Context: an optimization exercise on an open-source flow, tuned for small area. The choices shown serve that exercise and are no tape-out recipe. At most, simulation tests tie the RTL to the original design; equivalence was not proved. The series may have gaps, and a smaller design here may also do less where the tests do not look. For run 2, only the layout was checked, not whether the RTL still works. Power figures rest on the tool's default switching activity, not on a simulated workload.

==> design/flow/design.v <==
module chen_unsigned_div (clk, rst_n, divide_en, dividend, divisor,
                          divide_error, divide_done, quotient, remainde);
  input         clk;
  input         rst_n;
  input         divide_en;
  input  [31:0] dividend;
  input  [31:0] divisor;
  output        divide_error;
  output        divide_done;
  output [31:0] quotient;
  output [31:0] remainde;
  wire [0:0] t0 = dividend[31];
  wire [0:0] g0_0 = ~t0 & divisor[0:0];
  wire [0:0] p0_0 = ~t0 | divisor[0:0];
  wire [1:0] b0 = {g0_0[0], 1'b0};
  wire [1:0] s0 = {b0[1], divisor[0:0] ^ b0[0:0]};
  wire q0 = ~s0[1] & ~|divisor[31:1];
  wire [0:0] r1 = t0 ^ ({1{q0}} & s0[0:0]);
  wire [31:0] x1 = {dividend[30:0], q0};
  wire [1:0] t1 = {r1, x1[31]};
  wire [1:0] g1_0 = ~t1 & divisor[1:0];
  wire [1:0] p1_0 = ~t1 | divisor[1:0];
  wire g1_a_1 = g1_0[1] | (p1_0[1] & g1_0[0]);
  wire p1_a_1 = p1_0[1] & p1_0[0];
  wire [2:0] b1 = {g1_a_1, g1_0[0], 1'b0};
  wire [2:0] s1 = {b1[2], divisor[1:0] ^ b1[1:0]};
  wire q1 = ~s1[2] & ~|divisor[31:2];
  wire [1:0] r2 = t1 ^ ({2{q1}} & s1[1:0]);
  wire [31:0] x2 = {x1[30:0], q1};
  wire [2:0] t2 = {r2, x2[31]};
  wire [2:0] g2_0 = ~t2 & divisor[2:0];
  wire [2:0] p2_0 = ~t2 | divisor[2:0];
  wire g2_a_1 = g2_0[1] | (p2_0[1] & g2_0[0]);
  wire p2_a_1 = p2_0[1] & p2_0[0];
  wire g2_z_2 = g2_0[2] | (p2_0[2] & g2_a_1);
  wire [3:0] b2 = {g2_z_2, g2_a_1, g2_0[0], 1'b0};
  wire [3:0] s2 = {b2[3], divisor[2:0] ^ b2[2:0]};
  wire q2 = ~s2[3] & ~|divisor[31:3];
  wire [2:0] r3 = t2 ^ ({3{q2}} & s2[2:0]);
  wire [31:0] x3 = {x2[30:0], q2};
  wire [3:0] t3 = {r3, x3[31]};
  wire [3:0] g3_0 = ~t3 & divisor[3:0];
  wire [3:0] p3_0 = ~t3 | divisor[3:0];
  wire g3_a_1 = g3_0[1] | (p3_0[1] & g3_0[0]);
  wire p3_a_1 = p3_0[1] & p3_0[0];
  wire g3_a_3 = g3_0[3] | (p3_0[3] & g3_0[2]);
  wire p3_a_3 = p3_0[3] & p3_0[2];
  wire g3_2_3 = g3_a_3 | (p3_a_3 & g3_a_1);
  wire p3_2_3 = p3_a_3 & p3_a_1;
  wire g3_z_2 = g3_0[2] | (p3_0[2] & g3_a_1);
  wire [4:0] b3 = {g3_2_3, g3_z_2, g3_a_1, g3_0[0], 1'b0};
  wire [4:0] s3 = {b3[4], divisor[3:0] ^ b3[3:0]};
  wire q3 = ~s3[4] & ~|divisor[31:4];
  wire [3:0] r4 = t3 ^ ({4{q3}} & s3[3:0]);
  wire [31:0] x4 = {x3[30:0], q3};
  wire [4:0] t4 = {r4, x4[31]};
  wire [4:0] g4_0 = ~t4 & divisor[4:0];
  wire [4:0] p4_0 = ~t4 | divisor[4:0];
  wire g4_a_1 = g4_0[1] | (p4_0[1] & g4_0[0]);
  wire p4_a_1 = p4_0[1] & p4_0[0];
  wire g4_a_3 = g4_0[3] | (p4_0[3] & g4_0[2]);
  wire p4_a_3 = p4_0[3] & p4_0[2];
  wire g4_2_3 = g4_a_3 | (p4_a_3 & g4_a_1);
  wire p4_2_3 = p4_a_3 & p4_a_1;
  wire g4_z_2 = g4_0[2] | (p4_0[2] & g4_a_1);
  wire g4_z_4 = g4_0[4] | (p4_0[4] & g4_2_3);
  wire [5:0] b4 = {g4_z_4, g4_2_3, g4_z_2, g4_a_1, g4_0[0], 1'b0};
  wire [5:0] s4 = {b4[5], divisor[4:0] ^ b4[4:0]};
  wire q4 = ~s4[5] & ~|divisor[31:5];
  wire [4:0] r5 = t4 ^ ({5{q4}} & s4[4:0]);
  wire [31:0] x5 = {x4[30:0], q4};
  reg        v_0;
  reg [31:0] d_0;
  reg [31:0] x_0;
  reg [4:0] r_0;
  always @(posedge clk) begin
    v_0 <= rst_n & divide_en;
    d_0 <= divisor;
    x_0 <= x5;
    r_0 <= r5;
  end
  wire [5:0] t5 = {r_0, x_0[31]};
  wire [5:0] g5_0 = ~t5 & d_0[5:0];
  wire [5:0] p5_0 = ~t5 | d_0[5:0];
  wire g5_a_1 = g5_0[1] | (p5_0[1] & g5_0[0]);
  wire p5_a_1 = p5_0[1] & p5_0[0];
  wire g5_a_3 = g5_0[3] | (p5_0[3] & g5_0[2]);
  wire p5_a_3 = p5_0[3] & p5_0[2];
  wire g5_a_5 = g5_0[5] | (p5_0[5] & g5_0[4]);
  wire p5_a_5 = p5_0[5] & p5_0[4];
  wire g5_2_3 = g5_a_3 | (p5_a_3 & g5_a_1);
  wire p5_2_3 = p5_a_3 & p5_a_1;
  wire g5_3_5 = g5_a_5 | (p5_a_5 & g5_2_3);
  wire p5_3_5 = p5_a_5 & p5_2_3;
  wire g5_z_2 = g5_0[2] | (p5_0[2] & g5_a_1);
  wire g5_z_4 = g5_0[4] | (p5_0[4] & g5_2_3);
  wire [6:0] b5 = {g5_3_5, g5_z_4, g5_2_3, g5_z_2, g5_a_1, g5_0[0], 1'b0};
  wire [6:0] s5 = {b5[6], d_0[5:0] ^ b5[5:0]};
  wire q5 = ~s5[6] & ~|d_0[31:6];
  wire [5:0] r6 = t5 ^ ({6{q5}} & s5[5:0]);
  wire [31:0] x6 = {x_0[30:0], q5};
  wire [6:0] t6 = {r6, x6[31]};
  wire [6:0] g6_0 = ~t6 & d_0[6:0];
  wire [6:0] p6_0 = ~t6 | d_0[6:0];
  wire g6_a_1 = g6_0[1] | (p6_0[1] & g6_0[0]);
  wire p6_a_1 = p6_0[1] & p6_0[0];
  wire g6_a_3 = g6_0[3] | (p6_0[3] & g6_0[2]);
  wire p6_a_3 = p6_0[3] & p6_0[2];
  wire g6_a_5 = g6_0[5] | (p6_0[5] & g6_0[4]);
  wire p6_a_5 = p6_0[5] & p6_0[4];
  wire g6_2_3 = g6_a_3 | (p6_a_3 & g6_a_1);
  wire p6_2_3 = p6_a_3 & p6_a_1;
  wire g6_3_5 = g6_a_5 | (p6_a_5 & g6_2_3);
  wire p6_3_5 = p6_a_5 & p6_2_3;
  wire g6_z_2 = g6_0[2] | (p6_0[2] & g6_a_1);
  wire g6_z_4 = g6_0[4] | (p6_0[4] & g6_2_3);
  wire g6_z_6 = g6_0[6] | (p6_0[6] & g6_3_5);
  wire [7:0] b6 = {g6_z_6, g6_3_5, g6_z_4, g6_2_3, g6_z_2, g6_a_1, g6_0[0], 1'b0};
  wire [7:0] s6 = {b6[7], d_0[6:0] ^ b6[6:0]};
  wire q6 = ~s6[7] & ~|d_0[31:7];
  wire [6:0] r7 = t6 ^ ({7{q6}} & s6[6:0]);
  wire [31:0] x7 = {x6[30:0], q6};
  wire [7:0] t7 = {r7, x7[31]};
  wire [7:0] g7_0 = ~t7 & d_0[7:0];
  wire [7:0] p7_0 = ~t7 | d_0[7:0];
  wire g7_a_1 = g7_0[1] | (p7_0[1] & g7_0[0]);
  wire p7_a_1 = p7_0[1] & p7_0[0];
  wire g7_a_3 = g7_0[3] | (p7_0[3] & g7_0[2]);
  wire p7_a_3 = p7_0[3] & p7_0[2];
  wire g7_a_5 = g7_0[5] | (p7_0[5] & g7_0[4]);
  wire p7_a_5 = p7_0[5] & p7_0[4];
  wire g7_a_7 = g7_0[7] | (p7_0[7] & g7_0[6]);
  wire p7_a_7 = p7_0[7] & p7_0[6];
  wire g7_2_3 = g7_a_3 | (p7_a_3 & g7_a_1);
  wire p7_2_3 = p7_a_3 & p7_a_1;
  wire g7_2_7 = g7_a_7 | (p7_a_7 & g7_a_5);
  wire p7_2_7 = p7_a_7 & p7_a_5;
  wire g7_3_5 = g7_a_5 | (p7_a_5 & g7_2_3);
  wire p7_3_5 = p7_a_5 & p7_2_3;
  wire g7_3_7 = g7_2_7 | (p7_2_7 & g7_2_3);
  wire p7_3_7 = p7_2_7 & p7_2_3;
  wire g7_z_2 = g7_0[2] | (p7_0[2] & g7_a_1);
  wire g7_z_4 = g7_0[4] | (p7_0[4] & g7_2_3);
  wire g7_z_6 = g7_0[6] | (p7_0[6] & g7_3_5);
  wire [8:0] b7 = {g7_3_7, g7_z_6, g7_3_5, g7_z_4, g7_2_3, g7_z_2, g7_a_1, g7_0[0], 1'b0};
  wire [8:0] s7 = {b7[8], d_0[7:0] ^ b7[7:0]};
  wire q7 = ~s7[8] & ~|d_0[31:8];
  wire [7:0] r8 = t7 ^ ({8{q7}} & s7[7:0]);
  wire [31:0] x8 = {x7[30:0], q7};
  reg        v_1;
  reg [31:0] d_1;
  reg [31:0] x_1;
  reg [7:0] r_1;
  always @(posedge clk) begin
    v_1 <= rst_n & v_0;
    d_1 <= d_0;
    x_1 <= x8;
    r_1 <= r8;
  end
  wire [8:0] t8 = {r_1, x_1[31]};
  wire [8:0] g8_0 = ~t8 & d_1[8:0];
  wire [8:0] p8_0 = ~t8 | d_1[8:0];
  wire g8_a_1 = g8_0[1] | (p8_0[1] & g8_0[0]);
  wire p8_a_1 = p8_0[1] & p8_0[0];
  wire g8_a_3 = g8_0[3] | (p8_0[3] & g8_0[2]);
  wire p8_a_3 = p8_0[3] & p8_0[2];
  wire g8_a_5 = g8_0[5] | (p8_0[5] & g8_0[4]);
  wire p8_a_5 = p8_0[5] & p8_0[4];
  wire g8_a_7 = g8_0[7] | (p8_0[7] & g8_0[6]);
  wire p8_a_7 = p8_0[7] & p8_0[6];
  wire g8_2_3 = g8_a_3 | (p8_a_3 & g8_a_1);
  wire p8_2_3 = p8_a_3 & p8_a_1;
  wire g8_2_7 = g8_a_7 | (p8_a_7 & g8_a_5);
  wire p8_2_7 = p8_a_7 & p8_a_5;
  wire g8_3_5 = g8_a_5 | (p8_a_5 & g8_2_3);
  wire p8_3_5 = p8_a_5 & p8_2_3;
  wire g8_3_7 = g8_2_7 | (p8_2_7 & g8_2_3);
  wire p8_3_7 = p8_2_7 & p8_2_3;
  wire g8_z_2 = g8_0[2] | (p8_0[2] & g8_a_1);
  wire g8_z_4 = g8_0[4] | (p8_0[4] & g8_2_3);
  wire g8_z_6 = g8_0[6] | (p8_0[6] & g8_3_5);
  wire g8_z_8 = g8_0[8] | (p8_0[8] & g8_3_7);
  wire [9:0] b8 = {g8_z_8, g8_3_7, g8_z_6, g8_3_5, g8_z_4, g8_2_3, g8_z_2, g8_a_1, g8_0[0], 1'b0};
  wire [9:0] s8 = {b8[9], d_1[8:0] ^ b8[8:0]};
  wire q8 = ~s8[9] & ~|d_1[31:9];
  wire [8:0] r9 = t8 ^ ({9{q8}} & s8[8:0]);
  wire [31:0] x9 = {x_1[30:0], q8};
  wire [9:0] t9 = {r9, x9[31]};
  wire [9:0] g9_0 = ~t9 & d_1[9:0];
  wire [9:0] p9_0 = ~t9 | d_1[9:0];
  wire g9_a_1 = g9_0[1] | (p9_0[1] & g9_0[0]);
  wire p9_a_1 = p9_0[1] & p9_0[0];
  wire g9_a_3 = g9_0[3] | (p9_0[3] & g9_0[2]);
  wire p9_a_3 = p9_0[3] & p9_0[2];
  wire g9_a_5 = g9_0[5] | (p9_0[5] & g9_0[4]);
  wire p9_a_5 = p9_0[5] & p9_0[4];
  wire g9_a_7 = g9_0[7] | (p9_0[7] & g9_0[6]);
  wire p9_a_7 = p9_0[7] & p9_0[6];
  wire g9_a_9 = g9_0[9] | (p9_0[9] & g9_0[8]);
  wire p9_a_9 = p9_0[9] & p9_0[8];
  wire g9_2_3 = g9_a_3 | (p9_a_3 & g9_a_1);
  wire p9_2_3 = p9_a_3 & p9_a_1;
  wire g9_2_7 = g9_a_7 | (p9_a_7 & g9_a_5);
  wire p9_2_7 = p9_a_7 & p9_a_5;
  wire g9_3_5 = g9_a_5 | (p9_a_5 & g9_2_3);
  wire p9_3_5 = p9_a_5 & p9_2_3;
  wire g9_3_7 = g9_2_7 | (p9_2_7 & g9_2_3);
  wire p9_3_7 = p9_2_7 & p9_2_3;
  wire g9_4_9 = g9_a_9 | (p9_a_9 & g9_3_7);
  wire p9_4_9 = p9_a_9 & p9_3_7;
  wire g9_z_2 = g9_0[2] | (p9_0[2] & g9_a_1);
  wire g9_z_4 = g9_0[4] | (p9_0[4] & g9_2_3);
  wire g9_z_6 = g9_0[6] | (p9_0[6] & g9_3_5);
  wire g9_z_8 = g9_0[8] | (p9_0[8] & g9_3_7);
  wire [10:0] b9 = {g9_4_9, g9_z_8, g9_3_7, g9_z_6, g9_3_5, g9_z_4, g9_2_3, g9_z_2, g9_a_1, g9_0[0], 1'b0};
  wire [10:0] s9 = {b9[10], d_1[9:0] ^ b9[9:0]};
  wire q9 = ~s9[10] & ~|d_1[31:10];
  wire [9:0] r10 = t9 ^ ({10{q9}} & s9[9:0]);
  wire [31:0] x10 = {x9[30:0], q9};
  wire [10:0] t10 = {r10, x10[31]};
  wire [10:0] g10_0 = ~t10 & d_1[10:0];
  wire [10:0] p10_0 = ~t10 | d_1[10:0];
  wire g10_a_1 = g10_0[1] | (p10_0[1] & g10_0[0]);
  wire p10_a_1 = p10_0[1] & p10_0[0];
  wire g10_a_3 = g10_0[3] | (p10_0[3] & g10_0[2]);
  wire p10_a_3 = p10_0[3] & p10_0[2];
  wire g10_a_5 = g10_0[5] | (p10_0[5] & g10_0[4]);
  wire p10_a_5 = p10_0[5] & p10_0[4];
  wire g10_a_7 = g10_0[7] | (p10_0[7] & g10_0[6]);
  wire p10_a_7 = p10_0[7] & p10_0[6];
  wire g10_a_9 = g10_0[9] | (p10_0[9] & g10_0[8]);
  wire p10_a_9 = p10_0[9] & p10_0[8];
  wire g10_2_3 = g10_a_3 | (p10_a_3 & g10_a_1);
  wire p10_2_3 = p10_a_3 & p10_a_1;
  wire g10_2_7 = g10_a_7 | (p10_a_7 & g10_a_5);
  wire p10_2_7 = p10_a_7 & p10_a_5;
  wire g10_3_5 = g10_a_5 | (p10_a_5 & g10_2_3);
  wire p10_3_5 = p10_a_5 & p10_2_3;
  wire g10_3_7 = g10_2_7 | (p10_2_7 & g10_2_3);
  wire p10_3_7 = p10_2_7 & p10_2_3;
  wire g10_4_9 = g10_a_9 | (p10_a_9 & g10_3_7);
  wire p10_4_9 = p10_a_9 & p10_3_7;
  wire g10_z_2 = g10_0[2] | (p10_0[2] & g10_a_1);
  wire g10_z_4 = g10_0[4] | (p10_0[4] & g10_2_3);
  wire g10_z_6 = g10_0[6] | (p10_0[6] & g10_3_5);
  wire g10_z_8 = g10_0[8] | (p10_0[8] & g10_3_7);
  wire g10_z_10 = g10_0[10] | (p10_0[10] & g10_4_9);
  wire [11:0] b10 = {g10_z_10, g10_4_9, g10_z_8, g10_3_7, g10_z_6, g10_3_5, g10_z_4, g10_2_3, g10_z_2, g10_a_1, g10_0[0], 1'b0};
  wire [11:0] s10 = {b10[11], d_1[10:0] ^ b10[10:0]};
  wire q10 = ~s10[11] & ~|d_1[31:11];
  wire [10:0] r11 = t10 ^ ({11{q10}} & s10[10:0]);
  wire [31:0] x11 = {x10[30:0], q10};
  reg        v_2;
  reg [31:0] d_2;
  reg [31:0] x_2;
  reg [10:0] r_2;
  always @(posedge clk) begin
    v_2 <= rst_n & v_1;
    d_2 <= d_1;
    x_2 <= x11;
    r_2 <= r11;
  end
  wire [11:0] t11 = {r_2, x_2[31]};
  wire [11:0] g11_0 = ~t11 & d_2[11:0];
  wire [11:0] p11_0 = ~t11 | d_2[11:0];
  wire g11_a_1 = g11_0[1] | (p11_0[1] & g11_0[0]);
  wire p11_a_1 = p11_0[1] & p11_0[0];
  wire g11_a_3 = g11_0[3] | (p11_0[3] & g11_0[2]);
  wire p11_a_3 = p11_0[3] & p11_0[2];
  wire g11_a_5 = g11_0[5] | (p11_0[5] & g11_0[4]);
  wire p11_a_5 = p11_0[5] & p11_0[4];
  wire g11_a_7 = g11_0[7] | (p11_0[7] & g11_0[6]);
  wire p11_a_7 = p11_0[7] & p11_0[6];
  wire g11_a_9 = g11_0[9] | (p11_0[9] & g11_0[8]);
  wire p11_a_9 = p11_0[9] & p11_0[8];
  wire g11_a_11 = g11_0[11] | (p11_0[11] & g11_0[10]);
  wire p11_a_11 = p11_0[11] & p11_0[10];
  wire g11_2_3 = g11_a_3 | (p11_a_3 & g11_a_1);
  wire p11_2_3 = p11_a_3 & p11_a_1;
  wire g11_2_7 = g11_a_7 | (p11_a_7 & g11_a_5);
  wire p11_2_7 = p11_a_7 & p11_a_5;
  wire g11_2_11 = g11_a_11 | (p11_a_11 & g11_a_9);
  wire p11_2_11 = p11_a_11 & p11_a_9;
  wire g11_3_5 = g11_a_5 | (p11_a_5 & g11_2_3);
  wire p11_3_5 = p11_a_5 & p11_2_3;
  wire g11_3_7 = g11_2_7 | (p11_2_7 & g11_2_3);
  wire p11_3_7 = p11_2_7 & p11_2_3;
  wire g11_4_9 = g11_a_9 | (p11_a_9 & g11_3_7);
  wire p11_4_9 = p11_a_9 & p11_3_7;
  wire g11_4_11 = g11_2_11 | (p11_2_11 & g11_3_7);
  wire p11_4_11 = p11_2_11 & p11_3_7;
  wire g11_z_2 = g11_0[2] | (p11_0[2] & g11_a_1);
  wire g11_z_4 = g11_0[4] | (p11_0[4] & g11_2_3);
  wire g11_z_6 = g11_0[6] | (p11_0[6] & g11_3_5);
  wire g11_z_8 = g11_0[8] | (p11_0[8] & g11_3_7);
  wire g11_z_10 = g11_0[10] | (p11_0[10] & g11_4_9);
  wire [12:0] b11 = {g11_4_11, g11_z_10, g11_4_9, g11_z_8, g11_3_7, g11_z_6, g11_3_5, g11_z_4, g11_2_3, g11_z_2, g11_a_1, g11_0[0], 1'b0};
  wire [12:0] s11 = {b11[12], d_2[11:0] ^ b11[11:0]};
  wire q11 = ~s11[12] & ~|d_2[31:12];
  wire [11:0] r12 = t11 ^ ({12{q11}} & s11[11:0]);
  wire [31:0] x12 = {x_2[30:0], q11};
  wire [12:0] t12 = {r12, x12[31]};
  wire [12:0] g12_0 = ~t12 & d_2[12:0];
  wire [12:0] p12_0 = ~t12 | d_2[12:0];
  wire g12_a_1 = g12_0[1] | (p12_0[1] & g12_0[0]);
  wire p12_a_1 = p12_0[1] & p12_0[0];
  wire g12_a_3 = g12_0[3] | (p12_0[3] & g12_0[2]);
  wire p12_a_3 = p12_0[3] & p12_0[2];
  wire g12_a_5 = g12_0[5] | (p12_0[5] & g12_0[4]);
  wire p12_a_5 = p12_0[5] & p12_0[4];
  wire g12_a_7 = g12_0[7] | (p12_0[7] & g12_0[6]);
  wire p12_a_7 = p12_0[7] & p12_0[6];
  wire g12_a_9 = g12_0[9] | (p12_0[9] & g12_0[8]);
  wire p12_a_9 = p12_0[9] & p12_0[8];
  wire g12_a_11 = g12_0[11] | (p12_0[11] & g12_0[10]);
  wire p12_a_11 = p12_0[11] & p12_0[10];
  wire g12_2_3 = g12_a_3 | (p12_a_3 & g12_a_1);
  wire p12_2_3 = p12_a_3 & p12_a_1;
  wire g12_2_7 = g12_a_7 | (p12_a_7 & g12_a_5);
  wire p12_2_7 = p12_a_7 & p12_a_5;
  wire g12_2_11 = g12_a_11 | (p12_a_11 & g12_a_9);
  wire p12_2_11 = p12_a_11 & p12_a_9;
  wire g12_3_5 = g12_a_5 | (p12_a_5 & g12_2_3);
  wire p12_3_5 = p12_a_5 & p12_2_3;
  wire g12_3_7 = g12_2_7 | (p12_2_7 & g12_2_3);
  wire p12_3_7 = p12_2_7 & p12_2_3;
  wire g12_4_9 = g12_a_9 | (p12_a_9 & g12_3_7);
  wire p12_4_9 = p12_a_9 & p12_3_7;
  wire g12_4_11 = g12_2_11 | (p12_2_11 & g12_3_7);
  wire p12_4_11 = p12_2_11 & p12_3_7;
  wire g12_z_2 = g12_0[2] | (p12_0[2] & g12_a_1);
  wire g12_z_4 = g12_0[4] | (p12_0[4] & g12_2_3);
  wire g12_z_6 = g12_0[6] | (p12_0[6] & g12_3_5);
  wire g12_z_8 = g12_0[8] | (p12_0[8] & g12_3_7);
  wire g12_z_10 = g12_0[10] | (p12_0[10] & g12_4_9);
  wire g12_z_12 = g12_0[12] | (p12_0[12] & g12_4_11);
  wire [13:0] b12 = {g12_z_12, g12_4_11, g12_z_10, g12_4_9, g12_z_8, g12_3_7, g12_z_6, g12_3_5, g12_z_4, g12_2_3, g12_z_2, g12_a_1, g12_0[0], 1'b0};
  wire [13:0] s12 = {b12[13], d_2[12:0] ^ b12[12:0]};
  wire q12 = ~s12[13] & ~|d_2[31:13];
  wire [12:0] r13 = t12 ^ ({13{q12}} & s12[12:0]);
  wire [31:0] x13 = {x12[30:0], q12};
  wire [13:0] t13 = {r13, x13[31]};
  wire [13:0] g13_0 = ~t13 & d_2[13:0];
  wire [13:0] p13_0 = ~t13 | d_2[13:0];
  wire g13_a_1 = g13_0[1] | (p13_0[1] & g13_0[0]);
  wire p13_a_1 = p13_0[1] & p13_0[0];
  wire g13_a_3 = g13_0[3] | (p13_0[3] & g13_0[2]);
  wire p13_a_3 = p13_0[3] & p13_0[2];
  wire g13_a_5 = g13_0[5] | (p13_0[5] & g13_0[4]);
  wire p13_a_5 = p13_0[5] & p13_0[4];
  wire g13_a_7 = g13_0[7] | (p13_0[7] & g13_0[6]);
  wire p13_a_7 = p13_0[7] & p13_0[6];
  wire g13_a_9 = g13_0[9] | (p13_0[9] & g13_0[8]);
  wire p13_a_9 = p13_0[9] & p13_0[8];
  wire g13_a_11 = g13_0[11] | (p13_0[11] & g13_0[10]);
  wire p13_a_11 = p13_0[11] & p13_0[10];
  wire g13_a_13 = g13_0[13] | (p13_0[13] & g13_0[12]);
  wire p13_a_13 = p13_0[13] & p13_0[12];
  wire g13_2_3 = g13_a_3 | (p13_a_3 & g13_a_1);
  wire p13_2_3 = p13_a_3 & p13_a_1;
  wire g13_2_7 = g13_a_7 | (p13_a_7 & g13_a_5);
  wire p13_2_7 = p13_a_7 & p13_a_5;
  wire g13_2_11 = g13_a_11 | (p13_a_11 & g13_a_9);
  wire p13_2_11 = p13_a_11 & p13_a_9;
  wire g13_3_5 = g13_a_5 | (p13_a_5 & g13_2_3);
  wire p13_3_5 = p13_a_5 & p13_2_3;
  wire g13_3_7 = g13_2_7 | (p13_2_7 & g13_2_3);
  wire p13_3_7 = p13_2_7 & p13_2_3;
  wire g13_3_13 = g13_a_13 | (p13_a_13 & g13_2_11);
  wire p13_3_13 = p13_a_13 & p13_2_11;
  wire g13_4_9 = g13_a_9 | (p13_a_9 & g13_3_7);
  wire p13_4_9 = p13_a_9 & p13_3_7;
  wire g13_4_11 = g13_2_11 | (p13_2_11 & g13_3_7);
  wire p13_4_11 = p13_2_11 & p13_3_7;
  wire g13_4_13 = g13_3_13 | (p13_3_13 & g13_3_7);
  wire p13_4_13 = p13_3_13 & p13_3_7;
  wire g13_z_2 = g13_0[2] | (p13_0[2] & g13_a_1);
  wire g13_z_4 = g13_0[4] | (p13_0[4] & g13_2_3);
  wire g13_z_6 = g13_0[6] | (p13_0[6] & g13_3_5);
  wire g13_z_8 = g13_0[8] | (p13_0[8] & g13_3_7);
  wire g13_z_10 = g13_0[10] | (p13_0[10] & g13_4_9);
  wire g13_z_12 = g13_0[12] | (p13_0[12] & g13_4_11);
  wire [14:0] b13 = {g13_4_13, g13_z_12, g13_4_11, g13_z_10, g13_4_9, g13_z_8, g13_3_7, g13_z_6, g13_3_5, g13_z_4, g13_2_3, g13_z_2, g13_a_1, g13_0[0], 1'b0};
  wire [14:0] s13 = {b13[14], d_2[13:0] ^ b13[13:0]};
  wire q13 = ~s13[14] & ~|d_2[31:14];
  wire [13:0] r14 = t13 ^ ({14{q13}} & s13[13:0]);
  wire [31:0] x14 = {x13[30:0], q13};
  reg        v_3;
  reg [31:0] d_3;
  reg [31:0] x_3;
  reg [13:0] r_3;
  always @(posedge clk) begin
    v_3 <= rst_n & v_2;
    d_3 <= d_2;
    x_3 <= x14;
    r_3 <= r14;
  end
  wire [14:0] t14 = {r_3, x_3[31]};
  wire [14:0] g14_0 = ~t14 & d_3[14:0];
  wire [14:0] p14_0 = ~t14 | d_3[14:0];
  wire g14_a_1 = g14_0[1] | (p14_0[1] & g14_0[0]);
  wire p14_a_1 = p14_0[1] & p14_0[0];
  wire g14_a_3 = g14_0[3] | (p14_0[3] & g14_0[2]);
  wire p14_a_3 = p14_0[3] & p14_0[2];
  wire g14_a_5 = g14_0[5] | (p14_0[5] & g14_0[4]);
  wire p14_a_5 = p14_0[5] & p14_0[4];
  wire g14_a_7 = g14_0[7] | (p14_0[7] & g14_0[6]);
  wire p14_a_7 = p14_0[7] & p14_0[6];
  wire g14_a_9 = g14_0[9] | (p14_0[9] & g14_0[8]);
  wire p14_a_9 = p14_0[9] & p14_0[8];
  wire g14_a_11 = g14_0[11] | (p14_0[11] & g14_0[10]);
  wire p14_a_11 = p14_0[11] & p14_0[10];
  wire g14_a_13 = g14_0[13] | (p14_0[13] & g14_0[12]);
  wire p14_a_13 = p14_0[13] & p14_0[12];
  wire g14_2_3 = g14_a_3 | (p14_a_3 & g14_a_1);
  wire p14_2_3 = p14_a_3 & p14_a_1;
  wire g14_2_7 = g14_a_7 | (p14_a_7 & g14_a_5);
  wire p14_2_7 = p14_a_7 & p14_a_5;
  wire g14_2_11 = g14_a_11 | (p14_a_11 & g14_a_9);
  wire p14_2_11 = p14_a_11 & p14_a_9;
  wire g14_3_5 = g14_a_5 | (p14_a_5 & g14_2_3);
  wire p14_3_5 = p14_a_5 & p14_2_3;
  wire g14_3_7 = g14_2_7 | (p14_2_7 & g14_2_3);
  wire p14_3_7 = p14_2_7 & p14_2_3;
  wire g14_3_13 = g14_a_13 | (p14_a_13 & g14_2_11);
  wire p14_3_13 = p14_a_13 & p14_2_11;
  wire g14_4_9 = g14_a_9 | (p14_a_9 & g14_3_7);
  wire p14_4_9 = p14_a_9 & p14_3_7;
  wire g14_4_11 = g14_2_11 | (p14_2_11 & g14_3_7);
  wire p14_4_11 = p14_2_11 & p14_3_7;
  wire g14_4_13 = g14_3_13 | (p14_3_13 & g14_3_7);
  wire p14_4_13 = p14_3_13 & p14_3_7;
  wire g14_z_2 = g14_0[2] | (p14_0[2] & g14_a_1);
  wire g14_z_4 = g14_0[4] | (p14_0[4] & g14_2_3);
  wire g14_z_6 = g14_0[6] | (p14_0[6] & g14_3_5);
  wire g14_z_8 = g14_0[8] | (p14_0[8] & g14_3_7);
  wire g14_z_10 = g14_0[10] | (p14_0[10] & g14_4_9);
  wire g14_z_12 = g14_0[12] | (p14_0[12] & g14_4_11);
  wire g14_z_14 = g14_0[14] | (p14_0[14] & g14_4_13);
  wire [15:0] b14 = {g14_z_14, g14_4_13, g14_z_12, g14_4_11, g14_z_10, g14_4_9, g14_z_8, g14_3_7, g14_z_6, g14_3_5, g14_z_4, g14_2_3, g14_z_2, g14_a_1, g14_0[0], 1'b0};
  wire [15:0] s14 = {b14[15], d_3[14:0] ^ b14[14:0]};
  wire q14 = ~s14[15] & ~|d_3[31:15];
  wire [14:0] r15 = t14 ^ ({15{q14}} & s14[14:0]);
  wire [31:0] x15 = {x_3[30:0], q14};
  wire [15:0] t15 = {r15, x15[31]};
  wire [15:0] g15_0 = ~t15 & d_3[15:0];
  wire [15:0] p15_0 = ~t15 | d_3[15:0];
  wire g15_a_1 = g15_0[1] | (p15_0[1] & g15_0[0]);
  wire p15_a_1 = p15_0[1] & p15_0[0];
  wire g15_a_3 = g15_0[3] | (p15_0[3] & g15_0[2]);
  wire p15_a_3 = p15_0[3] & p15_0[2];
  wire g15_a_5 = g15_0[5] | (p15_0[5] & g15_0[4]);
  wire p15_a_5 = p15_0[5] & p15_0[4];
  wire g15_a_7 = g15_0[7] | (p15_0[7] & g15_0[6]);
  wire p15_a_7 = p15_0[7] & p15_0[6];
  wire g15_a_9 = g15_0[9] | (p15_0[9] & g15_0[8]);
  wire p15_a_9 = p15_0[9] & p15_0[8];
  wire g15_a_11 = g15_0[11] | (p15_0[11] & g15_0[10]);
  wire p15_a_11 = p15_0[11] & p15_0[10];
  wire g15_a_13 = g15_0[13] | (p15_0[13] & g15_0[12]);
  wire p15_a_13 = p15_0[13] & p15_0[12];
  wire g15_a_15 = g15_0[15] | (p15_0[15] & g15_0[14]);
  wire p15_a_15 = p15_0[15] & p15_0[14];
  wire g15_2_3 = g15_a_3 | (p15_a_3 & g15_a_1);
  wire p15_2_3 = p15_a_3 & p15_a_1;
  wire g15_2_7 = g15_a_7 | (p15_a_7 & g15_a_5);
  wire p15_2_7 = p15_a_7 & p15_a_5;
  wire g15_2_11 = g15_a_11 | (p15_a_11 & g15_a_9);
  wire p15_2_11 = p15_a_11 & p15_a_9;
  wire g15_2_15 = g15_a_15 | (p15_a_15 & g15_a_13);
  wire p15_2_15 = p15_a_15 & p15_a_13;
  wire g15_3_5 = g15_a_5 | (p15_a_5 & g15_2_3);
  wire p15_3_5 = p15_a_5 & p15_2_3;
  wire g15_3_7 = g15_2_7 | (p15_2_7 & g15_2_3);
  wire p15_3_7 = p15_2_7 & p15_2_3;
  wire g15_3_13 = g15_a_13 | (p15_a_13 & g15_2_11);
  wire p15_3_13 = p15_a_13 & p15_2_11;
  wire g15_3_15 = g15_2_15 | (p15_2_15 & g15_2_11);
  wire p15_3_15 = p15_2_15 & p15_2_11;
  wire g15_4_9 = g15_a_9 | (p15_a_9 & g15_3_7);
  wire p15_4_9 = p15_a_9 & p15_3_7;
  wire g15_4_11 = g15_2_11 | (p15_2_11 & g15_3_7);
  wire p15_4_11 = p15_2_11 & p15_3_7;
  wire g15_4_13 = g15_3_13 | (p15_3_13 & g15_3_7);
  wire p15_4_13 = p15_3_13 & p15_3_7;
  wire g15_4_15 = g15_3_15 | (p15_3_15 & g15_3_7);
  wire p15_4_15 = p15_3_15 & p15_3_7;
  wire g15_z_2 = g15_0[2] | (p15_0[2] & g15_a_1);
  wire g15_z_4 = g15_0[4] | (p15_0[4] & g15_2_3);
  wire g15_z_6 = g15_0[6] | (p15_0[6] & g15_3_5);
  wire g15_z_8 = g15_0[8] | (p15_0[8] & g15_3_7);
  wire g15_z_10 = g15_0[10] | (p15_0[10] & g15_4_9);
  wire g15_z_12 = g15_0[12] | (p15_0[12] & g15_4_11);
  wire g15_z_14 = g15_0[14] | (p15_0[14] & g15_4_13);
  wire [16:0] b15 = {g15_4_15, g15_z_14, g15_4_13, g15_z_12, g15_4_11, g15_z_10, g15_4_9, g15_z_8, g15_3_7, g15_z_6, g15_3_5, g15_z_4, g15_2_3, g15_z_2, g15_a_1, g15_0[0], 1'b0};
  wire [16:0] s15 = {b15[16], d_3[15:0] ^ b15[15:0]};
  wire q15 = ~s15[16] & ~|d_3[31:16];
  wire [15:0] r16 = t15 ^ ({16{q15}} & s15[15:0]);
  wire [31:0] x16 = {x15[30:0], q15};
  wire [16:0] t16 = {r16, x16[31]};
  wire [16:0] g16_0 = ~t16 & d_3[16:0];
  wire [16:0] p16_0 = ~t16 | d_3[16:0];
  wire g16_a_1 = g16_0[1] | (p16_0[1] & g16_0[0]);
  wire p16_a_1 = p16_0[1] & p16_0[0];
  wire g16_a_3 = g16_0[3] | (p16_0[3] & g16_0[2]);
  wire p16_a_3 = p16_0[3] & p16_0[2];
  wire g16_a_5 = g16_0[5] | (p16_0[5] & g16_0[4]);
  wire p16_a_5 = p16_0[5] & p16_0[4];
  wire g16_a_7 = g16_0[7] | (p16_0[7] & g16_0[6]);
  wire p16_a_7 = p16_0[7] & p16_0[6];
  wire g16_a_9 = g16_0[9] | (p16_0[9] & g16_0[8]);
  wire p16_a_9 = p16_0[9] & p16_0[8];
  wire g16_a_11 = g16_0[11] | (p16_0[11] & g16_0[10]);
  wire p16_a_11 = p16_0[11] & p16_0[10];
  wire g16_a_13 = g16_0[13] | (p16_0[13] & g16_0[12]);
  wire p16_a_13 = p16_0[13] & p16_0[12];
  wire g16_a_15 = g16_0[15] | (p16_0[15] & g16_0[14]);
  wire p16_a_15 = p16_0[15] & p16_0[14];
  wire g16_2_3 = g16_a_3 | (p16_a_3 & g16_a_1);
  wire p16_2_3 = p16_a_3 & p16_a_1;
  wire g16_2_7 = g16_a_7 | (p16_a_7 & g16_a_5);
  wire p16_2_7 = p16_a_7 & p16_a_5;
  wire g16_2_11 = g16_a_11 | (p16_a_11 & g16_a_9);
  wire p16_2_11 = p16_a_11 & p16_a_9;
  wire g16_2_15 = g16_a_15 | (p16_a_15 & g16_a_13);
  wire p16_2_15 = p16_a_15 & p16_a_13;
  wire g16_3_5 = g16_a_5 | (p16_a_5 & g16_2_3);
  wire p16_3_5 = p16_a_5 & p16_2_3;
  wire g16_3_7 = g16_2_7 | (p16_2_7 & g16_2_3);
  wire p16_3_7 = p16_2_7 & p16_2_3;
  wire g16_3_13 = g16_a_13 | (p16_a_13 & g16_2_11);
  wire p16_3_13 = p16_a_13 & p16_2_11;
  wire g16_3_15 = g16_2_15 | (p16_2_15 & g16_2_11);
  wire p16_3_15 = p16_2_15 & p16_2_11;
  wire g16_4_9 = g16_a_9 | (p16_a_9 & g16_3_7);
  wire p16_4_9 = p16_a_9 & p16_3_7;
  wire g16_4_11 = g16_2_11 | (p16_2_11 & g16_3_7);
  wire p16_4_11 = p16_2_11 & p16_3_7;
  wire g16_4_13 = g16_3_13 | (p16_3_13 & g16_3_7);
  wire p16_4_13 = p16_3_13 & p16_3_7;
  wire g16_4_15 = g16_3_15 | (p16_3_15 & g16_3_7);
  wire p16_4_15 = p16_3_15 & p16_3_7;
  wire g16_z_2 = g16_0[2] | (p16_0[2] & g16_a_1);
  wire g16_z_4 = g16_0[4] | (p16_0[4] & g16_2_3);
  wire g16_z_6 = g16_0[6] | (p16_0[6] & g16_3_5);
  wire g16_z_8 = g16_0[8] | (p16_0[8] & g16_3_7);
  wire g16_z_10 = g16_0[10] | (p16_0[10] & g16_4_9);
  wire g16_z_12 = g16_0[12] | (p16_0[12] & g16_4_11);
  wire g16_z_14 = g16_0[14] | (p16_0[14] & g16_4_13);
  wire g16_z_16 = g16_0[16] | (p16_0[16] & g16_4_15);
  wire [17:0] b16 = {g16_z_16, g16_4_15, g16_z_14, g16_4_13, g16_z_12, g16_4_11, g16_z_10, g16_4_9, g16_z_8, g16_3_7, g16_z_6, g16_3_5, g16_z_4, g16_2_3, g16_z_2, g16_a_1, g16_0[0], 1'b0};
  wire [17:0] s16 = {b16[17], d_3[16:0] ^ b16[16:0]};
  wire q16 = ~s16[17] & ~|d_3[31:17];
  wire [16:0] r17 = t16 ^ ({17{q16}} & s16[16:0]);
  wire [31:0] x17 = {x16[30:0], q16};
  reg        v_4;
  reg [31:0] d_4;
  reg [31:0] x_4;
  reg [16:0] r_4;
  always @(posedge clk) begin
    v_4 <= rst_n & v_3;
    d_4 <= d_3;
    x_4 <= x17;
    r_4 <= r17;
  end
  wire [17:0] t17 = {r_4, x_4[31]};
  wire [17:0] g17_0 = ~t17 & d_4[17:0];
  wire [17:0] p17_0 = ~t17 | d_4[17:0];
  wire g17_a_1 = g17_0[1] | (p17_0[1] & g17_0[0]);
  wire p17_a_1 = p17_0[1] & p17_0[0];
  wire g17_a_3 = g17_0[3] | (p17_0[3] & g17_0[2]);
  wire p17_a_3 = p17_0[3] & p17_0[2];
  wire g17_a_5 = g17_0[5] | (p17_0[5] & g17_0[4]);
  wire p17_a_5 = p17_0[5] & p17_0[4];
  wire g17_a_7 = g17_0[7] | (p17_0[7] & g17_0[6]);
  wire p17_a_7 = p17_0[7] & p17_0[6];
  wire g17_a_9 = g17_0[9] | (p17_0[9] & g17_0[8]);
  wire p17_a_9 = p17_0[9] & p17_0[8];
  wire g17_a_11 = g17_0[11] | (p17_0[11] & g17_0[10]);
  wire p17_a_11 = p17_0[11] & p17_0[10];
  wire g17_a_13 = g17_0[13] | (p17_0[13] & g17_0[12]);
  wire p17_a_13 = p17_0[13] & p17_0[12];
  wire g17_a_15 = g17_0[15] | (p17_0[15] & g17_0[14]);
  wire p17_a_15 = p17_0[15] & p17_0[14];
  wire g17_a_17 = g17_0[17] | (p17_0[17] & g17_0[16]);
  wire p17_a_17 = p17_0[17] & p17_0[16];
  wire g17_2_3 = g17_a_3 | (p17_a_3 & g17_a_1);
  wire p17_2_3 = p17_a_3 & p17_a_1;
  wire g17_2_7 = g17_a_7 | (p17_a_7 & g17_a_5);
  wire p17_2_7 = p17_a_7 & p17_a_5;
  wire g17_2_11 = g17_a_11 | (p17_a_11 & g17_a_9);
  wire p17_2_11 = p17_a_11 & p17_a_9;
  wire g17_2_15 = g17_a_15 | (p17_a_15 & g17_a_13);
  wire p17_2_15 = p17_a_15 & p17_a_13;
  wire g17_3_5 = g17_a_5 | (p17_a_5 & g17_2_3);
  wire p17_3_5 = p17_a_5 & p17_2_3;
  wire g17_3_7 = g17_2_7 | (p17_2_7 & g17_2_3);
  wire p17_3_7 = p17_2_7 & p17_2_3;
  wire g17_3_13 = g17_a_13 | (p17_a_13 & g17_2_11);
  wire p17_3_13 = p17_a_13 & p17_2_11;
  wire g17_3_15 = g17_2_15 | (p17_2_15 & g17_2_11);
  wire p17_3_15 = p17_2_15 & p17_2_11;
  wire g17_4_9 = g17_a_9 | (p17_a_9 & g17_3_7);
  wire p17_4_9 = p17_a_9 & p17_3_7;
  wire g17_4_11 = g17_2_11 | (p17_2_11 & g17_3_7);
  wire p17_4_11 = p17_2_11 & p17_3_7;
  wire g17_4_13 = g17_3_13 | (p17_3_13 & g17_3_7);
  wire p17_4_13 = p17_3_13 & p17_3_7;
  wire g17_4_15 = g17_3_15 | (p17_3_15 & g17_3_7);
  wire p17_4_15 = p17_3_15 & p17_3_7;
  wire g17_5_17 = g17_a_17 | (p17_a_17 & g17_4_15);
  wire p17_5_17 = p17_a_17 & p17_4_15;
  wire g17_z_2 = g17_0[2] | (p17_0[2] & g17_a_1);
  wire g17_z_4 = g17_0[4] | (p17_0[4] & g17_2_3);
  wire g17_z_6 = g17_0[6] | (p17_0[6] & g17_3_5);
  wire g17_z_8 = g17_0[8] | (p17_0[8] & g17_3_7);
  wire g17_z_10 = g17_0[10] | (p17_0[10] & g17_4_9);
  wire g17_z_12 = g17_0[12] | (p17_0[12] & g17_4_11);
  wire g17_z_14 = g17_0[14] | (p17_0[14] & g17_4_13);
  wire g17_z_16 = g17_0[16] | (p17_0[16] & g17_4_15);
  wire [18:0] b17 = {g17_5_17, g17_z_16, g17_4_15, g17_z_14, g17_4_13, g17_z_12, g17_4_11, g17_z_10, g17_4_9, g17_z_8, g17_3_7, g17_z_6, g17_3_5, g17_z_4, g17_2_3, g17_z_2, g17_a_1, g17_0[0], 1'b0};
  wire [18:0] s17 = {b17[18], d_4[17:0] ^ b17[17:0]};
  wire q17 = ~s17[18] & ~|d_4[31:18];
  wire [17:0] r18 = t17 ^ ({18{q17}} & s17[17:0]);
  wire [31:0] x18 = {x_4[30:0], q17};
  wire [18:0] t18 = {r18, x18[31]};
  wire [18:0] g18_0 = ~t18 & d_4[18:0];
  wire [18:0] p18_0 = ~t18 | d_4[18:0];
  wire g18_a_1 = g18_0[1] | (p18_0[1] & g18_0[0]);
  wire p18_a_1 = p18_0[1] & p18_0[0];
  wire g18_a_3 = g18_0[3] | (p18_0[3] & g18_0[2]);
  wire p18_a_3 = p18_0[3] & p18_0[2];
  wire g18_a_5 = g18_0[5] | (p18_0[5] & g18_0[4]);
  wire p18_a_5 = p18_0[5] & p18_0[4];
  wire g18_a_7 = g18_0[7] | (p18_0[7] & g18_0[6]);
  wire p18_a_7 = p18_0[7] & p18_0[6];
  wire g18_a_9 = g18_0[9] | (p18_0[9] & g18_0[8]);
  wire p18_a_9 = p18_0[9] & p18_0[8];
  wire g18_a_11 = g18_0[11] | (p18_0[11] & g18_0[10]);
  wire p18_a_11 = p18_0[11] & p18_0[10];
  wire g18_a_13 = g18_0[13] | (p18_0[13] & g18_0[12]);
  wire p18_a_13 = p18_0[13] & p18_0[12];
  wire g18_a_15 = g18_0[15] | (p18_0[15] & g18_0[14]);
  wire p18_a_15 = p18_0[15] & p18_0[14];
  wire g18_a_17 = g18_0[17] | (p18_0[17] & g18_0[16]);
  wire p18_a_17 = p18_0[17] & p18_0[16];
  wire g18_2_3 = g18_a_3 | (p18_a_3 & g18_a_1);
  wire p18_2_3 = p18_a_3 & p18_a_1;
  wire g18_2_7 = g18_a_7 | (p18_a_7 & g18_a_5);
  wire p18_2_7 = p18_a_7 & p18_a_5;
  wire g18_2_11 = g18_a_11 | (p18_a_11 & g18_a_9);
  wire p18_2_11 = p18_a_11 & p18_a_9;
  wire g18_2_15 = g18_a_15 | (p18_a_15 & g18_a_13);
  wire p18_2_15 = p18_a_15 & p18_a_13;
  wire g18_3_5 = g18_a_5 | (p18_a_5 & g18_2_3);
  wire p18_3_5 = p18_a_5 & p18_2_3;
  wire g18_3_7 = g18_2_7 | (p18_2_7 & g18_2_3);
  wire p18_3_7 = p18_2_7 & p18_2_3;
  wire g18_3_13 = g18_a_13 | (p18_a_13 & g18_2_11);
  wire p18_3_13 = p18_a_13 & p18_2_11;
  wire g18_3_15 = g18_2_15 | (p18_2_15 & g18_2_11);
  wire p18_3_15 = p18_2_15 & p18_2_11;
  wire g18_4_9 = g18_a_9 | (p18_a_9 & g18_3_7);
  wire p18_4_9 = p18_a_9 & p18_3_7;
  wire g18_4_11 = g18_2_11 | (p18_2_11 & g18_3_7);
  wire p18_4_11 = p18_2_11 & p18_3_7;
  wire g18_4_13 = g18_3_13 | (p18_3_13 & g18_3_7);
  wire p18_4_13 = p18_3_13 & p18_3_7;
  wire g18_4_15 = g18_3_15 | (p18_3_15 & g18_3_7);
  wire p18_4_15 = p18_3_15 & p18_3_7;
  wire g18_5_17 = g18_a_17 | (p18_a_17 & g18_4_15);
  wire p18_5_17 = p18_a_17 & p18_4_15;
  wire g18_z_2 = g18_0[2] | (p18_0[2] & g18_a_1);
  wire g18_z_4 = g18_0[4] | (p18_0[4] & g18_2_3);
  wire g18_z_6 = g18_0[6] | (p18_0[6] & g18_3_5);
  wire g18_z_8 = g18_0[8] | (p18_0[8] & g18_3_7);
  wire g18_z_10 = g18_0[10] | (p18_0[10] & g18_4_9);
  wire g18_z_12 = g18_0[12] | (p18_0[12] & g18_4_11);
  wire g18_z_14 = g18_0[14] | (p18_0[14] & g18_4_13);
  wire g18_z_16 = g18_0[16] | (p18_0[16] & g18_4_15);
  wire g18_z_18 = g18_0[18] | (p18_0[18] & g18_5_17);
  wire [19:0] b18 = {g18_z_18, g18_5_17, g18_z_16, g18_4_15, g18_z_14, g18_4_13, g18_z_12, g18_4_11, g18_z_10, g18_4_9, g18_z_8, g18_3_7, g18_z_6, g18_3_5, g18_z_4, g18_2_3, g18_z_2, g18_a_1, g18_0[0], 1'b0};
  wire [19:0] s18 = {b18[19], d_4[18:0] ^ b18[18:0]};
  wire q18 = ~s18[19] & ~|d_4[31:19];
  wire [18:0] r19 = t18 ^ ({19{q18}} & s18[18:0]);
  wire [31:0] x19 = {x18[30:0], q18};
  wire [19:0] t19 = {r19, x19[31]};
  wire [19:0] g19_0 = ~t19 & d_4[19:0];
  wire [19:0] p19_0 = ~t19 | d_4[19:0];
  wire g19_a_1 = g19_0[1] | (p19_0[1] & g19_0[0]);
  wire p19_a_1 = p19_0[1] & p19_0[0];
  wire g19_a_3 = g19_0[3] | (p19_0[3] & g19_0[2]);
  wire p19_a_3 = p19_0[3] & p19_0[2];
  wire g19_a_5 = g19_0[5] | (p19_0[5] & g19_0[4]);
  wire p19_a_5 = p19_0[5] & p19_0[4];
  wire g19_a_7 = g19_0[7] | (p19_0[7] & g19_0[6]);
  wire p19_a_7 = p19_0[7] & p19_0[6];
  wire g19_a_9 = g19_0[9] | (p19_0[9] & g19_0[8]);
  wire p19_a_9 = p19_0[9] & p19_0[8];
  wire g19_a_11 = g19_0[11] | (p19_0[11] & g19_0[10]);
  wire p19_a_11 = p19_0[11] & p19_0[10];
  wire g19_a_13 = g19_0[13] | (p19_0[13] & g19_0[12]);
  wire p19_a_13 = p19_0[13] & p19_0[12];
  wire g19_a_15 = g19_0[15] | (p19_0[15] & g19_0[14]);
  wire p19_a_15 = p19_0[15] & p19_0[14];
  wire g19_a_17 = g19_0[17] | (p19_0[17] & g19_0[16]);
  wire p19_a_17 = p19_0[17] & p19_0[16];
  wire g19_a_19 = g19_0[19] | (p19_0[19] & g19_0[18]);
  wire p19_a_19 = p19_0[19] & p19_0[18];
  wire g19_2_3 = g19_a_3 | (p19_a_3 & g19_a_1);
  wire p19_2_3 = p19_a_3 & p19_a_1;
  wire g19_2_7 = g19_a_7 | (p19_a_7 & g19_a_5);
  wire p19_2_7 = p19_a_7 & p19_a_5;
  wire g19_2_11 = g19_a_11 | (p19_a_11 & g19_a_9);
  wire p19_2_11 = p19_a_11 & p19_a_9;
  wire g19_2_15 = g19_a_15 | (p19_a_15 & g19_a_13);
  wire p19_2_15 = p19_a_15 & p19_a_13;
  wire g19_2_19 = g19_a_19 | (p19_a_19 & g19_a_17);
  wire p19_2_19 = p19_a_19 & p19_a_17;
  wire g19_3_5 = g19_a_5 | (p19_a_5 & g19_2_3);
  wire p19_3_5 = p19_a_5 & p19_2_3;
  wire g19_3_7 = g19_2_7 | (p19_2_7 & g19_2_3);
  wire p19_3_7 = p19_2_7 & p19_2_3;
  wire g19_3_13 = g19_a_13 | (p19_a_13 & g19_2_11);
  wire p19_3_13 = p19_a_13 & p19_2_11;
  wire g19_3_15 = g19_2_15 | (p19_2_15 & g19_2_11);
  wire p19_3_15 = p19_2_15 & p19_2_11;
  wire g19_4_9 = g19_a_9 | (p19_a_9 & g19_3_7);
  wire p19_4_9 = p19_a_9 & p19_3_7;
  wire g19_4_11 = g19_2_11 | (p19_2_11 & g19_3_7);
  wire p19_4_11 = p19_2_11 & p19_3_7;
  wire g19_4_13 = g19_3_13 | (p19_3_13 & g19_3_7);
  wire p19_4_13 = p19_3_13 & p19_3_7;
  wire g19_4_15 = g19_3_15 | (p19_3_15 & g19_3_7);
  wire p19_4_15 = p19_3_15 & p19_3_7;
  wire g19_5_17 = g19_a_17 | (p19_a_17 & g19_4_15);
  wire p19_5_17 = p19_a_17 & p19_4_15;
  wire g19_5_19 = g19_2_19 | (p19_2_19 & g19_4_15);
  wire p19_5_19 = p19_2_19 & p19_4_15;
  wire g19_z_2 = g19_0[2] | (p19_0[2] & g19_a_1);
  wire g19_z_4 = g19_0[4] | (p19_0[4] & g19_2_3);
  wire g19_z_6 = g19_0[6] | (p19_0[6] & g19_3_5);
  wire g19_z_8 = g19_0[8] | (p19_0[8] & g19_3_7);
  wire g19_z_10 = g19_0[10] | (p19_0[10] & g19_4_9);
  wire g19_z_12 = g19_0[12] | (p19_0[12] & g19_4_11);
  wire g19_z_14 = g19_0[14] | (p19_0[14] & g19_4_13);
  wire g19_z_16 = g19_0[16] | (p19_0[16] & g19_4_15);
  wire g19_z_18 = g19_0[18] | (p19_0[18] & g19_5_17);
  wire [20:0] b19 = {g19_5_19, g19_z_18, g19_5_17, g19_z_16, g19_4_15, g19_z_14, g19_4_13, g19_z_12, g19_4_11, g19_z_10, g19_4_9, g19_z_8, g19_3_7, g19_z_6, g19_3_5, g19_z_4, g19_2_3, g19_z_2, g19_a_1, g19_0[0], 1'b0};
  wire [20:0] s19 = {b19[20], d_4[19:0] ^ b19[19:0]};
  wire q19 = ~s19[20] & ~|d_4[31:20];
  wire [19:0] r20 = t19 ^ ({20{q19}} & s19[19:0]);
  wire [31:0] x20 = {x19[30:0], q19};
  reg        v_5;
  reg [31:0] d_5;
  reg [31:0] x_5;
  reg [19:0] r_5;
  always @(posedge clk) begin
    v_5 <= rst_n & v_4;
    d_5 <= d_4;
    x_5 <= x20;
    r_5 <= r20;
  end
  wire [20:0] t20 = {r_5, x_5[31]};
  wire [20:0] g20_0 = ~t20 & d_5[20:0];
  wire [20:0] p20_0 = ~t20 | d_5[20:0];
  wire g20_a_1 = g20_0[1] | (p20_0[1] & g20_0[0]);
  wire p20_a_1 = p20_0[1] & p20_0[0];
  wire g20_a_3 = g20_0[3] | (p20_0[3] & g20_0[2]);
  wire p20_a_3 = p20_0[3] & p20_0[2];
  wire g20_a_5 = g20_0[5] | (p20_0[5] & g20_0[4]);
  wire p20_a_5 = p20_0[5] & p20_0[4];
  wire g20_a_7 = g20_0[7] | (p20_0[7] & g20_0[6]);
  wire p20_a_7 = p20_0[7] & p20_0[6];
  wire g20_a_9 = g20_0[9] | (p20_0[9] & g20_0[8]);
  wire p20_a_9 = p20_0[9] & p20_0[8];
  wire g20_a_11 = g20_0[11] | (p20_0[11] & g20_0[10]);
  wire p20_a_11 = p20_0[11] & p20_0[10];
  wire g20_a_13 = g20_0[13] | (p20_0[13] & g20_0[12]);
  wire p20_a_13 = p20_0[13] & p20_0[12];
  wire g20_a_15 = g20_0[15] | (p20_0[15] & g20_0[14]);
  wire p20_a_15 = p20_0[15] & p20_0[14];
  wire g20_a_17 = g20_0[17] | (p20_0[17] & g20_0[16]);
  wire p20_a_17 = p20_0[17] & p20_0[16];
  wire g20_a_19 = g20_0[19] | (p20_0[19] & g20_0[18]);
  wire p20_a_19 = p20_0[19] & p20_0[18];
  wire g20_2_3 = g20_a_3 | (p20_a_3 & g20_a_1);
  wire p20_2_3 = p20_a_3 & p20_a_1;
  wire g20_2_7 = g20_a_7 | (p20_a_7 & g20_a_5);
  wire p20_2_7 = p20_a_7 & p20_a_5;
  wire g20_2_11 = g20_a_11 | (p20_a_11 & g20_a_9);
  wire p20_2_11 = p20_a_11 & p20_a_9;
  wire g20_2_15 = g20_a_15 | (p20_a_15 & g20_a_13);
  wire p20_2_15 = p20_a_15 & p20_a_13;
  wire g20_2_19 = g20_a_19 | (p20_a_19 & g20_a_17);
  wire p20_2_19 = p20_a_19 & p20_a_17;
  wire g20_3_5 = g20_a_5 | (p20_a_5 & g20_2_3);
  wire p20_3_5 = p20_a_5 & p20_2_3;
  wire g20_3_7 = g20_2_7 | (p20_2_7 & g20_2_3);
  wire p20_3_7 = p20_2_7 & p20_2_3;
  wire g20_3_13 = g20_a_13 | (p20_a_13 & g20_2_11);
  wire p20_3_13 = p20_a_13 & p20_2_11;
  wire g20_3_15 = g20_2_15 | (p20_2_15 & g20_2_11);
  wire p20_3_15 = p20_2_15 & p20_2_11;
  wire g20_4_9 = g20_a_9 | (p20_a_9 & g20_3_7);
  wire p20_4_9 = p20_a_9 & p20_3_7;
  wire g20_4_11 = g20_2_11 | (p20_2_11 & g20_3_7);
  wire p20_4_11 = p20_2_11 & p20_3_7;
  wire g20_4_13 = g20_3_13 | (p20_3_13 & g20_3_7);
  wire p20_4_13 = p20_3_13 & p20_3_7;
  wire g20_4_15 = g20_3_15 | (p20_3_15 & g20_3_7);
  wire p20_4_15 = p20_3_15 & p20_3_7;
  wire g20_5_17 = g20_a_17 | (p20_a_17 & g20_4_15);
  wire p20_5_17 = p20_a_17 & p20_4_15;
  wire g20_5_19 = g20_2_19 | (p20_2_19 & g20_4_15);
  wire p20_5_19 = p20_2_19 & p20_4_15;
  wire g20_z_2 = g20_0[2] | (p20_0[2] & g20_a_1);
  wire g20_z_4 = g20_0[4] | (p20_0[4] & g20_2_3);
  wire g20_z_6 = g20_0[6] | (p20_0[6] & g20_3_5);
  wire g20_z_8 = g20_0[8] | (p20_0[8] & g20_3_7);
  wire g20_z_10 = g20_0[10] | (p20_0[10] & g20_4_9);
  wire g20_z_12 = g20_0[12] | (p20_0[12] & g20_4_11);
  wire g20_z_14 = g20_0[14] | (p20_0[14] & g20_4_13);
  wire g20_z_16 = g20_0[16] | (p20_0[16] & g20_4_15);
  wire g20_z_18 = g20_0[18] | (p20_0[18] & g20_5_17);
  wire g20_z_20 = g20_0[20] | (p20_0[20] & g20_5_19);
  wire [21:0] b20 = {g20_z_20, g20_5_19, g20_z_18, g20_5_17, g20_z_16, g20_4_15, g20_z_14, g20_4_13, g20_z_12, g20_4_11, g20_z_10, g20_4_9, g20_z_8, g20_3_7, g20_z_6, g20_3_5, g20_z_4, g20_2_3, g20_z_2, g20_a_1, g20_0[0], 1'b0};
  wire [21:0] s20 = {b20[21], d_5[20:0] ^ b20[20:0]};
  wire q20 = ~s20[21] & ~|d_5[31:21];
  wire [20:0] r21 = t20 ^ ({21{q20}} & s20[20:0]);
  wire [31:0] x21 = {x_5[30:0], q20};
  wire [21:0] t21 = {r21, x21[31]};
  wire [21:0] g21_0 = ~t21 & d_5[21:0];
  wire [21:0] p21_0 = ~t21 | d_5[21:0];
  wire g21_a_1 = g21_0[1] | (p21_0[1] & g21_0[0]);
  wire p21_a_1 = p21_0[1] & p21_0[0];
  wire g21_a_3 = g21_0[3] | (p21_0[3] & g21_0[2]);
  wire p21_a_3 = p21_0[3] & p21_0[2];
  wire g21_a_5 = g21_0[5] | (p21_0[5] & g21_0[4]);
  wire p21_a_5 = p21_0[5] & p21_0[4];
  wire g21_a_7 = g21_0[7] | (p21_0[7] & g21_0[6]);
  wire p21_a_7 = p21_0[7] & p21_0[6];
  wire g21_a_9 = g21_0[9] | (p21_0[9] & g21_0[8]);
  wire p21_a_9 = p21_0[9] & p21_0[8];
  wire g21_a_11 = g21_0[11] | (p21_0[11] & g21_0[10]);
  wire p21_a_11 = p21_0[11] & p21_0[10];
  wire g21_a_13 = g21_0[13] | (p21_0[13] & g21_0[12]);
  wire p21_a_13 = p21_0[13] & p21_0[12];
  wire g21_a_15 = g21_0[15] | (p21_0[15] & g21_0[14]);
  wire p21_a_15 = p21_0[15] & p21_0[14];
  wire g21_a_17 = g21_0[17] | (p21_0[17] & g21_0[16]);
  wire p21_a_17 = p21_0[17] & p21_0[16];
  wire g21_a_19 = g21_0[19] | (p21_0[19] & g21_0[18]);
  wire p21_a_19 = p21_0[19] & p21_0[18];
  wire g21_a_21 = g21_0[21] | (p21_0[21] & g21_0[20]);
  wire p21_a_21 = p21_0[21] & p21_0[20];
  wire g21_2_3 = g21_a_3 | (p21_a_3 & g21_a_1);
  wire p21_2_3 = p21_a_3 & p21_a_1;
  wire g21_2_7 = g21_a_7 | (p21_a_7 & g21_a_5);
  wire p21_2_7 = p21_a_7 & p21_a_5;
  wire g21_2_11 = g21_a_11 | (p21_a_11 & g21_a_9);
  wire p21_2_11 = p21_a_11 & p21_a_9;
  wire g21_2_15 = g21_a_15 | (p21_a_15 & g21_a_13);
  wire p21_2_15 = p21_a_15 & p21_a_13;
  wire g21_2_19 = g21_a_19 | (p21_a_19 & g21_a_17);
  wire p21_2_19 = p21_a_19 & p21_a_17;
  wire g21_3_5 = g21_a_5 | (p21_a_5 & g21_2_3);
  wire p21_3_5 = p21_a_5 & p21_2_3;
  wire g21_3_7 = g21_2_7 | (p21_2_7 & g21_2_3);
  wire p21_3_7 = p21_2_7 & p21_2_3;
  wire g21_3_13 = g21_a_13 | (p21_a_13 & g21_2_11);
  wire p21_3_13 = p21_a_13 & p21_2_11;
  wire g21_3_15 = g21_2_15 | (p21_2_15 & g21_2_11);
  wire p21_3_15 = p21_2_15 & p21_2_11;
  wire g21_3_21 = g21_a_21 | (p21_a_21 & g21_2_19);
  wire p21_3_21 = p21_a_21 & p21_2_19;
  wire g21_4_9 = g21_a_9 | (p21_a_9 & g21_3_7);
  wire p21_4_9 = p21_a_9 & p21_3_7;
  wire g21_4_11 = g21_2_11 | (p21_2_11 & g21_3_7);
  wire p21_4_11 = p21_2_11 & p21_3_7;
  wire g21_4_13 = g21_3_13 | (p21_3_13 & g21_3_7);
  wire p21_4_13 = p21_3_13 & p21_3_7;
  wire g21_4_15 = g21_3_15 | (p21_3_15 & g21_3_7);
  wire p21_4_15 = p21_3_15 & p21_3_7;
  wire g21_5_17 = g21_a_17 | (p21_a_17 & g21_4_15);
  wire p21_5_17 = p21_a_17 & p21_4_15;
  wire g21_5_19 = g21_2_19 | (p21_2_19 & g21_4_15);
  wire p21_5_19 = p21_2_19 & p21_4_15;
  wire g21_5_21 = g21_3_21 | (p21_3_21 & g21_4_15);
  wire p21_5_21 = p21_3_21 & p21_4_15;
  wire g21_z_2 = g21_0[2] | (p21_0[2] & g21_a_1);
  wire g21_z_4 = g21_0[4] | (p21_0[4] & g21_2_3);
  wire g21_z_6 = g21_0[6] | (p21_0[6] & g21_3_5);
  wire g21_z_8 = g21_0[8] | (p21_0[8] & g21_3_7);
  wire g21_z_10 = g21_0[10] | (p21_0[10] & g21_4_9);
  wire g21_z_12 = g21_0[12] | (p21_0[12] & g21_4_11);
  wire g21_z_14 = g21_0[14] | (p21_0[14] & g21_4_13);
  wire g21_z_16 = g21_0[16] | (p21_0[16] & g21_4_15);
  wire g21_z_18 = g21_0[18] | (p21_0[18] & g21_5_17);
  wire g21_z_20 = g21_0[20] | (p21_0[20] & g21_5_19);
  wire [22:0] b21 = {g21_5_21, g21_z_20, g21_5_19, g21_z_18, g21_5_17, g21_z_16, g21_4_15, g21_z_14, g21_4_13, g21_z_12, g21_4_11, g21_z_10, g21_4_9, g21_z_8, g21_3_7, g21_z_6, g21_3_5, g21_z_4, g21_2_3, g21_z_2, g21_a_1, g21_0[0], 1'b0};
  wire [22:0] s21 = {b21[22], d_5[21:0] ^ b21[21:0]};
  wire q21 = ~s21[22] & ~|d_5[31:22];
  wire [21:0] r22 = t21 ^ ({22{q21}} & s21[21:0]);
  wire [31:0] x22 = {x21[30:0], q21};
  reg        v_6;
  reg [31:0] d_6;
  reg [31:0] x_6;
  reg [21:0] r_6;
  always @(posedge clk) begin
    v_6 <= rst_n & v_5;
    d_6 <= d_5;
    x_6 <= x22;
    r_6 <= r22;
  end
  wire [22:0] t22 = {r_6, x_6[31]};
  wire [22:0] g22_0 = ~t22 & d_6[22:0];
  wire [22:0] p22_0 = ~t22 | d_6[22:0];
  wire g22_a_1 = g22_0[1] | (p22_0[1] & g22_0[0]);
  wire p22_a_1 = p22_0[1] & p22_0[0];
  wire g22_a_3 = g22_0[3] | (p22_0[3] & g22_0[2]);
  wire p22_a_3 = p22_0[3] & p22_0[2];
  wire g22_a_5 = g22_0[5] | (p22_0[5] & g22_0[4]);
  wire p22_a_5 = p22_0[5] & p22_0[4];
  wire g22_a_7 = g22_0[7] | (p22_0[7] & g22_0[6]);
  wire p22_a_7 = p22_0[7] & p22_0[6];
  wire g22_a_9 = g22_0[9] | (p22_0[9] & g22_0[8]);
  wire p22_a_9 = p22_0[9] & p22_0[8];
  wire g22_a_11 = g22_0[11] | (p22_0[11] & g22_0[10]);
  wire p22_a_11 = p22_0[11] & p22_0[10];
  wire g22_a_13 = g22_0[13] | (p22_0[13] & g22_0[12]);
  wire p22_a_13 = p22_0[13] & p22_0[12];
  wire g22_a_15 = g22_0[15] | (p22_0[15] & g22_0[14]);
  wire p22_a_15 = p22_0[15] & p22_0[14];
  wire g22_a_17 = g22_0[17] | (p22_0[17] & g22_0[16]);
  wire p22_a_17 = p22_0[17] & p22_0[16];
  wire g22_a_19 = g22_0[19] | (p22_0[19] & g22_0[18]);
  wire p22_a_19 = p22_0[19] & p22_0[18];
  wire g22_a_21 = g22_0[21] | (p22_0[21] & g22_0[20]);
  wire p22_a_21 = p22_0[21] & p22_0[20];
  wire g22_2_3 = g22_a_3 | (p22_a_3 & g22_a_1);
  wire p22_2_3 = p22_a_3 & p22_a_1;
  wire g22_2_7 = g22_a_7 | (p22_a_7 & g22_a_5);
  wire p22_2_7 = p22_a_7 & p22_a_5;
  wire g22_2_11 = g22_a_11 | (p22_a_11 & g22_a_9);
  wire p22_2_11 = p22_a_11 & p22_a_9;
  wire g22_2_15 = g22_a_15 | (p22_a_15 & g22_a_13);
  wire p22_2_15 = p22_a_15 & p22_a_13;
  wire g22_2_19 = g22_a_19 | (p22_a_19 & g22_a_17);
  wire p22_2_19 = p22_a_19 & p22_a_17;
  wire g22_3_5 = g22_a_5 | (p22_a_5 & g22_2_3);
  wire p22_3_5 = p22_a_5 & p22_2_3;
  wire g22_3_7 = g22_2_7 | (p22_2_7 & g22_2_3);
  wire p22_3_7 = p22_2_7 & p22_2_3;
  wire g22_3_13 = g22_a_13 | (p22_a_13 & g22_2_11);
  wire p22_3_13 = p22_a_13 & p22_2_11;
  wire g22_3_15 = g22_2_15 | (p22_2_15 & g22_2_11);
  wire p22_3_15 = p22_2_15 & p22_2_11;
  wire g22_3_21 = g22_a_21 | (p22_a_21 & g22_2_19);
  wire p22_3_21 = p22_a_21 & p22_2_19;
  wire g22_4_9 = g22_a_9 | (p22_a_9 & g22_3_7);
  wire p22_4_9 = p22_a_9 & p22_3_7;
  wire g22_4_11 = g22_2_11 | (p22_2_11 & g22_3_7);
  wire p22_4_11 = p22_2_11 & p22_3_7;
  wire g22_4_13 = g22_3_13 | (p22_3_13 & g22_3_7);
  wire p22_4_13 = p22_3_13 & p22_3_7;
  wire g22_4_15 = g22_3_15 | (p22_3_15 & g22_3_7);
  wire p22_4_15 = p22_3_15 & p22_3_7;
  wire g22_5_17 = g22_a_17 | (p22_a_17 & g22_4_15);
  wire p22_5_17 = p22_a_17 & p22_4_15;
  wire g22_5_19 = g22_2_19 | (p22_2_19 & g22_4_15);
  wire p22_5_19 = p22_2_19 & p22_4_15;
  wire g22_5_21 = g22_3_21 | (p22_3_21 & g22_4_15);
  wire p22_5_21 = p22_3_21 & p22_4_15;
  wire g22_z_2 = g22_0[2] | (p22_0[2] & g22_a_1);
  wire g22_z_4 = g22_0[4] | (p22_0[4] & g22_2_3);
  wire g22_z_6 = g22_0[6] | (p22_0[6] & g22_3_5);
  wire g22_z_8 = g22_0[8] | (p22_0[8] & g22_3_7);
  wire g22_z_10 = g22_0[10] | (p22_0[10] & g22_4_9);
  wire g22_z_12 = g22_0[12] | (p22_0[12] & g22_4_11);
  wire g22_z_14 = g22_0[14] | (p22_0[14] & g22_4_13);
  wire g22_z_16 = g22_0[16] | (p22_0[16] & g22_4_15);
  wire g22_z_18 = g22_0[18] | (p22_0[18] & g22_5_17);
  wire g22_z_20 = g22_0[20] | (p22_0[20] & g22_5_19);
  wire g22_z_22 = g22_0[22] | (p22_0[22] & g22_5_21);
  wire [23:0] b22 = {g22_z_22, g22_5_21, g22_z_20, g22_5_19, g22_z_18, g22_5_17, g22_z_16, g22_4_15, g22_z_14, g22_4_13, g22_z_12, g22_4_11, g22_z_10, g22_4_9, g22_z_8, g22_3_7, g22_z_6, g22_3_5, g22_z_4, g22_2_3, g22_z_2, g22_a_1, g22_0[0], 1'b0};
  wire [23:0] s22 = {b22[23], d_6[22:0] ^ b22[22:0]};
  wire q22 = ~s22[23] & ~|d_6[31:23];
  wire [22:0] r23 = t22 ^ ({23{q22}} & s22[22:0]);
  wire [31:0] x23 = {x_6[30:0], q22};
  wire [23:0] t23 = {r23, x23[31]};
  wire [23:0] g23_0 = ~t23 & d_6[23:0];
  wire [23:0] p23_0 = ~t23 | d_6[23:0];
  wire g23_a_1 = g23_0[1] | (p23_0[1] & g23_0[0]);
  wire p23_a_1 = p23_0[1] & p23_0[0];
  wire g23_a_3 = g23_0[3] | (p23_0[3] & g23_0[2]);
  wire p23_a_3 = p23_0[3] & p23_0[2];
  wire g23_a_5 = g23_0[5] | (p23_0[5] & g23_0[4]);
  wire p23_a_5 = p23_0[5] & p23_0[4];
  wire g23_a_7 = g23_0[7] | (p23_0[7] & g23_0[6]);
  wire p23_a_7 = p23_0[7] & p23_0[6];
  wire g23_a_9 = g23_0[9] | (p23_0[9] & g23_0[8]);
  wire p23_a_9 = p23_0[9] & p23_0[8];
  wire g23_a_11 = g23_0[11] | (p23_0[11] & g23_0[10]);
  wire p23_a_11 = p23_0[11] & p23_0[10];
  wire g23_a_13 = g23_0[13] | (p23_0[13] & g23_0[12]);
  wire p23_a_13 = p23_0[13] & p23_0[12];
  wire g23_a_15 = g23_0[15] | (p23_0[15] & g23_0[14]);
  wire p23_a_15 = p23_0[15] & p23_0[14];
  wire g23_a_17 = g23_0[17] | (p23_0[17] & g23_0[16]);
  wire p23_a_17 = p23_0[17] & p23_0[16];
  wire g23_a_19 = g23_0[19] | (p23_0[19] & g23_0[18]);
  wire p23_a_19 = p23_0[19] & p23_0[18];
  wire g23_a_21 = g23_0[21] | (p23_0[21] & g23_0[20]);
  wire p23_a_21 = p23_0[21] & p23_0[20];
  wire g23_a_23 = g23_0[23] | (p23_0[23] & g23_0[22]);
  wire p23_a_23 = p23_0[23] & p23_0[22];
  wire g23_2_3 = g23_a_3 | (p23_a_3 & g23_a_1);
  wire p23_2_3 = p23_a_3 & p23_a_1;
  wire g23_2_7 = g23_a_7 | (p23_a_7 & g23_a_5);
  wire p23_2_7 = p23_a_7 & p23_a_5;
  wire g23_2_11 = g23_a_11 | (p23_a_11 & g23_a_9);
  wire p23_2_11 = p23_a_11 & p23_a_9;
  wire g23_2_15 = g23_a_15 | (p23_a_15 & g23_a_13);
  wire p23_2_15 = p23_a_15 & p23_a_13;
  wire g23_2_19 = g23_a_19 | (p23_a_19 & g23_a_17);
  wire p23_2_19 = p23_a_19 & p23_a_17;
  wire g23_2_23 = g23_a_23 | (p23_a_23 & g23_a_21);
  wire p23_2_23 = p23_a_23 & p23_a_21;
  wire g23_3_5 = g23_a_5 | (p23_a_5 & g23_2_3);
  wire p23_3_5 = p23_a_5 & p23_2_3;
  wire g23_3_7 = g23_2_7 | (p23_2_7 & g23_2_3);
  wire p23_3_7 = p23_2_7 & p23_2_3;
  wire g23_3_13 = g23_a_13 | (p23_a_13 & g23_2_11);
  wire p23_3_13 = p23_a_13 & p23_2_11;
  wire g23_3_15 = g23_2_15 | (p23_2_15 & g23_2_11);
  wire p23_3_15 = p23_2_15 & p23_2_11;
  wire g23_3_21 = g23_a_21 | (p23_a_21 & g23_2_19);
  wire p23_3_21 = p23_a_21 & p23_2_19;
  wire g23_3_23 = g23_2_23 | (p23_2_23 & g23_2_19);
  wire p23_3_23 = p23_2_23 & p23_2_19;
  wire g23_4_9 = g23_a_9 | (p23_a_9 & g23_3_7);
  wire p23_4_9 = p23_a_9 & p23_3_7;
  wire g23_4_11 = g23_2_11 | (p23_2_11 & g23_3_7);
  wire p23_4_11 = p23_2_11 & p23_3_7;
  wire g23_4_13 = g23_3_13 | (p23_3_13 & g23_3_7);
  wire p23_4_13 = p23_3_13 & p23_3_7;
  wire g23_4_15 = g23_3_15 | (p23_3_15 & g23_3_7);
  wire p23_4_15 = p23_3_15 & p23_3_7;
  wire g23_5_17 = g23_a_17 | (p23_a_17 & g23_4_15);
  wire p23_5_17 = p23_a_17 & p23_4_15;
  wire g23_5_19 = g23_2_19 | (p23_2_19 & g23_4_15);
  wire p23_5_19 = p23_2_19 & p23_4_15;
  wire g23_5_21 = g23_3_21 | (p23_3_21 & g23_4_15);
  wire p23_5_21 = p23_3_21 & p23_4_15;
  wire g23_5_23 = g23_3_23 | (p23_3_23 & g23_4_15);
  wire p23_5_23 = p23_3_23 & p23_4_15;
  wire g23_z_2 = g23_0[2] | (p23_0[2] & g23_a_1);
  wire g23_z_4 = g23_0[4] | (p23_0[4] & g23_2_3);
  wire g23_z_6 = g23_0[6] | (p23_0[6] & g23_3_5);
  wire g23_z_8 = g23_0[8] | (p23_0[8] & g23_3_7);
  wire g23_z_10 = g23_0[10] | (p23_0[10] & g23_4_9);
  wire g23_z_12 = g23_0[12] | (p23_0[12] & g23_4_11);
  wire g23_z_14 = g23_0[14] | (p23_0[14] & g23_4_13);
  wire g23_z_16 = g23_0[16] | (p23_0[16] & g23_4_15);
  wire g23_z_18 = g23_0[18] | (p23_0[18] & g23_5_17);
  wire g23_z_20 = g23_0[20] | (p23_0[20] & g23_5_19);
  wire g23_z_22 = g23_0[22] | (p23_0[22] & g23_5_21);
  wire [24:0] b23 = {g23_5_23, g23_z_22, g23_5_21, g23_z_20, g23_5_19, g23_z_18, g23_5_17, g23_z_16, g23_4_15, g23_z_14, g23_4_13, g23_z_12, g23_4_11, g23_z_10, g23_4_9, g23_z_8, g23_3_7, g23_z_6, g23_3_5, g23_z_4, g23_2_3, g23_z_2, g23_a_1, g23_0[0], 1'b0};
  wire [24:0] s23 = {b23[24], d_6[23:0] ^ b23[23:0]};
  wire q23 = ~s23[24] & ~|d_6[31:24];
  wire [23:0] r24 = t23 ^ ({24{q23}} & s23[23:0]);
  wire [31:0] x24 = {x23[30:0], q23};
  reg        v_7;
  reg [31:0] d_7;
  reg [31:0] x_7;
  reg [23:0] r_7;
  always @(posedge clk) begin
    v_7 <= rst_n & v_6;
    d_7 <= d_6;
    x_7 <= x24;
    r_7 <= r24;
  end
  wire [24:0] t24 = {r_7, x_7[31]};
  wire [24:0] g24_0 = ~t24 & d_7[24:0];
  wire [24:0] p24_0 = ~t24 | d_7[24:0];
  wire g24_a_1 = g24_0[1] | (p24_0[1] & g24_0[0]);
  wire p24_a_1 = p24_0[1] & p24_0[0];
  wire g24_a_3 = g24_0[3] | (p24_0[3] & g24_0[2]);
  wire p24_a_3 = p24_0[3] & p24_0[2];
  wire g24_a_5 = g24_0[5] | (p24_0[5] & g24_0[4]);
  wire p24_a_5 = p24_0[5] & p24_0[4];
  wire g24_a_7 = g24_0[7] | (p24_0[7] & g24_0[6]);
  wire p24_a_7 = p24_0[7] & p24_0[6];
  wire g24_a_9 = g24_0[9] | (p24_0[9] & g24_0[8]);
  wire p24_a_9 = p24_0[9] & p24_0[8];
  wire g24_a_11 = g24_0[11] | (p24_0[11] & g24_0[10]);
  wire p24_a_11 = p24_0[11] & p24_0[10];
  wire g24_a_13 = g24_0[13] | (p24_0[13] & g24_0[12]);
  wire p24_a_13 = p24_0[13] & p24_0[12];
  wire g24_a_15 = g24_0[15] | (p24_0[15] & g24_0[14]);
  wire p24_a_15 = p24_0[15] & p24_0[14];
  wire g24_a_17 = g24_0[17] | (p24_0[17] & g24_0[16]);
  wire p24_a_17 = p24_0[17] & p24_0[16];
  wire g24_a_19 = g24_0[19] | (p24_0[19] & g24_0[18]);
  wire p24_a_19 = p24_0[19] & p24_0[18];
  wire g24_a_21 = g24_0[21] | (p24_0[21] & g24_0[20]);
  wire p24_a_21 = p24_0[21] & p24_0[20];
  wire g24_a_23 = g24_0[23] | (p24_0[23] & g24_0[22]);
  wire p24_a_23 = p24_0[23] & p24_0[22];
  wire g24_2_3 = g24_a_3 | (p24_a_3 & g24_a_1);
  wire p24_2_3 = p24_a_3 & p24_a_1;
  wire g24_2_7 = g24_a_7 | (p24_a_7 & g24_a_5);
  wire p24_2_7 = p24_a_7 & p24_a_5;
  wire g24_2_11 = g24_a_11 | (p24_a_11 & g24_a_9);
  wire p24_2_11 = p24_a_11 & p24_a_9;
  wire g24_2_15 = g24_a_15 | (p24_a_15 & g24_a_13);
  wire p24_2_15 = p24_a_15 & p24_a_13;
  wire g24_2_19 = g24_a_19 | (p24_a_19 & g24_a_17);
  wire p24_2_19 = p24_a_19 & p24_a_17;
  wire g24_2_23 = g24_a_23 | (p24_a_23 & g24_a_21);
  wire p24_2_23 = p24_a_23 & p24_a_21;
  wire g24_3_5 = g24_a_5 | (p24_a_5 & g24_2_3);
  wire p24_3_5 = p24_a_5 & p24_2_3;
  wire g24_3_7 = g24_2_7 | (p24_2_7 & g24_2_3);
  wire p24_3_7 = p24_2_7 & p24_2_3;
  wire g24_3_13 = g24_a_13 | (p24_a_13 & g24_2_11);
  wire p24_3_13 = p24_a_13 & p24_2_11;
  wire g24_3_15 = g24_2_15 | (p24_2_15 & g24_2_11);
  wire p24_3_15 = p24_2_15 & p24_2_11;
  wire g24_3_21 = g24_a_21 | (p24_a_21 & g24_2_19);
  wire p24_3_21 = p24_a_21 & p24_2_19;
  wire g24_3_23 = g24_2_23 | (p24_2_23 & g24_2_19);
  wire p24_3_23 = p24_2_23 & p24_2_19;
  wire g24_4_9 = g24_a_9 | (p24_a_9 & g24_3_7);
  wire p24_4_9 = p24_a_9 & p24_3_7;
  wire g24_4_11 = g24_2_11 | (p24_2_11 & g24_3_7);
  wire p24_4_11 = p24_2_11 & p24_3_7;
  wire g24_4_13 = g24_3_13 | (p24_3_13 & g24_3_7);
  wire p24_4_13 = p24_3_13 & p24_3_7;
  wire g24_4_15 = g24_3_15 | (p24_3_15 & g24_3_7);
  wire p24_4_15 = p24_3_15 & p24_3_7;
  wire g24_5_17 = g24_a_17 | (p24_a_17 & g24_4_15);
  wire p24_5_17 = p24_a_17 & p24_4_15;
  wire g24_5_19 = g24_2_19 | (p24_2_19 & g24_4_15);
  wire p24_5_19 = p24_2_19 & p24_4_15;
  wire g24_5_21 = g24_3_21 | (p24_3_21 & g24_4_15);
  wire p24_5_21 = p24_3_21 & p24_4_15;
  wire g24_5_23 = g24_3_23 | (p24_3_23 & g24_4_15);
  wire p24_5_23 = p24_3_23 & p24_4_15;
  wire g24_z_2 = g24_0[2] | (p24_0[2] & g24_a_1);
  wire g24_z_4 = g24_0[4] | (p24_0[4] & g24_2_3);
  wire g24_z_6 = g24_0[6] | (p24_0[6] & g24_3_5);
  wire g24_z_8 = g24_0[8] | (p24_0[8] & g24_3_7);
  wire g24_z_10 = g24_0[10] | (p24_0[10] & g24_4_9);
  wire g24_z_12 = g24_0[12] | (p24_0[12] & g24_4_11);
  wire g24_z_14 = g24_0[14] | (p24_0[14] & g24_4_13);
  wire g24_z_16 = g24_0[16] | (p24_0[16] & g24_4_15);
  wire g24_z_18 = g24_0[18] | (p24_0[18] & g24_5_17);
  wire g24_z_20 = g24_0[20] | (p24_0[20] & g24_5_19);
  wire g24_z_22 = g24_0[22] | (p24_0[22] & g24_5_21);
  wire g24_z_24 = g24_0[24] | (p24_0[24] & g24_5_23);
  wire [25:0] b24 = {g24_z_24, g24_5_23, g24_z_22, g24_5_21, g24_z_20, g24_5_19, g24_z_18, g24_5_17, g24_z_16, g24_4_15, g24_z_14, g24_4_13, g24_z_12, g24_4_11, g24_z_10, g24_4_9, g24_z_8, g24_3_7, g24_z_6, g24_3_5, g24_z_4, g24_2_3, g24_z_2, g24_a_1, g24_0[0], 1'b0};
  wire [25:0] s24 = {b24[25], d_7[24:0] ^ b24[24:0]};
  wire q24 = ~s24[25] & ~|d_7[31:25];
  wire [24:0] r25 = t24 ^ ({25{q24}} & s24[24:0]);
  wire [31:0] x25 = {x_7[30:0], q24};
  wire [25:0] t25 = {r25, x25[31]};
  wire [25:0] g25_0 = ~t25 & d_7[25:0];
  wire [25:0] p25_0 = ~t25 | d_7[25:0];
  wire g25_a_1 = g25_0[1] | (p25_0[1] & g25_0[0]);
  wire p25_a_1 = p25_0[1] & p25_0[0];
  wire g25_a_3 = g25_0[3] | (p25_0[3] & g25_0[2]);
  wire p25_a_3 = p25_0[3] & p25_0[2];
  wire g25_a_5 = g25_0[5] | (p25_0[5] & g25_0[4]);
  wire p25_a_5 = p25_0[5] & p25_0[4];
  wire g25_a_7 = g25_0[7] | (p25_0[7] & g25_0[6]);
  wire p25_a_7 = p25_0[7] & p25_0[6];
  wire g25_a_9 = g25_0[9] | (p25_0[9] & g25_0[8]);
  wire p25_a_9 = p25_0[9] & p25_0[8];
  wire g25_a_11 = g25_0[11] | (p25_0[11] & g25_0[10]);
  wire p25_a_11 = p25_0[11] & p25_0[10];
  wire g25_a_13 = g25_0[13] | (p25_0[13] & g25_0[12]);
  wire p25_a_13 = p25_0[13] & p25_0[12];
  wire g25_a_15 = g25_0[15] | (p25_0[15] & g25_0[14]);
  wire p25_a_15 = p25_0[15] & p25_0[14];
  wire g25_a_17 = g25_0[17] | (p25_0[17] & g25_0[16]);
  wire p25_a_17 = p25_0[17] & p25_0[16];
  wire g25_a_19 = g25_0[19] | (p25_0[19] & g25_0[18]);
  wire p25_a_19 = p25_0[19] & p25_0[18];
  wire g25_a_21 = g25_0[21] | (p25_0[21] & g25_0[20]);
  wire p25_a_21 = p25_0[21] & p25_0[20];
  wire g25_a_23 = g25_0[23] | (p25_0[23] & g25_0[22]);
  wire p25_a_23 = p25_0[23] & p25_0[22];
  wire g25_a_25 = g25_0[25] | (p25_0[25] & g25_0[24]);
  wire p25_a_25 = p25_0[25] & p25_0[24];
  wire g25_2_3 = g25_a_3 | (p25_a_3 & g25_a_1);
  wire p25_2_3 = p25_a_3 & p25_a_1;
  wire g25_2_7 = g25_a_7 | (p25_a_7 & g25_a_5);
  wire p25_2_7 = p25_a_7 & p25_a_5;
  wire g25_2_11 = g25_a_11 | (p25_a_11 & g25_a_9);
  wire p25_2_11 = p25_a_11 & p25_a_9;
  wire g25_2_15 = g25_a_15 | (p25_a_15 & g25_a_13);
  wire p25_2_15 = p25_a_15 & p25_a_13;
  wire g25_2_19 = g25_a_19 | (p25_a_19 & g25_a_17);
  wire p25_2_19 = p25_a_19 & p25_a_17;
  wire g25_2_23 = g25_a_23 | (p25_a_23 & g25_a_21);
  wire p25_2_23 = p25_a_23 & p25_a_21;
  wire g25_3_5 = g25_a_5 | (p25_a_5 & g25_2_3);
  wire p25_3_5 = p25_a_5 & p25_2_3;
  wire g25_3_7 = g25_2_7 | (p25_2_7 & g25_2_3);
  wire p25_3_7 = p25_2_7 & p25_2_3;
  wire g25_3_13 = g25_a_13 | (p25_a_13 & g25_2_11);
  wire p25_3_13 = p25_a_13 & p25_2_11;
  wire g25_3_15 = g25_2_15 | (p25_2_15 & g25_2_11);
  wire p25_3_15 = p25_2_15 & p25_2_11;
  wire g25_3_21 = g25_a_21 | (p25_a_21 & g25_2_19);
  wire p25_3_21 = p25_a_21 & p25_2_19;
  wire g25_3_23 = g25_2_23 | (p25_2_23 & g25_2_19);
  wire p25_3_23 = p25_2_23 & p25_2_19;
  wire g25_4_9 = g25_a_9 | (p25_a_9 & g25_3_7);
  wire p25_4_9 = p25_a_9 & p25_3_7;
  wire g25_4_11 = g25_2_11 | (p25_2_11 & g25_3_7);
  wire p25_4_11 = p25_2_11 & p25_3_7;
  wire g25_4_13 = g25_3_13 | (p25_3_13 & g25_3_7);
  wire p25_4_13 = p25_3_13 & p25_3_7;
  wire g25_4_15 = g25_3_15 | (p25_3_15 & g25_3_7);
  wire p25_4_15 = p25_3_15 & p25_3_7;
  wire g25_4_25 = g25_a_25 | (p25_a_25 & g25_3_23);
  wire p25_4_25 = p25_a_25 & p25_3_23;
  wire g25_5_17 = g25_a_17 | (p25_a_17 & g25_4_15);
  wire p25_5_17 = p25_a_17 & p25_4_15;
  wire g25_5_19 = g25_2_19 | (p25_2_19 & g25_4_15);
  wire p25_5_19 = p25_2_19 & p25_4_15;
  wire g25_5_21 = g25_3_21 | (p25_3_21 & g25_4_15);
  wire p25_5_21 = p25_3_21 & p25_4_15;
  wire g25_5_23 = g25_3_23 | (p25_3_23 & g25_4_15);
  wire p25_5_23 = p25_3_23 & p25_4_15;
  wire g25_5_25 = g25_4_25 | (p25_4_25 & g25_4_15);
  wire p25_5_25 = p25_4_25 & p25_4_15;
  wire g25_z_2 = g25_0[2] | (p25_0[2] & g25_a_1);
  wire g25_z_4 = g25_0[4] | (p25_0[4] & g25_2_3);
  wire g25_z_6 = g25_0[6] | (p25_0[6] & g25_3_5);
  wire g25_z_8 = g25_0[8] | (p25_0[8] & g25_3_7);
  wire g25_z_10 = g25_0[10] | (p25_0[10] & g25_4_9);
  wire g25_z_12 = g25_0[12] | (p25_0[12] & g25_4_11);
  wire g25_z_14 = g25_0[14] | (p25_0[14] & g25_4_13);
  wire g25_z_16 = g25_0[16] | (p25_0[16] & g25_4_15);
  wire g25_z_18 = g25_0[18] | (p25_0[18] & g25_5_17);
  wire g25_z_20 = g25_0[20] | (p25_0[20] & g25_5_19);
  wire g25_z_22 = g25_0[22] | (p25_0[22] & g25_5_21);
  wire g25_z_24 = g25_0[24] | (p25_0[24] & g25_5_23);
  wire [26:0] b25 = {g25_5_25, g25_z_24, g25_5_23, g25_z_22, g25_5_21, g25_z_20, g25_5_19, g25_z_18, g25_5_17, g25_z_16, g25_4_15, g25_z_14, g25_4_13, g25_z_12, g25_4_11, g25_z_10, g25_4_9, g25_z_8, g25_3_7, g25_z_6, g25_3_5, g25_z_4, g25_2_3, g25_z_2, g25_a_1, g25_0[0], 1'b0};
  wire [26:0] s25 = {b25[26], d_7[25:0] ^ b25[25:0]};
  wire q25 = ~s25[26] & ~|d_7[31:26];
  wire [25:0] r26 = t25 ^ ({26{q25}} & s25[25:0]);
  wire [31:0] x26 = {x25[30:0], q25};
  reg        v_8;
  reg [31:0] d_8;
  reg [31:0] x_8;
  reg [25:0] r_8;
  always @(posedge clk) begin
    v_8 <= rst_n & v_7;
    d_8 <= d_7;
    x_8 <= x26;
    r_8 <= r26;
  end
  wire [26:0] t26 = {r_8, x_8[31]};
  wire [26:0] g26_0 = ~t26 & d_8[26:0];
  wire [26:0] p26_0 = ~t26 | d_8[26:0];
  wire g26_a_1 = g26_0[1] | (p26_0[1] & g26_0[0]);
  wire p26_a_1 = p26_0[1] & p26_0[0];
  wire g26_a_3 = g26_0[3] | (p26_0[3] & g26_0[2]);
  wire p26_a_3 = p26_0[3] & p26_0[2];
  wire g26_a_5 = g26_0[5] | (p26_0[5] & g26_0[4]);
  wire p26_a_5 = p26_0[5] & p26_0[4];
  wire g26_a_7 = g26_0[7] | (p26_0[7] & g26_0[6]);
  wire p26_a_7 = p26_0[7] & p26_0[6];
  wire g26_a_9 = g26_0[9] | (p26_0[9] & g26_0[8]);
  wire p26_a_9 = p26_0[9] & p26_0[8];
  wire g26_a_11 = g26_0[11] | (p26_0[11] & g26_0[10]);
  wire p26_a_11 = p26_0[11] & p26_0[10];
  wire g26_a_13 = g26_0[13] | (p26_0[13] & g26_0[12]);
  wire p26_a_13 = p26_0[13] & p26_0[12];
  wire g26_a_15 = g26_0[15] | (p26_0[15] & g26_0[14]);
  wire p26_a_15 = p26_0[15] & p26_0[14];
  wire g26_a_17 = g26_0[17] | (p26_0[17] & g26_0[16]);
  wire p26_a_17 = p26_0[17] & p26_0[16];
  wire g26_a_19 = g26_0[19] | (p26_0[19] & g26_0[18]);
  wire p26_a_19 = p26_0[19] & p26_0[18];
  wire g26_a_21 = g26_0[21] | (p26_0[21] & g26_0[20]);
  wire p26_a_21 = p26_0[21] & p26_0[20];
  wire g26_a_23 = g26_0[23] | (p26_0[23] & g26_0[22]);
  wire p26_a_23 = p26_0[23] & p26_0[22];
  wire g26_a_25 = g26_0[25] | (p26_0[25] & g26_0[24]);
  wire p26_a_25 = p26_0[25] & p26_0[24];
  wire g26_2_3 = g26_a_3 | (p26_a_3 & g26_a_1);
  wire p26_2_3 = p26_a_3 & p26_a_1;
  wire g26_2_7 = g26_a_7 | (p26_a_7 & g26_a_5);
  wire p26_2_7 = p26_a_7 & p26_a_5;
  wire g26_2_11 = g26_a_11 | (p26_a_11 & g26_a_9);
  wire p26_2_11 = p26_a_11 & p26_a_9;
  wire g26_2_15 = g26_a_15 | (p26_a_15 & g26_a_13);
  wire p26_2_15 = p26_a_15 & p26_a_13;
  wire g26_2_19 = g26_a_19 | (p26_a_19 & g26_a_17);
  wire p26_2_19 = p26_a_19 & p26_a_17;
  wire g26_2_23 = g26_a_23 | (p26_a_23 & g26_a_21);
  wire p26_2_23 = p26_a_23 & p26_a_21;
  wire g26_3_5 = g26_a_5 | (p26_a_5 & g26_2_3);
  wire p26_3_5 = p26_a_5 & p26_2_3;
  wire g26_3_7 = g26_2_7 | (p26_2_7 & g26_2_3);
  wire p26_3_7 = p26_2_7 & p26_2_3;
  wire g26_3_13 = g26_a_13 | (p26_a_13 & g26_2_11);
  wire p26_3_13 = p26_a_13 & p26_2_11;
  wire g26_3_15 = g26_2_15 | (p26_2_15 & g26_2_11);
  wire p26_3_15 = p26_2_15 & p26_2_11;
  wire g26_3_21 = g26_a_21 | (p26_a_21 & g26_2_19);
  wire p26_3_21 = p26_a_21 & p26_2_19;
  wire g26_3_23 = g26_2_23 | (p26_2_23 & g26_2_19);
  wire p26_3_23 = p26_2_23 & p26_2_19;
  wire g26_4_9 = g26_a_9 | (p26_a_9 & g26_3_7);
  wire p26_4_9 = p26_a_9 & p26_3_7;
  wire g26_4_11 = g26_2_11 | (p26_2_11 & g26_3_7);
  wire p26_4_11 = p26_2_11 & p26_3_7;
  wire g26_4_13 = g26_3_13 | (p26_3_13 & g26_3_7);
  wire p26_4_13 = p26_3_13 & p26_3_7;
  wire g26_4_15 = g26_3_15 | (p26_3_15 & g26_3_7);
  wire p26_4_15 = p26_3_15 & p26_3_7;
  wire g26_4_25 = g26_a_25 | (p26_a_25 & g26_3_23);
  wire p26_4_25 = p26_a_25 & p26_3_23;
  wire g26_5_17 = g26_a_17 | (p26_a_17 & g26_4_15);
  wire p26_5_17 = p26_a_17 & p26_4_15;
  wire g26_5_19 = g26_2_19 | (p26_2_19 & g26_4_15);
  wire p26_5_19 = p26_2_19 & p26_4_15;
  wire g26_5_21 = g26_3_21 | (p26_3_21 & g26_4_15);
  wire p26_5_21 = p26_3_21 & p26_4_15;
  wire g26_5_23 = g26_3_23 | (p26_3_23 & g26_4_15);
  wire p26_5_23 = p26_3_23 & p26_4_15;
  wire g26_5_25 = g26_4_25 | (p26_4_25 & g26_4_15);
  wire p26_5_25 = p26_4_25 & p26_4_15;
  wire g26_z_2 = g26_0[2] | (p26_0[2] & g26_a_1);
  wire g26_z_4 = g26_0[4] | (p26_0[4] & g26_2_3);
  wire g26_z_6 = g26_0[6] | (p26_0[6] & g26_3_5);
  wire g26_z_8 = g26_0[8] | (p26_0[8] & g26_3_7);
  wire g26_z_10 = g26_0[10] | (p26_0[10] & g26_4_9);
  wire g26_z_12 = g26_0[12] | (p26_0[12] & g26_4_11);
  wire g26_z_14 = g26_0[14] | (p26_0[14] & g26_4_13);
  wire g26_z_16 = g26_0[16] | (p26_0[16] & g26_4_15);
  wire g26_z_18 = g26_0[18] | (p26_0[18] & g26_5_17);
  wire g26_z_20 = g26_0[20] | (p26_0[20] & g26_5_19);
  wire g26_z_22 = g26_0[22] | (p26_0[22] & g26_5_21);
  wire g26_z_24 = g26_0[24] | (p26_0[24] & g26_5_23);
  wire g26_z_26 = g26_0[26] | (p26_0[26] & g26_5_25);
  wire [27:0] b26 = {g26_z_26, g26_5_25, g26_z_24, g26_5_23, g26_z_22, g26_5_21, g26_z_20, g26_5_19, g26_z_18, g26_5_17, g26_z_16, g26_4_15, g26_z_14, g26_4_13, g26_z_12, g26_4_11, g26_z_10, g26_4_9, g26_z_8, g26_3_7, g26_z_6, g26_3_5, g26_z_4, g26_2_3, g26_z_2, g26_a_1, g26_0[0], 1'b0};
  wire [27:0] s26 = {b26[27], d_8[26:0] ^ b26[26:0]};
  wire q26 = ~s26[27] & ~|d_8[31:27];
  wire [26:0] r27 = t26 ^ ({27{q26}} & s26[26:0]);
  wire [31:0] x27 = {x_8[30:0], q26};
  wire [27:0] t27 = {r27, x27[31]};
  wire [27:0] g27_0 = ~t27 & d_8[27:0];
  wire [27:0] p27_0 = ~t27 | d_8[27:0];
  wire g27_a_1 = g27_0[1] | (p27_0[1] & g27_0[0]);
  wire p27_a_1 = p27_0[1] & p27_0[0];
  wire g27_a_3 = g27_0[3] | (p27_0[3] & g27_0[2]);
  wire p27_a_3 = p27_0[3] & p27_0[2];
  wire g27_a_5 = g27_0[5] | (p27_0[5] & g27_0[4]);
  wire p27_a_5 = p27_0[5] & p27_0[4];
  wire g27_a_7 = g27_0[7] | (p27_0[7] & g27_0[6]);
  wire p27_a_7 = p27_0[7] & p27_0[6];
  wire g27_a_9 = g27_0[9] | (p27_0[9] & g27_0[8]);
  wire p27_a_9 = p27_0[9] & p27_0[8];
  wire g27_a_11 = g27_0[11] | (p27_0[11] & g27_0[10]);
  wire p27_a_11 = p27_0[11] & p27_0[10];
  wire g27_a_13 = g27_0[13] | (p27_0[13] & g27_0[12]);
  wire p27_a_13 = p27_0[13] & p27_0[12];
  wire g27_a_15 = g27_0[15] | (p27_0[15] & g27_0[14]);
  wire p27_a_15 = p27_0[15] & p27_0[14];
  wire g27_a_17 = g27_0[17] | (p27_0[17] & g27_0[16]);
  wire p27_a_17 = p27_0[17] & p27_0[16];
  wire g27_a_19 = g27_0[19] | (p27_0[19] & g27_0[18]);
  wire p27_a_19 = p27_0[19] & p27_0[18];
  wire g27_a_21 = g27_0[21] | (p27_0[21] & g27_0[20]);
  wire p27_a_21 = p27_0[21] & p27_0[20];
  wire g27_a_23 = g27_0[23] | (p27_0[23] & g27_0[22]);
  wire p27_a_23 = p27_0[23] & p27_0[22];
  wire g27_a_25 = g27_0[25] | (p27_0[25] & g27_0[24]);
  wire p27_a_25 = p27_0[25] & p27_0[24];
  wire g27_a_27 = g27_0[27] | (p27_0[27] & g27_0[26]);
  wire p27_a_27 = p27_0[27] & p27_0[26];
  wire g27_2_3 = g27_a_3 | (p27_a_3 & g27_a_1);
  wire p27_2_3 = p27_a_3 & p27_a_1;
  wire g27_2_7 = g27_a_7 | (p27_a_7 & g27_a_5);
  wire p27_2_7 = p27_a_7 & p27_a_5;
  wire g27_2_11 = g27_a_11 | (p27_a_11 & g27_a_9);
  wire p27_2_11 = p27_a_11 & p27_a_9;
  wire g27_2_15 = g27_a_15 | (p27_a_15 & g27_a_13);
  wire p27_2_15 = p27_a_15 & p27_a_13;
  wire g27_2_19 = g27_a_19 | (p27_a_19 & g27_a_17);
  wire p27_2_19 = p27_a_19 & p27_a_17;
  wire g27_2_23 = g27_a_23 | (p27_a_23 & g27_a_21);
  wire p27_2_23 = p27_a_23 & p27_a_21;
  wire g27_2_27 = g27_a_27 | (p27_a_27 & g27_a_25);
  wire p27_2_27 = p27_a_27 & p27_a_25;
  wire g27_3_5 = g27_a_5 | (p27_a_5 & g27_2_3);
  wire p27_3_5 = p27_a_5 & p27_2_3;
  wire g27_3_7 = g27_2_7 | (p27_2_7 & g27_2_3);
  wire p27_3_7 = p27_2_7 & p27_2_3;
  wire g27_3_13 = g27_a_13 | (p27_a_13 & g27_2_11);
  wire p27_3_13 = p27_a_13 & p27_2_11;
  wire g27_3_15 = g27_2_15 | (p27_2_15 & g27_2_11);
  wire p27_3_15 = p27_2_15 & p27_2_11;
  wire g27_3_21 = g27_a_21 | (p27_a_21 & g27_2_19);
  wire p27_3_21 = p27_a_21 & p27_2_19;
  wire g27_3_23 = g27_2_23 | (p27_2_23 & g27_2_19);
  wire p27_3_23 = p27_2_23 & p27_2_19;
  wire g27_4_9 = g27_a_9 | (p27_a_9 & g27_3_7);
  wire p27_4_9 = p27_a_9 & p27_3_7;
  wire g27_4_11 = g27_2_11 | (p27_2_11 & g27_3_7);
  wire p27_4_11 = p27_2_11 & p27_3_7;
  wire g27_4_13 = g27_3_13 | (p27_3_13 & g27_3_7);
  wire p27_4_13 = p27_3_13 & p27_3_7;
  wire g27_4_15 = g27_3_15 | (p27_3_15 & g27_3_7);
  wire p27_4_15 = p27_3_15 & p27_3_7;
  wire g27_4_25 = g27_a_25 | (p27_a_25 & g27_3_23);
  wire p27_4_25 = p27_a_25 & p27_3_23;
  wire g27_4_27 = g27_2_27 | (p27_2_27 & g27_3_23);
  wire p27_4_27 = p27_2_27 & p27_3_23;
  wire g27_5_17 = g27_a_17 | (p27_a_17 & g27_4_15);
  wire p27_5_17 = p27_a_17 & p27_4_15;
  wire g27_5_19 = g27_2_19 | (p27_2_19 & g27_4_15);
  wire p27_5_19 = p27_2_19 & p27_4_15;
  wire g27_5_21 = g27_3_21 | (p27_3_21 & g27_4_15);
  wire p27_5_21 = p27_3_21 & p27_4_15;
  wire g27_5_23 = g27_3_23 | (p27_3_23 & g27_4_15);
  wire p27_5_23 = p27_3_23 & p27_4_15;
  wire g27_5_25 = g27_4_25 | (p27_4_25 & g27_4_15);
  wire p27_5_25 = p27_4_25 & p27_4_15;
  wire g27_5_27 = g27_4_27 | (p27_4_27 & g27_4_15);
  wire p27_5_27 = p27_4_27 & p27_4_15;
  wire g27_z_2 = g27_0[2] | (p27_0[2] & g27_a_1);
  wire g27_z_4 = g27_0[4] | (p27_0[4] & g27_2_3);
  wire g27_z_6 = g27_0[6] | (p27_0[6] & g27_3_5);
  wire g27_z_8 = g27_0[8] | (p27_0[8] & g27_3_7);
  wire g27_z_10 = g27_0[10] | (p27_0[10] & g27_4_9);
  wire g27_z_12 = g27_0[12] | (p27_0[12] & g27_4_11);
  wire g27_z_14 = g27_0[14] | (p27_0[14] & g27_4_13);
  wire g27_z_16 = g27_0[16] | (p27_0[16] & g27_4_15);
  wire g27_z_18 = g27_0[18] | (p27_0[18] & g27_5_17);
  wire g27_z_20 = g27_0[20] | (p27_0[20] & g27_5_19);
  wire g27_z_22 = g27_0[22] | (p27_0[22] & g27_5_21);
  wire g27_z_24 = g27_0[24] | (p27_0[24] & g27_5_23);
  wire g27_z_26 = g27_0[26] | (p27_0[26] & g27_5_25);
  wire [28:0] b27 = {g27_5_27, g27_z_26, g27_5_25, g27_z_24, g27_5_23, g27_z_22, g27_5_21, g27_z_20, g27_5_19, g27_z_18, g27_5_17, g27_z_16, g27_4_15, g27_z_14, g27_4_13, g27_z_12, g27_4_11, g27_z_10, g27_4_9, g27_z_8, g27_3_7, g27_z_6, g27_3_5, g27_z_4, g27_2_3, g27_z_2, g27_a_1, g27_0[0], 1'b0};
  wire [28:0] s27 = {b27[28], d_8[27:0] ^ b27[27:0]};
  wire q27 = ~s27[28] & ~|d_8[31:28];
  wire [27:0] r28 = t27 ^ ({28{q27}} & s27[27:0]);
  wire [31:0] x28 = {x27[30:0], q27};
  reg        v_9;
  reg [31:0] d_9;
  reg [31:0] x_9;
  reg [27:0] r_9;
  always @(posedge clk) begin
    v_9 <= rst_n & v_8;
    d_9 <= d_8;
    x_9 <= x28;
    r_9 <= r28;
  end
  wire [28:0] t28 = {r_9, x_9[31]};
  wire [28:0] g28_0 = ~t28 & d_9[28:0];
  wire [28:0] p28_0 = ~t28 | d_9[28:0];
  wire g28_a_1 = g28_0[1] | (p28_0[1] & g28_0[0]);
  wire p28_a_1 = p28_0[1] & p28_0[0];
  wire g28_a_3 = g28_0[3] | (p28_0[3] & g28_0[2]);
  wire p28_a_3 = p28_0[3] & p28_0[2];
  wire g28_a_5 = g28_0[5] | (p28_0[5] & g28_0[4]);
  wire p28_a_5 = p28_0[5] & p28_0[4];
  wire g28_a_7 = g28_0[7] | (p28_0[7] & g28_0[6]);
  wire p28_a_7 = p28_0[7] & p28_0[6];
  wire g28_a_9 = g28_0[9] | (p28_0[9] & g28_0[8]);
  wire p28_a_9 = p28_0[9] & p28_0[8];
  wire g28_a_11 = g28_0[11] | (p28_0[11] & g28_0[10]);
  wire p28_a_11 = p28_0[11] & p28_0[10];
  wire g28_a_13 = g28_0[13] | (p28_0[13] & g28_0[12]);
  wire p28_a_13 = p28_0[13] & p28_0[12];
  wire g28_a_15 = g28_0[15] | (p28_0[15] & g28_0[14]);
  wire p28_a_15 = p28_0[15] & p28_0[14];
  wire g28_a_17 = g28_0[17] | (p28_0[17] & g28_0[16]);
  wire p28_a_17 = p28_0[17] & p28_0[16];
  wire g28_a_19 = g28_0[19] | (p28_0[19] & g28_0[18]);
  wire p28_a_19 = p28_0[19] & p28_0[18];
  wire g28_a_21 = g28_0[21] | (p28_0[21] & g28_0[20]);
  wire p28_a_21 = p28_0[21] & p28_0[20];
  wire g28_a_23 = g28_0[23] | (p28_0[23] & g28_0[22]);
  wire p28_a_23 = p28_0[23] & p28_0[22];
  wire g28_a_25 = g28_0[25] | (p28_0[25] & g28_0[24]);
  wire p28_a_25 = p28_0[25] & p28_0[24];
  wire g28_a_27 = g28_0[27] | (p28_0[27] & g28_0[26]);
  wire p28_a_27 = p28_0[27] & p28_0[26];
  wire g28_2_3 = g28_a_3 | (p28_a_3 & g28_a_1);
  wire p28_2_3 = p28_a_3 & p28_a_1;
  wire g28_2_7 = g28_a_7 | (p28_a_7 & g28_a_5);
  wire p28_2_7 = p28_a_7 & p28_a_5;
  wire g28_2_11 = g28_a_11 | (p28_a_11 & g28_a_9);
  wire p28_2_11 = p28_a_11 & p28_a_9;
  wire g28_2_15 = g28_a_15 | (p28_a_15 & g28_a_13);
  wire p28_2_15 = p28_a_15 & p28_a_13;
  wire g28_2_19 = g28_a_19 | (p28_a_19 & g28_a_17);
  wire p28_2_19 = p28_a_19 & p28_a_17;
  wire g28_2_23 = g28_a_23 | (p28_a_23 & g28_a_21);
  wire p28_2_23 = p28_a_23 & p28_a_21;
  wire g28_2_27 = g28_a_27 | (p28_a_27 & g28_a_25);
  wire p28_2_27 = p28_a_27 & p28_a_25;
  wire g28_3_5 = g28_a_5 | (p28_a_5 & g28_2_3);
  wire p28_3_5 = p28_a_5 & p28_2_3;
  wire g28_3_7 = g28_2_7 | (p28_2_7 & g28_2_3);
  wire p28_3_7 = p28_2_7 & p28_2_3;
  wire g28_3_13 = g28_a_13 | (p28_a_13 & g28_2_11);
  wire p28_3_13 = p28_a_13 & p28_2_11;
  wire g28_3_15 = g28_2_15 | (p28_2_15 & g28_2_11);
  wire p28_3_15 = p28_2_15 & p28_2_11;
  wire g28_3_21 = g28_a_21 | (p28_a_21 & g28_2_19);
  wire p28_3_21 = p28_a_21 & p28_2_19;
  wire g28_3_23 = g28_2_23 | (p28_2_23 & g28_2_19);
  wire p28_3_23 = p28_2_23 & p28_2_19;
  wire g28_4_9 = g28_a_9 | (p28_a_9 & g28_3_7);
  wire p28_4_9 = p28_a_9 & p28_3_7;
  wire g28_4_11 = g28_2_11 | (p28_2_11 & g28_3_7);
  wire p28_4_11 = p28_2_11 & p28_3_7;
  wire g28_4_13 = g28_3_13 | (p28_3_13 & g28_3_7);
  wire p28_4_13 = p28_3_13 & p28_3_7;
  wire g28_4_15 = g28_3_15 | (p28_3_15 & g28_3_7);
  wire p28_4_15 = p28_3_15 & p28_3_7;
  wire g28_4_25 = g28_a_25 | (p28_a_25 & g28_3_23);
  wire p28_4_25 = p28_a_25 & p28_3_23;
  wire g28_4_27 = g28_2_27 | (p28_2_27 & g28_3_23);
  wire p28_4_27 = p28_2_27 & p28_3_23;
  wire g28_5_17 = g28_a_17 | (p28_a_17 & g28_4_15);
  wire p28_5_17 = p28_a_17 & p28_4_15;
  wire g28_5_19 = g28_2_19 | (p28_2_19 & g28_4_15);
  wire p28_5_19 = p28_2_19 & p28_4_15;
  wire g28_5_21 = g28_3_21 | (p28_3_21 & g28_4_15);
  wire p28_5_21 = p28_3_21 & p28_4_15;
  wire g28_5_23 = g28_3_23 | (p28_3_23 & g28_4_15);
  wire p28_5_23 = p28_3_23 & p28_4_15;
  wire g28_5_25 = g28_4_25 | (p28_4_25 & g28_4_15);
  wire p28_5_25 = p28_4_25 & p28_4_15;
  wire g28_5_27 = g28_4_27 | (p28_4_27 & g28_4_15);
  wire p28_5_27 = p28_4_27 & p28_4_15;
  wire g28_z_2 = g28_0[2] | (p28_0[2] & g28_a_1);
  wire g28_z_4 = g28_0[4] | (p28_0[4] & g28_2_3);
  wire g28_z_6 = g28_0[6] | (p28_0[6] & g28_3_5);
  wire g28_z_8 = g28_0[8] | (p28_0[8] & g28_3_7);
  wire g28_z_10 = g28_0[10] | (p28_0[10] & g28_4_9);
  wire g28_z_12 = g28_0[12] | (p28_0[12] & g28_4_11);
  wire g28_z_14 = g28_0[14] | (p28_0[14] & g28_4_13);
  wire g28_z_16 = g28_0[16] | (p28_0[16] & g28_4_15);
  wire g28_z_18 = g28_0[18] | (p28_0[18] & g28_5_17);
  wire g28_z_20 = g28_0[20] | (p28_0[20] & g28_5_19);
  wire g28_z_22 = g28_0[22] | (p28_0[22] & g28_5_21);
  wire g28_z_24 = g28_0[24] | (p28_0[24] & g28_5_23);
  wire g28_z_26 = g28_0[26] | (p28_0[26] & g28_5_25);
  wire g28_z_28 = g28_0[28] | (p28_0[28] & g28_5_27);
  wire [29:0] b28 = {g28_z_28, g28_5_27, g28_z_26, g28_5_25, g28_z_24, g28_5_23, g28_z_22, g28_5_21, g28_z_20, g28_5_19, g28_z_18, g28_5_17, g28_z_16, g28_4_15, g28_z_14, g28_4_13, g28_z_12, g28_4_11, g28_z_10, g28_4_9, g28_z_8, g28_3_7, g28_z_6, g28_3_5, g28_z_4, g28_2_3, g28_z_2, g28_a_1, g28_0[0], 1'b0};
  wire [29:0] s28 = {b28[29], d_9[28:0] ^ b28[28:0]};
  wire q28 = ~s28[29] & ~|d_9[31:29];
  wire [28:0] r29 = t28 ^ ({29{q28}} & s28[28:0]);
  wire [31:0] x29 = {x_9[30:0], q28};
  wire [29:0] t29 = {r29, x29[31]};
  wire [29:0] g29_0 = ~t29 & d_9[29:0];
  wire [29:0] p29_0 = ~t29 | d_9[29:0];
  wire g29_a_1 = g29_0[1] | (p29_0[1] & g29_0[0]);
  wire p29_a_1 = p29_0[1] & p29_0[0];
  wire g29_a_3 = g29_0[3] | (p29_0[3] & g29_0[2]);
  wire p29_a_3 = p29_0[3] & p29_0[2];
  wire g29_a_5 = g29_0[5] | (p29_0[5] & g29_0[4]);
  wire p29_a_5 = p29_0[5] & p29_0[4];
  wire g29_a_7 = g29_0[7] | (p29_0[7] & g29_0[6]);
  wire p29_a_7 = p29_0[7] & p29_0[6];
  wire g29_a_9 = g29_0[9] | (p29_0[9] & g29_0[8]);
  wire p29_a_9 = p29_0[9] & p29_0[8];
  wire g29_a_11 = g29_0[11] | (p29_0[11] & g29_0[10]);
  wire p29_a_11 = p29_0[11] & p29_0[10];
  wire g29_a_13 = g29_0[13] | (p29_0[13] & g29_0[12]);
  wire p29_a_13 = p29_0[13] & p29_0[12];
  wire g29_a_15 = g29_0[15] | (p29_0[15] & g29_0[14]);
  wire p29_a_15 = p29_0[15] & p29_0[14];
  wire g29_a_17 = g29_0[17] | (p29_0[17] & g29_0[16]);
  wire p29_a_17 = p29_0[17] & p29_0[16];
  wire g29_a_19 = g29_0[19] | (p29_0[19] & g29_0[18]);
  wire p29_a_19 = p29_0[19] & p29_0[18];
  wire g29_a_21 = g29_0[21] | (p29_0[21] & g29_0[20]);
  wire p29_a_21 = p29_0[21] & p29_0[20];
  wire g29_a_23 = g29_0[23] | (p29_0[23] & g29_0[22]);
  wire p29_a_23 = p29_0[23] & p29_0[22];
  wire g29_a_25 = g29_0[25] | (p29_0[25] & g29_0[24]);
  wire p29_a_25 = p29_0[25] & p29_0[24];
  wire g29_a_27 = g29_0[27] | (p29_0[27] & g29_0[26]);
  wire p29_a_27 = p29_0[27] & p29_0[26];
  wire g29_a_29 = g29_0[29] | (p29_0[29] & g29_0[28]);
  wire p29_a_29 = p29_0[29] & p29_0[28];
  wire g29_2_3 = g29_a_3 | (p29_a_3 & g29_a_1);
  wire p29_2_3 = p29_a_3 & p29_a_1;
  wire g29_2_7 = g29_a_7 | (p29_a_7 & g29_a_5);
  wire p29_2_7 = p29_a_7 & p29_a_5;
  wire g29_2_11 = g29_a_11 | (p29_a_11 & g29_a_9);
  wire p29_2_11 = p29_a_11 & p29_a_9;
  wire g29_2_15 = g29_a_15 | (p29_a_15 & g29_a_13);
  wire p29_2_15 = p29_a_15 & p29_a_13;
  wire g29_2_19 = g29_a_19 | (p29_a_19 & g29_a_17);
  wire p29_2_19 = p29_a_19 & p29_a_17;
  wire g29_2_23 = g29_a_23 | (p29_a_23 & g29_a_21);
  wire p29_2_23 = p29_a_23 & p29_a_21;
  wire g29_2_27 = g29_a_27 | (p29_a_27 & g29_a_25);
  wire p29_2_27 = p29_a_27 & p29_a_25;
  wire g29_3_5 = g29_a_5 | (p29_a_5 & g29_2_3);
  wire p29_3_5 = p29_a_5 & p29_2_3;
  wire g29_3_7 = g29_2_7 | (p29_2_7 & g29_2_3);
  wire p29_3_7 = p29_2_7 & p29_2_3;
  wire g29_3_13 = g29_a_13 | (p29_a_13 & g29_2_11);
  wire p29_3_13 = p29_a_13 & p29_2_11;
  wire g29_3_15 = g29_2_15 | (p29_2_15 & g29_2_11);
  wire p29_3_15 = p29_2_15 & p29_2_11;
  wire g29_3_21 = g29_a_21 | (p29_a_21 & g29_2_19);
  wire p29_3_21 = p29_a_21 & p29_2_19;
  wire g29_3_23 = g29_2_23 | (p29_2_23 & g29_2_19);
  wire p29_3_23 = p29_2_23 & p29_2_19;
  wire g29_3_29 = g29_a_29 | (p29_a_29 & g29_2_27);
  wire p29_3_29 = p29_a_29 & p29_2_27;
  wire g29_4_9 = g29_a_9 | (p29_a_9 & g29_3_7);
  wire p29_4_9 = p29_a_9 & p29_3_7;
  wire g29_4_11 = g29_2_11 | (p29_2_11 & g29_3_7);
  wire p29_4_11 = p29_2_11 & p29_3_7;
  wire g29_4_13 = g29_3_13 | (p29_3_13 & g29_3_7);
  wire p29_4_13 = p29_3_13 & p29_3_7;
  wire g29_4_15 = g29_3_15 | (p29_3_15 & g29_3_7);
  wire p29_4_15 = p29_3_15 & p29_3_7;
  wire g29_4_25 = g29_a_25 | (p29_a_25 & g29_3_23);
  wire p29_4_25 = p29_a_25 & p29_3_23;
  wire g29_4_27 = g29_2_27 | (p29_2_27 & g29_3_23);
  wire p29_4_27 = p29_2_27 & p29_3_23;
  wire g29_4_29 = g29_3_29 | (p29_3_29 & g29_3_23);
  wire p29_4_29 = p29_3_29 & p29_3_23;
  wire g29_5_17 = g29_a_17 | (p29_a_17 & g29_4_15);
  wire p29_5_17 = p29_a_17 & p29_4_15;
  wire g29_5_19 = g29_2_19 | (p29_2_19 & g29_4_15);
  wire p29_5_19 = p29_2_19 & p29_4_15;
  wire g29_5_21 = g29_3_21 | (p29_3_21 & g29_4_15);
  wire p29_5_21 = p29_3_21 & p29_4_15;
  wire g29_5_23 = g29_3_23 | (p29_3_23 & g29_4_15);
  wire p29_5_23 = p29_3_23 & p29_4_15;
  wire g29_5_25 = g29_4_25 | (p29_4_25 & g29_4_15);
  wire p29_5_25 = p29_4_25 & p29_4_15;
  wire g29_5_27 = g29_4_27 | (p29_4_27 & g29_4_15);
  wire p29_5_27 = p29_4_27 & p29_4_15;
  wire g29_5_29 = g29_4_29 | (p29_4_29 & g29_4_15);
  wire p29_5_29 = p29_4_29 & p29_4_15;
  wire g29_z_2 = g29_0[2] | (p29_0[2] & g29_a_1);
  wire g29_z_4 = g29_0[4] | (p29_0[4] & g29_2_3);
  wire g29_z_6 = g29_0[6] | (p29_0[6] & g29_3_5);
  wire g29_z_8 = g29_0[8] | (p29_0[8] & g29_3_7);
  wire g29_z_10 = g29_0[10] | (p29_0[10] & g29_4_9);
  wire g29_z_12 = g29_0[12] | (p29_0[12] & g29_4_11);
  wire g29_z_14 = g29_0[14] | (p29_0[14] & g29_4_13);
  wire g29_z_16 = g29_0[16] | (p29_0[16] & g29_4_15);
  wire g29_z_18 = g29_0[18] | (p29_0[18] & g29_5_17);
  wire g29_z_20 = g29_0[20] | (p29_0[20] & g29_5_19);
  wire g29_z_22 = g29_0[22] | (p29_0[22] & g29_5_21);
  wire g29_z_24 = g29_0[24] | (p29_0[24] & g29_5_23);
  wire g29_z_26 = g29_0[26] | (p29_0[26] & g29_5_25);
  wire g29_z_28 = g29_0[28] | (p29_0[28] & g29_5_27);
  wire [30:0] b29 = {g29_5_29, g29_z_28, g29_5_27, g29_z_26, g29_5_25, g29_z_24, g29_5_23, g29_z_22, g29_5_21, g29_z_20, g29_5_19, g29_z_18, g29_5_17, g29_z_16, g29_4_15, g29_z_14, g29_4_13, g29_z_12, g29_4_11, g29_z_10, g29_4_9, g29_z_8, g29_3_7, g29_z_6, g29_3_5, g29_z_4, g29_2_3, g29_z_2, g29_a_1, g29_0[0], 1'b0};
  wire [30:0] s29 = {b29[30], d_9[29:0] ^ b29[29:0]};
  wire q29 = ~s29[30] & ~|d_9[31:30];
  wire [29:0] r30 = t29 ^ ({30{q29}} & s29[29:0]);
  wire [31:0] x30 = {x29[30:0], q29};
  reg        v_10;
  reg [31:0] d_10;
  reg [31:0] x_10;
  reg [29:0] r_10;
  always @(posedge clk) begin
    v_10 <= rst_n & v_9;
    d_10 <= d_9;
    x_10 <= x30;
    r_10 <= r30;
  end
  wire [30:0] t30 = {r_10, x_10[31]};
  wire [30:0] g30_0 = ~t30 & d_10[30:0];
  wire [30:0] p30_0 = ~t30 | d_10[30:0];
  wire g30_a_1 = g30_0[1] | (p30_0[1] & g30_0[0]);
  wire p30_a_1 = p30_0[1] & p30_0[0];
  wire g30_a_3 = g30_0[3] | (p30_0[3] & g30_0[2]);
  wire p30_a_3 = p30_0[3] & p30_0[2];
  wire g30_a_5 = g30_0[5] | (p30_0[5] & g30_0[4]);
  wire p30_a_5 = p30_0[5] & p30_0[4];
  wire g30_a_7 = g30_0[7] | (p30_0[7] & g30_0[6]);
  wire p30_a_7 = p30_0[7] & p30_0[6];
  wire g30_a_9 = g30_0[9] | (p30_0[9] & g30_0[8]);
  wire p30_a_9 = p30_0[9] & p30_0[8];
  wire g30_a_11 = g30_0[11] | (p30_0[11] & g30_0[10]);
  wire p30_a_11 = p30_0[11] & p30_0[10];
  wire g30_a_13 = g30_0[13] | (p30_0[13] & g30_0[12]);
  wire p30_a_13 = p30_0[13] & p30_0[12];
  wire g30_a_15 = g30_0[15] | (p30_0[15] & g30_0[14]);
  wire p30_a_15 = p30_0[15] & p30_0[14];
  wire g30_a_17 = g30_0[17] | (p30_0[17] & g30_0[16]);
  wire p30_a_17 = p30_0[17] & p30_0[16];
  wire g30_a_19 = g30_0[19] | (p30_0[19] & g30_0[18]);
  wire p30_a_19 = p30_0[19] & p30_0[18];
  wire g30_a_21 = g30_0[21] | (p30_0[21] & g30_0[20]);
  wire p30_a_21 = p30_0[21] & p30_0[20];
  wire g30_a_23 = g30_0[23] | (p30_0[23] & g30_0[22]);
  wire p30_a_23 = p30_0[23] & p30_0[22];
  wire g30_a_25 = g30_0[25] | (p30_0[25] & g30_0[24]);
  wire p30_a_25 = p30_0[25] & p30_0[24];
  wire g30_a_27 = g30_0[27] | (p30_0[27] & g30_0[26]);
  wire p30_a_27 = p30_0[27] & p30_0[26];
  wire g30_a_29 = g30_0[29] | (p30_0[29] & g30_0[28]);
  wire p30_a_29 = p30_0[29] & p30_0[28];
  wire g30_2_3 = g30_a_3 | (p30_a_3 & g30_a_1);
  wire p30_2_3 = p30_a_3 & p30_a_1;
  wire g30_2_7 = g30_a_7 | (p30_a_7 & g30_a_5);
  wire p30_2_7 = p30_a_7 & p30_a_5;
  wire g30_2_11 = g30_a_11 | (p30_a_11 & g30_a_9);
  wire p30_2_11 = p30_a_11 & p30_a_9;
  wire g30_2_15 = g30_a_15 | (p30_a_15 & g30_a_13);
  wire p30_2_15 = p30_a_15 & p30_a_13;
  wire g30_2_19 = g30_a_19 | (p30_a_19 & g30_a_17);
  wire p30_2_19 = p30_a_19 & p30_a_17;
  wire g30_2_23 = g30_a_23 | (p30_a_23 & g30_a_21);
  wire p30_2_23 = p30_a_23 & p30_a_21;
  wire g30_2_27 = g30_a_27 | (p30_a_27 & g30_a_25);
  wire p30_2_27 = p30_a_27 & p30_a_25;
  wire g30_3_5 = g30_a_5 | (p30_a_5 & g30_2_3);
  wire p30_3_5 = p30_a_5 & p30_2_3;
  wire g30_3_7 = g30_2_7 | (p30_2_7 & g30_2_3);
  wire p30_3_7 = p30_2_7 & p30_2_3;
  wire g30_3_13 = g30_a_13 | (p30_a_13 & g30_2_11);
  wire p30_3_13 = p30_a_13 & p30_2_11;
  wire g30_3_15 = g30_2_15 | (p30_2_15 & g30_2_11);
  wire p30_3_15 = p30_2_15 & p30_2_11;
  wire g30_3_21 = g30_a_21 | (p30_a_21 & g30_2_19);
  wire p30_3_21 = p30_a_21 & p30_2_19;
  wire g30_3_23 = g30_2_23 | (p30_2_23 & g30_2_19);
  wire p30_3_23 = p30_2_23 & p30_2_19;
  wire g30_3_29 = g30_a_29 | (p30_a_29 & g30_2_27);
  wire p30_3_29 = p30_a_29 & p30_2_27;
  wire g30_4_9 = g30_a_9 | (p30_a_9 & g30_3_7);
  wire p30_4_9 = p30_a_9 & p30_3_7;
  wire g30_4_11 = g30_2_11 | (p30_2_11 & g30_3_7);
  wire p30_4_11 = p30_2_11 & p30_3_7;
  wire g30_4_13 = g30_3_13 | (p30_3_13 & g30_3_7);
  wire p30_4_13 = p30_3_13 & p30_3_7;
  wire g30_4_15 = g30_3_15 | (p30_3_15 & g30_3_7);
  wire p30_4_15 = p30_3_15 & p30_3_7;
  wire g30_4_25 = g30_a_25 | (p30_a_25 & g30_3_23);
  wire p30_4_25 = p30_a_25 & p30_3_23;
  wire g30_4_27 = g30_2_27 | (p30_2_27 & g30_3_23);
  wire p30_4_27 = p30_2_27 & p30_3_23;
  wire g30_4_29 = g30_3_29 | (p30_3_29 & g30_3_23);
  wire p30_4_29 = p30_3_29 & p30_3_23;
  wire g30_5_17 = g30_a_17 | (p30_a_17 & g30_4_15);
  wire p30_5_17 = p30_a_17 & p30_4_15;
  wire g30_5_19 = g30_2_19 | (p30_2_19 & g30_4_15);
  wire p30_5_19 = p30_2_19 & p30_4_15;
  wire g30_5_21 = g30_3_21 | (p30_3_21 & g30_4_15);
  wire p30_5_21 = p30_3_21 & p30_4_15;
  wire g30_5_23 = g30_3_23 | (p30_3_23 & g30_4_15);
  wire p30_5_23 = p30_3_23 & p30_4_15;
  wire g30_5_25 = g30_4_25 | (p30_4_25 & g30_4_15);
  wire p30_5_25 = p30_4_25 & p30_4_15;
  wire g30_5_27 = g30_4_27 | (p30_4_27 & g30_4_15);
  wire p30_5_27 = p30_4_27 & p30_4_15;
  wire g30_5_29 = g30_4_29 | (p30_4_29 & g30_4_15);
  wire p30_5_29 = p30_4_29 & p30_4_15;
  wire g30_z_2 = g30_0[2] | (p30_0[2] & g30_a_1);
  wire g30_z_4 = g30_0[4] | (p30_0[4] & g30_2_3);
  wire g30_z_6 = g30_0[6] | (p30_0[6] & g30_3_5);
  wire g30_z_8 = g30_0[8] | (p30_0[8] & g30_3_7);
  wire g30_z_10 = g30_0[10] | (p30_0[10] & g30_4_9);
  wire g30_z_12 = g30_0[12] | (p30_0[12] & g30_4_11);
  wire g30_z_14 = g30_0[14] | (p30_0[14] & g30_4_13);
  wire g30_z_16 = g30_0[16] | (p30_0[16] & g30_4_15);
  wire g30_z_18 = g30_0[18] | (p30_0[18] & g30_5_17);
  wire g30_z_20 = g30_0[20] | (p30_0[20] & g30_5_19);
  wire g30_z_22 = g30_0[22] | (p30_0[22] & g30_5_21);
  wire g30_z_24 = g30_0[24] | (p30_0[24] & g30_5_23);
  wire g30_z_26 = g30_0[26] | (p30_0[26] & g30_5_25);
  wire g30_z_28 = g30_0[28] | (p30_0[28] & g30_5_27);
  wire g30_z_30 = g30_0[30] | (p30_0[30] & g30_5_29);
  wire [31:0] b30 = {g30_z_30, g30_5_29, g30_z_28, g30_5_27, g30_z_26, g30_5_25, g30_z_24, g30_5_23, g30_z_22, g30_5_21, g30_z_20, g30_5_19, g30_z_18, g30_5_17, g30_z_16, g30_4_15, g30_z_14, g30_4_13, g30_z_12, g30_4_11, g30_z_10, g30_4_9, g30_z_8, g30_3_7, g30_z_6, g30_3_5, g30_z_4, g30_2_3, g30_z_2, g30_a_1, g30_0[0], 1'b0};
  wire [31:0] s30 = {b30[31], d_10[30:0] ^ b30[30:0]};
  wire q30 = ~s30[31] & ~|d_10[31:31];
  wire [30:0] r31 = t30 ^ ({31{q30}} & s30[30:0]);
  wire [31:0] x31 = {x_10[30:0], q30};
  wire [31:0] t31 = {r31, x31[31]};
  wire [31:0] g31_0 = ~t31 & d_10[31:0];
  wire [31:0] p31_0 = ~t31 | d_10[31:0];
  wire g31_a_1 = g31_0[1] | (p31_0[1] & g31_0[0]);
  wire p31_a_1 = p31_0[1] & p31_0[0];
  wire g31_a_3 = g31_0[3] | (p31_0[3] & g31_0[2]);
  wire p31_a_3 = p31_0[3] & p31_0[2];
  wire g31_a_5 = g31_0[5] | (p31_0[5] & g31_0[4]);
  wire p31_a_5 = p31_0[5] & p31_0[4];
  wire g31_a_7 = g31_0[7] | (p31_0[7] & g31_0[6]);
  wire p31_a_7 = p31_0[7] & p31_0[6];
  wire g31_a_9 = g31_0[9] | (p31_0[9] & g31_0[8]);
  wire p31_a_9 = p31_0[9] & p31_0[8];
  wire g31_a_11 = g31_0[11] | (p31_0[11] & g31_0[10]);
  wire p31_a_11 = p31_0[11] & p31_0[10];
  wire g31_a_13 = g31_0[13] | (p31_0[13] & g31_0[12]);
  wire p31_a_13 = p31_0[13] & p31_0[12];
  wire g31_a_15 = g31_0[15] | (p31_0[15] & g31_0[14]);
  wire p31_a_15 = p31_0[15] & p31_0[14];
  wire g31_a_17 = g31_0[17] | (p31_0[17] & g31_0[16]);
  wire p31_a_17 = p31_0[17] & p31_0[16];
  wire g31_a_19 = g31_0[19] | (p31_0[19] & g31_0[18]);
  wire p31_a_19 = p31_0[19] & p31_0[18];
  wire g31_a_21 = g31_0[21] | (p31_0[21] & g31_0[20]);
  wire p31_a_21 = p31_0[21] & p31_0[20];
  wire g31_a_23 = g31_0[23] | (p31_0[23] & g31_0[22]);
  wire p31_a_23 = p31_0[23] & p31_0[22];
  wire g31_a_25 = g31_0[25] | (p31_0[25] & g31_0[24]);
  wire p31_a_25 = p31_0[25] & p31_0[24];
  wire g31_a_27 = g31_0[27] | (p31_0[27] & g31_0[26]);
  wire p31_a_27 = p31_0[27] & p31_0[26];
  wire g31_a_29 = g31_0[29] | (p31_0[29] & g31_0[28]);
  wire p31_a_29 = p31_0[29] & p31_0[28];
  wire g31_a_31 = g31_0[31] | (p31_0[31] & g31_0[30]);
  wire p31_a_31 = p31_0[31] & p31_0[30];
  wire g31_2_3 = g31_a_3 | (p31_a_3 & g31_a_1);
  wire p31_2_3 = p31_a_3 & p31_a_1;
  wire g31_2_7 = g31_a_7 | (p31_a_7 & g31_a_5);
  wire p31_2_7 = p31_a_7 & p31_a_5;
  wire g31_2_11 = g31_a_11 | (p31_a_11 & g31_a_9);
  wire p31_2_11 = p31_a_11 & p31_a_9;
  wire g31_2_15 = g31_a_15 | (p31_a_15 & g31_a_13);
  wire p31_2_15 = p31_a_15 & p31_a_13;
  wire g31_2_19 = g31_a_19 | (p31_a_19 & g31_a_17);
  wire p31_2_19 = p31_a_19 & p31_a_17;
  wire g31_2_23 = g31_a_23 | (p31_a_23 & g31_a_21);
  wire p31_2_23 = p31_a_23 & p31_a_21;
  wire g31_2_27 = g31_a_27 | (p31_a_27 & g31_a_25);
  wire p31_2_27 = p31_a_27 & p31_a_25;
  wire g31_2_31 = g31_a_31 | (p31_a_31 & g31_a_29);
  wire p31_2_31 = p31_a_31 & p31_a_29;
  wire g31_3_5 = g31_a_5 | (p31_a_5 & g31_2_3);
  wire p31_3_5 = p31_a_5 & p31_2_3;
  wire g31_3_7 = g31_2_7 | (p31_2_7 & g31_2_3);
  wire p31_3_7 = p31_2_7 & p31_2_3;
  wire g31_3_13 = g31_a_13 | (p31_a_13 & g31_2_11);
  wire p31_3_13 = p31_a_13 & p31_2_11;
  wire g31_3_15 = g31_2_15 | (p31_2_15 & g31_2_11);
  wire p31_3_15 = p31_2_15 & p31_2_11;
  wire g31_3_21 = g31_a_21 | (p31_a_21 & g31_2_19);
  wire p31_3_21 = p31_a_21 & p31_2_19;
  wire g31_3_23 = g31_2_23 | (p31_2_23 & g31_2_19);
  wire p31_3_23 = p31_2_23 & p31_2_19;
  wire g31_3_29 = g31_a_29 | (p31_a_29 & g31_2_27);
  wire p31_3_29 = p31_a_29 & p31_2_27;
  wire g31_3_31 = g31_2_31 | (p31_2_31 & g31_2_27);
  wire p31_3_31 = p31_2_31 & p31_2_27;
  wire g31_4_9 = g31_a_9 | (p31_a_9 & g31_3_7);
  wire p31_4_9 = p31_a_9 & p31_3_7;
  wire g31_4_11 = g31_2_11 | (p31_2_11 & g31_3_7);
  wire p31_4_11 = p31_2_11 & p31_3_7;
  wire g31_4_13 = g31_3_13 | (p31_3_13 & g31_3_7);
  wire p31_4_13 = p31_3_13 & p31_3_7;
  wire g31_4_15 = g31_3_15 | (p31_3_15 & g31_3_7);
  wire p31_4_15 = p31_3_15 & p31_3_7;
  wire g31_4_25 = g31_a_25 | (p31_a_25 & g31_3_23);
  wire p31_4_25 = p31_a_25 & p31_3_23;
  wire g31_4_27 = g31_2_27 | (p31_2_27 & g31_3_23);
  wire p31_4_27 = p31_2_27 & p31_3_23;
  wire g31_4_29 = g31_3_29 | (p31_3_29 & g31_3_23);
  wire p31_4_29 = p31_3_29 & p31_3_23;
  wire g31_4_31 = g31_3_31 | (p31_3_31 & g31_3_23);
  wire p31_4_31 = p31_3_31 & p31_3_23;
  wire g31_5_17 = g31_a_17 | (p31_a_17 & g31_4_15);
  wire p31_5_17 = p31_a_17 & p31_4_15;
  wire g31_5_19 = g31_2_19 | (p31_2_19 & g31_4_15);
  wire p31_5_19 = p31_2_19 & p31_4_15;
  wire g31_5_21 = g31_3_21 | (p31_3_21 & g31_4_15);
  wire p31_5_21 = p31_3_21 & p31_4_15;
  wire g31_5_23 = g31_3_23 | (p31_3_23 & g31_4_15);
  wire p31_5_23 = p31_3_23 & p31_4_15;
  wire g31_5_25 = g31_4_25 | (p31_4_25 & g31_4_15);
  wire p31_5_25 = p31_4_25 & p31_4_15;
  wire g31_5_27 = g31_4_27 | (p31_4_27 & g31_4_15);
  wire p31_5_27 = p31_4_27 & p31_4_15;
  wire g31_5_29 = g31_4_29 | (p31_4_29 & g31_4_15);
  wire p31_5_29 = p31_4_29 & p31_4_15;
  wire g31_5_31 = g31_4_31 | (p31_4_31 & g31_4_15);
  wire p31_5_31 = p31_4_31 & p31_4_15;
  wire g31_z_2 = g31_0[2] | (p31_0[2] & g31_a_1);
  wire g31_z_4 = g31_0[4] | (p31_0[4] & g31_2_3);
  wire g31_z_6 = g31_0[6] | (p31_0[6] & g31_3_5);
  wire g31_z_8 = g31_0[8] | (p31_0[8] & g31_3_7);
  wire g31_z_10 = g31_0[10] | (p31_0[10] & g31_4_9);
  wire g31_z_12 = g31_0[12] | (p31_0[12] & g31_4_11);
  wire g31_z_14 = g31_0[14] | (p31_0[14] & g31_4_13);
  wire g31_z_16 = g31_0[16] | (p31_0[16] & g31_4_15);
  wire g31_z_18 = g31_0[18] | (p31_0[18] & g31_5_17);
  wire g31_z_20 = g31_0[20] | (p31_0[20] & g31_5_19);
  wire g31_z_22 = g31_0[22] | (p31_0[22] & g31_5_21);
  wire g31_z_24 = g31_0[24] | (p31_0[24] & g31_5_23);
  wire g31_z_26 = g31_0[26] | (p31_0[26] & g31_5_25);
  wire g31_z_28 = g31_0[28] | (p31_0[28] & g31_5_27);
  wire g31_z_30 = g31_0[30] | (p31_0[30] & g31_5_29);
  wire [32:0] b31 = {g31_5_31, g31_z_30, g31_5_29, g31_z_28, g31_5_27, g31_z_26, g31_5_25, g31_z_24, g31_5_23, g31_z_22, g31_5_21, g31_z_20, g31_5_19, g31_z_18, g31_5_17, g31_z_16, g31_4_15, g31_z_14, g31_4_13, g31_z_12, g31_4_11, g31_z_10, g31_4_9, g31_z_8, g31_3_7, g31_z_6, g31_3_5, g31_z_4, g31_2_3, g31_z_2, g31_a_1, g31_0[0], 1'b0};
  wire [32:0] s31 = {b31[32], d_10[31:0] ^ b31[31:0]};
  wire q31 = ~s31[32];
  wire [31:0] r32 = t31 ^ ({32{q31}} & s31[31:0]);
  wire [31:0] x32 = {x31[30:0], q31};
  reg        v_11;
  reg        e_11;
  reg [31:0] x_11;
  reg [31:0] r_11;
  always @(posedge clk) begin
    v_11 <= rst_n & v_10;
    e_11 <= ~|d_10;
    x_11 <= x32;
    r_11 <= r32;
  end
  assign divide_done  = v_11;
  assign divide_error = v_11 & e_11;
  assign quotient     = x_11;
  assign remainde     = r_11;
endmodule
==> design/flow/run.sh <==
#!/bin/bash
# synth_recipe.tcl (not shown) runs the flow's synth.tcl, then flattens the netlist and writes it again
# the make line also repeats each setting of config.mk as NAME=value (left out here)
make -C /OpenROAD-flow-scripts/flow DESIGN_CONFIG=/design/flow/config.mk WORK_HOME=/design/flow/orfs CLKGATE_MAP_FILE= SYNTH_SCRIPT=/design/flow/synth_recipe.tcl finish
==> design/flow/config.mk <==
export PLATFORM = sky130hd
export DESIGN_NAME = chen_unsigned_div
export DESIGN_NICKNAME = chen_unsigned_div
export VERILOG_FILES = /design/flow/design.v
export SDC_FILE = /design/flow/constraint.sdc
export NUM_CORES = 4
export LEC_CHECK = 0
export ABC_AREA = 1
export CAP_MARGIN = 20
export CORE_MARGIN = 2
export CORE_UTILIZATION = 50
export CTS_CLUSTER_DIAMETER = 80
export CTS_CLUSTER_SIZE = 25
export SLEW_MARGIN = 20
==> design/flow/constraint.sdc <==
create_clock -name core_clock -period 5.0 [get_ports {clk}]
set_input_delay 1.0000 -clock core_clock [delete_from_list [all_inputs] [get_ports {clk}]]
set_output_delay 1.0000 -clock core_clock [all_outputs]
set_load 0.01 [all_outputs]
### Cells coloured by class, run 1

Scale: 1.5 px per um. Fill, decap, tap and diode cells in grey.
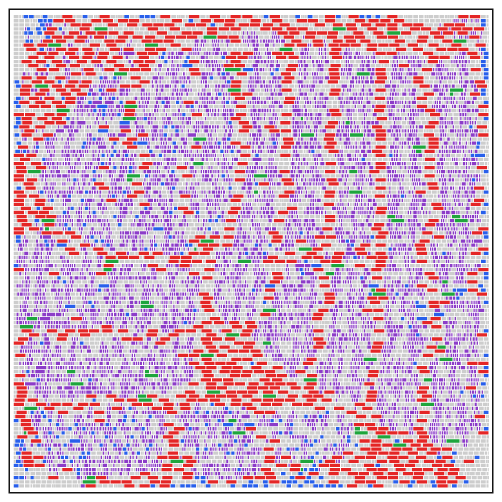
legend:
  remaining buffers and delay cells:
    colour: blue
    cells: 423
    share_of_their_area: 6.8%
  registers:
    colour: red
    cells: 986
    share_of_their_area: 36%
  remaining logic cells:
    colour: purple
    cells: 6,360
    share_of_their_area: 54%
  clock drivers and dummy loads:
    colour: green
    cells: 87
    share_of_their_area: 3.3%

### Clock distribution, run 1

Scale: 2 px per um.
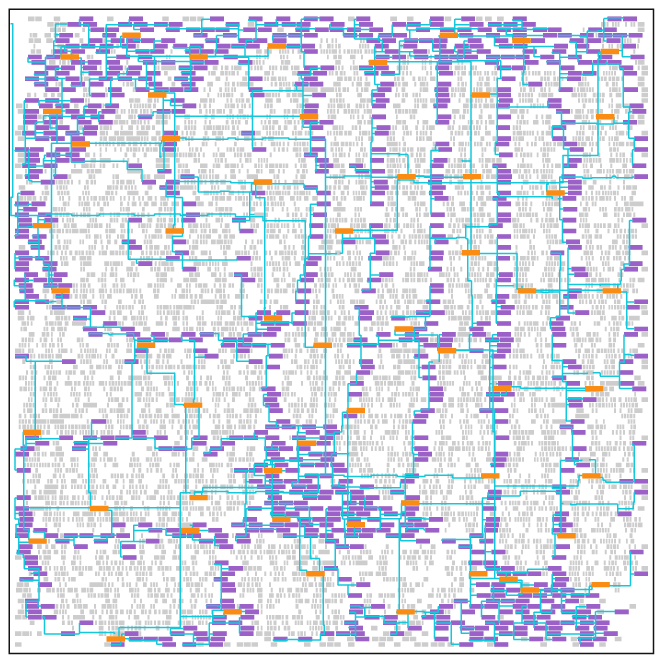
legend:
  flip-flops:
    colour: purple
    count: 986
  clock-net drivers:
    colour: orange
    count: 56
  clock wires:
    colour: cyan
    length: 10,600 um
routed clock nets: 57

==> impl_metrics.ini, run 1 <==
[outcome]
status = no timing/DRC/antenna violations

[synthesis]
syn_avg_cell_area_um2 = 6.78
ys_seq_elements = 986
fraction_of_the_yosys_area_taken_by_sequential_cells = 0.392
post_synth_instance_area_um2 = 50300
synthesis.nets = 7496
yosysWarningCount = 1
synthesis.instances = 7429
synth_cell_types = 64

[critical_path]
worst_setup_path_start_kind = register
crit_buf_inv = 3
critical_path_class = register to register
worst_path_most_repeated_cell = sky130_fd_sc_hd__nand2_1
r2r_setup_slack_ns = 0.43
worst-path-max-fanout = 17
worst_path_largest_cell_delay_ns = 0.33
cp_capture_type = register
critical-path-slowest-cell = sky130_fd_sc_hd__dfxtp_1
path_delay_family = simple AND/OR/NAND/NOR gates
worst_ep_required_time_ns = 5.58
critical_path_arrival_ns = 5.14

[clocking]
ctsHoldBuffers = 0
clkTransAtPathRegs_ns = 0.09
clock_tree.buffer_depth = 3
cts_root_buffer = sky130_fd_sc_hd__clkbuf_16
cts_htree_levels = 2
worstSkewPairLatency_ns = 0.70
cts_made_buffers = 56
cts.sink_count = 986
tritoncts = done

[final_layout]
drive_above_1_share = 0.0908
final-seq-area_um2 = 19700
nNetsFinal = 7894
fillCellCount = 9577
number_of_inserted_diodes = 0
final_instance_area_um2 = 57000
syn_to_final_growth_pct = 13.2
area_used_by_multi_input_combinational_logic_um2 = 26200

[floorplan]
initial_utilization = 0.503
io_pins = 133
fp.dieArea_um2 = 103000
rows = 116
die_w_um = 321
placeableCoreArea_um2 = 100000

[global_routing]
grt_max_degree = 41
global_route.usage.total = 0.228
overflow = 0
grt_pass1_wl_um = 196000
antenna_found_initial = 0
number_of_global_route_vias_before_repair = 40949

[route]
route.detailed.vias_per_inst = 4.92
detail_route.first_pass.iterations = 5
post_detailed_route_wirelength_per_cell_um = 13.0
drc = 0
vias = 45029
routed_wl_um = 119000
ant_nets = 0
detailedRoute.firstIterationViolations = 2350

[power_and_ir_drop]
power_density_nw_per_um2 = 311
power.total_mw = 17.7
power.leakage_nw = 29.4
vdd.ir_drop.worst_uv = 319

[timing]
number_of_pins_exceeding_their_max_slew_limit_in_the_final_report = 0
slew_headroom = 0.554
final-hold-violation-count = 0
worst_slew_pin_slew_ns = 0.652
finClkSkew_ns = 0.0239
setup_repair_after_global_routing_missed_its_margin = no
clock.fmax_ghz = 0.219
setup_viol = 0
period_needed_ns = 4.57
finalCritPeriodShare = 0.913

[flow_run]
max_cap_viol_count = 0

[placed_design]
dp.final_hpwl_um = 97100
placedInstanceArea_um2 = 55000
numPortBuffers = 132
globalplace.congestion = 0.905

[worst_hold_path]
hp-class = register to register
### Final layout, run 1

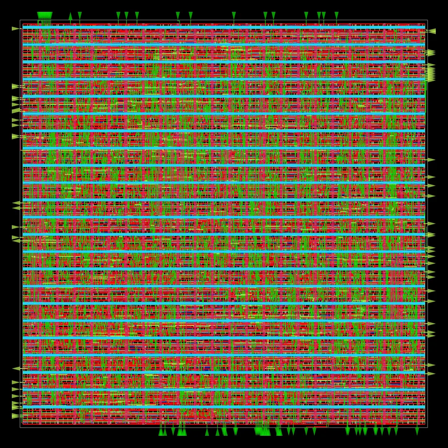
Die Y: 321 um
Finished Core Util: 0.570

-- run 1: report_power, final --
group	internal [mW]	switching [mW]	leakage [nW]	total, mW
logic	1.55	2.44	20.3	3.99
clock network	2.25	2.81	0.888	5.07
registers	8.31	0.365	8.22	8.68
-- run 1: cells in the final DEF, fill, tap and decap left out, drive strengths merged, types with 39 or more instances in the layout --
| master | Yosys | routed |
|---|---|---|
| clkdlybuf4s50 | 0 | 132 |
| nor2 | 643 | 643 |
| nand3 | 840 | 840 |
| nand3b | 39 | 39 |
| xnor2 | 50 | 50 |
| inv | 1013 | 1031 |
| nand2 | 2532 | 2533 |
| clkbuf | 14 | 58 |
| o21ai | 312 | 312 |
| nand4 | 200 | 200 |
| xor2 | 361 | 361 |
| a21oi | 149 | 149 |
| buf | 70 | 291 |
| dfxtp | 986 | 986 |
-- run 1: synth_stat cells, drive strengths merged --
library cell | number | area [um^2]
a2111oi | 1 | 8.76
a221oi | 2 | 17.5
o211ai | 11 | 82.6
nor2 | 643 | 2580
o311ai | 1 | 8.76
a31oi | 9 | 56.3
nand3b | 39 | 297
dfxtp | 986 | 19700
a22oi | 3 | 22.5
a21oi | 149 | 911
o21a | 4 | 30.0
o21ai | 312 | 1600
xor2 | 361 | 3180
o21bai | 21 | 161
inv | 1013 | 3810
nand4 | 200 | 1290
or2 | 28 | 175
maj3 | 6 | 67.6
nand3 | 840 | 4430
nor3 | 28 | 150
nand2 | 2532 | 9860
a21boi | 25 | 206
clkinv | 13 | 48.8
o221ai | 4 | 35.0
a21o | 3 | 22.5
nor3b | 3 | 22.5
clkbuf | 14 | 58.8
or3 | 1 | 6.26
nor4 | 23 | 174
and2 | 15 | 96.3
xnor2 | 50 | 438
and3 | 4 | 25.0
o221a | 2 | 22.5
buf | 70 | 608
a211oi | 13 | 97.6
-- run 1: path summary, 6_finish.rpt --
path                start  endpoint  cells after the start
hold / removal    x_7[15]   x_8[17]                      0
hold reg to reg   x_7[15]   x_8[17]                      0
setup / recovery  d_3[22]    r_4[7]                     31
setup reg to reg  d_3[22]    r_4[7]                     31
-- run 1: timing repair --
action                     in CTS  in global routing
setup endpoints to repair       0                 73
gates resized for setup         0                 27
buffers inserted                0                  6
-- run 1: cells by family after synthesis --
logic type,share of synthesized area
AND/OR/NAND/NOR,0.379
AO/OA/AOI/OAI,0.0652
flip-flops,0.392
adder cells (fa/ha/maj),0.00134
XOR/XNOR,0.0719
buffers and inverters,0.0900
-- run 1: worst reg2reg max path: cells and delay by family (launching register included) --
kind                   cells  cell delay [ns]
AND/OR/NAND/NOR           26             3.23
flip-flops                 1             0.33
buffers and inverters      3             0.48
AO/OA/AOI/OAI              2             0.40
-- run 1: through the flow --
stage / setup TNS (ns) / instances / worst slack [ns] / hold WS, ns
3_3_place_gp: -2.22 / 9060 / -0.436 / 0.309
6_report: 0 / 9154 / 0.434 / 0.322
2_1_floorplan: 0 / 7429 / 0.811 / 0.310
4_1_cts: 0 / 9147 / 0.266 / 0.322
5_1_grt: 0 / 9154 / 0.00873 / 0.315
3_5_place_dp: -2.52 / 9060 / -0.478 / 0.312
-- run 1: metal layers --
layer,part of all wire,vias to the layer above,track usage
li1,-,24202,-
met1,0.43,19988,0.268
met2,0.50,630,0.424
met3,0.029,209,0.0250
met4,0.039,0,0.0854
met5,0,-,0
-- run 1: layout make-up --
cell class / count / area share
multi-input cells: 5334 / 0.459
well taps: 1298 / 0.0285
clock buffers: 58 / 0.0251
flip-flops and latches: 986 / 0.346
repair buffers: 423 / 0.0661
clock inverters: 29 / 0.00689
inverters: 1026 / 0.0678
### Wires at chosen ports, followed through buffers, run 1

Scale: 2 px per um.
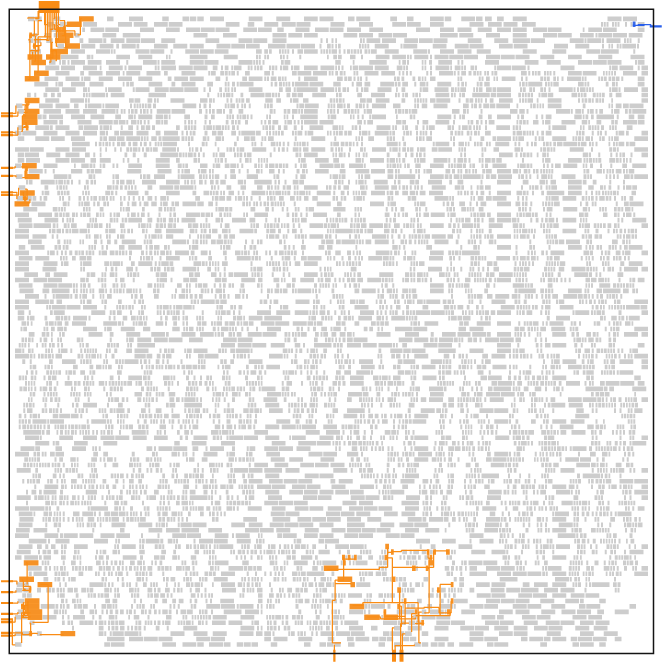

## Run 2: large edit since run 1, in outline
design/flow/design.v: 1928 -> 1679 lines; modules unchanged: 0
  chen_unsigned_div: edited, 1928 -> 1679 lines
### Wires at chosen ports, followed through buffers, run 2

Scale: 2 px per um.
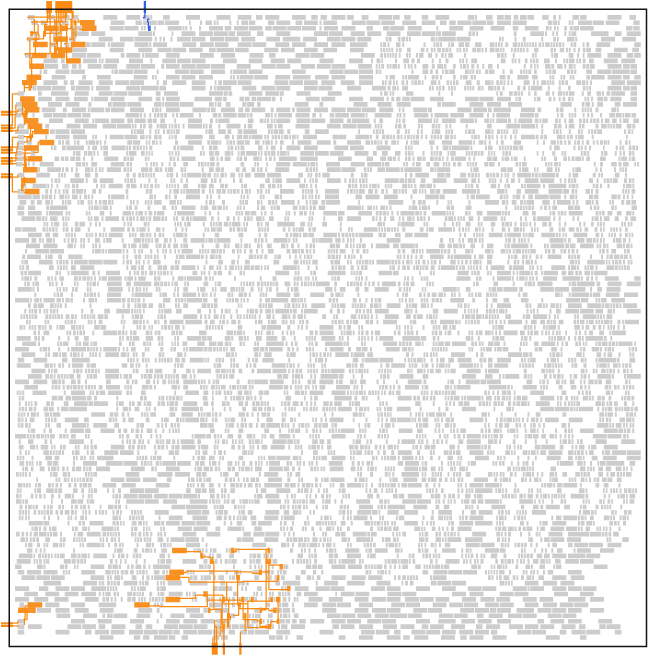
legend:
  divide_en:
    colour: blue
    direction: input
    end_cells: 1
    buffers: 1
    wire: 10.7 um
  divisor:
    colour: orange
    direction: input
    end_cells: 72
    buffers: 44
    wire: 1,180 um

### Cell density map, run 2

Scale: 1 px per um. 32 x 32 tiles, from black (low) to pale yellow (high), 0 to 100% covered.
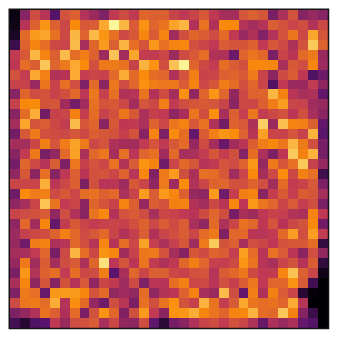
tiles over 75% full: 8.9%
fullest tile: 98%
nearly empty tiles: 0.70%

==> impl_metrics.ini, run 2 <==
[outcome]
status = no timing/DRC/antenna violations

[global_routing]
grt_busiest_layer = met2
grt_max_degree = 45
overflow = 0
global_route.usage.total = 0.240
met3_usage = 0.0248
number_of_global_route_vias_before_repair = 42305
gr-usage-met2 = 0.463
antenna_found_initial = 1
global_route_track_usage_on_met1 = 0.262
grt_pass1_wl_um = 202000

[synthesis]
synth.area.top_cells = sky130_fd_sc_hd__dfxtp_1 40%, sky130_fd_sc_hd__nand2_1 18%, sky130_fd_sc_hd__nand3_1 7.5%
synthMostInstantiatedCell = sky130_fd_sc_hd__nand2_1
yosysTopAreaCell = sky130_fd_sc_hd__dfxtp_1
post_synth_instance_area_um2 = 49200
synthesis.nets = 7330
fraction_of_the_yosys_area_taken_by_sequential_cells = 0.401
ys_seq_elements = 986
share_of_synthesized_registers_carrying_an_async_set_or_reset = 0
yosysWarningCount = 1
netlist_top_cells_count = 2,408 x sky130_fd_sc_hd__nand2_1, 986 x sky130_fd_sc_hd__dfxtp_1, 955 x sky130_fd_sc_hd__inv_1
ys_flop_type = sky130_fd_sc_hd__dfxtp_1
yosysTopAreaCellShare = 0.401
synth_enable_flop_cells = 0
syn_avg_cell_area_um2 = 6.78
synthesis.instances = 7263
synth_cell_types = 64

[timing]
period_needed_ns = 4.66
final-hold-violation-count = 0
number_of_pins_exceeding_their_max_slew_limit_in_the_final_report = 0
setup_repair_after_global_routing_missed_its_margin = yes
worst_slew_pin_slew_ns = 0.871
slew_headroom = 0.415
clock.fmax_ghz = 0.214
finClkSkew_ns = 0.0430
finalCritPeriodShare = 0.933
setup_viol = 0
timing.final.ws_setup_ns = 0.336

[route]
detail_route.first_pass.iterations = 5
post_detailed_route_wirelength_per_cell_um = 13.8
drc = 0
vias = 45359
detailedRoute.firstIterationViolations = 1988
ant_nets = 0
route.detailed.vias_per_inst = 4.94

[critical_path]
r2r_setup_slack_ns = 0.34
path_delay_family = simple AND/OR/NAND/NOR gates
regToRegStartpoint = d_3[0]
rr_endpoint = r_4[4]
worst_path_most_repeated_cell = sky130_fd_sc_hd__nand2_1
worst_setup_path_start_kind = register
r2r_cells = 42
cp_capture_type = register
critical-path-slowest-cell = sky130_fd_sc_hd__dfxtp_4
crit_buf_inv = 6
worst_ep_required_time_ns = 5.56
critical_path_arrival_ns = 5.23
critical_path_class = register to register
worst_path_largest_cell_delay_ns = 0.38
worst-path-max-fanout = 15

[final_layout]
drive_above_1_share = 0.122
nNetsFinal = 7925
syn_to_final_growth_pct = 18.6
final_cell_mix = 2,349 x sky130_fd_sc_hd__nand2_1, 968 x sky130_fd_sc_hd__dfxtp_1, 951 x sky130_fd_sc_hd__inv_1
number_of_inserted_diodes = 0
layout.cells.most_common = sky130_fd_sc_hd__nand2_1

[floorplan]
placeableCoreArea_um2 = 98000
die_w_um = 318
rows = 115
fp.dieArea_um2 = 101000
die_height_um = 318
initial_utilization = 0.503
io_pins = 133

[worst_hold_path]
worst_hold_path.endpoint = x_8[5]
hp-class = register to register
hold-path-cell-count = 0
timing.hold.worst.start = x_7[3]

[clocking]
ctsHoldBuffers = 0
cts_htree_levels = 2
cts_root_buffer = sky130_fd_sc_hd__clkbuf_16
tritoncts = done
cts_made_buffers = 56
clock_tree.buffer_depth = 3
worstSkewPairLatency_ns = 0.70
cts.sink_count = 986
clkTransAtPathRegs_ns = 0.09

[placed_design]
placedInstanceArea_um2 = 55100
dp.final_hpwl_um = 100000
globalplace.congestion = 0.897
pre_cts_slack_ns = -0.403
numPortBuffers = 132

[flow_run]
max_cap_viol_count = 0

[power_and_ir_drop]
vdd.ir_drop.worst_uv = 269
power.leakage_nw = 30.1
power_density_nw_per_um2 = 310
### Final layout, run 2

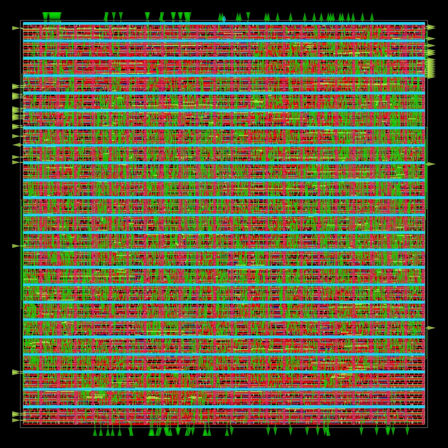
routed wire length: 126,000 um
Final Instance Area: 58,400 um^2

run 2: cells by family after synthesis:
kind of cell | synth area share
compound gates | 0.0666
xor+xnor | 0.0779
fa+ha+maj | 0.00152
buf+inv | 0.0895
flops | 0.401
simple gates | 0.364
run 2: how the worst max path moves through the flow:
stage / from / to / slack (ns) / depth (start not counted)
global route: r_3[6] / r_4[4] / -0.06 / 39
finish: d_3[0] / r_4[4] / 0.34 / 42
global placement: divisor[6] / r_0[1] / -0.34 / 38
detailed placement: divisor[6] / r_0[1] / -0.40 / 38
floorplan: divisor[14] / r_0[1] / 0.72 / 29
CTS: d_3[0] / r_4[0] / 0.06 / 39
run 2: layout make-up:
type	count	area, um^2
Clock buffer	59	1440
Clock inverter	30	429
Fill cell	9270	39600
Inverter	1009	3800
Multi-Input combinational cell	5184	25800
Sequential cell	986	19800
Tap cell	1287	1610
Timing Repair Buffer	620	5540
Timing Repair inverter	1	5.00
run 2: routing by layer:
metal,vias to the layer above,share of wire
li1,24028,-
met2,697,0.51
met1,20335,0.41
met3,299,0.025
met5,-,0
met4,0,0.055
run 2: stage by stage:
stage	hold slack [ns]	std cells	power, mW	setup TNS, ns	utilization
after floorplan	0.310	7263	11.5	0	-
after global placement	0.310	9027	12.9	-3.57	0.563
after detailed placement	0.312	9027	13.0	-4.45	0.563
after CTS	0.292	9116	18.1	0	0.582
after global routing	0.324	9176	19.2	-0.560	0.596
final	0.307	9176	18.1	0	0.596
run 2: timing repair:
| item | 4_1_cts | 5_1_grt |
|---|---|---|
| buffers inserted | 0 | 41 |
| gates cloned | 0 | 19 |
| pin swaps | 0 | 50 |
| resized for setup | 2 | 219 |
| setup endpoints to repair | 9 | 224 |
run 2: power breakdown:
part	leakage (nW)	internal, mW	switching (mW)
logic	20.9	1.77	2.51
clock network	0.899	2.27	2.85
registers	8.23	8.32	0.380
total	30.1	12.4	5.75

[what the ideal ports hide]
The results above use ideal ports. As a check the final layouts listed here were re-extracted and re-timed, cells and wires unchanged. Step 1: set_driving_cell puts a clkbuf_16 on clk and a buf_2 on each other input, an assumption about the parent block. Step 2, shift: input delay + t, output delay - t, t = (earliest + latest rising clock arrival at the registers) / 2. This alone moves slack from input paths to output paths. a / b / c = ideal / step 1 / step 2; a / b = the first two.
| run | shift t [ns] | setup WS [ns] | clock arrival spread, ns | worst data-port slew with drivers (ns) |
|---|---|---|---|---|
| run 1 | 0.754 | 0.434 / 0.434 / -0.141 | 0.032 / 0.032 | 0.04 |
| run 2 | 0.754 | 0.336 / 0.336 / -0.147 | 0.045 / 0.046 | 0.05 |
With both steps, setup timing fails in run 1 and run 2, where it was met with ideal ports. For run 1, which loses most, drivers alone change the setup slack by 0.000 ns; drivers and shift together by -0.575 ns.
